Source: an optimization exercise on an open RTL-to-GDS flow (aim: small area). Production flows keep margins and buffers that such runs may drop. The RTL was checked by simulation tests, not by an equivalence proof against the original design. Not every run is shown, and edits may drop behaviour that the tests do not exercise.

## flow/design.v

```verilog
module nco (
	input  wire        clk_i,
	input  wire        rst_n,
	input  wire [31:0] acc_i,
	output wire [15:0] cos_o,
	output wire [15:0] sin_o
);
reg [31:0] acc; reg c0r, c1r, c2r;
wire [8:0] s1;
wire [9:0] c2;
assign c2[0] = 1'b0;
assign s1[0] = acc[0] ^ acc_i[0] ^ c2[0];
assign c2[1] = (acc[0] & acc_i[0]) | (c2[0] & (acc[0] ^ acc_i[0]));
assign s1[1] = acc[1] ^ acc_i[1] ^ c2[1];
assign c2[2] = (acc[1] & acc_i[1]) | (c2[1] & (acc[1] ^ acc_i[1]));
assign s1[2] = acc[2] ^ acc_i[2] ^ c2[2];
assign c2[3] = (acc[2] & acc_i[2]) | (c2[2] & (acc[2] ^ acc_i[2]));
assign s1[3] = acc[3] ^ acc_i[3] ^ c2[3];
assign c2[4] = (acc[3] & acc_i[3]) | (c2[3] & (acc[3] ^ acc_i[3]));
assign s1[4] = acc[4] ^ acc_i[4] ^ c2[4];
assign c2[5] = (acc[4] & acc_i[4]) | (c2[4] & (acc[4] ^ acc_i[4]));
assign s1[5] = acc[5] ^ acc_i[5] ^ c2[5];
assign c2[6] = (acc[5] & acc_i[5]) | (c2[5] & (acc[5] ^ acc_i[5]));
assign s1[6] = acc[6] ^ acc_i[6] ^ c2[6];
assign c2[7] = (acc[6] & acc_i[6]) | (c2[6] & (acc[6] ^ acc_i[6]));
assign s1[7] = acc[7] ^ acc_i[7] ^ c2[7];
assign c2[8] = (acc[7] & acc_i[7]) | (c2[7] & (acc[7] ^ acc_i[7]));
assign s1[8] = 1'b0 ^ 1'b0 ^ c2[8];
assign c2[9] = (1'b0 & 1'b0) | (c2[8] & (1'b0 ^ 1'b0));
wire [8:0] ch0 = s1;
wire [8:0] s3;
wire [9:0] c4;
assign c4[0] = c0r;
assign s3[0] = acc[8] ^ acc_i[8] ^ c4[0];
assign c4[1] = (acc[8] & acc_i[8]) | (c4[0] & (acc[8] ^ acc_i[8]));
assign s3[1] = acc[9] ^ acc_i[9] ^ c4[1];
assign c4[2] = (acc[9] & acc_i[9]) | (c4[1] & (acc[9] ^ acc_i[9]));
assign s3[2] = acc[10] ^ acc_i[10] ^ c4[2];
assign c4[3] = (acc[10] & acc_i[10]) | (c4[2] & (acc[10] ^ acc_i[10]));
assign s3[3] = acc[11] ^ acc_i[11] ^ c4[3];
assign c4[4] = (acc[11] & acc_i[11]) | (c4[3] & (acc[11] ^ acc_i[11]));
assign s3[4] = acc[12] ^ acc_i[12] ^ c4[4];
assign c4[5] = (acc[12] & acc_i[12]) | (c4[4] & (acc[12] ^ acc_i[12]));
assign s3[5] = acc[13] ^ acc_i[13] ^ c4[5];
assign c4[6] = (acc[13] & acc_i[13]) | (c4[5] & (acc[13] ^ acc_i[13]));
assign s3[6] = acc[14] ^ acc_i[14] ^ c4[6];
assign c4[7] = (acc[14] & acc_i[14]) | (c4[6] & (acc[14] ^ acc_i[14]));
assign s3[7] = acc[15] ^ acc_i[15] ^ c4[7];
assign c4[8] = (acc[15] & acc_i[15]) | (c4[7] & (acc[15] ^ acc_i[15]));
assign s3[8] = 1'b0 ^ 1'b0 ^ c4[8];
assign c4[9] = (1'b0 & 1'b0) | (c4[8] & (1'b0 ^ 1'b0));
wire [8:0] ch1 = s3;
wire [8:0] s5;
wire [9:0] c6;
assign c6[0] = c1r;
assign s5[0] = acc[16] ^ acc_i[16] ^ c6[0];
assign c6[1] = (acc[16] & acc_i[16]) | (c6[0] & (acc[16] ^ acc_i[16]));
assign s5[1] = acc[17] ^ acc_i[17] ^ c6[1];
assign c6[2] = (acc[17] & acc_i[17]) | (c6[1] & (acc[17] ^ acc_i[17]));
assign s5[2] = acc[18] ^ acc_i[18] ^ c6[2];
assign c6[3] = (acc[18] & acc_i[18]) | (c6[2] & (acc[18] ^ acc_i[18]));
assign s5[3] = acc[19] ^ acc_i[19] ^ c6[3];
assign c6[4] = (acc[19] & acc_i[19]) | (c6[3] & (acc[19] ^ acc_i[19]));
assign s5[4] = acc[20] ^ acc_i[20] ^ c6[4];
assign c6[5] = (acc[20] & acc_i[20]) | (c6[4] & (acc[20] ^ acc_i[20]));
assign s5[5] = acc[21] ^ acc_i[21] ^ c6[5];
assign c6[6] = (acc[21] & acc_i[21]) | (c6[5] & (acc[21] ^ acc_i[21]));
assign s5[6] = acc[22] ^ acc_i[22] ^ c6[6];
assign c6[7] = (acc[22] & acc_i[22]) | (c6[6] & (acc[22] ^ acc_i[22]));
assign s5[7] = acc[23] ^ acc_i[23] ^ c6[7];
assign c6[8] = (acc[23] & acc_i[23]) | (c6[7] & (acc[23] ^ acc_i[23]));
assign s5[8] = 1'b0 ^ 1'b0 ^ c6[8];
assign c6[9] = (1'b0 & 1'b0) | (c6[8] & (1'b0 ^ 1'b0));
wire [8:0] ch2 = s5;
wire [8:0] s7;
wire [9:0] c8;
assign c8[0] = c2r;
assign s7[0] = acc[24] ^ acc_i[24] ^ c8[0];
assign c8[1] = (acc[24] & acc_i[24]) | (c8[0] & (acc[24] ^ acc_i[24]));
assign s7[1] = acc[25] ^ acc_i[25] ^ c8[1];
assign c8[2] = (acc[25] & acc_i[25]) | (c8[1] & (acc[25] ^ acc_i[25]));
assign s7[2] = acc[26] ^ acc_i[26] ^ c8[2];
assign c8[3] = (acc[26] & acc_i[26]) | (c8[2] & (acc[26] ^ acc_i[26]));
assign s7[3] = acc[27] ^ acc_i[27] ^ c8[3];
assign c8[4] = (acc[27] & acc_i[27]) | (c8[3] & (acc[27] ^ acc_i[27]));
assign s7[4] = acc[28] ^ acc_i[28] ^ c8[4];
assign c8[5] = (acc[28] & acc_i[28]) | (c8[4] & (acc[28] ^ acc_i[28]));
assign s7[5] = acc[29] ^ acc_i[29] ^ c8[5];
assign c8[6] = (acc[29] & acc_i[29]) | (c8[5] & (acc[29] ^ acc_i[29]));
assign s7[6] = acc[30] ^ acc_i[30] ^ c8[6];
assign c8[7] = (acc[30] & acc_i[30]) | (c8[6] & (acc[30] ^ acc_i[30]));
assign s7[7] = acc[31] ^ acc_i[31] ^ c8[7];
assign c8[8] = (acc[31] & acc_i[31]) | (c8[7] & (acc[31] ^ acc_i[31]));
assign s7[8] = 1'b0 ^ 1'b0 ^ c8[8];
assign c8[9] = (1'b0 & 1'b0) | (c8[8] & (1'b0 ^ 1'b0));
wire [8:0] ch3 = s7;
always @(posedge clk_i, negedge rst_n)
	if (!rst_n) begin
		acc <= 32'd0; c0r <= 1'b0; c1r <= 1'b0; c2r <= 1'b0;
	end else begin
		acc <= {ch3[7:0], ch2[7:0], ch1[7:0], ch0[7:0]};
		c0r <= ch0[8]; c1r <= ch1[8]; c2r <= ch2[8];
	end
wire [23:0] s9;
wire [24:0] c10;
assign c10[0] = 1'b0;
assign s9[0] = acc[8] ^ c0r ^ c10[0];
assign c10[1] = (acc[8] & c0r) | (c10[0] & (acc[8] ^ c0r));
assign s9[1] = acc[9] ^ 1'b0 ^ c10[1];
assign c10[2] = (acc[9] & 1'b0) | (c10[1] & (acc[9] ^ 1'b0));
assign s9[2] = acc[10] ^ 1'b0 ^ c10[2];
assign c10[3] = (acc[10] & 1'b0) | (c10[2] & (acc[10] ^ 1'b0));
assign s9[3] = acc[11] ^ 1'b0 ^ c10[3];
assign c10[4] = (acc[11] & 1'b0) | (c10[3] & (acc[11] ^ 1'b0));
assign s9[4] = acc[12] ^ 1'b0 ^ c10[4];
assign c10[5] = (acc[12] & 1'b0) | (c10[4] & (acc[12] ^ 1'b0));
assign s9[5] = acc[13] ^ 1'b0 ^ c10[5];
assign c10[6] = (acc[13] & 1'b0) | (c10[5] & (acc[13] ^ 1'b0));
assign s9[6] = acc[14] ^ 1'b0 ^ c10[6];
assign c10[7] = (acc[14] & 1'b0) | (c10[6] & (acc[14] ^ 1'b0));
assign s9[7] = acc[15] ^ 1'b0 ^ c10[7];
assign c10[8] = (acc[15] & 1'b0) | (c10[7] & (acc[15] ^ 1'b0));
assign s9[8] = acc[16] ^ c1r ^ c10[8];
assign c10[9] = (acc[16] & c1r) | (c10[8] & (acc[16] ^ c1r));
assign s9[9] = acc[17] ^ 1'b0 ^ c10[9];
assign c10[10] = (acc[17] & 1'b0) | (c10[9] & (acc[17] ^ 1'b0));
assign s9[10] = acc[18] ^ 1'b0 ^ c10[10];
assign c10[11] = (acc[18] & 1'b0) | (c10[10] & (acc[18] ^ 1'b0));
assign s9[11] = acc[19] ^ 1'b0 ^ c10[11];
assign c10[12] = (acc[19] & 1'b0) | (c10[11] & (acc[19] ^ 1'b0));
assign s9[12] = acc[20] ^ 1'b0 ^ c10[12];
assign c10[13] = (acc[20] & 1'b0) | (c10[12] & (acc[20] ^ 1'b0));
assign s9[13] = acc[21] ^ 1'b0 ^ c10[13];
assign c10[14] = (acc[21] & 1'b0) | (c10[13] & (acc[21] ^ 1'b0));
assign s9[14] = acc[22] ^ 1'b0 ^ c10[14];
assign c10[15] = (acc[22] & 1'b0) | (c10[14] & (acc[22] ^ 1'b0));
assign s9[15] = acc[23] ^ 1'b0 ^ c10[15];
assign c10[16] = (acc[23] & 1'b0) | (c10[15] & (acc[23] ^ 1'b0));
assign s9[16] = acc[24] ^ c2r ^ c10[16];
assign c10[17] = (acc[24] & c2r) | (c10[16] & (acc[24] ^ c2r));
assign s9[17] = acc[25] ^ 1'b0 ^ c10[17];
assign c10[18] = (acc[25] & 1'b0) | (c10[17] & (acc[25] ^ 1'b0));
assign s9[18] = acc[26] ^ 1'b0 ^ c10[18];
assign c10[19] = (acc[26] & 1'b0) | (c10[18] & (acc[26] ^ 1'b0));
assign s9[19] = acc[27] ^ 1'b0 ^ c10[19];
assign c10[20] = (acc[27] & 1'b0) | (c10[19] & (acc[27] ^ 1'b0));
assign s9[20] = acc[28] ^ 1'b0 ^ c10[20];
assign c10[21] = (acc[28] & 1'b0) | (c10[20] & (acc[28] ^ 1'b0));
assign s9[21] = acc[29] ^ 1'b0 ^ c10[21];
assign c10[22] = (acc[29] & 1'b0) | (c10[21] & (acc[29] ^ 1'b0));
assign s9[22] = acc[30] ^ 1'b0 ^ c10[22];
assign c10[23] = (acc[30] & 1'b0) | (c10[22] & (acc[30] ^ 1'b0));
assign s9[23] = acc[31] ^ 1'b0 ^ c10[23];
assign c10[24] = (acc[31] & 1'b0) | (c10[23] & (acc[31] ^ 1'b0));
wire [23:0] accres = s9;
reg [14:0] r1_p;
always @(posedge clk_i) r1_p <= accres[23:9];
wire [14:0] ph2 = r1_p;
wire [12:0] zv11 = {~ph2[12], ph2[11:0]};
wire dv12 = ~ph2[12];
wire [12:0] s14;
wire [13:0] c15;
assign c15[0] = 1'b0;
assign s14[0] = zv11[0] ^ 1'b0 ^ c15[0];
assign c15[1] = (zv11[0] & 1'b0) | (c15[0] & (zv11[0] ^ 1'b0));
assign s14[1] = zv11[1] ^ 1'b1 ^ c15[1];
assign c15[2] = (zv11[1] & 1'b1) | (c15[1] & (zv11[1] ^ 1'b1));
assign s14[2] = zv11[2] ^ ~dv12 ^ c15[2];
assign c15[3] = (zv11[2] & ~dv12) | (c15[2] & (zv11[2] ^ ~dv12));
assign s14[3] = zv11[3] ^ ~dv12 ^ c15[3];
assign c15[4] = (zv11[3] & ~dv12) | (c15[3] & (zv11[3] ^ ~dv12));
assign s14[4] = zv11[4] ^ dv12 ^ c15[4];
assign c15[5] = (zv11[4] & dv12) | (c15[4] & (zv11[4] ^ dv12));
assign s14[5] = zv11[5] ^ dv12 ^ c15[5];
assign c15[6] = (zv11[5] & dv12) | (c15[5] & (zv11[5] ^ dv12));
assign s14[6] = zv11[6] ^ dv12 ^ c15[6];
assign c15[7] = (zv11[6] & dv12) | (c15[6] & (zv11[6] ^ dv12));
assign s14[7] = zv11[7] ^ ~dv12 ^ c15[7];
assign c15[8] = (zv11[7] & ~dv12) | (c15[7] & (zv11[7] ^ ~dv12));
assign s14[8] = zv11[8] ^ dv12 ^ c15[8];
assign c15[9] = (zv11[8] & dv12) | (c15[8] & (zv11[8] ^ dv12));
assign s14[9] = zv11[9] ^ ~dv12 ^ c15[9];
assign c15[10] = (zv11[9] & ~dv12) | (c15[9] & (zv11[9] ^ ~dv12));
assign s14[10] = zv11[10] ^ ~dv12 ^ c15[10];
assign c15[11] = (zv11[10] & ~dv12) | (c15[10] & (zv11[10] ^ ~dv12));
assign s14[11] = zv11[11] ^ dv12 ^ c15[11];
assign c15[12] = (zv11[11] & dv12) | (c15[11] & (zv11[11] ^ dv12));
assign s14[12] = zv11[12] ^ ~dv12 ^ c15[12];
assign c15[13] = (zv11[12] & ~dv12) | (c15[12] & (zv11[12] ^ ~dv12));
wire [12:0] z13 = s14;
reg [0:0] r2_sel;
always @(posedge clk_i) r2_sel <= ~ph2[14];
reg [0:0] r2_d0;
always @(posedge clk_i) r2_d0 <= ~ph2[13];
reg [0:0] r2_d1;
always @(posedge clk_i) r2_d1 <= ~ph2[12];
reg [12:0] r2_z2;
always @(posedge clk_i) r2_z2 <= z13;
reg [0:0] r2_d2;
always @(posedge clk_i) r2_d2 <= z13[12];
wire [12:0] zv16 = r2_z2;
wire dv17 = r2_d2;
wire [11:0] s19;
wire [12:0] c20;
assign c20[0] = 1'b0;
assign s19[0] = zv16[0] ^ 1'b0 ^ c20[0];
assign c20[1] = (zv16[0] & 1'b0) | (c20[0] & (zv16[0] ^ 1'b0));
assign s19[1] = zv16[1] ^ 1'b1 ^ c20[1];
assign c20[2] = (zv16[1] & 1'b1) | (c20[1] & (zv16[1] ^ 1'b1));
assign s19[2] = zv16[2] ^ dv17 ^ c20[2];
assign c20[3] = (zv16[2] & dv17) | (c20[2] & (zv16[2] ^ dv17));
assign s19[3] = zv16[3] ^ dv17 ^ c20[3];
assign c20[4] = (zv16[3] & dv17) | (c20[3] & (zv16[3] ^ dv17));
assign s19[4] = zv16[4] ^ dv17 ^ c20[4];
assign c20[5] = (zv16[4] & dv17) | (c20[4] & (zv16[4] ^ dv17));
assign s19[5] = zv16[5] ^ dv17 ^ c20[5];
assign c20[6] = (zv16[5] & dv17) | (c20[5] & (zv16[5] ^ dv17));
assign s19[6] = zv16[6] ^ dv17 ^ c20[6];
assign c20[7] = (zv16[6] & dv17) | (c20[6] & (zv16[6] ^ dv17));
assign s19[7] = zv16[7] ^ dv17 ^ c20[7];
assign c20[8] = (zv16[7] & dv17) | (c20[7] & (zv16[7] ^ dv17));
assign s19[8] = zv16[8] ^ ~dv17 ^ c20[8];
assign c20[9] = (zv16[8] & ~dv17) | (c20[8] & (zv16[8] ^ ~dv17));
assign s19[9] = zv16[9] ^ ~dv17 ^ c20[9];
assign c20[10] = (zv16[9] & ~dv17) | (c20[9] & (zv16[9] ^ ~dv17));
assign s19[10] = zv16[10] ^ dv17 ^ c20[10];
assign c20[11] = (zv16[10] & dv17) | (c20[10] & (zv16[10] ^ dv17));
assign s19[11] = zv16[11] ^ ~dv17 ^ c20[11];
assign c20[12] = (zv16[11] & ~dv17) | (c20[11] & (zv16[11] ^ ~dv17));
wire [11:0] z18 = s19;
reg [0:0] r3_sel;
always @(posedge clk_i) r3_sel <= r2_sel;
reg [0:0] r3_d0;
always @(posedge clk_i) r3_d0 <= r2_d0;
reg [0:0] r3_d1;
always @(posedge clk_i) r3_d1 <= r2_d1;
reg [0:0] r3_d2;
always @(posedge clk_i) r3_d2 <= r2_d2;
reg [11:0] r3_z3;
always @(posedge clk_i) r3_z3 <= z18;
reg [0:0] r3_d3;
always @(posedge clk_i) r3_d3 <= z18[11];
wire [11:0] zv21 = r3_z3;
wire dv22 = r3_d3;
wire [10:0] s24;
wire [11:0] c25;
assign c25[0] = 1'b0;
assign s24[0] = zv21[0] ^ 1'b1 ^ c25[0];
assign c25[1] = (zv21[0] & 1'b1) | (c25[0] & (zv21[0] ^ 1'b1));
assign s24[1] = zv21[1] ^ ~dv22 ^ c25[1];
assign c25[2] = (zv21[1] & ~dv22) | (c25[1] & (zv21[1] ^ ~dv22));
assign s24[2] = zv21[2] ^ ~dv22 ^ c25[2];
assign c25[3] = (zv21[2] & ~dv22) | (c25[2] & (zv21[2] ^ ~dv22));
assign s24[3] = zv21[3] ^ dv22 ^ c25[3];
assign c25[4] = (zv21[3] & dv22) | (c25[3] & (zv21[3] ^ dv22));
assign s24[4] = zv21[4] ^ ~dv22 ^ c25[4];
assign c25[5] = (zv21[4] & ~dv22) | (c25[4] & (zv21[4] ^ ~dv22));
assign s24[5] = zv21[5] ^ ~dv22 ^ c25[5];
assign c25[6] = (zv21[5] & ~dv22) | (c25[5] & (zv21[5] ^ ~dv22));
assign s24[6] = zv21[6] ^ ~dv22 ^ c25[6];
assign c25[7] = (zv21[6] & ~dv22) | (c25[6] & (zv21[6] ^ ~dv22));
assign s24[7] = zv21[7] ^ dv22 ^ c25[7];
assign c25[8] = (zv21[7] & dv22) | (c25[7] & (zv21[7] ^ dv22));
assign s24[8] = zv21[8] ^ ~dv22 ^ c25[8];
assign c25[9] = (zv21[8] & ~dv22) | (c25[8] & (zv21[8] ^ ~dv22));
assign s24[9] = zv21[9] ^ dv22 ^ c25[9];
assign c25[10] = (zv21[9] & dv22) | (c25[9] & (zv21[9] ^ dv22));
assign s24[10] = zv21[10] ^ ~dv22 ^ c25[10];
assign c25[11] = (zv21[10] & ~dv22) | (c25[10] & (zv21[10] ^ ~dv22));
wire [10:0] z23 = s24;
reg [0:0] r4_sel;
always @(posedge clk_i) r4_sel <= r3_sel;
reg [0:0] r4_d0;
always @(posedge clk_i) r4_d0 <= r3_d0;
reg [0:0] r4_d1;
always @(posedge clk_i) r4_d1 <= r3_d1;
reg [0:0] r4_d2;
always @(posedge clk_i) r4_d2 <= r3_d2;
reg [0:0] r4_d3;
always @(posedge clk_i) r4_d3 <= r3_d3;
reg [10:0] r4_z4;
always @(posedge clk_i) r4_z4 <= z23;
reg [0:0] r4_d4;
always @(posedge clk_i) r4_d4 <= z23[10];
wire [10:0] zv26 = r4_z4;
wire dv27 = r4_d4;
wire [9:0] s29;
wire [10:0] c30;
assign c30[0] = 1'b0;
assign s29[0] = zv26[0] ^ 1'b0 ^ c30[0];
assign c30[1] = (zv26[0] & 1'b0) | (c30[0] & (zv26[0] ^ 1'b0));
assign s29[1] = zv26[1] ^ 1'b1 ^ c30[1];
assign c30[2] = (zv26[1] & 1'b1) | (c30[1] & (zv26[1] ^ 1'b1));
assign s29[2] = zv26[2] ^ dv27 ^ c30[2];
assign c30[3] = (zv26[2] & dv27) | (c30[2] & (zv26[2] ^ dv27));
assign s29[3] = zv26[3] ^ ~dv27 ^ c30[3];
assign c30[4] = (zv26[3] & ~dv27) | (c30[3] & (zv26[3] ^ ~dv27));
assign s29[4] = zv26[4] ^ ~dv27 ^ c30[4];
assign c30[5] = (zv26[4] & ~dv27) | (c30[4] & (zv26[4] ^ ~dv27));
assign s29[5] = zv26[5] ^ ~dv27 ^ c30[5];
assign c30[6] = (zv26[5] & ~dv27) | (c30[5] & (zv26[5] ^ ~dv27));
assign s29[6] = zv26[6] ^ dv27 ^ c30[6];
assign c30[7] = (zv26[6] & dv27) | (c30[6] & (zv26[6] ^ dv27));
assign s29[7] = zv26[7] ^ ~dv27 ^ c30[7];
assign c30[8] = (zv26[7] & ~dv27) | (c30[7] & (zv26[7] ^ ~dv27));
assign s29[8] = zv26[8] ^ dv27 ^ c30[8];
assign c30[9] = (zv26[8] & dv27) | (c30[8] & (zv26[8] ^ dv27));
assign s29[9] = zv26[9] ^ ~dv27 ^ c30[9];
assign c30[10] = (zv26[9] & ~dv27) | (c30[9] & (zv26[9] ^ ~dv27));
wire [9:0] z28 = s29;
reg [0:0] r5_sel;
always @(posedge clk_i) r5_sel <= r4_sel;
reg [0:0] r5_d0;
always @(posedge clk_i) r5_d0 <= r4_d0;
reg [0:0] r5_d1;
always @(posedge clk_i) r5_d1 <= r4_d1;
reg [0:0] r5_d2;
always @(posedge clk_i) r5_d2 <= r4_d2;
reg [0:0] r5_d3;
always @(posedge clk_i) r5_d3 <= r4_d3;
reg [0:0] r5_d4;
always @(posedge clk_i) r5_d4 <= r4_d4;
reg [9:0] r5_z5;
always @(posedge clk_i) r5_z5 <= z28;
reg [0:0] r5_d5;
always @(posedge clk_i) r5_d5 <= z28[9];
wire [9:0] zv31 = r5_z5;
wire dv32 = r5_d5;
wire [8:0] s34;
wire [9:0] c35;
assign c35[0] = 1'b0;
assign s34[0] = zv31[0] ^ 1'b1 ^ c35[0];
assign c35[1] = (zv31[0] & 1'b1) | (c35[0] & (zv31[0] ^ 1'b1));
assign s34[1] = zv31[1] ^ dv32 ^ c35[1];
assign c35[2] = (zv31[1] & dv32) | (c35[1] & (zv31[1] ^ dv32));
assign s34[2] = zv31[2] ^ ~dv32 ^ c35[2];
assign c35[3] = (zv31[2] & ~dv32) | (c35[2] & (zv31[2] ^ ~dv32));
assign s34[3] = zv31[3] ^ ~dv32 ^ c35[3];
assign c35[4] = (zv31[3] & ~dv32) | (c35[3] & (zv31[3] ^ ~dv32));
assign s34[4] = zv31[4] ^ ~dv32 ^ c35[4];
assign c35[5] = (zv31[4] & ~dv32) | (c35[4] & (zv31[4] ^ ~dv32));
assign s34[5] = zv31[5] ^ dv32 ^ c35[5];
assign c35[6] = (zv31[5] & dv32) | (c35[5] & (zv31[5] ^ dv32));
assign s34[6] = zv31[6] ^ ~dv32 ^ c35[6];
assign c35[7] = (zv31[6] & ~dv32) | (c35[6] & (zv31[6] ^ ~dv32));
assign s34[7] = zv31[7] ^ dv32 ^ c35[7];
assign c35[8] = (zv31[7] & dv32) | (c35[7] & (zv31[7] ^ dv32));
assign s34[8] = zv31[8] ^ ~dv32 ^ c35[8];
assign c35[9] = (zv31[8] & ~dv32) | (c35[8] & (zv31[8] ^ ~dv32));
wire [8:0] z33 = s34;
reg [0:0] r6_sel;
always @(posedge clk_i) r6_sel <= r5_sel;
reg [0:0] r6_d0;
always @(posedge clk_i) r6_d0 <= r5_d0;
reg [0:0] r6_d1;
always @(posedge clk_i) r6_d1 <= r5_d1;
reg [0:0] r6_d2;
always @(posedge clk_i) r6_d2 <= r5_d2;
reg [0:0] r6_d3;
always @(posedge clk_i) r6_d3 <= r5_d3;
reg [0:0] r6_d4;
always @(posedge clk_i) r6_d4 <= r5_d4;
reg [0:0] r6_d5;
always @(posedge clk_i) r6_d5 <= r5_d5;
reg [8:0] r6_z6;
always @(posedge clk_i) r6_z6 <= z33;
reg [0:0] r6_d6;
always @(posedge clk_i) r6_d6 <= z33[8];
wire [8:0] zv36 = r6_z6;
wire dv37 = r6_d6;
wire [7:0] s39;
wire [8:0] c40;
assign c40[0] = 1'b0;
assign s39[0] = zv36[0] ^ 1'b1 ^ c40[0];
assign c40[1] = (zv36[0] & 1'b1) | (c40[0] & (zv36[0] ^ 1'b1));
assign s39[1] = zv36[1] ^ ~dv37 ^ c40[1];
assign c40[2] = (zv36[1] & ~dv37) | (c40[1] & (zv36[1] ^ ~dv37));
assign s39[2] = zv36[2] ^ ~dv37 ^ c40[2];
assign c40[3] = (zv36[2] & ~dv37) | (c40[2] & (zv36[2] ^ ~dv37));
assign s39[3] = zv36[3] ^ ~dv37 ^ c40[3];
assign c40[4] = (zv36[3] & ~dv37) | (c40[3] & (zv36[3] ^ ~dv37));
assign s39[4] = zv36[4] ^ dv37 ^ c40[4];
assign c40[5] = (zv36[4] & dv37) | (c40[4] & (zv36[4] ^ dv37));
assign s39[5] = zv36[5] ^ ~dv37 ^ c40[5];
assign c40[6] = (zv36[5] & ~dv37) | (c40[5] & (zv36[5] ^ ~dv37));
assign s39[6] = zv36[6] ^ dv37 ^ c40[6];
assign c40[7] = (zv36[6] & dv37) | (c40[6] & (zv36[6] ^ dv37));
assign s39[7] = zv36[7] ^ ~dv37 ^ c40[7];
assign c40[8] = (zv36[7] & ~dv37) | (c40[7] & (zv36[7] ^ ~dv37));
wire [7:0] z38 = s39;
reg [0:0] r7_sel;
always @(posedge clk_i) r7_sel <= r6_sel;
reg [0:0] r7_d0;
always @(posedge clk_i) r7_d0 <= r6_d0;
reg [0:0] r7_d1;
always @(posedge clk_i) r7_d1 <= r6_d1;
reg [0:0] r7_d2;
always @(posedge clk_i) r7_d2 <= r6_d2;
reg [0:0] r7_d3;
always @(posedge clk_i) r7_d3 <= r6_d3;
reg [0:0] r7_d4;
always @(posedge clk_i) r7_d4 <= r6_d4;
reg [0:0] r7_d5;
always @(posedge clk_i) r7_d5 <= r6_d5;
reg [0:0] r7_d6;
always @(posedge clk_i) r7_d6 <= r6_d6;
reg [7:0] r7_z7;
always @(posedge clk_i) r7_z7 <= z38;
reg [0:0] r7_d7;
always @(posedge clk_i) r7_d7 <= z38[7];
wire [7:0] zv41 = r7_z7;
wire dv42 = r7_d7;
wire [6:0] s44;
wire [7:0] c45;
assign c45[0] = 1'b0;
assign s44[0] = zv41[0] ^ 1'b1 ^ c45[0];
assign c45[1] = (zv41[0] & 1'b1) | (c45[0] & (zv41[0] ^ 1'b1));
assign s44[1] = zv41[1] ^ ~dv42 ^ c45[1];
assign c45[2] = (zv41[1] & ~dv42) | (c45[1] & (zv41[1] ^ ~dv42));
assign s44[2] = zv41[2] ^ ~dv42 ^ c45[2];
assign c45[3] = (zv41[2] & ~dv42) | (c45[2] & (zv41[2] ^ ~dv42));
assign s44[3] = zv41[3] ^ dv42 ^ c45[3];
assign c45[4] = (zv41[3] & dv42) | (c45[3] & (zv41[3] ^ dv42));
assign s44[4] = zv41[4] ^ ~dv42 ^ c45[4];
assign c45[5] = (zv41[4] & ~dv42) | (c45[4] & (zv41[4] ^ ~dv42));
assign s44[5] = zv41[5] ^ dv42 ^ c45[5];
assign c45[6] = (zv41[5] & dv42) | (c45[5] & (zv41[5] ^ dv42));
assign s44[6] = zv41[6] ^ ~dv42 ^ c45[6];
assign c45[7] = (zv41[6] & ~dv42) | (c45[6] & (zv41[6] ^ ~dv42));
wire [6:0] z43 = s44;
reg [0:0] r8_sel;
always @(posedge clk_i) r8_sel <= r7_sel;
reg [0:0] r8_d0;
always @(posedge clk_i) r8_d0 <= r7_d0;
reg [0:0] r8_d1;
always @(posedge clk_i) r8_d1 <= r7_d1;
reg [0:0] r8_d2;
always @(posedge clk_i) r8_d2 <= r7_d2;
reg [0:0] r8_d3;
always @(posedge clk_i) r8_d3 <= r7_d3;
reg [0:0] r8_d4;
always @(posedge clk_i) r8_d4 <= r7_d4;
reg [0:0] r8_d5;
always @(posedge clk_i) r8_d5 <= r7_d5;
reg [0:0] r8_d6;
always @(posedge clk_i) r8_d6 <= r7_d6;
reg [0:0] r8_d7;
always @(posedge clk_i) r8_d7 <= r7_d7;
reg [6:0] r8_z8;
always @(posedge clk_i) r8_z8 <= z43;
reg [0:0] r8_d8;
always @(posedge clk_i) r8_d8 <= z43[6];
wire [6:0] zv46 = r8_z8;
wire dv47 = r8_d8;
wire [5:0] s49;
wire [6:0] c50;
assign c50[0] = 1'b0;
assign s49[0] = zv46[0] ^ 1'b0 ^ c50[0];
assign c50[1] = (zv46[0] & 1'b0) | (c50[0] & (zv46[0] ^ 1'b0));
assign s49[1] = zv46[1] ^ 1'b0 ^ c50[1];
assign c50[2] = (zv46[1] & 1'b0) | (c50[1] & (zv46[1] ^ 1'b0));
assign s49[2] = zv46[2] ^ 1'b1 ^ c50[2];
assign c50[3] = (zv46[2] & 1'b1) | (c50[2] & (zv46[2] ^ 1'b1));
assign s49[3] = zv46[3] ^ ~dv47 ^ c50[3];
assign c50[4] = (zv46[3] & ~dv47) | (c50[3] & (zv46[3] ^ ~dv47));
assign s49[4] = zv46[4] ^ dv47 ^ c50[4];
assign c50[5] = (zv46[4] & dv47) | (c50[4] & (zv46[4] ^ dv47));
assign s49[5] = zv46[5] ^ ~dv47 ^ c50[5];
assign c50[6] = (zv46[5] & ~dv47) | (c50[5] & (zv46[5] ^ ~dv47));
wire [5:0] z48 = s49;
reg [0:0] r9_sel;
always @(posedge clk_i) r9_sel <= r8_sel;
reg [0:0] r9_d0;
always @(posedge clk_i) r9_d0 <= r8_d0;
reg [0:0] r9_d1;
always @(posedge clk_i) r9_d1 <= r8_d1;
reg [0:0] r9_d2;
always @(posedge clk_i) r9_d2 <= r8_d2;
reg [0:0] r9_d3;
always @(posedge clk_i) r9_d3 <= r8_d3;
reg [0:0] r9_d4;
always @(posedge clk_i) r9_d4 <= r8_d4;
reg [0:0] r9_d5;
always @(posedge clk_i) r9_d5 <= r8_d5;
reg [0:0] r9_d6;
always @(posedge clk_i) r9_d6 <= r8_d6;
reg [0:0] r9_d7;
always @(posedge clk_i) r9_d7 <= r8_d7;
reg [0:0] r9_d8;
always @(posedge clk_i) r9_d8 <= r8_d8;
reg [5:0] r9_z9;
always @(posedge clk_i) r9_z9 <= z48;
reg [0:0] r9_d9;
always @(posedge clk_i) r9_d9 <= z48[5];
wire [5:0] zv51 = r9_z9;
wire dv52 = r9_d9;
wire [4:0] s54;
wire [5:0] c55;
assign c55[0] = 1'b0;
assign s54[0] = zv51[0] ^ 1'b0 ^ c55[0];
assign c55[1] = (zv51[0] & 1'b0) | (c55[0] & (zv51[0] ^ 1'b0));
assign s54[1] = zv51[1] ^ 1'b1 ^ c55[1];
assign c55[2] = (zv51[1] & 1'b1) | (c55[1] & (zv51[1] ^ 1'b1));
assign s54[2] = zv51[2] ^ ~dv52 ^ c55[2];
assign c55[3] = (zv51[2] & ~dv52) | (c55[2] & (zv51[2] ^ ~dv52));
assign s54[3] = zv51[3] ^ dv52 ^ c55[3];
assign c55[4] = (zv51[3] & dv52) | (c55[3] & (zv51[3] ^ dv52));
assign s54[4] = zv51[4] ^ ~dv52 ^ c55[4];
assign c55[5] = (zv51[4] & ~dv52) | (c55[4] & (zv51[4] ^ ~dv52));
wire [4:0] z53 = s54;
reg [0:0] r10_sel;
always @(posedge clk_i) r10_sel <= r9_sel;
reg [0:0] r10_d0;
always @(posedge clk_i) r10_d0 <= r9_d0;
reg [0:0] r10_d1;
always @(posedge clk_i) r10_d1 <= r9_d1;
reg [0:0] r10_d2;
always @(posedge clk_i) r10_d2 <= r9_d2;
reg [0:0] r10_d3;
always @(posedge clk_i) r10_d3 <= r9_d3;
reg [0:0] r10_d4;
always @(posedge clk_i) r10_d4 <= r9_d4;
reg [0:0] r10_d5;
always @(posedge clk_i) r10_d5 <= r9_d5;
reg [0:0] r10_d6;
always @(posedge clk_i) r10_d6 <= r9_d6;
reg [0:0] r10_d7;
always @(posedge clk_i) r10_d7 <= r9_d7;
reg [0:0] r10_d8;
always @(posedge clk_i) r10_d8 <= r9_d8;
reg [0:0] r10_d9;
always @(posedge clk_i) r10_d9 <= r9_d9;
reg [4:0] r10_z10;
always @(posedge clk_i) r10_z10 <= z53;
reg [0:0] r10_d10;
always @(posedge clk_i) r10_d10 <= z53[4];
wire [4:0] zv56 = r10_z10;
wire dv57 = r10_d10;
wire [3:0] s59;
wire [4:0] c60;
assign c60[0] = 1'b0;
assign s59[0] = zv56[0] ^ 1'b1 ^ c60[0];
assign c60[1] = (zv56[0] & 1'b1) | (c60[0] & (zv56[0] ^ 1'b1));
assign s59[1] = zv56[1] ^ ~dv57 ^ c60[1];
assign c60[2] = (zv56[1] & ~dv57) | (c60[1] & (zv56[1] ^ ~dv57));
assign s59[2] = zv56[2] ^ dv57 ^ c60[2];
assign c60[3] = (zv56[2] & dv57) | (c60[2] & (zv56[2] ^ dv57));
assign s59[3] = zv56[3] ^ ~dv57 ^ c60[3];
assign c60[4] = (zv56[3] & ~dv57) | (c60[3] & (zv56[3] ^ ~dv57));
wire [3:0] z58 = s59;
reg [0:0] r11_sel;
always @(posedge clk_i) r11_sel <= r10_sel;
reg [0:0] r11_d0;
always @(posedge clk_i) r11_d0 <= r10_d0;
reg [0:0] r11_d1;
always @(posedge clk_i) r11_d1 <= r10_d1;
reg [0:0] r11_d2;
always @(posedge clk_i) r11_d2 <= r10_d2;
reg [0:0] r11_d3;
always @(posedge clk_i) r11_d3 <= r10_d3;
reg [0:0] r11_d4;
always @(posedge clk_i) r11_d4 <= r10_d4;
reg [0:0] r11_d5;
always @(posedge clk_i) r11_d5 <= r10_d5;
reg [0:0] r11_d6;
always @(posedge clk_i) r11_d6 <= r10_d6;
reg [0:0] r11_d7;
always @(posedge clk_i) r11_d7 <= r10_d7;
reg [0:0] r11_d8;
always @(posedge clk_i) r11_d8 <= r10_d8;
reg [0:0] r11_d9;
always @(posedge clk_i) r11_d9 <= r10_d9;
reg [0:0] r11_d10;
always @(posedge clk_i) r11_d10 <= r10_d10;
reg [3:0] r11_z11;
always @(posedge clk_i) r11_z11 <= z58;
reg [0:0] r11_d11;
always @(posedge clk_i) r11_d11 <= z58[3];
wire [3:0] zv61 = r11_z11;
wire dv62 = r11_d11;
wire [2:0] s64;
wire [3:0] c65;
assign c65[0] = 1'b0;
assign s64[0] = zv61[0] ^ 1'b1 ^ c65[0];
assign c65[1] = (zv61[0] & 1'b1) | (c65[0] & (zv61[0] ^ 1'b1));
assign s64[1] = zv61[1] ^ dv62 ^ c65[1];
assign c65[2] = (zv61[1] & dv62) | (c65[1] & (zv61[1] ^ dv62));
assign s64[2] = zv61[2] ^ ~dv62 ^ c65[2];
assign c65[3] = (zv61[2] & ~dv62) | (c65[2] & (zv61[2] ^ ~dv62));
wire [2:0] z63 = s64;
wire [5:0] tix66 = {r11_d5,r11_d4,r11_d3,r11_d2,r11_d1,r11_d0};
reg [16:0] tx67, ty68;
wire [63:0] dec69 = 64'd1 << tix66;
wire [16:0] tx67_w, ty68_w;
assign tx67_w[0] = |(dec69 & 64'h259a1be6259a1be6);
assign tx67_w[1] = |(dec69 & 64'hf837f2bc9742a3b5);
assign tx67_w[2] = |(dec69 & 64'h176fcdb6e5bebae7);
assign tx67_w[3] = |(dec69 & 64'hb9dc28689e157f95);
assign tx67_w[4] = |(dec69 & 64'hcada788b511e5b5b);
assign tx67_w[5] = |(dec69 & 64'hdbc9d79189eb93db);
assign tx67_w[6] = |(dec69 & 64'h961fdca1853bf869);
assign tx67_w[7] = |(dec69 & 64'he88fc54bd2a3f117);
assign tx67_w[8] = |(dec69 & 64'h89dfe5b3cda7fb91);
assign tx67_w[9] = |(dec69 & 64'h7a6a5a12485a565e);
assign tx67_w[10] = |(dec69 & 64'hc1ebf3ebd7cfd783);
assign tx67_w[11] = |(dec69 & 64'hfee6dac2435b677f);
assign tx67_w[12] = |(dec69 & 64'h7642cffbdff3426e);
assign tx67_w[13] = |(dec69 & 64'hcf66ee77ee7766f3);
assign tx67_w[14] = |(dec69 & 64'hf67ef66ff66f7e6f);
assign tx67_w[15] = |(dec69 & 64'h8000800180010001);
assign tx67_w[16] = |(dec69 & 64'h8000800180010001);
always @* tx67 = tx67_w;
assign ty68_w[0] = |(dec69 & 64'h9bc4a6789bc4a678);
assign ty68_w[1] = |(dec69 & 64'hdeca83d414257487);
assign ty68_w[2] = |(dec69 & 64'hf1243cd194d95374);
assign ty68_w[3] = |(dec69 & 64'hdc57fe3ca3829dc4);
assign ty68_w[4] = |(dec69 & 64'h6f4f1eef48870d09);
assign ty68_w[5] = |(dec69 & 64'h4d6c41c8ec7dc94d);
assign ty68_w[6] = |(dec69 & 64'hc38546f8e09d5e3c);
assign ty68_w[7] = |(dec69 & 64'h7ee5602d4bf95881);
assign ty68_w[8] = |(dec69 & 64'hec4570d964f15dc8);
assign ty68_w[9] = |(dec69 & 64'h1f3f0f8b2e0f0307);
assign ty68_w[10] = |(dec69 & 64'h687d597d416541e9);
assign ty68_w[11] = |(dec69 & 64'h57734f6b290d3115);
assign ty68_w[12] = |(dec69 & 64'h132b655d45592b37);
assign ty68_w[13] = |(dec69 & 64'h6533771177113359);
assign ty68_w[14] = |(dec69 & 64'h5317533553351735);
assign ty68_w[15] = |(dec69 & 64'heaaaeaa8eaa8aaa8);
assign ty68_w[16] = |(dec69 & 64'heaaaeaa8eaa8aaa8);
always @* ty68 = ty68_w;
wire [16:0] xv70 = tx67; wire [16:0] yv71 = ty68; wire dv72 = r11_d6;
wire nd73 = ~dv72;
wire [16:0] s74;
wire [16:0] a75 = {xv70[16],xv70[15],xv70[14],xv70[13],xv70[12],xv70[11],xv70[10],xv70[9],xv70[8],xv70[7],xv70[6],xv70[5],xv70[4],xv70[3],xv70[2],xv70[1],xv70[0]};
wire [16:0] b76 = {(yv71[16] ^ nd73),(yv71[16] ^ nd73),(yv71[16] ^ nd73),(yv71[16] ^ nd73),(yv71[16] ^ nd73),(yv71[16] ^ nd73),(yv71[16] ^ nd73),(yv71[15] ^ nd73),(yv71[14] ^ nd73),(yv71[13] ^ nd73),(yv71[12] ^ nd73),(yv71[11] ^ nd73),(yv71[10] ^ nd73),(yv71[9] ^ nd73),(yv71[8] ^ nd73),(yv71[7] ^ nd73),(yv71[6] ^ nd73)};
assign s74 = a75 + b76 + nd73;
wire [16:0] s77;
wire [16:0] a78 = {yv71[16],yv71[15],yv71[14],yv71[13],yv71[12],yv71[11],yv71[10],yv71[9],yv71[8],yv71[7],yv71[6],yv71[5],yv71[4],yv71[3],yv71[2],yv71[1],yv71[0]};
wire [16:0] b79 = {(xv70[16] ^ dv72),(xv70[16] ^ dv72),(xv70[16] ^ dv72),(xv70[16] ^ dv72),(xv70[16] ^ dv72),(xv70[16] ^ dv72),(xv70[16] ^ dv72),(xv70[15] ^ dv72),(xv70[14] ^ dv72),(xv70[13] ^ dv72),(xv70[12] ^ dv72),(xv70[11] ^ dv72),(xv70[10] ^ dv72),(xv70[9] ^ dv72),(xv70[8] ^ dv72),(xv70[7] ^ dv72),(xv70[6] ^ dv72)};
assign s77 = a78 + b79 + dv72;
wire [16:0] ym80 = s77 ^ {17{~r11_d7}};
reg [0:0] r12_sel;
always @(posedge clk_i) r12_sel <= r11_sel;
reg [0:0] r12_d7;
always @(posedge clk_i) r12_d7 <= r11_d7;
reg [0:0] r12_d8;
always @(posedge clk_i) r12_d8 <= r11_d8;
reg [0:0] r12_d9;
always @(posedge clk_i) r12_d9 <= r11_d9;
reg [0:0] r12_d10;
always @(posedge clk_i) r12_d10 <= r11_d10;
reg [0:0] r12_d11;
always @(posedge clk_i) r12_d11 <= r11_d11;
reg [2:0] r12_z12;
always @(posedge clk_i) r12_z12 <= z63;
reg [0:0] r12_d12;
always @(posedge clk_i) r12_d12 <= z63[2];
reg [16:0] r12_x;
always @(posedge clk_i) r12_x <= s74;
reg [16:0] r12_y;
always @(posedge clk_i) r12_y <= ym80;
wire [2:0] zv81 = r12_z12;
wire dv82 = r12_d12;
wire [1:0] s84;
wire [2:0] c85;
assign c85[0] = 1'b0;
assign s84[0] = zv81[0] ^ 1'b1 ^ c85[0];
assign c85[1] = (zv81[0] & 1'b1) | (c85[0] & (zv81[0] ^ 1'b1));
assign s84[1] = zv81[1] ^ ~dv82 ^ c85[1];
assign c85[2] = (zv81[1] & ~dv82) | (c85[1] & (zv81[1] ^ ~dv82));
wire [1:0] z83 = s84;
wire [16:0] xv86 = r12_x; wire [16:0] yv87 = r12_y; wire dv88 = r12_d7;
wire nd89 = ~dv88;
wire [9:0] la90 = {xv86[9],xv86[8],xv86[7],xv86[6],xv86[5],xv86[4],xv86[3],xv86[2],xv86[1],xv86[0]};
wire [9:0] lb91 = {yv87[16],yv87[15],yv87[14],yv87[13],yv87[12],yv87[11],yv87[10],yv87[9],yv87[8],yv87[7]};
wire [10:0] lo92 = la90 + lb91 + nd89;
wire bb93 = yv87[16];
wire e94 = lo92[10] ^ bb93;
wire [6:0] al95;
assign al95[0] = 1'b1;
wire [6:0] tq96;
assign tq96[0] = xv86[10] ^ bb93;
assign tq96[1] = xv86[11] ^ bb93;
assign tq96[2] = xv86[12] ^ bb93;
assign tq96[3] = xv86[13] ^ bb93;
assign tq96[4] = xv86[14] ^ bb93;
assign tq96[5] = xv86[15] ^ bb93;
assign tq96[6] = xv86[16] ^ bb93;
assign al95[1] = &tq96[0:0];
assign al95[2] = &tq96[1:0];
assign al95[3] = &tq96[2:0];
assign al95[4] = &tq96[3:0];
assign al95[5] = &tq96[4:0];
assign al95[6] = &tq96[5:0];
wire [16:0] sp97;
assign sp97[9:0] = lo92[9:0];
assign sp97[10] = xv86[10] ^ (e94 & al95[0]);
assign sp97[11] = xv86[11] ^ (e94 & al95[1]);
assign sp97[12] = xv86[12] ^ (e94 & al95[2]);
assign sp97[13] = xv86[13] ^ (e94 & al95[3]);
assign sp97[14] = xv86[14] ^ (e94 & al95[4]);
assign sp97[15] = xv86[15] ^ (e94 & al95[5]);
assign sp97[16] = xv86[16] ^ (e94 & al95[6]);
wire [9:0] la98 = {yv87[9],yv87[8],yv87[7],yv87[6],yv87[5],yv87[4],yv87[3],yv87[2],yv87[1],yv87[0]};
wire [9:0] lb99 = {~xv86[16],~xv86[15],~xv86[14],~xv86[13],~xv86[12],~xv86[11],~xv86[10],~xv86[9],~xv86[8],~xv86[7]};
wire [10:0] lo100 = la98 + lb99 + 1'b1;
wire bb101 = ~xv86[16];
wire e102 = lo100[10] ^ bb101;
wire [6:0] al103;
assign al103[0] = 1'b1;
wire [6:0] tq104;
assign tq104[0] = yv87[10] ^ bb101;
assign tq104[1] = yv87[11] ^ bb101;
assign tq104[2] = yv87[12] ^ bb101;
assign tq104[3] = yv87[13] ^ bb101;
assign tq104[4] = yv87[14] ^ bb101;
assign tq104[5] = yv87[15] ^ bb101;
assign tq104[6] = yv87[16] ^ bb101;
assign al103[1] = &tq104[0:0];
assign al103[2] = &tq104[1:0];
assign al103[3] = &tq104[2:0];
assign al103[4] = &tq104[3:0];
assign al103[5] = &tq104[4:0];
assign al103[6] = &tq104[5:0];
wire [16:0] sp105;
assign sp105[9:0] = lo100[9:0];
assign sp105[10] = yv87[10] ^ (e102 & al103[0]);
assign sp105[11] = yv87[11] ^ (e102 & al103[1]);
assign sp105[12] = yv87[12] ^ (e102 & al103[2]);
assign sp105[13] = yv87[13] ^ (e102 & al103[3]);
assign sp105[14] = yv87[14] ^ (e102 & al103[4]);
assign sp105[15] = yv87[15] ^ (e102 & al103[5]);
assign sp105[16] = yv87[16] ^ (e102 & al103[6]);
wire [16:0] xp106 = {1'b0, sp97[15:0]};
wire fm107 = dv88 ^ r12_d8;
wire [16:0] ym108 = sp105 ^ {17{fm107}};
wire [16:0] xv109 = xp106; wire [16:0] yv110 = ym108; wire dv111 = r12_d8;
wire nd112 = ~dv111;
wire [8:0] la113 = {xv109[8],xv109[7],xv109[6],xv109[5],xv109[4],xv109[3],xv109[2],xv109[1],xv109[0]};
wire [8:0] lb114 = {yv110[16],yv110[15],yv110[14],yv110[13],yv110[12],yv110[11],yv110[10],yv110[9],yv110[8]};
wire [9:0] lo115 = la113 + lb114 + nd112;
wire bb116 = yv110[16];
wire e117 = lo115[9] ^ bb116;
wire [7:0] al118;
assign al118[0] = 1'b1;
wire [7:0] tq119;
assign tq119[0] = xv109[9] ^ bb116;
assign tq119[1] = xv109[10] ^ bb116;
assign tq119[2] = xv109[11] ^ bb116;
assign tq119[3] = xv109[12] ^ bb116;
assign tq119[4] = xv109[13] ^ bb116;
assign tq119[5] = xv109[14] ^ bb116;
assign tq119[6] = xv109[15] ^ bb116;
assign tq119[7] = xv109[16] ^ bb116;
assign al118[1] = &tq119[0:0];
assign al118[2] = &tq119[1:0];
assign al118[3] = &tq119[2:0];
assign al118[4] = &tq119[3:0];
assign al118[5] = &tq119[4:0];
assign al118[6] = &tq119[5:0];
assign al118[7] = &tq119[6:0];
wire [16:0] sp120;
assign sp120[8:0] = lo115[8:0];
assign sp120[9] = xv109[9] ^ (e117 & al118[0]);
assign sp120[10] = xv109[10] ^ (e117 & al118[1]);
assign sp120[11] = xv109[11] ^ (e117 & al118[2]);
assign sp120[12] = xv109[12] ^ (e117 & al118[3]);
assign sp120[13] = xv109[13] ^ (e117 & al118[4]);
assign sp120[14] = xv109[14] ^ (e117 & al118[5]);
assign sp120[15] = xv109[15] ^ (e117 & al118[6]);
assign sp120[16] = xv109[16] ^ (e117 & al118[7]);
wire [8:0] la121 = {yv110[8],yv110[7],yv110[6],yv110[5],yv110[4],yv110[3],yv110[2],yv110[1],yv110[0]};
wire [8:0] lb122 = {~xv109[16],~xv109[15],~xv109[14],~xv109[13],~xv109[12],~xv109[11],~xv109[10],~xv109[9],~xv109[8]};
wire [9:0] lo123 = la121 + lb122 + 1'b1;
wire bb124 = ~xv109[16];
wire e125 = lo123[9] ^ bb124;
wire [7:0] al126;
assign al126[0] = 1'b1;
wire [7:0] tq127;
assign tq127[0] = yv110[9] ^ bb124;
assign tq127[1] = yv110[10] ^ bb124;
assign tq127[2] = yv110[11] ^ bb124;
assign tq127[3] = yv110[12] ^ bb124;
assign tq127[4] = yv110[13] ^ bb124;
assign tq127[5] = yv110[14] ^ bb124;
assign tq127[6] = yv110[15] ^ bb124;
assign tq127[7] = yv110[16] ^ bb124;
assign al126[1] = &tq127[0:0];
assign al126[2] = &tq127[1:0];
assign al126[3] = &tq127[2:0];
assign al126[4] = &tq127[3:0];
assign al126[5] = &tq127[4:0];
assign al126[6] = &tq127[5:0];
assign al126[7] = &tq127[6:0];
wire [16:0] sp128;
assign sp128[8:0] = lo123[8:0];
assign sp128[9] = yv110[9] ^ (e125 & al126[0]);
assign sp128[10] = yv110[10] ^ (e125 & al126[1]);
assign sp128[11] = yv110[11] ^ (e125 & al126[2]);
assign sp128[12] = yv110[12] ^ (e125 & al126[3]);
assign sp128[13] = yv110[13] ^ (e125 & al126[4]);
assign sp128[14] = yv110[14] ^ (e125 & al126[5]);
assign sp128[15] = yv110[15] ^ (e125 & al126[6]);
assign sp128[16] = yv110[16] ^ (e125 & al126[7]);
wire [16:0] xp129 = {1'b0, sp120[15:0]};
wire fm130 = dv111 ^ r12_d9;
wire [16:0] ym131 = sp128 ^ {17{fm130}};
reg [0:0] r13_sel;
always @(posedge clk_i) r13_sel <= r12_sel;
reg [0:0] r13_d9;
always @(posedge clk_i) r13_d9 <= r12_d9;
reg [0:0] r13_d10;
always @(posedge clk_i) r13_d10 <= r12_d10;
reg [0:0] r13_d11;
always @(posedge clk_i) r13_d11 <= r12_d11;
reg [0:0] r13_d12;
always @(posedge clk_i) r13_d12 <= r12_d12;
reg [16:0] r13_x;
always @(posedge clk_i) r13_x <= xp129;
reg [16:0] r13_y;
always @(posedge clk_i) r13_y <= ym131;
reg [1:0] r13_z13;
always @(posedge clk_i) r13_z13 <= z83;
reg [0:0] r13_d13;
always @(posedge clk_i) r13_d13 <= z83[1];
wire [1:0] zv132 = r13_z13;
wire dv133 = r13_d13;
wire [0:0] s135;
wire [1:0] c136;
assign c136[0] = 1'b0;
assign s135[0] = zv132[0] ^ 1'b1 ^ c136[0];
assign c136[1] = (zv132[0] & 1'b1) | (c136[0] & (zv132[0] ^ 1'b1));
wire [0:0] z134 = s135;
wire [16:0] xv137 = r13_x; wire [16:0] yv138 = r13_y; wire dv139 = r13_d9;
wire nd140 = ~dv139;
wire [7:0] la141 = {xv137[7],xv137[6],xv137[5],xv137[4],xv137[3],xv137[2],xv137[1],xv137[0]};
wire [7:0] lb142 = {yv138[16],yv138[15],yv138[14],yv138[13],yv138[12],yv138[11],yv138[10],yv138[9]};
wire [8:0] lo143 = la141 + lb142 + nd140;
wire bb144 = yv138[16];
wire e145 = lo143[8] ^ bb144;
wire [8:0] al146;
assign al146[0] = 1'b1;
wire [8:0] tq147;
assign tq147[0] = xv137[8] ^ bb144;
assign tq147[1] = xv137[9] ^ bb144;
assign tq147[2] = xv137[10] ^ bb144;
assign tq147[3] = xv137[11] ^ bb144;
assign tq147[4] = xv137[12] ^ bb144;
assign tq147[5] = xv137[13] ^ bb144;
assign tq147[6] = xv137[14] ^ bb144;
assign tq147[7] = xv137[15] ^ bb144;
assign tq147[8] = xv137[16] ^ bb144;
assign al146[1] = &tq147[0:0];
assign al146[2] = &tq147[1:0];
assign al146[3] = &tq147[2:0];
assign al146[4] = &tq147[3:0];
assign al146[5] = &tq147[4:0];
assign al146[6] = &tq147[5:0];
assign al146[7] = &tq147[6:0];
assign al146[8] = &tq147[7:0];
wire [16:0] sp148;
assign sp148[7:0] = lo143[7:0];
assign sp148[8] = xv137[8] ^ (e145 & al146[0]);
assign sp148[9] = xv137[9] ^ (e145 & al146[1]);
assign sp148[10] = xv137[10] ^ (e145 & al146[2]);
assign sp148[11] = xv137[11] ^ (e145 & al146[3]);
assign sp148[12] = xv137[12] ^ (e145 & al146[4]);
assign sp148[13] = xv137[13] ^ (e145 & al146[5]);
assign sp148[14] = xv137[14] ^ (e145 & al146[6]);
assign sp148[15] = xv137[15] ^ (e145 & al146[7]);
assign sp148[16] = xv137[16] ^ (e145 & al146[8]);
wire [7:0] la149 = {yv138[7],yv138[6],yv138[5],yv138[4],yv138[3],yv138[2],yv138[1],yv138[0]};
wire [7:0] lb150 = {~xv137[16],~xv137[15],~xv137[14],~xv137[13],~xv137[12],~xv137[11],~xv137[10],~xv137[9]};
wire [8:0] lo151 = la149 + lb150 + 1'b1;
wire bb152 = ~xv137[16];
wire e153 = lo151[8] ^ bb152;
wire [8:0] al154;
assign al154[0] = 1'b1;
wire [8:0] tq155;
assign tq155[0] = yv138[8] ^ bb152;
assign tq155[1] = yv138[9] ^ bb152;
assign tq155[2] = yv138[10] ^ bb152;
assign tq155[3] = yv138[11] ^ bb152;
assign tq155[4] = yv138[12] ^ bb152;
assign tq155[5] = yv138[13] ^ bb152;
assign tq155[6] = yv138[14] ^ bb152;
assign tq155[7] = yv138[15] ^ bb152;
assign tq155[8] = yv138[16] ^ bb152;
assign al154[1] = &tq155[0:0];
assign al154[2] = &tq155[1:0];
assign al154[3] = &tq155[2:0];
assign al154[4] = &tq155[3:0];
assign al154[5] = &tq155[4:0];
assign al154[6] = &tq155[5:0];
assign al154[7] = &tq155[6:0];
assign al154[8] = &tq155[7:0];
wire [16:0] sp156;
assign sp156[7:0] = lo151[7:0];
assign sp156[8] = yv138[8] ^ (e153 & al154[0]);
assign sp156[9] = yv138[9] ^ (e153 & al154[1]);
assign sp156[10] = yv138[10] ^ (e153 & al154[2]);
assign sp156[11] = yv138[11] ^ (e153 & al154[3]);
assign sp156[12] = yv138[12] ^ (e153 & al154[4]);
assign sp156[13] = yv138[13] ^ (e153 & al154[5]);
assign sp156[14] = yv138[14] ^ (e153 & al154[6]);
assign sp156[15] = yv138[15] ^ (e153 & al154[7]);
assign sp156[16] = yv138[16] ^ (e153 & al154[8]);
wire [16:0] xp157 = {1'b0, sp148[15:0]};
wire fm158 = dv139 ^ r13_d10;
wire [16:0] ym159 = sp156 ^ {17{fm158}};
wire [16:0] xv160 = xp157; wire [16:0] yv161 = ym159; wire dv162 = r13_d10;
wire nd163 = ~dv162;
wire [6:0] la164 = {xv160[6],xv160[5],xv160[4],xv160[3],xv160[2],xv160[1],xv160[0]};
wire [6:0] lb165 = {yv161[16],yv161[15],yv161[14],yv161[13],yv161[12],yv161[11],yv161[10]};
wire [7:0] lo166 = la164 + lb165 + nd163;
wire bb167 = yv161[16];
wire e168 = lo166[7] ^ bb167;
wire [9:0] al169;
assign al169[0] = 1'b1;
wire [9:0] tq170;
assign tq170[0] = xv160[7] ^ bb167;
assign tq170[1] = xv160[8] ^ bb167;
assign tq170[2] = xv160[9] ^ bb167;
assign tq170[3] = xv160[10] ^ bb167;
assign tq170[4] = xv160[11] ^ bb167;
assign tq170[5] = xv160[12] ^ bb167;
assign tq170[6] = xv160[13] ^ bb167;
assign tq170[7] = xv160[14] ^ bb167;
assign tq170[8] = xv160[15] ^ bb167;
assign tq170[9] = xv160[16] ^ bb167;
assign al169[1] = &tq170[0:0];
assign al169[2] = &tq170[1:0];
assign al169[3] = &tq170[2:0];
assign al169[4] = &tq170[3:0];
assign al169[5] = &tq170[4:0];
assign al169[6] = &tq170[5:0];
assign al169[7] = &tq170[6:0];
assign al169[8] = &tq170[7:0];
assign al169[9] = &tq170[8:0];
wire [16:0] sp171;
assign sp171[6:0] = lo166[6:0];
assign sp171[7] = xv160[7] ^ (e168 & al169[0]);
assign sp171[8] = xv160[8] ^ (e168 & al169[1]);
assign sp171[9] = xv160[9] ^ (e168 & al169[2]);
assign sp171[10] = xv160[10] ^ (e168 & al169[3]);
assign sp171[11] = xv160[11] ^ (e168 & al169[4]);
assign sp171[12] = xv160[12] ^ (e168 & al169[5]);
assign sp171[13] = xv160[13] ^ (e168 & al169[6]);
assign sp171[14] = xv160[14] ^ (e168 & al169[7]);
assign sp171[15] = xv160[15] ^ (e168 & al169[8]);
assign sp171[16] = xv160[16] ^ (e168 & al169[9]);
wire [6:0] la172 = {yv161[6],yv161[5],yv161[4],yv161[3],yv161[2],yv161[1],yv161[0]};
wire [6:0] lb173 = {~xv160[16],~xv160[15],~xv160[14],~xv160[13],~xv160[12],~xv160[11],~xv160[10]};
wire [7:0] lo174 = la172 + lb173 + 1'b1;
wire bb175 = ~xv160[16];
wire e176 = lo174[7] ^ bb175;
wire [9:0] al177;
assign al177[0] = 1'b1;
wire [9:0] tq178;
assign tq178[0] = yv161[7] ^ bb175;
assign tq178[1] = yv161[8] ^ bb175;
assign tq178[2] = yv161[9] ^ bb175;
assign tq178[3] = yv161[10] ^ bb175;
assign tq178[4] = yv161[11] ^ bb175;
assign tq178[5] = yv161[12] ^ bb175;
assign tq178[6] = yv161[13] ^ bb175;
assign tq178[7] = yv161[14] ^ bb175;
assign tq178[8] = yv161[15] ^ bb175;
assign tq178[9] = yv161[16] ^ bb175;
assign al177[1] = &tq178[0:0];
assign al177[2] = &tq178[1:0];
assign al177[3] = &tq178[2:0];
assign al177[4] = &tq178[3:0];
assign al177[5] = &tq178[4:0];
assign al177[6] = &tq178[5:0];
assign al177[7] = &tq178[6:0];
assign al177[8] = &tq178[7:0];
assign al177[9] = &tq178[8:0];
wire [16:0] sp179;
assign sp179[6:0] = lo174[6:0];
assign sp179[7] = yv161[7] ^ (e176 & al177[0]);
assign sp179[8] = yv161[8] ^ (e176 & al177[1]);
assign sp179[9] = yv161[9] ^ (e176 & al177[2]);
assign sp179[10] = yv161[10] ^ (e176 & al177[3]);
assign sp179[11] = yv161[11] ^ (e176 & al177[4]);
assign sp179[12] = yv161[12] ^ (e176 & al177[5]);
assign sp179[13] = yv161[13] ^ (e176 & al177[6]);
assign sp179[14] = yv161[14] ^ (e176 & al177[7]);
assign sp179[15] = yv161[15] ^ (e176 & al177[8]);
assign sp179[16] = yv161[16] ^ (e176 & al177[9]);
wire [16:0] xp180 = {1'b0, sp171[15:0]};
wire fm181 = dv162 ^ r13_d11;
wire [16:0] ym182 = sp179 ^ {17{fm181}};
reg [0:0] r14_sel;
always @(posedge clk_i) r14_sel <= r13_sel;
reg [0:0] r14_d11;
always @(posedge clk_i) r14_d11 <= r13_d11;
reg [0:0] r14_d12;
always @(posedge clk_i) r14_d12 <= r13_d12;
reg [16:0] r14_x;
always @(posedge clk_i) r14_x <= xp180;
reg [16:0] r14_y;
always @(posedge clk_i) r14_y <= ym182;
reg [0:0] r14_d13;
always @(posedge clk_i) r14_d13 <= r13_d13;
reg [0:0] r14_d14;
always @(posedge clk_i) r14_d14 <= z134[0];
reg [0:0] r14_d15;
always @(posedge clk_i) r14_d15 <= z134[0];
wire [16:0] xv183 = r14_x; wire [16:0] yv184 = r14_y; wire dv185 = r14_d11;
wire nd186 = ~dv185;
wire [5:0] la187 = {xv183[5],xv183[4],xv183[3],xv183[2],xv183[1],xv183[0]};
wire [5:0] lb188 = {yv184[16],yv184[15],yv184[14],yv184[13],yv184[12],yv184[11]};
wire [6:0] lo189 = la187 + lb188 + nd186;
wire bb190 = yv184[16];
wire e191 = lo189[6] ^ bb190;
wire [10:0] al192;
assign al192[0] = 1'b1;
wire [10:0] tq193;
assign tq193[0] = xv183[6] ^ bb190;
assign tq193[1] = xv183[7] ^ bb190;
assign tq193[2] = xv183[8] ^ bb190;
assign tq193[3] = xv183[9] ^ bb190;
assign tq193[4] = xv183[10] ^ bb190;
assign tq193[5] = xv183[11] ^ bb190;
assign tq193[6] = xv183[12] ^ bb190;
assign tq193[7] = xv183[13] ^ bb190;
assign tq193[8] = xv183[14] ^ bb190;
assign tq193[9] = xv183[15] ^ bb190;
assign tq193[10] = xv183[16] ^ bb190;
assign al192[1] = &tq193[0:0];
assign al192[2] = &tq193[1:0];
assign al192[3] = &tq193[2:0];
assign al192[4] = &tq193[3:0];
assign al192[5] = &tq193[4:0];
assign al192[6] = &tq193[5:0];
assign al192[7] = &tq193[6:0];
assign al192[8] = &tq193[7:0];
assign al192[9] = &tq193[8:0];
assign al192[10] = &tq193[9:0];
wire [16:0] sp194;
assign sp194[5:0] = lo189[5:0];
assign sp194[6] = xv183[6] ^ (e191 & al192[0]);
assign sp194[7] = xv183[7] ^ (e191 & al192[1]);
assign sp194[8] = xv183[8] ^ (e191 & al192[2]);
assign sp194[9] = xv183[9] ^ (e191 & al192[3]);
assign sp194[10] = xv183[10] ^ (e191 & al192[4]);
assign sp194[11] = xv183[11] ^ (e191 & al192[5]);
assign sp194[12] = xv183[12] ^ (e191 & al192[6]);
assign sp194[13] = xv183[13] ^ (e191 & al192[7]);
assign sp194[14] = xv183[14] ^ (e191 & al192[8]);
assign sp194[15] = xv183[15] ^ (e191 & al192[9]);
assign sp194[16] = xv183[16] ^ (e191 & al192[10]);
wire [5:0] la195 = {yv184[5],yv184[4],yv184[3],yv184[2],yv184[1],yv184[0]};
wire [5:0] lb196 = {~xv183[16],~xv183[15],~xv183[14],~xv183[13],~xv183[12],~xv183[11]};
wire [6:0] lo197 = la195 + lb196 + 1'b1;
wire bb198 = ~xv183[16];
wire e199 = lo197[6] ^ bb198;
wire [10:0] al200;
assign al200[0] = 1'b1;
wire [10:0] tq201;
assign tq201[0] = yv184[6] ^ bb198;
assign tq201[1] = yv184[7] ^ bb198;
assign tq201[2] = yv184[8] ^ bb198;
assign tq201[3] = yv184[9] ^ bb198;
assign tq201[4] = yv184[10] ^ bb198;
assign tq201[5] = yv184[11] ^ bb198;
assign tq201[6] = yv184[12] ^ bb198;
assign tq201[7] = yv184[13] ^ bb198;
assign tq201[8] = yv184[14] ^ bb198;
assign tq201[9] = yv184[15] ^ bb198;
assign tq201[10] = yv184[16] ^ bb198;
assign al200[1] = &tq201[0:0];
assign al200[2] = &tq201[1:0];
assign al200[3] = &tq201[2:0];
assign al200[4] = &tq201[3:0];
assign al200[5] = &tq201[4:0];
assign al200[6] = &tq201[5:0];
assign al200[7] = &tq201[6:0];
assign al200[8] = &tq201[7:0];
assign al200[9] = &tq201[8:0];
assign al200[10] = &tq201[9:0];
wire [16:0] sp202;
assign sp202[5:0] = lo197[5:0];
assign sp202[6] = yv184[6] ^ (e199 & al200[0]);
assign sp202[7] = yv184[7] ^ (e199 & al200[1]);
assign sp202[8] = yv184[8] ^ (e199 & al200[2]);
assign sp202[9] = yv184[9] ^ (e199 & al200[3]);
assign sp202[10] = yv184[10] ^ (e199 & al200[4]);
assign sp202[11] = yv184[11] ^ (e199 & al200[5]);
assign sp202[12] = yv184[12] ^ (e199 & al200[6]);
assign sp202[13] = yv184[13] ^ (e199 & al200[7]);
assign sp202[14] = yv184[14] ^ (e199 & al200[8]);
assign sp202[15] = yv184[15] ^ (e199 & al200[9]);
assign sp202[16] = yv184[16] ^ (e199 & al200[10]);
wire fm203 = dv185 ^ r14_d12;
wire [16:0] ym204 = sp202 ^ {17{fm203}};
wire [16:0] xv205 = sp194; wire [16:0] yv206 = ym204; wire dv207 = r14_d12;
wire nd208 = ~dv207;
wire [4:0] la209 = {xv205[4],xv205[3],xv205[2],xv205[1],xv205[0]};
wire [4:0] lb210 = {yv206[16],yv206[15],yv206[14],yv206[13],yv206[12]};
wire [5:0] lo211 = la209 + lb210 + nd208;
wire bb212 = yv206[16];
wire e213 = lo211[5] ^ bb212;
wire [11:0] al214;
assign al214[0] = 1'b1;
wire [11:0] tq215;
assign tq215[0] = xv205[5] ^ bb212;
assign tq215[1] = xv205[6] ^ bb212;
assign tq215[2] = xv205[7] ^ bb212;
assign tq215[3] = xv205[8] ^ bb212;
assign tq215[4] = xv205[9] ^ bb212;
assign tq215[5] = xv205[10] ^ bb212;
assign tq215[6] = xv205[11] ^ bb212;
assign tq215[7] = xv205[12] ^ bb212;
assign tq215[8] = xv205[13] ^ bb212;
assign tq215[9] = xv205[14] ^ bb212;
assign tq215[10] = xv205[15] ^ bb212;
assign tq215[11] = xv205[16] ^ bb212;
assign al214[1] = &tq215[0:0];
assign al214[2] = &tq215[1:0];
assign al214[3] = &tq215[2:0];
assign al214[4] = &tq215[3:0];
assign al214[5] = &tq215[4:0];
assign al214[6] = &tq215[5:0];
assign al214[7] = &tq215[6:0];
assign al214[8] = &tq215[7:0];
assign al214[9] = &tq215[8:0];
assign al214[10] = &tq215[9:0];
assign al214[11] = &tq215[10:0];
wire [16:0] sp216;
assign sp216[4:0] = lo211[4:0];
assign sp216[5] = xv205[5] ^ (e213 & al214[0]);
assign sp216[6] = xv205[6] ^ (e213 & al214[1]);
assign sp216[7] = xv205[7] ^ (e213 & al214[2]);
assign sp216[8] = xv205[8] ^ (e213 & al214[3]);
assign sp216[9] = xv205[9] ^ (e213 & al214[4]);
assign sp216[10] = xv205[10] ^ (e213 & al214[5]);
assign sp216[11] = xv205[11] ^ (e213 & al214[6]);
assign sp216[12] = xv205[12] ^ (e213 & al214[7]);
assign sp216[13] = xv205[13] ^ (e213 & al214[8]);
assign sp216[14] = xv205[14] ^ (e213 & al214[9]);
assign sp216[15] = xv205[15] ^ (e213 & al214[10]);
assign sp216[16] = xv205[16] ^ (e213 & al214[11]);
wire [4:0] la217 = {yv206[4],yv206[3],yv206[2],yv206[1],yv206[0]};
wire [4:0] lb218 = {~xv205[16],~xv205[15],~xv205[14],~xv205[13],~xv205[12]};
wire [5:0] lo219 = la217 + lb218 + 1'b1;
wire bb220 = ~xv205[16];
wire e221 = lo219[5] ^ bb220;
wire [11:0] al222;
assign al222[0] = 1'b1;
wire [11:0] tq223;
assign tq223[0] = yv206[5] ^ bb220;
assign tq223[1] = yv206[6] ^ bb220;
assign tq223[2] = yv206[7] ^ bb220;
assign tq223[3] = yv206[8] ^ bb220;
assign tq223[4] = yv206[9] ^ bb220;
assign tq223[5] = yv206[10] ^ bb220;
assign tq223[6] = yv206[11] ^ bb220;
assign tq223[7] = yv206[12] ^ bb220;
assign tq223[8] = yv206[13] ^ bb220;
assign tq223[9] = yv206[14] ^ bb220;
assign tq223[10] = yv206[15] ^ bb220;
assign tq223[11] = yv206[16] ^ bb220;
assign al222[1] = &tq223[0:0];
assign al222[2] = &tq223[1:0];
assign al222[3] = &tq223[2:0];
assign al222[4] = &tq223[3:0];
assign al222[5] = &tq223[4:0];
assign al222[6] = &tq223[5:0];
assign al222[7] = &tq223[6:0];
assign al222[8] = &tq223[7:0];
assign al222[9] = &tq223[8:0];
assign al222[10] = &tq223[9:0];
assign al222[11] = &tq223[10:0];
wire [16:0] sp224;
assign sp224[4:0] = lo219[4:0];
assign sp224[5] = yv206[5] ^ (e221 & al222[0]);
assign sp224[6] = yv206[6] ^ (e221 & al222[1]);
assign sp224[7] = yv206[7] ^ (e221 & al222[2]);
assign sp224[8] = yv206[8] ^ (e221 & al222[3]);
assign sp224[9] = yv206[9] ^ (e221 & al222[4]);
assign sp224[10] = yv206[10] ^ (e221 & al222[5]);
assign sp224[11] = yv206[11] ^ (e221 & al222[6]);
assign sp224[12] = yv206[12] ^ (e221 & al222[7]);
assign sp224[13] = yv206[13] ^ (e221 & al222[8]);
assign sp224[14] = yv206[14] ^ (e221 & al222[9]);
assign sp224[15] = yv206[15] ^ (e221 & al222[10]);
assign sp224[16] = yv206[16] ^ (e221 & al222[11]);
wire fm225 = dv207 ^ r14_d13;
wire [16:0] ym226 = sp224 ^ {17{fm225}};
reg [0:0] r15_sel;
always @(posedge clk_i) r15_sel <= r14_sel;
reg [16:0] r15_x;
always @(posedge clk_i) r15_x <= sp216;
reg [16:0] r15_y;
always @(posedge clk_i) r15_y <= ym226;
reg [0:0] r15_d13;
always @(posedge clk_i) r15_d13 <= r14_d13;
reg [0:0] r15_d14;
always @(posedge clk_i) r15_d14 <= r14_d14;
reg [0:0] r15_d15;
always @(posedge clk_i) r15_d15 <= r14_d15;
wire [16:0] xv227 = r15_x; wire [16:0] yv228 = r15_y; wire dv229 = r15_d13;
wire nd230 = ~dv229;
wire [3:0] la231 = {xv227[3],xv227[2],xv227[1],xv227[0]};
wire [3:0] lb232 = {yv228[16],yv228[15],yv228[14],yv228[13]};
wire [4:0] lo233 = la231 + lb232 + nd230;
wire bb234 = yv228[16];
wire e235 = lo233[4] ^ bb234;
wire [12:0] al236;
assign al236[0] = 1'b1;
wire [12:0] tq237;
assign tq237[0] = xv227[4] ^ bb234;
assign tq237[1] = xv227[5] ^ bb234;
assign tq237[2] = xv227[6] ^ bb234;
assign tq237[3] = xv227[7] ^ bb234;
assign tq237[4] = xv227[8] ^ bb234;
assign tq237[5] = xv227[9] ^ bb234;
assign tq237[6] = xv227[10] ^ bb234;
assign tq237[7] = xv227[11] ^ bb234;
assign tq237[8] = xv227[12] ^ bb234;
assign tq237[9] = xv227[13] ^ bb234;
assign tq237[10] = xv227[14] ^ bb234;
assign tq237[11] = xv227[15] ^ bb234;
assign tq237[12] = xv227[16] ^ bb234;
assign al236[1] = &tq237[0:0];
assign al236[2] = &tq237[1:0];
assign al236[3] = &tq237[2:0];
assign al236[4] = &tq237[3:0];
assign al236[5] = &tq237[4:0];
assign al236[6] = &tq237[5:0];
assign al236[7] = &tq237[6:0];
assign al236[8] = &tq237[7:0];
assign al236[9] = &tq237[8:0];
assign al236[10] = &tq237[9:0];
assign al236[11] = &tq237[10:0];
assign al236[12] = &tq237[11:0];
wire [16:0] sp238;
assign sp238[3:0] = lo233[3:0];
assign sp238[4] = xv227[4] ^ (e235 & al236[0]);
assign sp238[5] = xv227[5] ^ (e235 & al236[1]);
assign sp238[6] = xv227[6] ^ (e235 & al236[2]);
assign sp238[7] = xv227[7] ^ (e235 & al236[3]);
assign sp238[8] = xv227[8] ^ (e235 & al236[4]);
assign sp238[9] = xv227[9] ^ (e235 & al236[5]);
assign sp238[10] = xv227[10] ^ (e235 & al236[6]);
assign sp238[11] = xv227[11] ^ (e235 & al236[7]);
assign sp238[12] = xv227[12] ^ (e235 & al236[8]);
assign sp238[13] = xv227[13] ^ (e235 & al236[9]);
assign sp238[14] = xv227[14] ^ (e235 & al236[10]);
assign sp238[15] = xv227[15] ^ (e235 & al236[11]);
assign sp238[16] = xv227[16] ^ (e235 & al236[12]);
wire [3:0] la239 = {yv228[3],yv228[2],yv228[1],yv228[0]};
wire [3:0] lb240 = {~xv227[16],~xv227[15],~xv227[14],~xv227[13]};
wire [4:0] lo241 = la239 + lb240 + 1'b1;
wire bb242 = ~xv227[16];
wire e243 = lo241[4] ^ bb242;
wire [12:0] al244;
assign al244[0] = 1'b1;
wire [12:0] tq245;
assign tq245[0] = yv228[4] ^ bb242;
assign tq245[1] = yv228[5] ^ bb242;
assign tq245[2] = yv228[6] ^ bb242;
assign tq245[3] = yv228[7] ^ bb242;
assign tq245[4] = yv228[8] ^ bb242;
assign tq245[5] = yv228[9] ^ bb242;
assign tq245[6] = yv228[10] ^ bb242;
assign tq245[7] = yv228[11] ^ bb242;
assign tq245[8] = yv228[12] ^ bb242;
assign tq245[9] = yv228[13] ^ bb242;
assign tq245[10] = yv228[14] ^ bb242;
assign tq245[11] = yv228[15] ^ bb242;
assign tq245[12] = yv228[16] ^ bb242;
assign al244[1] = &tq245[0:0];
assign al244[2] = &tq245[1:0];
assign al244[3] = &tq245[2:0];
assign al244[4] = &tq245[3:0];
assign al244[5] = &tq245[4:0];
assign al244[6] = &tq245[5:0];
assign al244[7] = &tq245[6:0];
assign al244[8] = &tq245[7:0];
assign al244[9] = &tq245[8:0];
assign al244[10] = &tq245[9:0];
assign al244[11] = &tq245[10:0];
assign al244[12] = &tq245[11:0];
wire [16:0] sp246;
assign sp246[3:0] = lo241[3:0];
assign sp246[4] = yv228[4] ^ (e243 & al244[0]);
assign sp246[5] = yv228[5] ^ (e243 & al244[1]);
assign sp246[6] = yv228[6] ^ (e243 & al244[2]);
assign sp246[7] = yv228[7] ^ (e243 & al244[3]);
assign sp246[8] = yv228[8] ^ (e243 & al244[4]);
assign sp246[9] = yv228[9] ^ (e243 & al244[5]);
assign sp246[10] = yv228[10] ^ (e243 & al244[6]);
assign sp246[11] = yv228[11] ^ (e243 & al244[7]);
assign sp246[12] = yv228[12] ^ (e243 & al244[8]);
assign sp246[13] = yv228[13] ^ (e243 & al244[9]);
assign sp246[14] = yv228[14] ^ (e243 & al244[10]);
assign sp246[15] = yv228[15] ^ (e243 & al244[11]);
assign sp246[16] = yv228[16] ^ (e243 & al244[12]);
wire [16:0] xp247 = {1'b0, sp238[15:0]};
wire fm248 = dv229 ^ r15_d14;
wire [16:0] ym249 = sp246 ^ {17{fm248}};
wire [16:0] xv250 = xp247; wire [16:0] yv251 = ym249; wire dv252 = r15_d14;
wire nd253 = ~dv252;
wire [2:0] la254 = {xv250[2],xv250[1],xv250[0]};
wire [2:0] lb255 = {yv251[16],yv251[15],yv251[14]};
wire [3:0] lo256 = la254 + lb255 + nd253;
wire bb257 = yv251[16];
wire e258 = lo256[3] ^ bb257;
wire [13:0] al259;
assign al259[0] = 1'b1;
wire [13:0] tq260;
assign tq260[0] = xv250[3] ^ bb257;
assign tq260[1] = xv250[4] ^ bb257;
assign tq260[2] = xv250[5] ^ bb257;
assign tq260[3] = xv250[6] ^ bb257;
assign tq260[4] = xv250[7] ^ bb257;
assign tq260[5] = xv250[8] ^ bb257;
assign tq260[6] = xv250[9] ^ bb257;
assign tq260[7] = xv250[10] ^ bb257;
assign tq260[8] = xv250[11] ^ bb257;
assign tq260[9] = xv250[12] ^ bb257;
assign tq260[10] = xv250[13] ^ bb257;
assign tq260[11] = xv250[14] ^ bb257;
assign tq260[12] = xv250[15] ^ bb257;
assign tq260[13] = xv250[16] ^ bb257;
assign al259[1] = &tq260[0:0];
assign al259[2] = &tq260[1:0];
assign al259[3] = &tq260[2:0];
assign al259[4] = &tq260[3:0];
assign al259[5] = &tq260[4:0];
assign al259[6] = &tq260[5:0];
assign al259[7] = &tq260[6:0];
assign al259[8] = &tq260[7:0];
assign al259[9] = &tq260[8:0];
assign al259[10] = &tq260[9:0];
assign al259[11] = &tq260[10:0];
assign al259[12] = &tq260[11:0];
assign al259[13] = &tq260[12:0];
wire [16:0] sp261;
assign sp261[2:0] = lo256[2:0];
assign sp261[3] = xv250[3] ^ (e258 & al259[0]);
assign sp261[4] = xv250[4] ^ (e258 & al259[1]);
assign sp261[5] = xv250[5] ^ (e258 & al259[2]);
assign sp261[6] = xv250[6] ^ (e258 & al259[3]);
assign sp261[7] = xv250[7] ^ (e258 & al259[4]);
assign sp261[8] = xv250[8] ^ (e258 & al259[5]);
assign sp261[9] = xv250[9] ^ (e258 & al259[6]);
assign sp261[10] = xv250[10] ^ (e258 & al259[7]);
assign sp261[11] = xv250[11] ^ (e258 & al259[8]);
assign sp261[12] = xv250[12] ^ (e258 & al259[9]);
assign sp261[13] = xv250[13] ^ (e258 & al259[10]);
assign sp261[14] = xv250[14] ^ (e258 & al259[11]);
assign sp261[15] = xv250[15] ^ (e258 & al259[12]);
assign sp261[16] = xv250[16] ^ (e258 & al259[13]);
wire [2:0] la262 = {yv251[2],yv251[1],yv251[0]};
wire [2:0] lb263 = {~xv250[16],~xv250[15],~xv250[14]};
wire [3:0] lo264 = la262 + lb263 + 1'b1;
wire bb265 = ~xv250[16];
wire e266 = lo264[3] ^ bb265;
wire [13:0] al267;
assign al267[0] = 1'b1;
wire [13:0] tq268;
assign tq268[0] = yv251[3] ^ bb265;
assign tq268[1] = yv251[4] ^ bb265;
assign tq268[2] = yv251[5] ^ bb265;
assign tq268[3] = yv251[6] ^ bb265;
assign tq268[4] = yv251[7] ^ bb265;
assign tq268[5] = yv251[8] ^ bb265;
assign tq268[6] = yv251[9] ^ bb265;
assign tq268[7] = yv251[10] ^ bb265;
assign tq268[8] = yv251[11] ^ bb265;
assign tq268[9] = yv251[12] ^ bb265;
assign tq268[10] = yv251[13] ^ bb265;
assign tq268[11] = yv251[14] ^ bb265;
assign tq268[12] = yv251[15] ^ bb265;
assign tq268[13] = yv251[16] ^ bb265;
assign al267[1] = &tq268[0:0];
assign al267[2] = &tq268[1:0];
assign al267[3] = &tq268[2:0];
assign al267[4] = &tq268[3:0];
assign al267[5] = &tq268[4:0];
assign al267[6] = &tq268[5:0];
assign al267[7] = &tq268[6:0];
assign al267[8] = &tq268[7:0];
assign al267[9] = &tq268[8:0];
assign al267[10] = &tq268[9:0];
assign al267[11] = &tq268[10:0];
assign al267[12] = &tq268[11:0];
assign al267[13] = &tq268[12:0];
wire [16:0] sp269;
assign sp269[2:0] = lo264[2:0];
assign sp269[3] = yv251[3] ^ (e266 & al267[0]);
assign sp269[4] = yv251[4] ^ (e266 & al267[1]);
assign sp269[5] = yv251[5] ^ (e266 & al267[2]);
assign sp269[6] = yv251[6] ^ (e266 & al267[3]);
assign sp269[7] = yv251[7] ^ (e266 & al267[4]);
assign sp269[8] = yv251[8] ^ (e266 & al267[5]);
assign sp269[9] = yv251[9] ^ (e266 & al267[6]);
assign sp269[10] = yv251[10] ^ (e266 & al267[7]);
assign sp269[11] = yv251[11] ^ (e266 & al267[8]);
assign sp269[12] = yv251[12] ^ (e266 & al267[9]);
assign sp269[13] = yv251[13] ^ (e266 & al267[10]);
assign sp269[14] = yv251[14] ^ (e266 & al267[11]);
assign sp269[15] = yv251[15] ^ (e266 & al267[12]);
assign sp269[16] = yv251[16] ^ (e266 & al267[13]);
wire [16:0] xp270 = {1'b0, sp261[15:0]};
wire fm271 = dv252 ^ r15_d15;
wire [16:0] ym272 = sp269 ^ {17{fm271}};
reg [0:0] r16_sel;
always @(posedge clk_i) r16_sel <= r15_sel;
reg [16:0] r16_x;
always @(posedge clk_i) r16_x <= xp270;
reg [16:0] r16_y;
always @(posedge clk_i) r16_y <= ym272;
reg [0:0] r16_d15;
always @(posedge clk_i) r16_d15 <= r15_d15;
wire [16:0] xo273 = r16_x; wire so275 = r16_sel; wire dv276 = r16_d15;
wire [16:0] yo274 = r16_y ^ {17{~dv276}};
wire signed [2:0] xs277 = {1'b0, xo273[16:15]};
wire signed [2:0] ys278 = {yo274[16], yo274[16:15]};
wire signed [2:0] m279 = so275 ? (dv276 ? 3'sd1 + xs277 : 3'sd1 - xs277) : (dv276 ? -xs277 : xs277);
wire signed [3:0] m280 = so275 ? (dv276 ? {ys278[2],ys278} : -{ys278[2],ys278}) : (dv276 ? 4'sd1 - {ys278[2],ys278} : 4'sd1 + {ys278[2],ys278});
wire [2:0] la281 = {(yo274[2] ^ so275),(yo274[1] ^ so275),(yo274[0] ^ so275)};
wire [2:0] lb282 = {m279[2],m279[1],m279[0]};
wire [3:0] lo283 = la281 + lb282 + 1'b0;
wire bb284 = m279[2];
wire e285 = lo283[3] ^ bb284;
wire [13:0] al286;
assign al286[0] = 1'b1;
wire [13:0] tq287;
assign tq287[0] = (yo274[3] ^ so275) ^ bb284;
assign tq287[1] = (yo274[4] ^ so275) ^ bb284;
assign tq287[2] = (yo274[5] ^ so275) ^ bb284;
assign tq287[3] = (yo274[6] ^ so275) ^ bb284;
assign tq287[4] = (yo274[7] ^ so275) ^ bb284;
assign tq287[5] = (yo274[8] ^ so275) ^ bb284;
assign tq287[6] = (yo274[9] ^ so275) ^ bb284;
assign tq287[7] = (yo274[10] ^ so275) ^ bb284;
assign tq287[8] = (yo274[11] ^ so275) ^ bb284;
assign tq287[9] = (yo274[12] ^ so275) ^ bb284;
assign tq287[10] = (yo274[13] ^ so275) ^ bb284;
assign tq287[11] = (yo274[14] ^ so275) ^ bb284;
assign tq287[12] = (yo274[15] ^ so275) ^ bb284;
assign tq287[13] = (yo274[16] ^ so275) ^ bb284;
assign al286[1] = &tq287[0:0];
assign al286[2] = &tq287[1:0];
assign al286[3] = &tq287[2:0];
assign al286[4] = &tq287[3:0];
assign al286[5] = &tq287[4:0];
assign al286[6] = &tq287[5:0];
assign al286[7] = &tq287[6:0];
assign al286[8] = &tq287[7:0];
assign al286[9] = &tq287[8:0];
assign al286[10] = &tq287[9:0];
assign al286[11] = &tq287[10:0];
assign al286[12] = &tq287[11:0];
assign al286[13] = &tq287[12:0];
wire [16:0] sp288;
assign sp288[2:0] = lo283[2:0];
assign sp288[3] = (yo274[3] ^ so275) ^ (e285 & al286[0]);
assign sp288[4] = (yo274[4] ^ so275) ^ (e285 & al286[1]);
assign sp288[5] = (yo274[5] ^ so275) ^ (e285 & al286[2]);
assign sp288[6] = (yo274[6] ^ so275) ^ (e285 & al286[3]);
assign sp288[7] = (yo274[7] ^ so275) ^ (e285 & al286[4]);
assign sp288[8] = (yo274[8] ^ so275) ^ (e285 & al286[5]);
assign sp288[9] = (yo274[9] ^ so275) ^ (e285 & al286[6]);
assign sp288[10] = (yo274[10] ^ so275) ^ (e285 & al286[7]);
assign sp288[11] = (yo274[11] ^ so275) ^ (e285 & al286[8]);
assign sp288[12] = (yo274[12] ^ so275) ^ (e285 & al286[9]);
assign sp288[13] = (yo274[13] ^ so275) ^ (e285 & al286[10]);
assign sp288[14] = (yo274[14] ^ so275) ^ (e285 & al286[11]);
assign sp288[15] = (yo274[15] ^ so275) ^ (e285 & al286[12]);
assign sp288[16] = (yo274[16] ^ so275) ^ (e285 & al286[13]);
wire [3:0] la289 = {(xo273[3] ^ ~so275),(xo273[2] ^ ~so275),(xo273[1] ^ ~so275),(xo273[0] ^ ~so275)};
wire [3:0] lb290 = {m280[3],m280[2],m280[1],m280[0]};
wire [4:0] lo291 = la289 + lb290 + 1'b0;
wire bb292 = m280[3];
wire e293 = lo291[4] ^ bb292;
wire [12:0] al294;
assign al294[0] = 1'b1;
wire [12:0] tq295;
assign tq295[0] = (xo273[4] ^ ~so275) ^ bb292;
assign tq295[1] = (xo273[5] ^ ~so275) ^ bb292;
assign tq295[2] = (xo273[6] ^ ~so275) ^ bb292;
assign tq295[3] = (xo273[7] ^ ~so275) ^ bb292;
assign tq295[4] = (xo273[8] ^ ~so275) ^ bb292;
assign tq295[5] = (xo273[9] ^ ~so275) ^ bb292;
assign tq295[6] = (xo273[10] ^ ~so275) ^ bb292;
assign tq295[7] = (xo273[11] ^ ~so275) ^ bb292;
assign tq295[8] = (xo273[12] ^ ~so275) ^ bb292;
assign tq295[9] = (xo273[13] ^ ~so275) ^ bb292;
assign tq295[10] = (xo273[14] ^ ~so275) ^ bb292;
assign tq295[11] = (xo273[15] ^ ~so275) ^ bb292;
assign tq295[12] = (xo273[16] ^ ~so275) ^ bb292;
assign al294[1] = &tq295[0:0];
assign al294[2] = &tq295[1:0];
assign al294[3] = &tq295[2:0];
assign al294[4] = &tq295[3:0];
assign al294[5] = &tq295[4:0];
assign al294[6] = &tq295[5:0];
assign al294[7] = &tq295[6:0];
assign al294[8] = &tq295[7:0];
assign al294[9] = &tq295[8:0];
assign al294[10] = &tq295[9:0];
assign al294[11] = &tq295[10:0];
assign al294[12] = &tq295[11:0];
wire [16:0] sp296;
assign sp296[3:0] = lo291[3:0];
assign sp296[4] = (xo273[4] ^ ~so275) ^ (e293 & al294[0]);
assign sp296[5] = (xo273[5] ^ ~so275) ^ (e293 & al294[1]);
assign sp296[6] = (xo273[6] ^ ~so275) ^ (e293 & al294[2]);
assign sp296[7] = (xo273[7] ^ ~so275) ^ (e293 & al294[3]);
assign sp296[8] = (xo273[8] ^ ~so275) ^ (e293 & al294[4]);
assign sp296[9] = (xo273[9] ^ ~so275) ^ (e293 & al294[5]);
assign sp296[10] = (xo273[10] ^ ~so275) ^ (e293 & al294[6]);
assign sp296[11] = (xo273[11] ^ ~so275) ^ (e293 & al294[7]);
assign sp296[12] = (xo273[12] ^ ~so275) ^ (e293 & al294[8]);
assign sp296[13] = (xo273[13] ^ ~so275) ^ (e293 & al294[9]);
assign sp296[14] = (xo273[14] ^ ~so275) ^ (e293 & al294[10]);
assign sp296[15] = (xo273[15] ^ ~so275) ^ (e293 & al294[11]);
assign sp296[16] = (xo273[16] ^ ~so275) ^ (e293 & al294[12]);
wire [16:0] xt_o = sp288; wire [16:0] yt_o = sp296;
wire [15:0] cos_n = xt_o[16] ? (xt_o[15] ? xt_o[15:0] : 16'h8001) : (xt_o[15] ? 16'h7FFF : xt_o[15:0]);
wire [15:0] sin_n = yt_o[16] ? (yt_o[15] ? yt_o[15:0] : 16'h8001) : (yt_o[15] ? 16'h7FFF : yt_o[15:0]);
reg [15:0] r17_cos;
always @(posedge clk_i) r17_cos <= cos_n;
reg [15:0] r17_sin;
always @(posedge clk_i) r17_sin <= sin_n;
assign cos_o = r17_cos;
assign sin_o = r17_sin;
endmodule
```

## flow/flow/run.sh

```bash
#!/bin/bash
# The standard ORFS layout (standard.sh) with two changes passed as make variables:
#  - ports are buffered with sky130_fd_sc_hd__buf_1 (every input and output still gets a buffer)
#  - CTS does not insert dummy load cells
# The full output of the run is kept in standard.log; ORFS keeps its per-step logs under orfs/logs.
set -o pipefail
bash standard.sh \
  "BUFFER_PORTS_ARGS=-buffer_cell sky130_fd_sc_hd__buf_1" \
  "CTS_ARGS=-sink_clustering_enable -repair_clock_nets -sink_clustering_size 30 -sink_clustering_max_diameter 150 -buf_list sky130_fd_sc_hd__clkbuf_16 -dont_use_dummy_load" \
  finish > standard.log 2>&1
```

## flow/standard.sh

```bash
#!/bin/bash
# synth_recipe.tcl (not shown) runs the flow's synth.tcl, then flattens the netlist and writes it again
# the make line also repeats each setting of config.mk as NAME=value (left out here)
make -C /OpenROAD-flow-scripts/flow DESIGN_CONFIG=/design/flow/config.mk WORK_HOME=/design/flow/orfs CLKGATE_MAP_FILE= SYNTH_SCRIPT=/design/flow/synth_recipe.tcl "${@:-finish}"
```

## flow/config.mk

```make
export PLATFORM = sky130hd
export DESIGN_NAME = nco
export DESIGN_NICKNAME = nco
export VERILOG_FILES = /design/flow/design.v
export SDC_FILE = /design/flow/constraint.sdc
export NUM_CORES = 4
export LEC_CHECK = 0
export CAP_MARGIN = 20
export CORE_MARGIN = 2
export CORE_UTILIZATION = 40
export CTS_BUF_LIST = sky130_fd_sc_hd__clkbuf_16
export CTS_CLUSTER_DIAMETER = 100
export CTS_CLUSTER_SIZE = 30
export SLEW_MARGIN = 20
```

## flow/constraint.sdc

```tcl
create_clock -name core_clock -period 5.0 [get_ports {clk_i}]
set_input_delay 1.0000 -clock core_clock [delete_from_list [all_inputs] [get_ports {clk_i}]]
set_output_delay 1.0000 -clock core_clock [all_outputs]
set_load 0.01 [all_outputs]
```

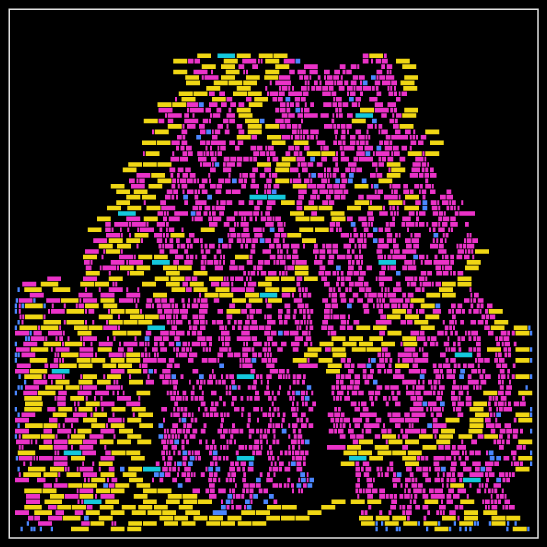
*Cell classes on the final placement, run 1*
(2 px per um)
| class | colour | cells |
|---|---|---|
| remaining logic cells | magenta | 2389 |
| remaining buffers and delay cells | blue | 170 |
| registers | yellow | 435 |
| clock-net drivers | cyan | 18 |
num rows: 95
fin area: 29300 um2
area of the core: 66900 um2
Seq/total area: 30.4%
Final Core Density: 43.8%

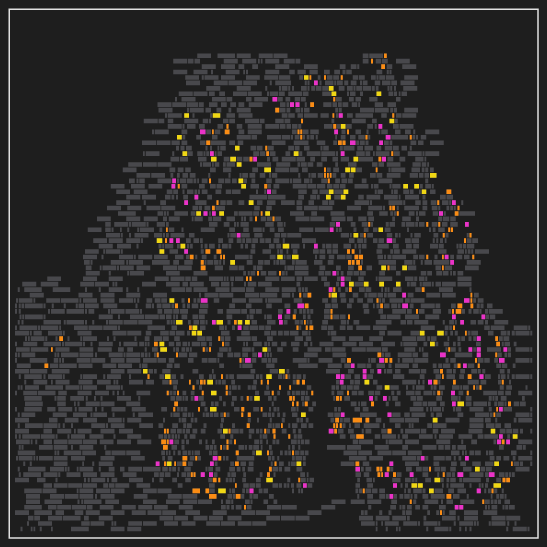
*Gate-type map, run 1*
(2 px per um)
| family | colour | cells |
|---|---|---|
| non-inverting ao/oa cells | yellow | 91 |
| and/or cells | magenta | 105 |
| nand cells | orange | 258 |
fin cells: 3885
multi-input gate share of total cell area: 57.0%
commonest non-fill, non-tap cell in the layout: dfxtp_1

==> flow_metrics.env, run 1 <==
export IMPL_status="finished clean"
export IMPL_start_util_pct=40.3
export IMPL_max_freq_ghz=0.212
export IMPL_path_clk_slew_ns=0.12
export IMPL_nNetsFinal=3317
export IMPL_synthTopCellsByCount="dfxtp_1, xnor2_1, inv_1, a21oi_1, nor2_1"
export IMPL_critPathCaptureType="flip-flop"
export IMPL_route_detailed_drc=0
export IMPL_htreeDepth=1
export IMPL_inverters_excl_clock=298
export IMPL_clock_area_share_pct=1.54
export IMPL_synth_nets=3231
export IMPL_n_all_buffers=170
export IMPL_vias=19707
export IMPL_grt_ovfl_total=0
export IMPL_synth_most_common_cell="dfxtp_1"
export IMPL_largest_class="multi-input gates"
export IMPL_yosysSeqAreaShare_pct=33.0
export IMPL_n_fill_cell=6561
export IMPL_maxCapViolations=0
export IMPL_cts_buffer_depth=3
export IMPL_hpwl_um=47200
export IMPL_wl_per_cell_um=15.4
export IMPL_crit_chain="fa_1 > fa_1 > nor2b_1 > o21ai_1 > a211oi_2 > mux2_2 > nand2_1 > a21oi_1 > xnor2_1 > ha_1 > a211oi_4 > o211ai_4 > nor4b_4 > nand2b_4 > a311oi_4 > nand2_4 > nor4_4 > xnor2_1"
export IMPL_holdWs_ns=0.310
export IMPL_cts_sinks=435
export IMPL_netlist_instances=2928
export IMPL_synth_area_leaders="dfxtp_1, xnor2_1, fa_1, ha_1, xor2_1"
export IMPL_start_kind="flip-flop"
export IMPL_finalSetupViolCount=0
export IMPL_ys_warn_count=1
export IMPL_relSlewSlack_pct=32.4
export IMPL_synth_edf_count=0
export IMPL_drive_above_1_share_pct=7.07
export IMPL_cts_tree="built"
export IMPL_place_port_buffers=65
export IMPL_yosysUniqueCellTypes=107
export IMPL_cpMaxStageDelayCell="fa_1"
export IMPL_period_share_pct=94.2
export IMPL_worst_slack_ns=0.291
export IMPL_die_area_um2=69500
export IMPL_antenna_cells=0
export IMPL_synth_top_cell_area_share_pct=29.7
export IMPL_cts_buffers_inserted=18
export IMPL_routed_wl_um=59900
export IMPL_buffer_area_share_pct=3.57
export IMPL_drtPass1Iterations=7
export IMPL_arrival_ns=5.22
export IMPL_final_seq_area_um2=8890
export IMPL_drv_slew=0
export IMPL_crit_family="compound AO/OA/AOI/OAI gates"
export IMPL_syn_area_per_cell_um2=9.20
export IMPL_crit_type="reg -> reg"
export IMPL_ant_nets=0
export IMPL_fp_dieW_um=264
export IMPL_synthArstFlopShare_pct=8.05
export IMPL_clkLatencyLatePin_ns=0.58
export IMPL_path_max_fanout=7
export IMPL_grt_pass1_vias=19081
export IMPL_clock_root_buffer="clkbuf_16"
export IMPL_layout_common_cells="dfxtp_1, xnor2_1, inv_1"
export IMPL_gr_usage_all_layers_pct=17.1
export IMPL_antenna_found_initial=0
export IMPL_hold_viol=0
export IMPL_max_stage_delay_ns=0.49
export IMPL_ys_flop_type="dfxtp_1"
export IMPL_dp_slack_ns=0.106
export IMPL_yosys_area_top_type="dfxtp_1"
export IMPL_multiInputGateArea_um2=16700
export IMPL_area_growth_pct=8.67
export IMPL_min_period_ns=4.71
export IMPL_place_congestion=0.934
export IMPL_ctsHoldBuffers=0
export IMPL_hold_path_class="reg -> reg"
export IMPL_io_pins=66
export IMPL_multi_input_cells=2091
export IMPL_grt_max_degree=36
export IMPL_tightestPinTransition_ns=1.01
export IMPL_syn_area_um2=27000
export IMPL_ys_seq_elements=435
export IMPL_required_ns=5.51
export IMPL_viasPerCell=5.07
export IMPL_tap_cells=873
export IMPL_dieHeight_um=264
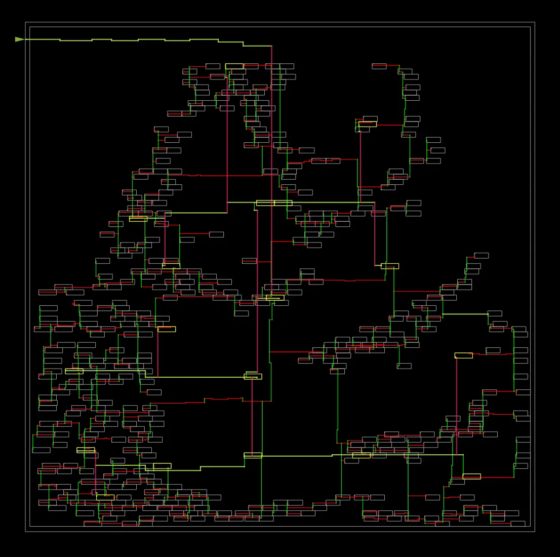
*Clock nets, run 1*
worst clock skew: 0.0666 ns
seq_cells: 435
CLK BUF: 18

==> run 1: routing by layer <==
| metal | track usage [%] | share of wire, % |
|---|---|---|
| met5 | 0 | 0 |
| met3 | 1.91 | 4.0 |
| met4 | 6.25 | 3.5 |
| met1 | 21.5 | 44 |
| met2 | 30.1 | 49 |
==> run 1: kinds of logic after synthesis <==
logic type / count (synthesis) / synth area share (%)
buffers and inverters: 402 / 5.69
AND/OR/NAND/NOR: 647 / 12.0
multiplexers: 32 / 1.23
AO/OA/AOI/OAI: 621 / 14.9
adder cells (fa/ha/maj): 273 / 16.0
XOR/XNOR: 518 / 17.3
flip-flops: 435 / 33.0
==> run 1: stage by stage <==
stage / util, % / cells / instance area (um2) / setup TNS [ns]
final: 43.8 / 3885 / 29300 / 0
after global routing: 43.8 / 3885 / 29300 / -0.0275
after CTS: 43.5 / 3881 / 29100 / 0
after detailed placement: 42.9 / 3863 / 28700 / 0
after global placement: 42.9 / 3863 / 28700 / 0
after floorplan: - / 2928 / 27000 / 0
==> run 1: path summary, 6_finish.rpt <==
check                         from   endpoint  slack (ns)  depth (start not counted)
max in group asynchronous    rst_n     acc[3]        3.92                          1
min in group asynchronous    rst_n     acc[6]        0.51                          1
max reg2reg                r15_d13  r16_y[16]        0.29                         18
max                        r15_d13  r16_y[16]        0.29                         18
min                        r12_d11    r13_d11        0.31                          0
min reg2reg                r12_d11    r13_d11        0.31                          0
==> run 1: registers in the layout, summed over array words and instances (netlist names), 5 cells and up <==
signal and flops:
r2_z2 12, r12_x 17, acc 32, r15_x 17, r14_y 17, r7_z7 7
r4_z4 10, r16_y 17, r6_z6 8, r16_x 16, r12_y 17, r3_z3 11
r17_cos 16, r9_z9 5, r1_p 15, r5_z5 9, r13_x 16, r15_y 17
r17_sin 16, r8_z8 6, r13_y 17, r14_x 16
==> run 1: timing repair <==
action | in CTS | in global routing
endpoints found under the setup margin | 0 | 27
gates resized for setup | 0 | 30
setup buffers | 0 | 4
### Signal wires on met1, run 1

(2 px per um) Supply wires on this layer in grey.
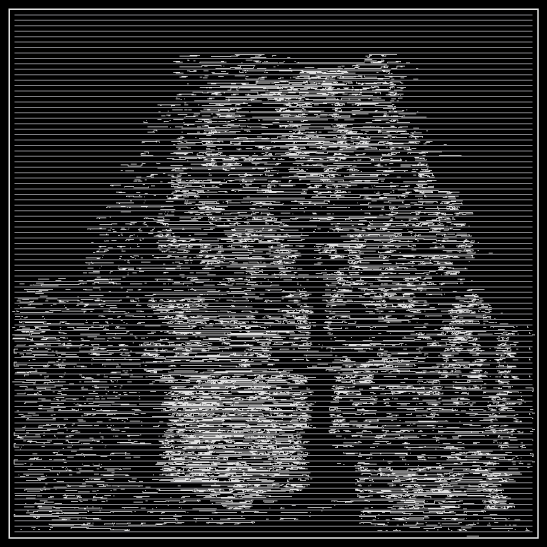

## Run 2: what changed since run 1
--- a/flow/flow/run.sh
+++ b/flow/flow/run.sh
@@ -8,3 +8,3 @@
   "BUFFER_PORTS_ARGS=-buffer_cell sky130_fd_sc_hd__buf_1" \
-  "CTS_ARGS=-sink_clustering_enable -repair_clock_nets -sink_clustering_size 30 -sink_clustering_max_diameter 150 -buf_list sky130_fd_sc_hd__clkbuf_16 -dont_use_dummy_load" \
+  "CTS_ARGS=-sink_clustering_enable -repair_clock_nets -sink_clustering_size 18 -sink_clustering_max_diameter 80 -buf_list sky130_fd_sc_hd__clkbuf_8 -dont_use_dummy_load" \
   finish > standard.log 2>&1
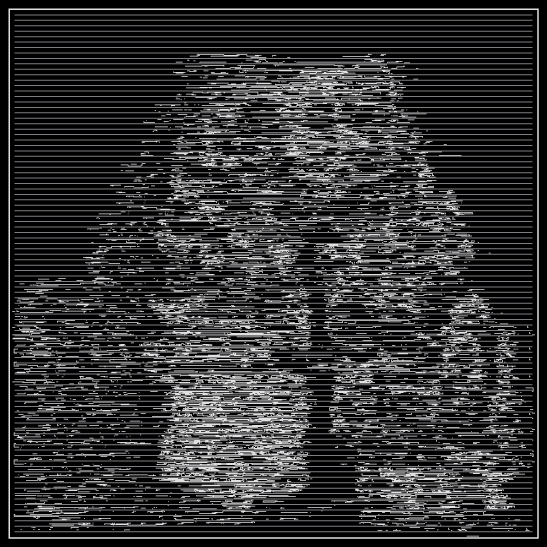
*Signal wires on met1, run 2*
(2 px per um) Supply wires on this layer in grey.
longest straight run: 46.0 um
wire length on this layer: 25.8 mm
share of all routed wire: 43%

==> run 2 against run 1 <==
  * Global-route usage rose by 0.16 points
  * Clock skew rose by 0.010 ns
  * Non-clock buffer count rose by 1
  * Die area did not move
  * Count of clock-buffer cells in the layout rose by 16
  * Highest routed layer unchanged
  * Cell area rose by 0.12%
  * Utilization rose by 0.052 points
  * Fmax rose by 0.30%
  * Synthesized area did not move
  * Flip-flop and latch count did not move
==> flow_metrics.env, run 2 <==
export IMPL_r2r_slack_ns=0.31
export IMPL_period_share_pct=93.9
export IMPL_route_detailed_drc=0
export IMPL_htreeDepth=2
export IMPL_area_growth_pct=8.80
export IMPL_yosysUniqueCellTypes=107
export IMPL_drv_slew=0
export IMPL_die_area_um2=69500
export IMPL_ys_warn_count=1
export IMPL_netlist_instances=2928
export IMPL_routed_wl_um=60000
export IMPL_grtUsageMet2_pct=30.0
export IMPL_min_period_ns=4.69
export IMPL_rows=95
export IMPL_status="finished clean"
export IMPL_final_area_um2=29300
export IMPL_fin_util_pct=43.8
export IMPL_layout_common_cells="dfxtp_1, xnor2_1, inv_1"
export IMPL_rsz0062_at_grt="no"
export IMPL_placed_cell_area_um2=28700
export IMPL_r2r_end="r16_y[16]"
export IMPL_antenna_found_initial=1
export IMPL_place_port_buffers=65
export IMPL_hold_viol=0
export IMPL_viasPerCell=5.08
export IMPL_vias=19833
export IMPL_final_setup_tns_ns=0
export IMPL_final_common_cell="dfxtp_1"
export IMPL_dieHeight_um=264
export IMPL_cts_sinks=435
export IMPL_io_pins=66
export IMPL_gr_usage_all_layers_pct=17.3
export IMPL_grt_pass1_wl_um=98200
export IMPL_ys_flop_type="dfxtp_1"
export IMPL_cp_startpoint="r15_d13"
export IMPL_crit_type="reg -> reg"
export IMPL_arrival_ns=5.26
export IMPL_worst_slack_ns=0.306
export IMPL_synthTopCellsByCount="dfxtp_1, xnor2_1, inv_1, a21oi_1, nor2_1"
export IMPL_synth_edf_count=0
export IMPL_place_congestion=0.934
export IMPL_yosys_area_top_type="dfxtp_1"
export IMPL_path_max_fanout=7
export IMPL_yosysSeqAreaShare_pct=33.0
export IMPL_critPathCaptureType="flip-flop"
export IMPL_hpwl_um=47200
export IMPL_synthArstFlopShare_pct=8.05
export IMPL_dp_slack_ns=0.106
export IMPL_grt_max_degree=36
export IMPL_grt_busiest_layer="met2"
export IMPL_min_to="r11_d5"
export IMPL_nNetsFinal=3334
export IMPL_hold_start="r10_d5"
export IMPL_largest_reg_flops=32
export IMPL_finalSetupViolCount=0
export IMPL_clock_root_buffer="clkbuf_8"
export IMPL_synth_top_cell_area_share_pct=29.7
export IMPL_path_clk_slew_ns=0.11
export IMPL_grt_use_met3_pct=2.43
export IMPL_grt_ovfl_total=0
export IMPL_syn_area_per_cell_um2=9.20
export IMPL_syn_area_um2=27000
export IMPL_reg2reg_from="r15_d13"
export IMPL_tightestPinTransition_ns=1.01
export IMPL_hold_path_class="reg -> reg"
export IMPL_worst_r2r_path_depth=18
export IMPL_synth_most_common_cell="dfxtp_1"
export IMPL_wl_per_cell_um=15.4
export IMPL_coreArea_um2=66900
export IMPL_synth_area_leaders="dfxtp_1, xnor2_1, fa_1, ha_1, xor2_1"
export IMPL_first_iter_violations=1523
export IMPL_maxCapViolations=0
export IMPL_ys_seq_elements=435
export IMPL_max_freq_ghz=0.213
export IMPL_ant_nets=0
export IMPL_relSlewSlack_pct=32.4
export IMPL_start_util_pct=40.3
export IMPL_grt_pass1_vias=19257
export IMPL_cts_buffer_depth=3
export IMPL_fp_dieW_um=264
export IMPL_ctsHoldBuffers=0
export IMPL_start_kind="flip-flop"
export IMPL_hold_depth=0
export IMPL_drtPass1Iterations=5
export IMPL_cts_tree="built"
export IMPL_drive_above_1_share_pct=7.59
export IMPL_synth_nets=3231
export IMPL_global_route_usage_met1_pct=21.3
export IMPL_regMostFlops="acc"
export IMPL_required_ns=5.56
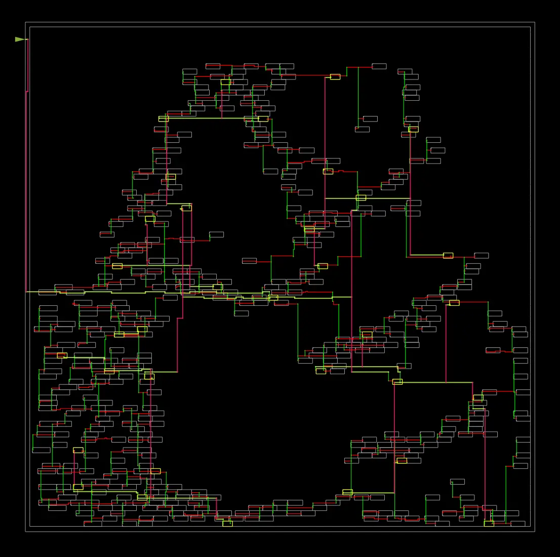
*Clock nets, run 2*
Clock Latency Late Sink: 0.63 ns
worst clock skew: 0.0766 ns
total CTS buffers: 34

## run 2: critical path, stage by stage, from the launching register on
cell      delay, ns
dfxtp_1        0.39
fa_1           0.49
fa_1           0.43
nor2b_1        0.17
o21ai_1        0.19
a211oi_2       0.30
mux2_2         0.20
nand2_1        0.09
a21oi_1        0.19
xnor2_1        0.16
ha_1           0.29
a211oi_4       0.31
o211ai_4       0.14
nor4b_4        0.32
nand2b_4       0.12
a311oi_4       0.29
nand2_4        0.12
nor4_4         0.29
xnor2_1        0.14
## run 2: repair_timing
item,4_1_cts,5_1_grt
gates resized for setup,0,30
buffers inserted,0,5
setup endpoints to repair,0,27
endpoints found under the hold margin,0,0
## run 2: worst max-delay path by stage
stage                      endpoint  slack, ns  cells past startpoint
final                     r16_y[16]       0.31                     18
after global routing      r16_y[16]     0.0009                     19
after CTS                 r13_y[14]       0.10                     20
after detailed placement  r15_x[15]       0.11                     19
after global placement    r13_y[16]       0.15                     20
after floorplan           r14_y[16]       0.25                     18
## run 2: layer usage
| metal | part of all wire [%] | up-vias |
|---|---|---|
| li1 | - | 10030 |
| met5 | 0 | - |
| met1 | 43 | 9201 |
| met2 | 48 | 481 |
| met4 | 4.0 | 0 |
| met3 | 4.5 | 121 |
## run 2: final cells by class
class | count | area, um2
Fill cell | 6562 | 37600
Multi-Input combinational cell | 2091 | 16700
Sequential cell | 435 | 8890
Inverter | 298 | 1120
Tap cell | 873 | 1090
Timing Repair Buffer | 171 | 1050
Clock buffer | 34 | 468
Antenna cell | 1 | 2.50
## run 2: stage by stage
step                cells  hold slack (ns)
global route         3903            0.322
global placement     3863            0.310
finish               3903            0.315
detailed placement   3863            0.312
floorplan            2928            0.310
CTS                  3897            0.318
## run 2: cells by family (layout without fill, tap and decap cells)
logic type	count (synthesis)	count (layout)	share of synthesized area, %
and+or+nand+nor	647	647	12.0
xor gates and xnor gates	518	518	17.3
DFF	435	435	33.0
other	0	1	0
AOI/OAI and AO/OA	621	621	14.9
adders and majority gates	273	273	16.0
muxes	32	32	1.23
buffers and inverters	402	503	5.69
### Cell outlines without signal wires, run 2

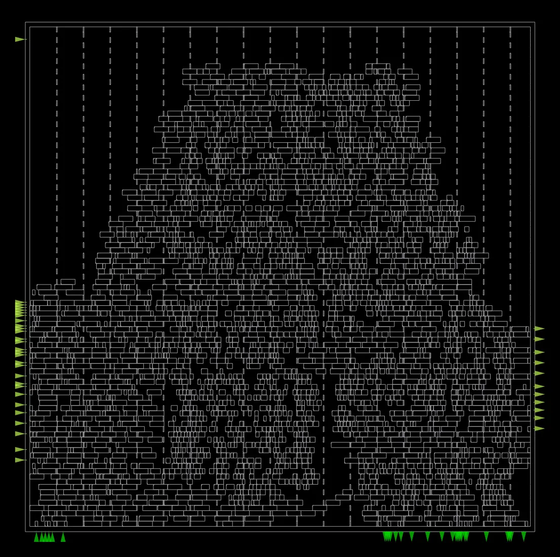

## Run 3: what changed since run 2
==> flow/flow/run.sh (replaced) <==
#!/bin/bash
# The standard ORFS layout (standard.sh) with these changes passed as make variables:
#  - ports are buffered with sky130_fd_sc_hd__buf_1 (every input and output still gets a buffer)
#  - CTS does not insert dummy load cells
#  - global placement is not routability-driven
# The full output of the run is kept in standard.log; ORFS keeps its per-step logs under orfs/logs.
set -o pipefail
bash standard.sh \
  "BUFFER_PORTS_ARGS=-buffer_cell sky130_fd_sc_hd__buf_1" \
  "CTS_ARGS=-sink_clustering_enable -repair_clock_nets -sink_clustering_size 18 -sink_clustering_max_diameter 80 -buf_list sky130_fd_sc_hd__clkbuf_8 -dont_use_dummy_load" \
  "GPL_ROUTABILITY_DRIVEN=0" \
  finish > standard.log 2>&1
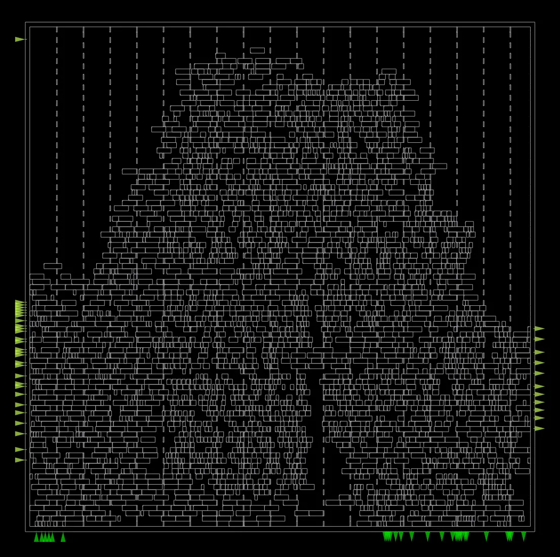
*Cell outlines without signal wires, run 3*
Tap Cells: 873
fin cells: 3901
Final Core Density: 43.8%

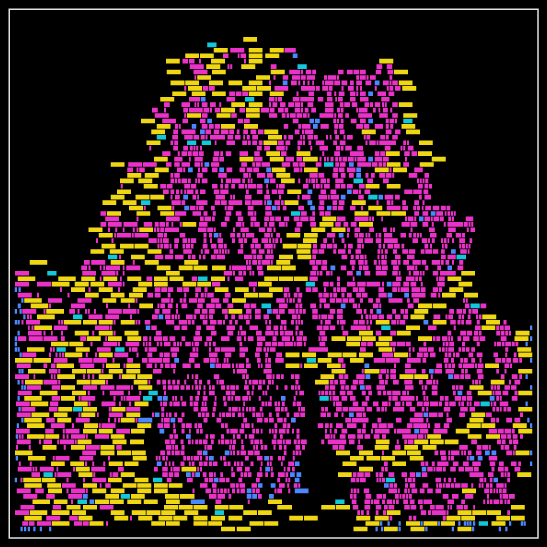
*Cell classes on the final placement, run 3*
(2 px per um)
| class | colour | cells |
|---|---|---|
| clock-net drivers | cyan | 37 |
| registers | yellow | 435 |
| remaining buffers and delay cells | blue | 166 |
| remaining logic cells | magenta | 2389 |

==> run 3 against run 2 <==
  * Critical path depth is 3 higher
  * Synthesized cell count stayed put
  * Synthesized area stayed put
  * Fmax is 1.8% lower
  * Clock skew is 0.040 ns higher
  * First-iteration DRC count is 12% lower
  * Highest routed layer unchanged
==> flow_metrics.env, run 3 <==
export IMPL_path_clk_slew_ns=0.10
export IMPL_yosys_area_top_type="dfxtp_1"
export IMPL_final_common_cell="dfxtp_1"
export IMPL_io_pins=66
export IMPL_cp_startpoint="r13_y[9]"
export IMPL_ys_seq_elements=435
export IMPL_maxCapViolations=0
export IMPL_hold_depth=0
export IMPL_synthArstFlopShare_pct=8.05
export IMPL_die_area_um2=69500
export IMPL_wl_per_cell_um=15.3
export IMPL_ys_warn_count=1
export IMPL_hold_path_class="reg -> reg"
export IMPL_cts_resized=0
export IMPL_cts_tree="built"
export IMPL_drv_slew=0
export IMPL_routed_wl_um=59600
export IMPL_status="finished clean"
export IMPL_max_freq_ghz=0.209
export IMPL_hpwl_um=46400
export IMPL_r2r_end="r14_y[16]"
export IMPL_ys_flop_type="dfxtp_1"
export IMPL_viasPerCell=5.14
export IMPL_start_util_pct=40.3
export IMPL_crit_path_end="r14_y[16]"
export IMPL_yosysSeqAreaShare_pct=33.0
export IMPL_first_iter_violations=1343
export IMPL_clock_root_buffer="clkbuf_8"
export IMPL_synth_area_leaders="dfxtp_1, xnor2_1, fa_1, ha_1, xor2_1"
export IMPL_nNetsFinal=3332
export IMPL_clkLatencyLatePin_ns=0.67
export IMPL_ant_nets=0
export IMPL_rsz0062_at_grt="yes"
export IMPL_place_port_buffers=65
export IMPL_min_period_ns=4.78
export IMPL_grt_pass1_wl_um=97900
export IMPL_post_cts_buffers=0
export IMPL_worst_r2r_path_depth=21
export IMPL_coreArea_um2=66900
export IMPL_synth_top_cell_area_share_pct=29.7
export IMPL_synth_nets=3231
export IMPL_synthTopCellsByCount="dfxtp_1, xnor2_1, inv_1, a21oi_1, nor2_1"
export IMPL_critPathCaptureType="flip-flop"
export IMPL_regMostFlops="acc"
[run 3: cell counts after synthesis]
Identical to the previous run, type by type.
[run 3: cells by family after synthesis]
| group | synth area share [%] |
|---|---|
| and+or+nand+nor | 12.0 |
| buffers and inverters | 5.69 |
| muxes | 1.23 |
| adders and majority gates | 16.0 |
| DFF | 33.0 |
| AOI/OAI and AO/OA | 14.9 |
| xor gates and xnor gates | 17.3 |
[run 3: routing by layer]
metal,up-vias,share of wire (%),global-route usage (%)
met3,126,4.9,2.53
met1,9382,42,21.2
met4,0,3.7,6.63
met5,-,0,0
met2,520,49,29.7
li1,10020,-,-
[run 3: cell type report]
| class | count | area, um2 | area share, % |
|---|---|---|---|
| diodes | 1 | 2.50 | 0.00853 |
| clock buffers | 37 | 509 | 1.74 |
| inverters | 298 | 1120 | 3.81 |
| multi-input cells | 2091 | 16700 | 56.8 |
| flip-flops and latches | 435 | 8890 | 30.3 |
| well taps | 873 | 1090 | 3.73 |
| repair buffers | 166 | 1040 | 3.55 |
[run 3: critical path, cell delays in order, from the launching register on]
cell and delay, ns:
dfxtp_1 0.38, inv_1 0.07, fa_1 0.41, fa_1 0.43, nor2b_1 0.17, o2111ai_1 0.17
and3_1 0.25, o21ai_2 0.17, a21oi_1 0.12, xnor2_1 0.20, ha_1 0.26, a21o_1 0.17
a21o_1 0.19, a21o_1 0.18, a21o_1 0.20, a211oi_2 0.27, buf_4 0.17, nand4_1 0.19
nor3_2 0.24, buf_4 0.16, nand4_1 0.10, xnor2_1 0.15
[run 3: per-stage QoR]
| stage | TNS (ns) | std cells | area, um2 | hold WS [ns] | setup slack, ns |
|---|---|---|---|---|---|
| 4_1_cts | 0 | 3893 | 29200 | 0.310 | 0.0724 |
| 3_5_place_dp | 0 | 3856 | 28700 | 0.312 | 0.101 |
| 3_3_place_gp | 0 | 3856 | 28700 | 0.309 | 0.136 |
| 2_1_floorplan | 0 | 2928 | 27000 | 0.310 | 0.246 |
| 6_report | 0 | 3901 | 29300 | 0.308 | 0.217 |
| 5_1_grt | -0.156 | 3901 | 29300 | 0.311 | -0.0764 |
### Wires at chosen ports, followed through buffers, run 3

(2 px per um)
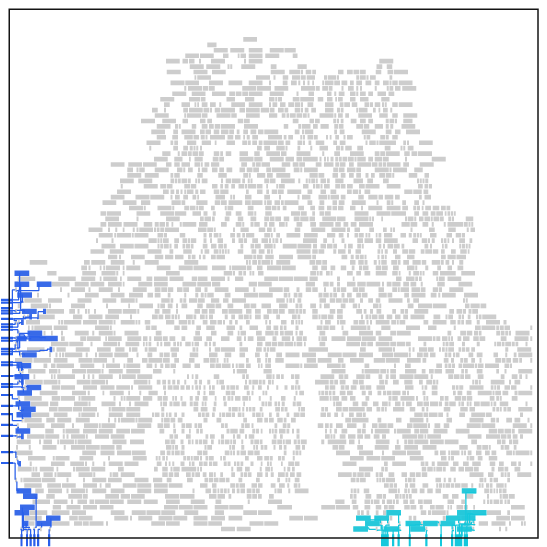

## Run 4: what changed since run 3
--- a/flow/flow/run.sh
+++ b/flow/flow/run.sh
@@ -4,3 +4,4 @@
 #  - CTS does not insert dummy load cells
-#  - global placement is not routability-driven
+#  - timing-driven global placement does not keep the resizer's buffers (GPL_KEEP_OVERFLOW=0)
+#  - the post-CTS and post-route timing repairs aim for 0.1 ns of setup slack
 # The full output of the run is kept in standard.log; ORFS keeps its per-step logs under orfs/logs.
@@ -10,3 +11,4 @@
   "CTS_ARGS=-sink_clustering_enable -repair_clock_nets -sink_clustering_size 18 -sink_clustering_max_diameter 80 -buf_list sky130_fd_sc_hd__clkbuf_8 -dont_use_dummy_load" \
-  "GPL_ROUTABILITY_DRIVEN=0" \
+  "GPL_KEEP_OVERFLOW=0" \
+  "SETUP_SLACK_MARGIN=0.1" \
   finish > standard.log 2>&1
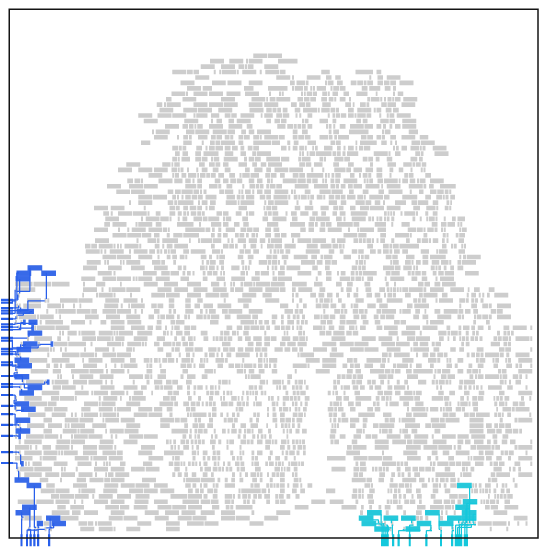
*Wires at chosen ports, followed through buffers, run 4*
(2 px per um)
| port | colour | bits | direction | edge | end cells | buffers | wire |
|---|---|---|---|---|---|---|---|
| `acc_i` | blue | 32 | input | 26 west, 6 south | 32 | 32 | 404 um |
| `cos_o` | cyan | 16 | output | south | 16 | 16 | 221 um |

==> run 4 against run 3 <==
  * Still clean on timing, DRC and antenna
  * Critical path depth fell by 2
  * Via count fell by 0.64%
  * Cell area rose by 0.84%
  * Die area did not move
  * Routed wire length fell by 0.38%
  * Global-route usage fell by 0.22 points
  * Fmax rose by 0.43%
  * Flip-flop and latch count did not move
  * First-iteration DRC count fell by 4.4%
  * Synthesized cell count did not move
  * Final cell count fell by 1.1%
  * Critical path type unchanged
  * Critical endpoint is now r13_y[16]
  * Highest routed layer unchanged
==> flow_metrics.env, run 4 <==
export IMPL_cts_buffer_depth=3
export IMPL_rows=95
export IMPL_largest_reg_flops=32
export IMPL_relSlewSlack_pct=33.6
export IMPL_rsz0062_at_grt="yes"
export IMPL_dp_slack_ns=-0.654
export IMPL_regMostFlops="acc"
export IMPL_first_iter_violations=1284
export IMPL_drv_slew=0
export IMPL_fin_util_pct=44.2
export IMPL_max_freq_ghz=0.210
export IMPL_yosys_area_top_type="dfxtp_1"
export IMPL_syn_area_per_cell_um2=9.20
export IMPL_ys_warn_count=1
export IMPL_multi_input_cells=2091
export IMPL_buffer_area_share_pct=2.70
export IMPL_path_max_fanout=4
export IMPL_layout_common_cells="dfxtp_1, xnor2_1, inv_1"
export IMPL_period_share_pct=95.2
export IMPL_drtPass1Iterations=6
export IMPL_drive_above_1_share_pct=8.92
export IMPL_vias=19919
export IMPL_dp_cells=3770
export IMPL_required_ns=5.47
export IMPL_coreArea_um2=66900
export IMPL_cpMaxStageDelayCell="a2111o_1"
export IMPL_cts_tree="built"
export IMPL_netlist_instances=2928
export IMPL_clock_root_buffer="clkbuf_8"
export IMPL_place_congestion=0.912
export IMPL_fp_dieW_um=264
export IMPL_crit_chain="fa_2 > fa_2 > nor2b_2 > o31a_1 > o211ai_1 > a21oi_2 > buf_4 > o211ai_1 > a21boi_2 > xnor2_2 > ha_1 > a21boi_2 > o21ai_2 > a21oi_2 > a2111o_1 > nor4_4 > and2b_2 > nand3b_1 > xnor2_1"
export IMPL_antenna_cells=2
export IMPL_final_seq_area_um2=8930
export IMPL_critPathCaptureType="flip-flop"
export IMPL_ys_flop_type="dfxtp_1"
export IMPL_wl_per_cell_um=15.4
export IMPL_inverters_excl_clock=300
export IMPL_cp_startpoint="r12_d7"
export IMPL_hold_path_class="in -> async"
export IMPL_n_all_buffers=122
export IMPL_multiInputGateArea_um2=17100
export IMPL_seq_cell_count=435
export IMPL_n_fill_cell=6593
export IMPL_htreeDepth=2
export IMPL_synthArstFlopShare_pct=8.05
export IMPL_dieHeight_um=264
export IMPL_ys_seq_elements=435
export IMPL_clkLatencyLatePin_ns=0.63
export IMPL_sh_seq_area_pct=30.2
export IMPL_start_kind="flip-flop"
export IMPL_maxCapViolations=0
export IMPL_die_area_um2=69500
export IMPL_cts_sinks=435
export IMPL_finalNonFillerCells=3858
export IMPL_ctsHoldBuffers=0
export IMPL_routed_wl_um=59400
export IMPL_synth_edf_count=0
export IMPL_synth_area_leaders="dfxtp_1, xnor2_1, fa_1, ha_1, xor2_1"
export IMPL_yosysUniqueCellTypes=107
export IMPL_ant_nets=0
export IMPL_yosysSeqAreaShare_pct=33.0
export IMPL_grt_pass1_wl_um=96400
export IMPL_synth_top_cell_area_share_pct=29.7
export IMPL_grt_max_degree=72
export IMPL_gr_usage_all_layers_pct=16.9
export IMPL_final_setup_tns_ns=0
export IMPL_num_clock_buffers=35
export IMPL_worst_slack_ns=0.238
export IMPL_finalSetupViolCount=0
export IMPL_io_pins=66
export IMPL_hold_viol=0
export IMPL_viasPerCell=5.16
export IMPL_start_util_pct=40.3
export IMPL_clock_area_share_pct=1.63
export IMPL_hpwl_um=44700
export IMPL_min_period_ns=4.76
export IMPL_nNetsFinal=3288
export IMPL_synth_most_common_cell="dfxtp_1"
export IMPL_arrival_ns=5.23
export IMPL_tap_cells=873
export IMPL_synthTopCellsByCount="dfxtp_1, xnor2_1, inv_1, a21oi_1, nor2_1"
export IMPL_multi_input_area_share_pct=57.9
export IMPL_antenna_found_initial=2
export IMPL_area_growth_pct=9.72
export IMPL_path_clk_slew_ns=0.11
export IMPL_crit_type="reg -> reg"
export IMPL_tightestPinTransition_ns=0.995
export IMPL_grt_pass1_vias=19041
export IMPL_grt_ovfl_total=0
export IMPL_status="finished clean"
export IMPL_final_common_cell="dfxtp_1"
export IMPL_synth_nets=3231
export IMPL_route_detailed_drc=0
export IMPL_reg2reg_from="r12_d7"
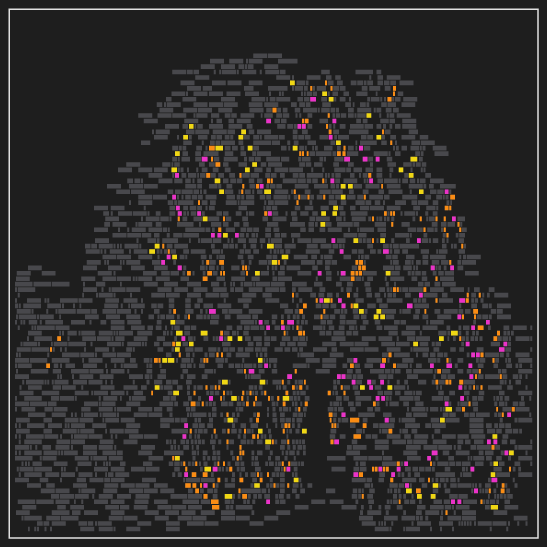
*Gate-type map, run 4*
(2 px per um)
| family | colour | cells |
|---|---|---|
| and/or cells | magenta | 105 |
| nand cells | orange | 258 |
| non-inverting ao/oa cells | yellow | 91 |

## run 4: cell count changes in the layout (fill, tap and decap cells not counted), moves of 5 or more
| cell | change |
|---|---|
| dfxtp_4 | +8 |
| a21oi_1 | -11 |
| xor2_4 | +5 |
| fa_1 | -6 |
| dfxtp_1 | -12 |
| buf_4 | -51 |
| xnor2_2 | +18 |
| a21oi_2 | +10 |
| xnor2_1 | -19 |
| fa_2 | +6 |
## run 4: layer usage
layer | track usage [%] | up-vias | share of wire (%)
li1 | - | 9940 | -
met1 | 20.7 | 9343 | 42
met2 | 30.1 | 508 | 50
met3 | 2.64 | 128 | 5.1
met4 | 5.50 | 0 | 3.1
met5 | 0 | - | 0
## run 4: final timing paths
check / slack, ns / end / cells past startpoint
worst min register to register: 0.31 / r12_d9 / 0
max in group asynchronous: 4.39 / acc[27] / 2
worst max-delay path: 0.24 / r13_y[16] / 19
worst min-delay path: 0.19 / acc[6] / 1
worst max register to register: 0.24 / r13_y[16] / 19
min in group core_clock: 0.31 / r12_d9 / 0
## run 4: per-stage QoR
stage	hold WS, ns	instance area (um2)
after floorplan	0.310	27000
after global placement	0.310	27900
after detailed placement	0.312	28100
after CTS	0.131	28900
after global routing	0.140	29600
final	0.189	29600
## run 4: kinds of logic (layout without fill, tap and decap cells)
family | after synthesis | after routing | synth area share, %
xor+xnor | 518 | 518 | 17.3
fa+ha+maj | 273 | 273 | 16.0
mux | 32 | 32 | 1.23
compound gates | 621 | 621 | 14.9
simple gates | 647 | 647 | 12.0
buf+inv | 402 | 457 | 5.69
other cells | 0 | 2 | 0
flops | 435 | 435 | 33.0
## run 4: repair_timing
item	4_1_cts	5_1_grt
setup buffers	9	40
pin swaps	7	42
gates cloned	1	1
endpoints found under the setup margin	73	87
resized for setup	33	94
## run 4: worst max-delay path, delay by kind of cell (launching register included)
| kind | cells | cell delay [ns] |
|---|---|---|
| AOI/OAI and AO/OA | 9 | 1.80 |
| adders and majority gates | 3 | 1.11 |
| and+or+nand+nor | 4 | 0.76 |
| xor gates and xnor gates | 2 | 0.41 |
| DFF | 1 | 0.38 |
| buffers and inverters | 1 | 0.16 |
### Clock nets, run 4

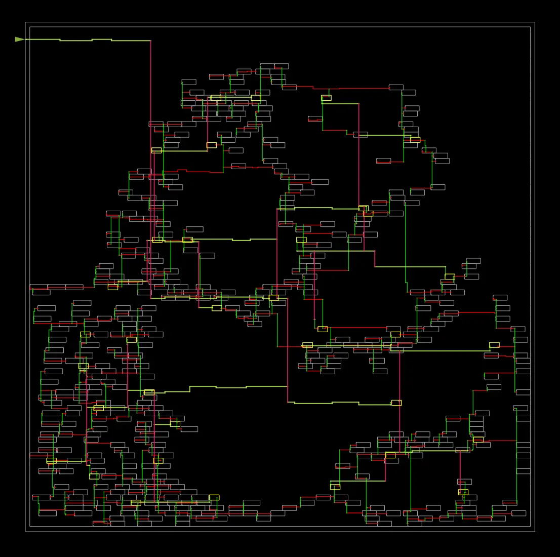

==> run 5: too many edits to list; what changed since run 4 <==
flow/design.v: 1534 -> 1470 lines; modules unchanged: 0
  nco: edited, 1534 -> 1470 lines
==> flow/flow/run.sh (replaced) <==
#!/bin/bash
# The standard ORFS layout (standard.sh) with two changes passed as make variables:
#  - ports are buffered with sky130_fd_sc_hd__buf_1 (every input and output still gets a buffer)
#  - CTS does not insert dummy load cells
# The full output of the run is kept in standard.log; ORFS keeps its per-step logs under orfs/logs.
set -o pipefail
bash standard.sh \
  "BUFFER_PORTS_ARGS=-buffer_cell sky130_fd_sc_hd__buf_1" \
  "CTS_ARGS=-sink_clustering_enable -repair_clock_nets -sink_clustering_size 30 -sink_clustering_max_diameter 100 -buf_list sky130_fd_sc_hd__clkbuf_16 -dont_use_dummy_load" \
  finish > standard.log 2>&1
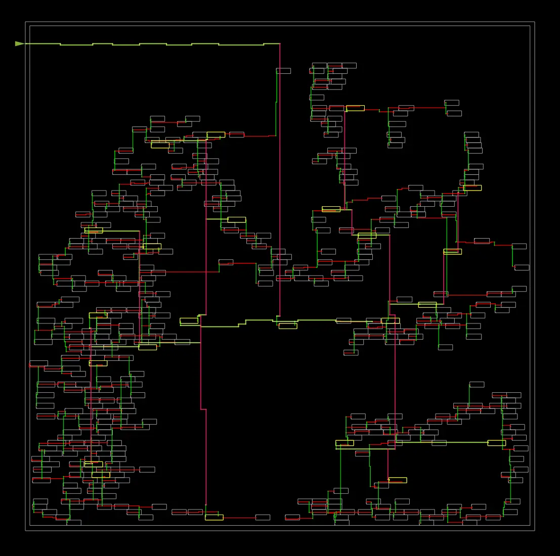
*Clock nets, run 5*
total CTS buffers: 23
worst clock skew: 0.0598 ns

==> run 5 against run 4 <==
  * Synthesized cell count decreased by 3.0%
  * Flip-flop and latch count decreased by 4
  * Count of clock-buffer cells in the layout decreased by 12
  * Utilization increased by 1.0 points
  * Critical path depth increased by 1
  * Critical path type unchanged
  * Critical endpoint is now r13_y[14]
  * Largest cell class unchanged
==> flow_metrics.env, run 5 <==
export IMPL_status="finished clean"
export IMPL_grt_max_degree=49
export IMPL_met2_length_um=31800
export IMPL_vias=19794
export IMPL_ys_seq_elements=431
export IMPL_wl_per_cell_um=16.1
export IMPL_route_detailed_drc=0
export IMPL_die_area_um2=67800
export IMPL_crit_type="reg -> reg"
export IMPL_maxCapViolations=0
export IMPL_holdWs_ns=0.286
export IMPL_cp_startpoint="r12_d7"
export IMPL_syn_area_per_cell_um2=9.27
export IMPL_tightestPinTransition_ns=1.01
export IMPL_layout_common_cells="dfxtp_1, xnor2_1, inv_1"
export IMPL_hold_path_class="reg -> reg"
export IMPL_fp_dieW_um=260
export IMPL_largest_reg_flops=32
export IMPL_required_ns=5.48
export IMPL_n_fill_cell=6320
export IMPL_finalSetupViolCount=0
export IMPL_timing_critical_path_buf_inv=3
export IMPL_antenna_found_initial=1
export IMPL_cts_tree="built"
export IMPL_met1Wirelength_um=26400
export IMPL_grt_ovfl_total=0
export IMPL_cp_depth=20
export IMPL_synth_edf_count=0
export IMPL_cpMaxStageDelayCell="fa_2"
export IMPL_rsz0062_at_grt="no"
export IMPL_start_kind="flip-flop"
export IMPL_crit_family="compound AO/OA/AOI/OAI gates"
export IMPL_start_util_pct=40.2
export IMPL_reg2reg_from="r12_d7"
export IMPL_path_max_fanout=3
export IMPL_place_congestion=0.885
export IMPL_max_stage_delay_ns=0.43
export IMPL_crit_path_end="r13_y[14]"
export IMPL_first_iter_violations=1022
export IMPL_critPathMostFrequentCell="a21o_1"
export IMPL_worst_r2r_path_depth=20
export IMPL_cts_buffer_depth=3
export IMPL_nNetsFinal=3303
export IMPL_finalNonFillerCells=3872
export IMPL_drive_above_1_share_pct=11.8
export IMPL_htreeDepth=1
export IMPL_regMostFlops="acc"
export IMPL_dieHeight_um=260
export IMPL_critPathCaptureType="flip-flop"
export IMPL_grt_pass1_wl_um=102000
export IMPL_ys_warn_count=1
export IMPL_netlist_instances=2839
export IMPL_dp_cells=3842
export IMPL_drtPass1Iterations=5
export IMPL_synth_most_common_cell="dfxtp_1"
export IMPL_synthArstFlopShare_pct=8.12
export IMPL_ant_nets=0
export IMPL_routed_wl_um=62500
export IMPL_syn_area_um2=26300
export IMPL_place_port_buffers=65
export IMPL_crit_chain="fa_2 > fa_1 > nand2b_1 > a21oi_1 > o21a_2 > buf_4 > o21ai_0 > xnor2_1 > ha_1 > inv_1 > a21o_1 > a21o_1 > a21o_1 > a21o_1 > a21o_1 > a21o_1 > a2111oi_4 > nand4_1 > buf_4 > xnor2_1"
export IMPL_clkLatencyLatePin_ns=0.58
export IMPL_yosysUniqueCellTypes=105
export IMPL_io_pins=66
export IMPL_ys_flop_type="dfxtp_1"
export IMPL_clock_root_buffer="clkbuf_16"
export IMPL_synth_nets=3132
export IMPL_routed_wl_met3_um=1900
export IMPL_r2r_end="r13_y[14]"
export IMPL_yosys_area_top_type="dfxtp_1"
export IMPL_final_common_cell="dfxtp_1"
export IMPL_area_growth_pct=12.4
export IMPL_antenna_cells=0
export IMPL_path_clk_slew_ns=0.11
export IMPL_yosysSeqAreaShare_pct=33.5
export IMPL_max_freq_ghz=0.208
export IMPL_grt_pass1_vias=20097
export IMPL_synth_top_cell_area_share_pct=30.1
export IMPL_cts_sinks=431
export IMPL_synth_area_leaders="dfxtp_1, xnor2_1, fa_1, ha_1, xor2_1"
export IMPL_period_share_pct=96.2
export IMPL_relSlewSlack_pct=32.8
export IMPL_viasPerCell=5.11
export IMPL_synthTopCellsByCount="dfxtp_1, xnor2_1, inv_1, nor2_1, a21oi_1"
export IMPL_hold_viol=0
export IMPL_arrival_ns=5.29
export IMPL_r2r_slack_ns=0.19
export IMPL_ctsHoldBuffers=0
export IMPL_gr_usage_all_layers_pct=18.4
export IMPL_drv_slew=0
export IMPL_min_period_ns=4.81
export IMPL_highest_layer="met5"
export IMPL_hpwl_um=49000
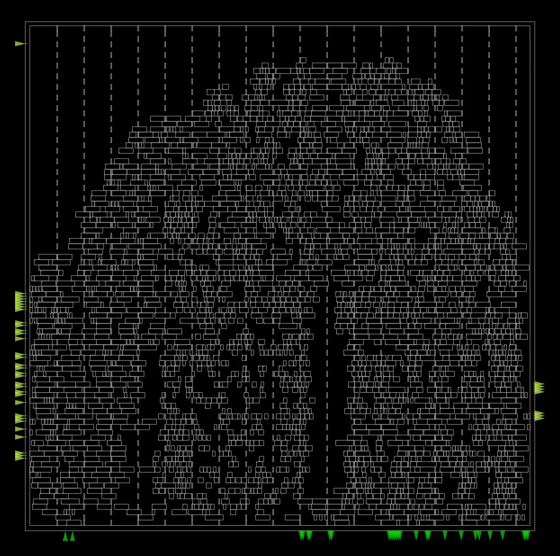
*Cell outlines without signal wires, run 5*
area of the core: 65400 um2
num rows: 94
Final Core Density: 45.2%
Seq/total area: 29.8%

[run 5: cell types whose count changed in the layout (fill, tap and decap cells not counted), moves of 17 or more]
cell       change
buf_4        +131
clkbuf_8      -35
xor2_1        +27
clkbuf_16     +23
o21ai_0       +22
a21oi_1       -19
o211ai_1      -19
xnor2_1       -17
[run 5: area by class of cell]
cell class / instances / area (um2) / area share [%]
multi-input combinational: 2024 / 16300 / 55.3
clock buffer: 23 / 576 / 1.95
tap: 864 / 1080 / 3.66
timing repair buffer: 248 / 1680 / 5.69
sequential: 431 / 8820 / 29.8
inverter: 282 / 1060 / 3.58
[run 5: worst min-delay path by stage]
stage                       start       to  cells after the start
after CTS                 r14_sel  r15_sel                      0
final                     r14_sel  r15_sel                      0
after detailed placement  r1_p[4]  r2_p[4]                      0
after global placement    r13_sel  r14_sel                      0
after global routing      r11_sel  r12_sel                      0
after floorplan             r9_d0   r10_d0                      0
[run 5: logic make-up (layout without fill, tap and decap cells)]
logic type	after synthesis	in the layout	synth area share, %
buf+inv	384	553	5.76
fa+ha+maj	263	263	15.8
xor+xnor	505	505	17.0
flops	431	431	33.5
compound gates	589	589	14.5
simple gates	632	632	12.0
mux	35	35	1.42
[run 5: routing by layer]
layer | vias to the layer above | GRT usage [%]
met5 | - | 0
met4 | 2 | 6.63
met3 | 125 | 1.94
met2 | 399 | 34.0
met1 | 9454 | 21.9
li1 | 9814 | -
[run 5: stage by stage]
step | TNS [ns] | setup WS, ns | instance area [um2]
CTS | 0 | 0.00968 | 29200
finish | 0 | 0.189 | 29600
detailed placement | -0.307 | -0.0629 | 28600
global route | 0 | 0.00375 | 29600
floorplan | 0 | 0.00540 | 26300
global placement | -0.00313 | -0.00266 | 28600
[run 5: timing repair]
action	CTS	global route
pin swaps	3	27
setup buffers	1	6
resized for setup	6	72
endpoints found under the setup margin	13	62
gates cloned	0	0
### Cell classes on the final placement, run 5

(2 px per um)
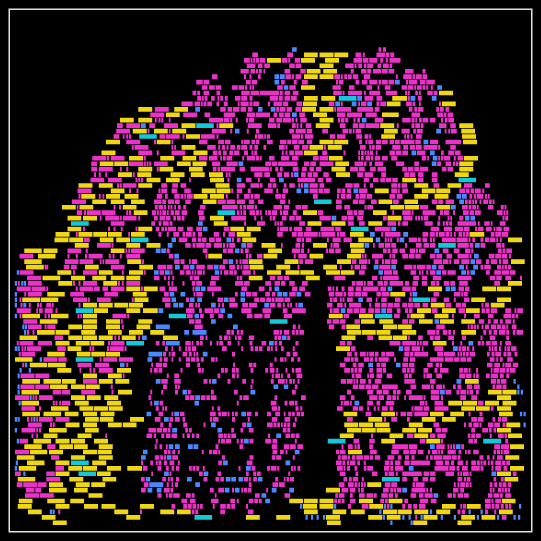

## Run 6: what changed since run 5
--- a/flow/flow/run.sh
+++ b/flow/flow/run.sh
@@ -4,2 +4,3 @@
 #  - CTS does not insert dummy load cells
+#  - timing-driven global placement does not keep the resizer's buffers (GPL_KEEP_OVERFLOW=0)
 # The full output of the run is kept in standard.log; ORFS keeps its per-step logs under orfs/logs.
@@ -9,2 +10,3 @@
   "CTS_ARGS=-sink_clustering_enable -repair_clock_nets -sink_clustering_size 30 -sink_clustering_max_diameter 100 -buf_list sky130_fd_sc_hd__clkbuf_16 -dont_use_dummy_load" \
+  "GPL_KEEP_OVERFLOW=0" \
   finish > standard.log 2>&1
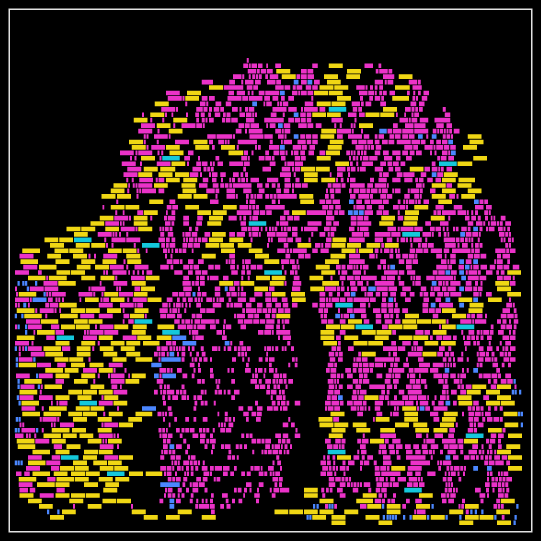
*Cell classes on the final placement, run 6*
(2 px per um)
| class | colour | cells |
|---|---|---|
| remaining buffers and delay cells | blue | 128 |
| remaining logic cells | magenta | 2307 |
| clock-net drivers | cyan | 20 |
| registers | yellow | 431 |
Final Core Density: 44.4%
fin area: 29000 um2

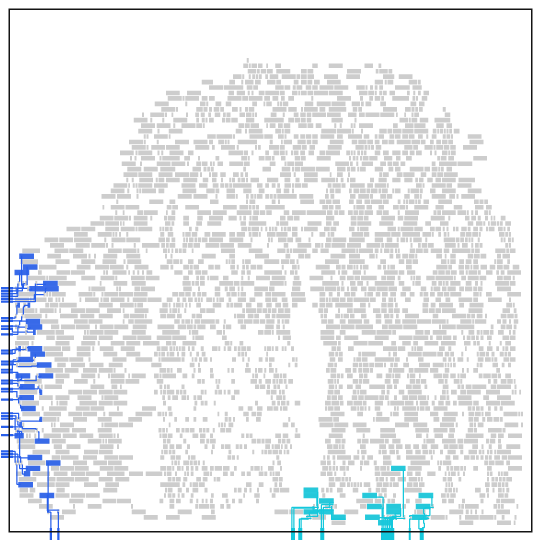
*Wires at chosen ports, followed through buffers, run 6*
(2 px per um)
| port | colour | bits | direction | edge | end cells | buffers | wire |
|---|---|---|---|---|---|---|---|
| `acc_i` | blue | 32 | input | 30 west, 2 south | 32 | 32 | 484 um |
| `cos_o` | cyan | 16 | output | south | 16 | 16 | 346 um |
IO Port Bufs: 65
IO Count: 66

==> run 6 against run 5 <==
  * Synthesized cell count unchanged
  * Sequential share of layout area increased by 0.70 points
  * Setup slack got worse by 0.11 ns
  * Routed wire length decreased by 2.9%
  * Clock skew decreased by 0.028 ns
  * First-iteration DRC count increased by 12%
  * Non-clock buffer count decreased by 120
  * Final cell count decreased by 3.2%
  * Global-route usage decreased by 0.64 points
  * Critical path type unchanged
  * Critical endpoint is now r15_y[16]
==> flow_metrics.env, run 6 <==
export IMPL_grt_busiest_layer="met2"
export IMPL_grt_pass1_vias=19560
export IMPL_global_route_usage_met1_pct=21.0
export IMPL_status="finished clean"
export IMPL_gr_usage_all_layers_pct=17.7
export IMPL_rows=94
export IMPL_placed_cell_area_um2=27500
export IMPL_fp_dieW_um=260
export IMPL_cts_sinks=431
export IMPL_max_stage_delay_ns=0.45
export IMPL_period_share_pct=98.4
export IMPL_coreArea_um2=65400
export IMPL_relSlewSlack_pct=24.6
export IMPL_path_max_fanout=5
export IMPL_htreeDepth=1
export IMPL_path_clk_slew_ns=0.10
export IMPL_grt_ovfl_total=0
export IMPL_netlist_instances=2839
export IMPL_antenna_found_initial=0
export IMPL_cts_resized=58
export IMPL_wl_per_cell_um=16.2
export IMPL_cpMaxStageDelayCell="or4_4"
export IMPL_routed_wl_um=60700
export IMPL_nNetsFinal=3181
export IMPL_fin_skew_ns=0.0316
export IMPL_synth_edf_count=0
export IMPL_synth_area_leaders="dfxtp_1, xnor2_1, fa_1, ha_1, xor2_1"
export IMPL_drtPass1Iterations=8
export IMPL_clkLatencyLatePin_ns=0.56
export IMPL_crit_chain="inv_4 > fa_2 > fa_2 > nand2b_4 > a21boi_4 > o21ai_2 > a211o_1 > and2_4 > nor2_4 > xnor2_2 > inv_1 > ha_2 > inv_2 > a21o_1 > a21o_1 > a21o_1 > a21o_1 > or4_4 > or2_4 > o22a_1 > a211o_4 > a21oi_2 > xnor2_1"
export IMPL_hold_path_class="in -> async"
export IMPL_first_iter_violations=1146
export IMPL_start_util_pct=40.2
export IMPL_synth_top_cell_area_share_pct=30.1
export IMPL_required_ns=5.50
export IMPL_cts_tree="built"
export IMPL_final_setup_tns_ns=0
export IMPL_cts_buffers_inserted=20
export IMPL_maxCapViolations=0
export IMPL_tightestPinTransition_ns=1.13
export IMPL_hpwl_um=45800
export IMPL_regMostFlops="acc"
export IMPL_highest_layer="met4"
export IMPL_yosysSeqAreaShare_pct=33.5
export IMPL_ys_seq_elements=431
export IMPL_route_detailed_drc=0
export IMPL_clock_root_buffer="clkbuf_16"
export IMPL_rsz0062_at_grt="yes"
export IMPL_grt_use_met3_pct=1.77
export IMPL_max_freq_ghz=0.203
export IMPL_area_growth_pct=10.2
export IMPL_critPathMostFrequentCell="a21o_1"
export IMPL_grtUsageMet2_pct=33.2
export IMPL_grt_pass1_wl_um=98700
export IMPL_synthArstFlopShare_pct=8.12
export IMPL_yosys_area_top_type="dfxtp_1"
export IMPL_viasPerCell=5.18
export IMPL_dieHeight_um=260
export IMPL_ys_warn_count=1
export IMPL_ys_flop_type="dfxtp_1"
export IMPL_met2_length_um=31000
export IMPL_routed_wl_met3_um=2290
export IMPL_critPathCaptureType="flip-flop"
export IMPL_die_area_um2=67800
export IMPL_vias=19434
export IMPL_largest_reg_flops=32
export IMPL_grt_max_degree=81
export IMPL_crit_family="compound AO/OA/AOI/OAI gates"
export IMPL_antenna_cells=0
export IMPL_min_period_ns=4.92
export IMPL_synthTopCellsByCount="dfxtp_1, xnor2_1, inv_1, nor2_1, a21oi_1"
export IMPL_finalSetupViolCount=0
export IMPL_post_cts_buffers=11
[run 6: cell counts after synthesis]
No cell type changed its count.
[run 6: final cells by class]
| cell class | count | area [um2] |
|---|---|---|
| tap | 864 | 1080 |
| fill | 6378 | 36400 |
| multi-input combinational | 2024 | 16700 |
| sequential | 431 | 8850 |
| timing repair buffer | 128 | 831 |
| clock buffer | 20 | 500 |
| inverter | 282 | 1070 |
| timing repair inverter | 1 | 5.00 |
[run 6: path summary, 6_finish.rpt]
kind                       startpoint        end  slack (ns)  cells after the start
max                         r14_y[11]  r15_y[16]        0.08                     23
min                             rst_n    acc[15]        0.27                      1
max reg2reg                 r14_y[11]  r15_y[16]        0.08                     23
min reg2reg                   r14_sel    r15_sel        0.30                      0
max in group asynchronous       rst_n    acc[28]        4.34                      2
min in group core_clock       r14_sel    r15_sel        0.30                      0
[run 6: logic make-up (layout without fill, tap and decap cells)]
group	after synthesis	in the layout	share of synthesized area (%)
AO/OA/AOI/OAI	589	589	14.5
XOR/XNOR	505	505	17.0
adder cells (fa/ha/maj)	263	263	15.8
buffers and inverters	384	431	5.76
flip-flops	431	431	33.5
multiplexers	35	35	1.42
AND/OR/NAND/NOR	632	632	12.0
[run 6: worst register-to-register path: stages, from the launching register on]
cell and delay (ns):
dfxtp_4 0.37, inv_4 0.04, fa_2 0.38, fa_2 0.41, nand2b_4 0.16, a21boi_4 0.19
o21ai_2 0.09, a211o_1 0.34, and2_4 0.19, nor2_4 0.12, xnor2_2 0.09, inv_1 0.08
ha_2 0.17, inv_2 0.04, a21o_1 0.15, a21o_1 0.17, a21o_1 0.16, a21o_1 0.18
or4_4 0.46, or2_4 0.24, o22a_1 0.22, a211o_4 0.36, a21oi_2 0.13, xnor2_1 0.12
[run 6: through the flow]
step                      std cells  hold slack [ns]  setup WS (ns)  utilization [%]
after floorplan                2839            0.310        0.00540                -
after global placement         3666            0.310          -2.85             41.6
after detailed placement       3675            0.312         -0.517             42.0
after CTS                      3706            0.237        0.00155             43.3
after global routing           3750            0.232         -0.134             44.4
final                          3750            0.266         0.0808             44.4
### Signal wires on met1, run 6

(2 px per um) Supply wires on this layer in grey.
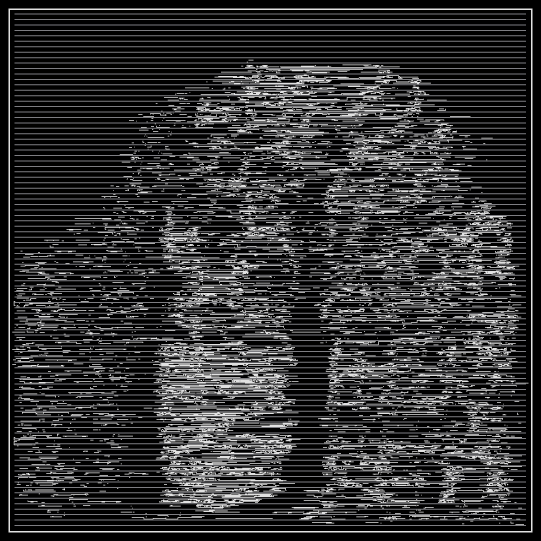

## Run 7: what changed since run 6
--- a/flow/flow/run.sh
+++ b/flow/flow/run.sh
@@ -5,2 +5,3 @@
 #  - timing-driven global placement does not keep the resizer's buffers (GPL_KEEP_OVERFLOW=0)
+#  - the post-CTS and post-route timing repairs aim for 0.15 ns of setup slack
 # The full output of the run is kept in standard.log; ORFS keeps its per-step logs under orfs/logs.
@@ -9,4 +10,5 @@
   "BUFFER_PORTS_ARGS=-buffer_cell sky130_fd_sc_hd__buf_1" \
-  "CTS_ARGS=-sink_clustering_enable -repair_clock_nets -sink_clustering_size 30 -sink_clustering_max_diameter 100 -buf_list sky130_fd_sc_hd__clkbuf_16 -dont_use_dummy_load" \
+  "CTS_ARGS=-sink_clustering_enable -repair_clock_nets -sink_clustering_size 18 -sink_clustering_max_diameter 80 -buf_list sky130_fd_sc_hd__clkbuf_8 -dont_use_dummy_load" \
   "GPL_KEEP_OVERFLOW=0" \
+  "SETUP_SLACK_MARGIN=0.15" \
   finish > standard.log 2>&1
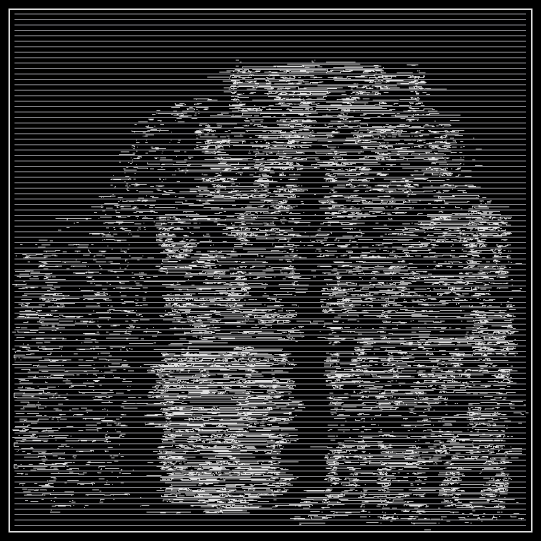
*Signal wires on met1, run 7*
(2 px per um) Supply wires on this layer in grey.
GR met1 Demand/Resource: 21.7%
vias: 19672
Detailed Route WL: 62200 um

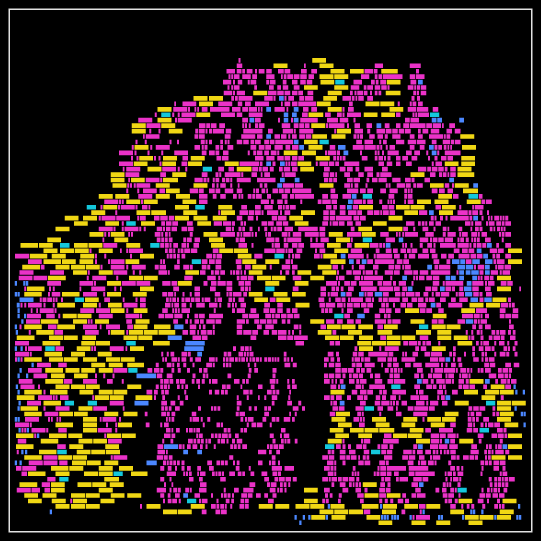
*Cell classes on the final placement, run 7*
(2 px per um)
| class | colour | cells |
|---|---|---|
| remaining logic cells | magenta | 2306 |
| registers | yellow | 431 |
| clock-net drivers | cyan | 35 |
| remaining buffers and delay cells | blue | 158 |
fin area: 29400 um2
Seq/total area: 30.1%
Final Core Density: 45.0%

==> run 7 against run 6 <==
  * Register-to-register slack improved by 0.08 ns
  * Synthesized cell count did not move
  * Final cell count rose by 1.2%
  * Cell area rose by 1.4%
  * Global-route usage rose by 0.36 points
  * Critical path type unchanged
  * Setup slack improved by 0.077 ns
  * Routed wire length rose by 2.4%
  * Utilization rose by 0.64 points
  * Critical endpoint is now r15_y[15]
  * Synthesized area did not move
==> flow_metrics.env, run 7 <==
export IMPL_start_kind="flip-flop"
export IMPL_place_congestion=0.883
export IMPL_grt_busiest_layer="met2"
export IMPL_synth_most_common_cell="dfxtp_1"
export IMPL_first_iter_violations=1025
export IMPL_routed_wl_met3_um=2510
export IMPL_cts_sinks=431
export IMPL_cts_buffers_inserted=35
export IMPL_drtPass1Iterations=7
export IMPL_cts_tree="built"
export IMPL_drv_slew=0
export IMPL_ys_warn_count=1
export IMPL_arrival_ns=5.37
export IMPL_maxCapViolations=0
export IMPL_n_fill_cell=6309
export IMPL_clock_root_buffer="clkbuf_8"
export IMPL_synth_edf_count=0
export IMPL_largest_reg_flops=32
export IMPL_period_share_pct=96.8
export IMPL_finalSetupViolCount=0
export IMPL_hold_path_class="in -> async"
export IMPL_syn_area_um2=26300
export IMPL_relSlewSlack_pct=27.1
export IMPL_met1Wirelength_um=25700
export IMPL_reg2reg_from="r14_y[11]"
export IMPL_highest_layer="met4"
export IMPL_regMostFlops="acc"
export IMPL_grt_max_degree=61
export IMPL_path_max_fanout=4
export IMPL_grt_pass1_vias=19541
export IMPL_syn_area_per_cell_um2=9.27
export IMPL_clkLatencyLatePin_ns=0.61
export IMPL_final_common_cell="dfxtp_1"
export IMPL_nNetsFinal=3225
export IMPL_status="finished clean"
export IMPL_critPathCaptureType="flip-flop"
export IMPL_synth_nets=3132
export IMPL_drive_above_1_share_pct=12.0
export IMPL_yosys_area_top_type="dfxtp_1"
export IMPL_cts_buffer_depth=3
export IMPL_yosysUniqueCellTypes=105
export IMPL_grt_ovfl_total=0
export IMPL_gr_usage_all_layers_pct=18.1
export IMPL_final_setup_tns_ns=0
export IMPL_io_pins=66
export IMPL_synth_top_cell_area_share_pct=30.1
export IMPL_ys_flop_type="dfxtp_1"
export IMPL_die_area_um2=67800
export IMPL_fp_dieW_um=260
export IMPL_grt_use_met3_pct=2.60
export IMPL_min_period_ns=4.84
export IMPL_fin_skew_ns=0.0519
export IMPL_required_ns=5.53
export IMPL_hpwl_um=46200
export IMPL_dieHeight_um=260
export IMPL_area_growth_pct=11.8
export IMPL_netlist_instances=2839
export IMPL_placed_cell_area_um2=27500
export IMPL_grtUsageMet2_pct=32.6
export IMPL_start_util_pct=40.2
export IMPL_met2_length_um=31600
export IMPL_grt_pass1_wl_um=99600
export IMPL_yosysSeqAreaShare_pct=33.5
export IMPL_tightestPinTransition_ns=1.09
export IMPL_ys_seq_elements=431
export IMPL_hold_viol=0
export IMPL_layout_common_cells="dfxtp_1, xnor2_1, inv_1"
export IMPL_rows=94
export IMPL_synthTopCellsByCount="dfxtp_1, xnor2_1, inv_1, nor2_1, a21oi_1"
export IMPL_place_port_buffers=65
export IMPL_coreArea_um2=65400
export IMPL_ctsHoldBuffers=0
export IMPL_ant_nets=0
export IMPL_antenna_found_initial=1
export IMPL_final_seq_area_um2=8860
export IMPL_wl_per_cell_um=16.4
export IMPL_htreeDepth=2
export IMPL_worst_r2r_path_depth=23
export IMPL_multiInputGateArea_um2=16800
export IMPL_r2r_slack_ns=0.16
export IMPL_r2r_end="r15_y[15]"
export IMPL_viasPerCell=5.18
export IMPL_crit_type="reg -> reg"
export IMPL_path_clk_slew_ns=0.10
export IMPL_route_detailed_drc=0
export IMPL_synthArstFlopShare_pct=8.12
export IMPL_max_freq_ghz=0.207
export IMPL_rsz0062_at_grt="yes"
export IMPL_synth_area_leaders="dfxtp_1, xnor2_1, fa_1, ha_1, xor2_1"
run 7: kinds of logic after synthesis:
| logic type | Yosys count | synth area share (%) |
|---|---|---|
| AND/OR/NAND/NOR | 632 | 12.0 |
| XOR/XNOR | 505 | 17.0 |
| adder cells (fa/ha/maj) | 263 | 15.8 |
| flip-flops | 431 | 33.5 |
| multiplexers | 35 | 1.42 |
| AO/OA/AOI/OAI | 589 | 14.5 |
| buffers and inverters | 384 | 5.76 |
run 7: critical path, cell delays in order (launching register included):
cell	delay (ns)
dfxtp_2	0.34
inv_2	0.05
fa_2	0.41
fa_2	0.40
nand2b_4	0.16
a21boi_4	0.16
o21ai_2	0.09
a211o_1	0.37
and2_4	0.22
nor2_4	0.10
xnor2_2	0.09
inv_2	0.10
ha_4	0.13
inv_2	0.04
a21o_1	0.15
a21o_1	0.17
a21o_1	0.15
a21o_1	0.16
or4_4	0.44
or2_4	0.24
o22a_1	0.20
a211o_4	0.32
nor2_2	0.13
xnor2_1	0.14
run 7: cell type report:
cell class,instances,area share (%)
multi-input cells,2024,57.1
inverters,282,3.65
diodes,1,0.00851
well taps,864,3.67
clock buffers,35,1.64
flip-flops and latches,431,30.1
repair buffers,158,3.81
run 7: through the flow:
step / utilization [%] / instances / worst slack (ns) / hold WS, ns
after floorplan: - / 2839 / 0.158 / 0.310
after global placement: 41.7 / 3666 / -3.07 / 0.310
after detailed placement: 42.1 / 3674 / -0.547 / 0.312
after CTS: 43.8 / 3753 / 0.0614 / 0.150
after global routing: 45.0 / 3795 / -0.0833 / 0.156
final: 45.0 / 3795 / 0.158 / 0.205
run 7: how the worst max path moves through the flow:
| stage | startpoint | endpoint | slack (ns) | cells after the start |
|---|---|---|---|---|
| after CTS | r12_d7 | r13_y[16] | 0.06 | 18 |
| after detailed placement | r12_d7 | r13_y[16] | -0.55 | 18 |
| after global routing | r14_y[11] | r15_y[10] | -0.08 | 24 |
| final | r14_y[11] | r15_y[15] | 0.16 | 23 |
| after floorplan | r14_y[11] | r15_y[14] | 0.16 | 21 |
| after global placement | r11_d0 | r12_x[15] | -3.07 | 17 |
run 7: repair_timing:
action / in CTS / in global routing
buffers inserted: 44 / 41
resized for setup: 70 / 109
endpoints found under the setup margin: 92 / 75
pin swaps: 35 / 54
### Gate-type map, run 7

(2 px per um)
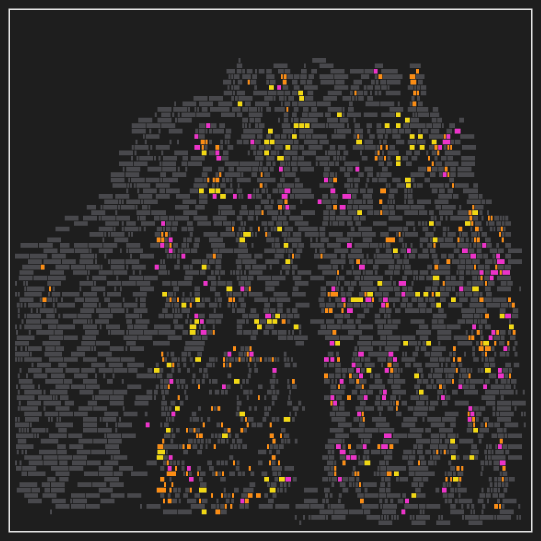

## Run 8: what changed since run 7
==> flow/flow/run.sh (replaced) <==
#!/bin/bash
# The standard ORFS layout (standard.sh) with two changes passed as make variables:
#  - ports are buffered with sky130_fd_sc_hd__buf_1 (every input and output still gets a buffer)
#  - CTS does not insert dummy load cells
# The full output of the run is kept in standard.log; ORFS keeps its per-step logs under orfs/logs.
set -o pipefail
bash standard.sh \
  "BUFFER_PORTS_ARGS=-buffer_cell sky130_fd_sc_hd__buf_1" \
  "CTS_ARGS=-sink_clustering_enable -repair_clock_nets -sink_clustering_size 18 -sink_clustering_max_diameter 80 -buf_list sky130_fd_sc_hd__clkbuf_8 -dont_use_dummy_load" \
  finish > standard.log 2>&1
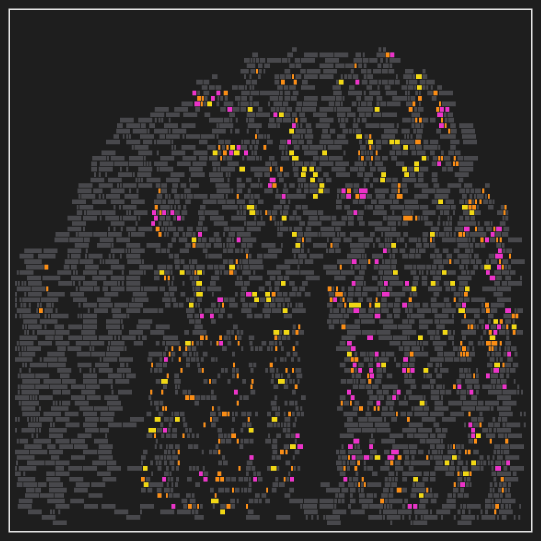
*Gate-type map, run 8*
(2 px per um)
| family | colour | cells | most used |
|---|---|---|---|
| and/or cells | magenta | 115 | or2_2 |
| nand cells | orange | 243 | nand2_1 |
| non-inverting ao/oa cells | yellow | 103 | a21o_1 |
multi-input gate share of total cell area: 55.4%
fin cells: 3886

==> run 8 against run 7 <==
  * Largest cell class unchanged
  * Utilization about the same
  * Cell area increased by 0.11%
  * First-iteration DRC count is 2.7% lower
  * Synthesized cell count stayed put
  * Hold slack better by 0.097 ns
  * Count of clock-buffer cells in the layout up 1
  * Register-to-register slack better by 0.04 ns
==> flow_metrics.env, run 8 <==
export IMPL_rows=94
export IMPL_relSlewSlack_pct=32.8
export IMPL_route_detailed_drc=0
export IMPL_hpwl_um=49000
export IMPL_fp_dieW_um=260
export IMPL_rsz0062_at_grt="yes"
export IMPL_crit_type="reg -> reg"
export IMPL_clock_root_buffer="clkbuf_8"
export IMPL_cts_buffers_inserted=36
export IMPL_yosysUniqueCellTypes=105
export IMPL_grt_pass1_wl_um=102000
export IMPL_maxCapViolations=0
export IMPL_vias=19829
export IMPL_wl_per_cell_um=16.2
export IMPL_arrival_ns=5.30
export IMPL_ys_seq_elements=431
export IMPL_final_setup_tns_ns=0
export IMPL_start_kind="flip-flop"
export IMPL_finalSetupViolCount=0
export IMPL_viasPerCell=5.10
export IMPL_placed_cell_area_um2=28600
export IMPL_worst_slack_ns=0.200
export IMPL_dp_cells=3842
export IMPL_dieHeight_um=260
export IMPL_area_growth_pct=12.0
export IMPL_crit_family="compound AO/OA/AOI/OAI gates"
export IMPL_ant_nets=0
export IMPL_clkLatencyLatePin_ns=0.61
export IMPL_final_area_um2=29500
export IMPL_antenna_found_initial=1
export IMPL_synthTopCellsByCount="dfxtp_1, xnor2_1, inv_1, nor2_1, a21oi_1"
export IMPL_crit_chain="inv_1 > fa_1 > a21o_1 > a21oi_2 > o21a_1 > nand2_1 > or2_2 > nor2_1 > xnor2_1 > ha_1 > a21o_1 > a21oi_2 > o21bai_1 > a21oi_2 > o21ai_1 > or3b_2 > mux2_2 > a221oi_1 > xor2_1"
export IMPL_dp_slack_ns=-0.0629
export IMPL_cpMaxStageDelayCell="or3b_2"
export IMPL_start_util_pct=40.2
export IMPL_nNetsFinal=3316
export IMPL_synth_nets=3132
export IMPL_routed_wl_um=62900
export IMPL_cts_sinks=431
export IMPL_grt_ovfl_total=0
export IMPL_yosysSeqAreaShare_pct=33.5
export IMPL_coreArea_um2=65400
export IMPL_critPathMostFrequentCell="a21oi_2"
export IMPL_synth_top_cell_area_share_pct=30.1
export IMPL_holdWs_ns=0.302
export IMPL_place_port_buffers=65
export IMPL_timing_critical_path_buf_inv=1
export IMPL_path_clk_slew_ns=0.10
export IMPL_hold_path_class="reg -> reg"
export IMPL_synth_area_leaders="dfxtp_1, xnor2_1, fa_1, ha_1, xor2_1"
export IMPL_max_stage_delay_ns=0.52
export IMPL_drtPass1Iterations=5
export IMPL_critPathCaptureType="flip-flop"
export IMPL_die_area_um2=67800
export IMPL_grt_pass1_vias=20257
export IMPL_path_max_fanout=5
export IMPL_cts_tree="built"
export IMPL_first_iter_violations=997
export IMPL_htreeDepth=2
export IMPL_largest_reg_flops=32
export IMPL_ctsHoldBuffers=0
export IMPL_synth_most_common_cell="dfxtp_1"
export IMPL_layout_common_cells="dfxtp_1, xnor2_1, inv_1"
export IMPL_period_share_pct=96.0
export IMPL_fin_util_pct=45.0
export IMPL_netlist_instances=2839
export IMPL_status="finished clean"
export IMPL_drive_above_1_share_pct=12.0
export IMPL_io_pins=66
export IMPL_ys_warn_count=1
export IMPL_gr_usage_all_layers_pct=18.6
export IMPL_required_ns=5.50
export IMPL_tightestPinTransition_ns=1.01
export IMPL_synth_edf_count=0
export IMPL_syn_area_per_cell_um2=9.27
export IMPL_synthArstFlopShare_pct=8.12
export IMPL_cts_buffer_depth=3
export IMPL_ys_flop_type="dfxtp_1"
export IMPL_min_period_ns=4.80
export IMPL_drv_slew=0
export IMPL_hold_viol=0
export IMPL_fin_skew_ns=0.0640
export IMPL_regMostFlops="acc"
export IMPL_n_fill_cell=6352
export IMPL_yosys_area_top_type="dfxtp_1"
export IMPL_place_congestion=0.885
export IMPL_final_common_cell="dfxtp_1"
export IMPL_syn_area_um2=26300
export IMPL_grt_max_degree=49
export IMPL_max_freq_ghz=0.208
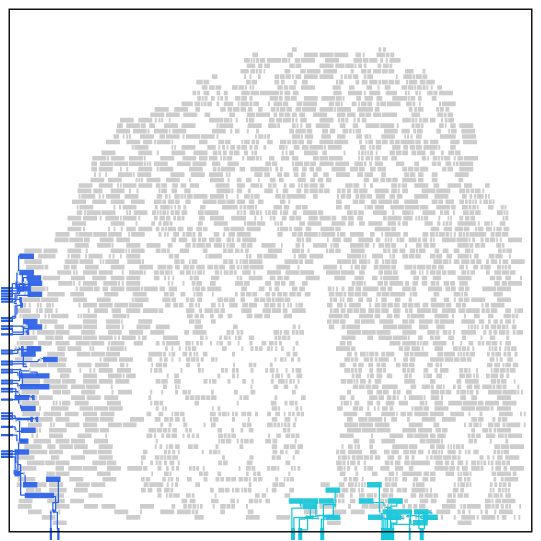
*Wires at chosen ports, followed through buffers, run 8*
(2 px per um)
| port | colour | bits | direction | edge | end cells | buffers | wire |
|---|---|---|---|---|---|---|---|
| `acc_i` | blue | 32 | input | 30 west, 2 south | 32 | 32 | 457 um |
| `cos_o` | cyan | 16 | output | south | 16 | 16 | 320 um |

-- run 8: cell counts after synthesis --
No cell type changed its count.
-- run 8: area by class of cell --
type                    instances  area [um2]  area share, %
flip-flops and latches        431        8820           29.9
repair buffers                248        1690           5.72
multi-input cells            2024       16300           55.4
clock buffers                  36         495           1.68
well taps                     864        1080           3.67
diodes                          1        2.50        0.00850
inverters                     282        1060           3.59
-- run 8: worst reg2reg max path, delay by kind of cell (launching register included) --
kind                       cells  cell delay [ns]
AOI/OAI and AO/OA              9             1.67
adders and majority gates      2             0.73
muxes                          1             0.29
buffers and inverters          1             0.15
DFF                            1             0.41
xor gates and xnor gates       2             0.35
and+or+nand+nor                4             1.08
-- run 8: layer usage --
metal | routed length [um] | vias to the layer above | global-route usage [%]
li1 | - | 9828 | -
met1 | 26100 | 9488 | 21.9
met2 | 32100 | 377 | 34.1
met3 | 2350 | 136 | 2.47
met4 | 2390 | 0 | 7.68
met5 | 0 | - | 0
-- run 8: cell families (layout without fill, tap and decap cells) --
group	Yosys count	count (layout)	synth area share, %
AO/OA/AOI/OAI	589	589	14.5
multiplexers	35	35	1.42
XOR/XNOR	505	505	17.0
buffers and inverters	384	566	5.76
flip-flops	431	431	33.5
adder cells (fa/ha/maj)	263	263	15.8
AND/OR/NAND/NOR	632	632	12.0
other	0	1	0
-- run 8: timing repair --
| action | CTS | global route |
|---|---|---|
| gates resized for setup | 5 | 68 |
| buffers inserted | 1 | 6 |
| pin swaps | 3 | 25 |
| setup endpoints to repair | 9 | 59 |
| cloned | 0 | 0 |
| endpoints found under the hold margin | 0 | 0 |
-- run 8: path summary, 6_finish.rpt --
kind                            from        to  slack (ns)  depth (start not counted)
max reg2reg                r14_x[12]  r15_x[8]        0.20                         19
min                            r8_d1     r9_d1        0.30                          0
min in group asynchronous      rst_n   acc[15]        0.46                          1
max in group asynchronous      rst_n   acc[27]        3.99                          1
max                        r14_x[12]  r15_x[8]        0.20                         19
min reg2reg                    r8_d1     r9_d1        0.30                          0
### Signal wires on met1, run 8

(2 px per um) Supply wires on this layer in grey.
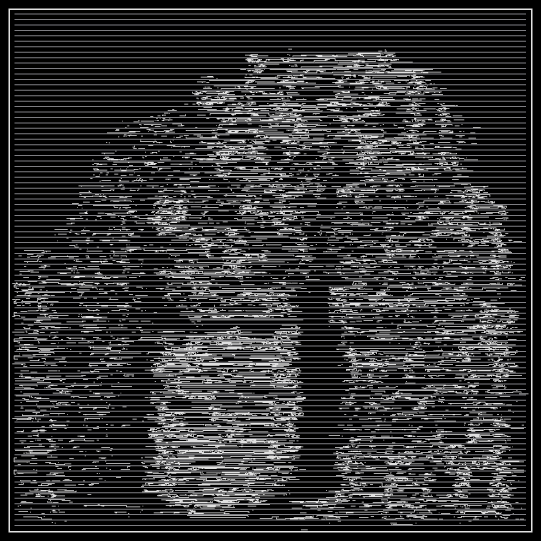

## Run 9: what changed since run 8
--- a/flow/flow/run.sh
+++ b/flow/flow/run.sh
@@ -4,2 +4,4 @@
 #  - CTS does not insert dummy load cells
+#  - timing-driven global placement does not keep the resizer's buffers (GPL_KEEP_OVERFLOW=0)
+#  - the post-CTS and post-route timing repairs aim for 0.05 ns of setup slack
 # The full output of the run is kept in standard.log; ORFS keeps its per-step logs under orfs/logs.
@@ -9,2 +11,4 @@
   "CTS_ARGS=-sink_clustering_enable -repair_clock_nets -sink_clustering_size 18 -sink_clustering_max_diameter 80 -buf_list sky130_fd_sc_hd__clkbuf_8 -dont_use_dummy_load" \
+  "GPL_KEEP_OVERFLOW=0" \
+  "SETUP_SLACK_MARGIN=0.05" \
   finish > standard.log 2>&1
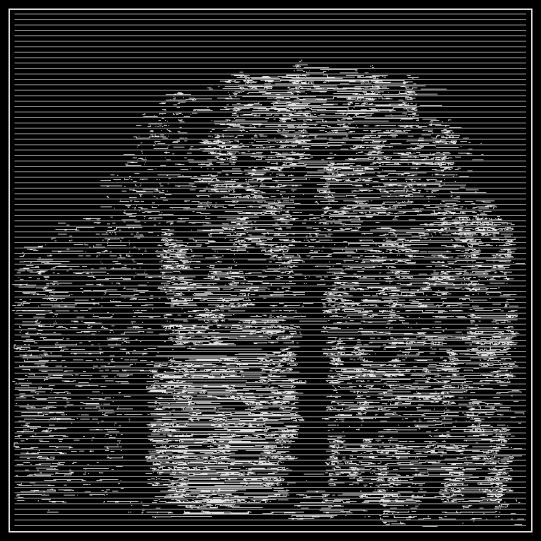
*Signal wires on met1, run 9*
(2 px per um) Supply wires on this layer in grey.
GR met1 Demand/Resource: 21.5%
Detailed Route WL: 61500 um
vias: 19610

==> run 9 against run 8 <==
  * Now fails the layout checks on negative setup slack
  * Utilization fell by 0.54 points
  * Sequential share of layout area rose by 0.49 points
  * Global-route usage fell by 0.70 points
  * Synthesized area did not move
  * Largest cell class unchanged
==> flow_metrics.env, run 9 <==
export IMPL_yosysUniqueCellTypes=105
export IMPL_rsz0062_at_grt="yes"
export IMPL_hpwl_um=46200
export IMPL_clock_root_buffer="clkbuf_8"
export IMPL_max_stage_delay_ns=0.55
export IMPL_start_util_pct=40.2
export IMPL_crit_type="reg -> reg"
export IMPL_syn_area_per_cell_um2=9.27
export IMPL_yosys_area_top_type="dfxtp_1"
export IMPL_viasPerCell=5.19
export IMPL_synth_edf_count=0
export IMPL_hold_viol=0
export IMPL_syn_area_um2=26300
export IMPL_cpMaxStageDelayCell="or4_4"
export IMPL_start_kind="flip-flop"
export IMPL_synthTopCellsByCount="dfxtp_1, xnor2_1, inv_1, nor2_1, a21oi_1"
export IMPL_final_common_cell="dfxtp_1"
export IMPL_ys_seq_elements=431
export IMPL_netlist_instances=2839
export IMPL_finalNonFillerCells=3779
export IMPL_crit_family="compound AO/OA/AOI/OAI gates"
export IMPL_finalSetupViolCount=2
export IMPL_grt_pass1_vias=19595
export IMPL_layout_common_cells="dfxtp_1, xnor2_1, inv_1"
export IMPL_wl_per_cell_um=16.3
export IMPL_synth_most_common_cell="dfxtp_1"
export IMPL_maxCapViolations=0
export IMPL_worst_slack_ns=-0.0369
export IMPL_ctsHoldBuffers=0
export IMPL_rows=94
export IMPL_relSlewSlack_pct=26.0
export IMPL_placed_cell_area_um2=27500
export IMPL_synthArstFlopShare_pct=8.12
export IMPL_area_growth_pct=10.6
export IMPL_cts_buffer_depth=3
export IMPL_synth_nets=3132
export IMPL_crit_chain="fa_2 > fa_2 > nand2b_4 > a21boi_4 > o21ai_2 > a211o_1 > and2_4 > nor2_4 > xnor2_2 > inv_1 > ha_2 > inv_2 > a21o_1 > a21o_1 > a21o_1 > a21o_1 > or4_4 > buf_6 > mux2i_4 > and2b_2 > mux2i_2 > o31ai_2 > xnor2_1"
export IMPL_place_port_buffers=65
export IMPL_path_max_fanout=5
export IMPL_io_pins=66
export IMPL_clkLatencyLatePin_ns=0.63
export IMPL_cp_startpoint="r14_d11"
export IMPL_period_share_pct=101
export IMPL_coreArea_um2=65400
export IMPL_dp_slack_ns=-0.496
export IMPL_min_period_ns=5.04
export IMPL_first_iter_violations=1031
export IMPL_status="finished with violations"
export IMPL_grt_max_degree=79
export IMPL_ys_flop_type="dfxtp_1"
export IMPL_max_freq_ghz=0.199
export IMPL_largest_reg_flops=32
export IMPL_holdWs_ns=0.230
export IMPL_critPathMostFrequentCell="a21o_1"
export IMPL_dp_cells=3676
export IMPL_htreeDepth=2
export IMPL_nNetsFinal=3209
export IMPL_grt_ovfl_total=0
export IMPL_final_setup_tns_ns=-0.0546
export IMPL_grt_pass1_wl_um=98900
export IMPL_violations="negative setup slack"
export IMPL_required_ns=5.51
export IMPL_tightestPinTransition_ns=1.11
export IMPL_drtPass1Iterations=6
export IMPL_drive_above_1_share_pct=10.8
export IMPL_critPathCaptureType="flip-flop"
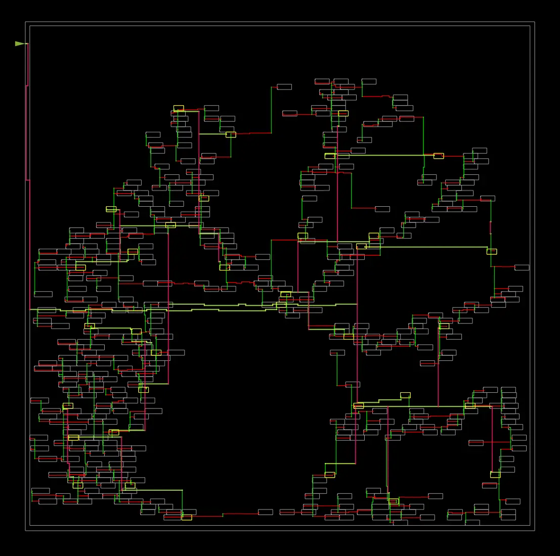
*Clock nets, run 9*
CLK BUF: 35
worst clock skew: 0.0840 ns
# clock sinks: 431
total CTS buffers: 35
seq_cells: 431

[run 9: cell counts after synthesis]
No cell type changed its count.
[run 9: repair_timing]
item,in CTS,in global routing
setup endpoints to repair,76,87
gates resized for setup,58,87
buffers inserted,20,47
pin swaps,28,61
endpoints found under the hold margin,0,0
[run 9: path summary, 6_finish.rpt]
path	end	slack (ns)
worst max-delay path	r15_y[11]	-0.04
worst min-delay path	acc[15]	0.23
max in group asynchronous	acc[28]	4.38
min in group core_clock	r10_d2	0.31
worst max register to register	r15_y[11]	-0.04
worst min register to register	r10_d2	0.31
[run 9: worst register-to-register path, cell delays in order, from the launching register on]
cell      delay, ns
dfxtp_4        0.36
fa_2           0.41
fa_2           0.36
nand2b_4       0.15
a21boi_4       0.19
o21ai_2        0.10
a211o_1        0.34
and2_4         0.20
nor2_4         0.11
xnor2_2        0.09
inv_1          0.09
ha_2           0.18
inv_2          0.04
a21o_1         0.18
a21o_1         0.19
a21o_1         0.15
a21o_1         0.19
or4_4          0.55
buf_6          0.14
mux2i_4        0.17
and2b_2        0.24
mux2i_2        0.28
o31ai_2        0.11
xnor2_1        0.13
[run 9: final cells by class]
| type | count | area [um2] |
|---|---|---|
| Fill cell | 6317 | 36300 |
| Multi-Input combinational cell | 2024 | 16700 |
| Sequential cell | 431 | 8860 |
| Tap cell | 864 | 1080 |
| Inverter | 282 | 1070 |
| Timing Repair Buffer | 142 | 926 |
| Clock buffer | 35 | 482 |
| Antenna cell | 1 | 2.50 |
[run 9: logic make-up after synthesis]
logic type / Yosys count / share of synthesized area, %
muxes: 35 / 1.42
DFF: 431 / 33.5
buffers and inverters: 384 / 5.76
adders and majority gates: 263 / 15.8
xor gates and xnor gates: 505 / 17.0
AOI/OAI and AO/OA: 589 / 14.5
and+or+nand+nor: 632 / 12.0
[run 9: metrics by stage]
stage / util (%)
finish: 44.5
CTS: 43.4
global placement: 41.6
global route: 44.5
detailed placement: 42.0
floorplan: -
[run 9: metal layers]
layer | global-route usage, % | wire length, um | vias to the layer above | part of all wire (%)
met2 | 32.1 | 31200 | 423 | 51
met1 | 21.5 | 25700 | 9441 | 42
li1 | - | - | 9622 | -
met5 | 0 | 0 | - | 0
met3 | 2.21 | 2300 | 124 | 3.7
met4 | 7.87 | 2350 | 0 | 3.8
### Cell outlines without signal wires, run 9

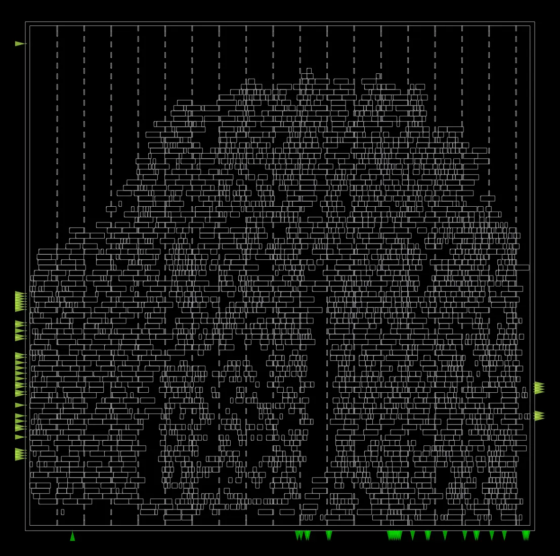

## Run 10: what changed since run 9
--- a/flow/flow/run.sh
+++ b/flow/flow/run.sh
@@ -1,3 +1,3 @@
 #!/bin/bash
-# The standard ORFS layout (standard.sh) with two changes passed as make variables:
+# The standard ORFS layout (standard.sh) with these changes passed as make variables:
 #  - ports are buffered with sky130_fd_sc_hd__buf_1 (every input and output still gets a buffer)
@@ -10,3 +10,3 @@
   "BUFFER_PORTS_ARGS=-buffer_cell sky130_fd_sc_hd__buf_1" \
-  "CTS_ARGS=-sink_clustering_enable -repair_clock_nets -sink_clustering_size 18 -sink_clustering_max_diameter 80 -buf_list sky130_fd_sc_hd__clkbuf_8 -dont_use_dummy_load" \
+  "CTS_ARGS=-sink_clustering_enable -repair_clock_nets -sink_clustering_size 30 -sink_clustering_max_diameter 100 -buf_list sky130_fd_sc_hd__clkbuf_16 -dont_use_dummy_load" \
   "GPL_KEEP_OVERFLOW=0" \
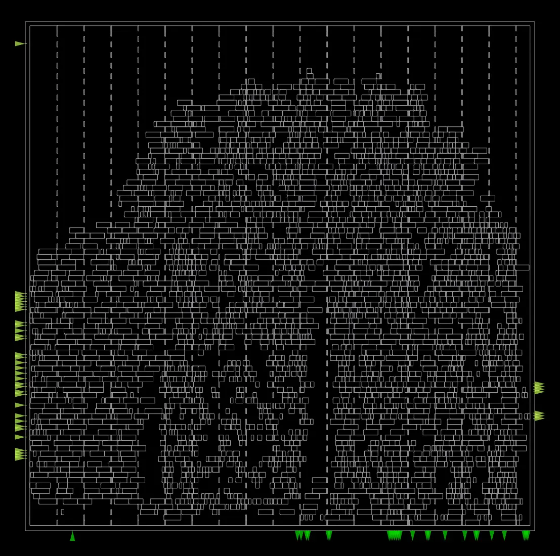
*Cell outlines without signal wires, run 10*
fillcell total: 6329
Final Core Density: 44.6%
fin cells: 3766
Tap Cells: 864

==> run 10 against run 9 <==
  * Now clean on timing, DRC and antenna
  * Utilization grew 0.11 points
  * Flip-flop and latch count did not move
  * Synthesized cell count stayed put
  * Via count about the same
  * Global-route usage decreased by 0.15 points
  * Register-to-register slack better by 0.23 ns
  * Count of clock-buffer cells in the layout down 13
  * Largest cell class unchanged
==> flow_metrics.env, run 10 <==
export IMPL_status="finished clean"
export IMPL_hpwl_um=46200
export IMPL_path_max_fanout=4
export IMPL_area_growth_pct=10.9
export IMPL_synthTopCellsByCount="dfxtp_1, xnor2_1, inv_1, nor2_1, a21oi_1"
export IMPL_routed_wl_um=61200
export IMPL_fin_skew_ns=0.0663
export IMPL_route_detailed_drc=0
export IMPL_synth_area_leaders="dfxtp_1, xnor2_1, fa_1, ha_1, xor2_1"
export IMPL_relSlewSlack_pct=25.7
export IMPL_critPathCaptureType="flip-flop"
export IMPL_tightestPinTransition_ns=1.11
export IMPL_yosysSeqAreaShare_pct=33.5
export IMPL_synth_nets=3132
export IMPL_netlist_instances=2839
export IMPL_ys_warn_count=1
export IMPL_gr_usage_all_layers_pct=17.8
export IMPL_crit_chain="fa_2 > fa_2 > nand2b_4 > a21boi_4 > o21ai_2 > a211o_1 > and2_4 > nor2_4 > xnor2_2 > inv_2 > ha_1 > inv_1 > a21o_1 > a21o_1 > a21o_1 > a21o_1 > or4_4 > or2_2 > o22a_1 > a211o_4 > nor2_2 > xnor2_1"
export IMPL_grt_ovfl_total=0
export IMPL_fp_dieW_um=260
export IMPL_required_ns=5.50
export IMPL_layout_common_cells="dfxtp_1, xnor2_1, inv_1"
export IMPL_die_area_um2=67800
export IMPL_synth_top_cell_area_share_pct=30.1
export IMPL_path_clk_slew_ns=0.11
export IMPL_coreArea_um2=65400
export IMPL_regMostFlops="acc"
export IMPL_final_area_um2=29200
export IMPL_first_iter_violations=1111
export IMPL_clkLatencyLatePin_ns=0.57
export IMPL_cts_buffer_depth=3
export IMPL_ant_nets=0
export IMPL_io_pins=66
export IMPL_grt_pass1_vias=19495
export IMPL_grt_max_degree=79
export IMPL_drtPass1Iterations=7
export IMPL_place_congestion=0.897
export IMPL_finalSetupViolCount=0
export IMPL_critPathMostFrequentCell="a21o_1"
export IMPL_hold_path_class="in -> async"
export IMPL_max_freq_ghz=0.208
export IMPL_antenna_found_initial=0
export IMPL_cts_sinks=431
export IMPL_placed_cell_area_um2=27500
export IMPL_synth_most_common_cell="dfxtp_1"
export IMPL_yosysUniqueCellTypes=105
export IMPL_holdWs_ns=0.254
export IMPL_cts_tree="built"
export IMPL_vias=19621
export IMPL_cpMaxStageDelayCell="or4_4"
export IMPL_rsz0062_at_grt="yes"
export IMPL_min_period_ns=4.81
export IMPL_nNetsFinal=3197
export IMPL_crit_type="reg -> reg"
export IMPL_grt_pass1_wl_um=98700
export IMPL_yosys_area_top_type="dfxtp_1"
export IMPL_arrival_ns=5.31
export IMPL_synth_edf_count=0
export IMPL_cts_buffers_inserted=22
export IMPL_drv_slew=0
export IMPL_start_kind="flip-flop"
export IMPL_drive_above_1_share_pct=10.5
export IMPL_place_port_buffers=65
export IMPL_final_common_cell="dfxtp_1"
export IMPL_syn_area_per_cell_um2=9.27
export IMPL_maxCapViolations=0
export IMPL_start_util_pct=40.2
export IMPL_viasPerCell=5.21
export IMPL_hold_viol=0
export IMPL_htreeDepth=1
export IMPL_wl_per_cell_um=16.2
export IMPL_rows=94
export IMPL_ys_flop_type="dfxtp_1"
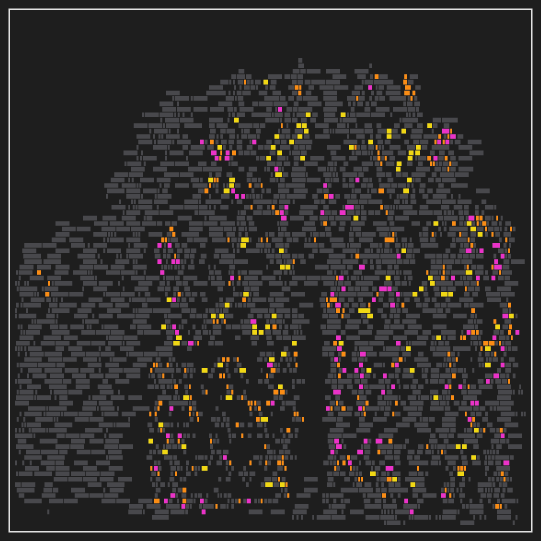
*Gate-type map, run 10*
(2 px per um)
multi-input gate share of total cell area: 57.1%

-- run 10: worst paths after layout --
check	from	end	slack, ns	cells past startpoint
worst min register to register	r2_p[13]	r3_p[13]	0.29	0
min in group core_clock	r2_p[13]	r3_p[13]	0.29	0
max in group asynchronous	rst_n	acc[28]	4.31	2
worst max-delay path	r14_d11	r15_y[14]	0.19	22
worst max register to register	r14_d11	r15_y[14]	0.19	22
worst min-delay path	rst_n	acc[14]	0.25	1
-- run 10: cell type report --
cell class              count  area, um2
flip-flops and latches    431       8860
multi-input cells        2024      16700
fillers                  6329      36200
repair buffers            143        942
inverters                 282       1070
clock buffers              22        551
well taps                 864       1080
-- run 10: kinds of logic (layout without fill, tap and decap cells) --
group	Yosys count	in the layout	synth area share, %
compound gates	589	589	14.5
fa+ha+maj	263	263	15.8
xor+xnor	505	505	17.0
mux	35	35	1.42
buf+inv	384	447	5.76
simple gates	632	632	12.0
flops	431	431	33.5
-- run 10: worst max-delay path: cells and delay by family (launching register included) --
kind                     cells  cell delay, ns
AND/OR/NAND/NOR              6            1.32
flip-flops                   1            0.36
buffers and inverters        2            0.15
AO/OA/AOI/OAI                9            1.80
XOR/XNOR                     2            0.20
adder cells (fa/ha/maj)      3            0.90
-- run 10: what timing repair did --
action                     in CTS  in global routing
resized for setup              55                 86
pin swaps                      27                 42
setup endpoints to repair      75                 87
hold buffers                    0                  0
buffers inserted               22                 46
-- run 10: stage by stage --
stage | worst slack, ns | std cells | util, % | TNS, ns
floorplan | 0.0576 | 2839 | - | 0
global placement | -2.97 | 3666 | 41.6 | -102.37
detailed placement | -0.496 | 3676 | 42.0 | -15.90
CTS | 0.0215 | 3720 | 43.6 | 0
global route | 0.0291 | 3766 | 44.6 | 0
finish | 0.189 | 3766 | 44.6 | 0
-- run 10: layer usage --
metal | vias to the layer above | GRT usage, % | wire length [um]
met4 | 0 | 6.84 | 2230
met1 | 9473 | 21.6 | 25600
li1 | 9604 | - | -
met3 | 112 | 1.81 | 2230
met2 | 432 | 32.3 | 31100
met5 | - | 0 | 0

[port drivers added, routing unchanged]
In the flow no input, the clock included, has a driving cell. The finished layouts below were timed again as built, in two steps.
Step 1 sets driving cells, clkbuf_16 on the clock port and buf_2 on the other inputs (assumed; they add their load-dependent delay and slew).
Step 2 moves the port delays by t, midway between the first and last clock arrival at a register: inputs arrive t later, outputs are due t later. That takes back most of the time a late clock gives input paths.
Three values: ideal ports, drivers, drivers and shift; two values: the first two.
run | t (ns) | setup slack, ns | clock arrival spread, ns | worst register clock-pin slew, ns
run 1 | 0.606 | 0.291 / 0.291 / 0.291 | 0.074 / 0.074 | 0.12 / 0.12
run 2 | 0.637 | 0.306 / 0.306 / 0.306 | 0.093 / 0.093 | 0.11 / 0.11
run 3 | 0.660 | 0.217 / 0.217 / 0.217 | 0.139 / 0.138 | 0.11 / 0.11
run 4 | 0.660 | 0.238 / 0.238 / 0.238 | 0.062 / 0.062 | 0.11 / 0.11
run 5 | 0.613 | 0.189 / 0.189 / 0.189 | 0.076 / 0.077 | 0.12 / 0.12
run 6 | 0.607 | 0.081 / 0.081 / 0.081 | 0.035 / 0.036 | 0.11 / 0.11
run 7 | 0.634 | 0.158 / 0.158 / 0.158 | 0.058 / 0.058 | 0.11 / 0.11
run 8 | 0.643 | 0.200 / 0.200 / 0.200 | 0.072 / 0.073 | 0.11 / 0.11
run 9 | 0.641 | -0.037 / -0.037 / -0.037 | 0.084 / 0.084 | 0.12 / 0.12
run 10 | 0.605 | 0.189 / 0.189 / 0.189 | 0.066 / 0.066 | 0.11 / 0.11
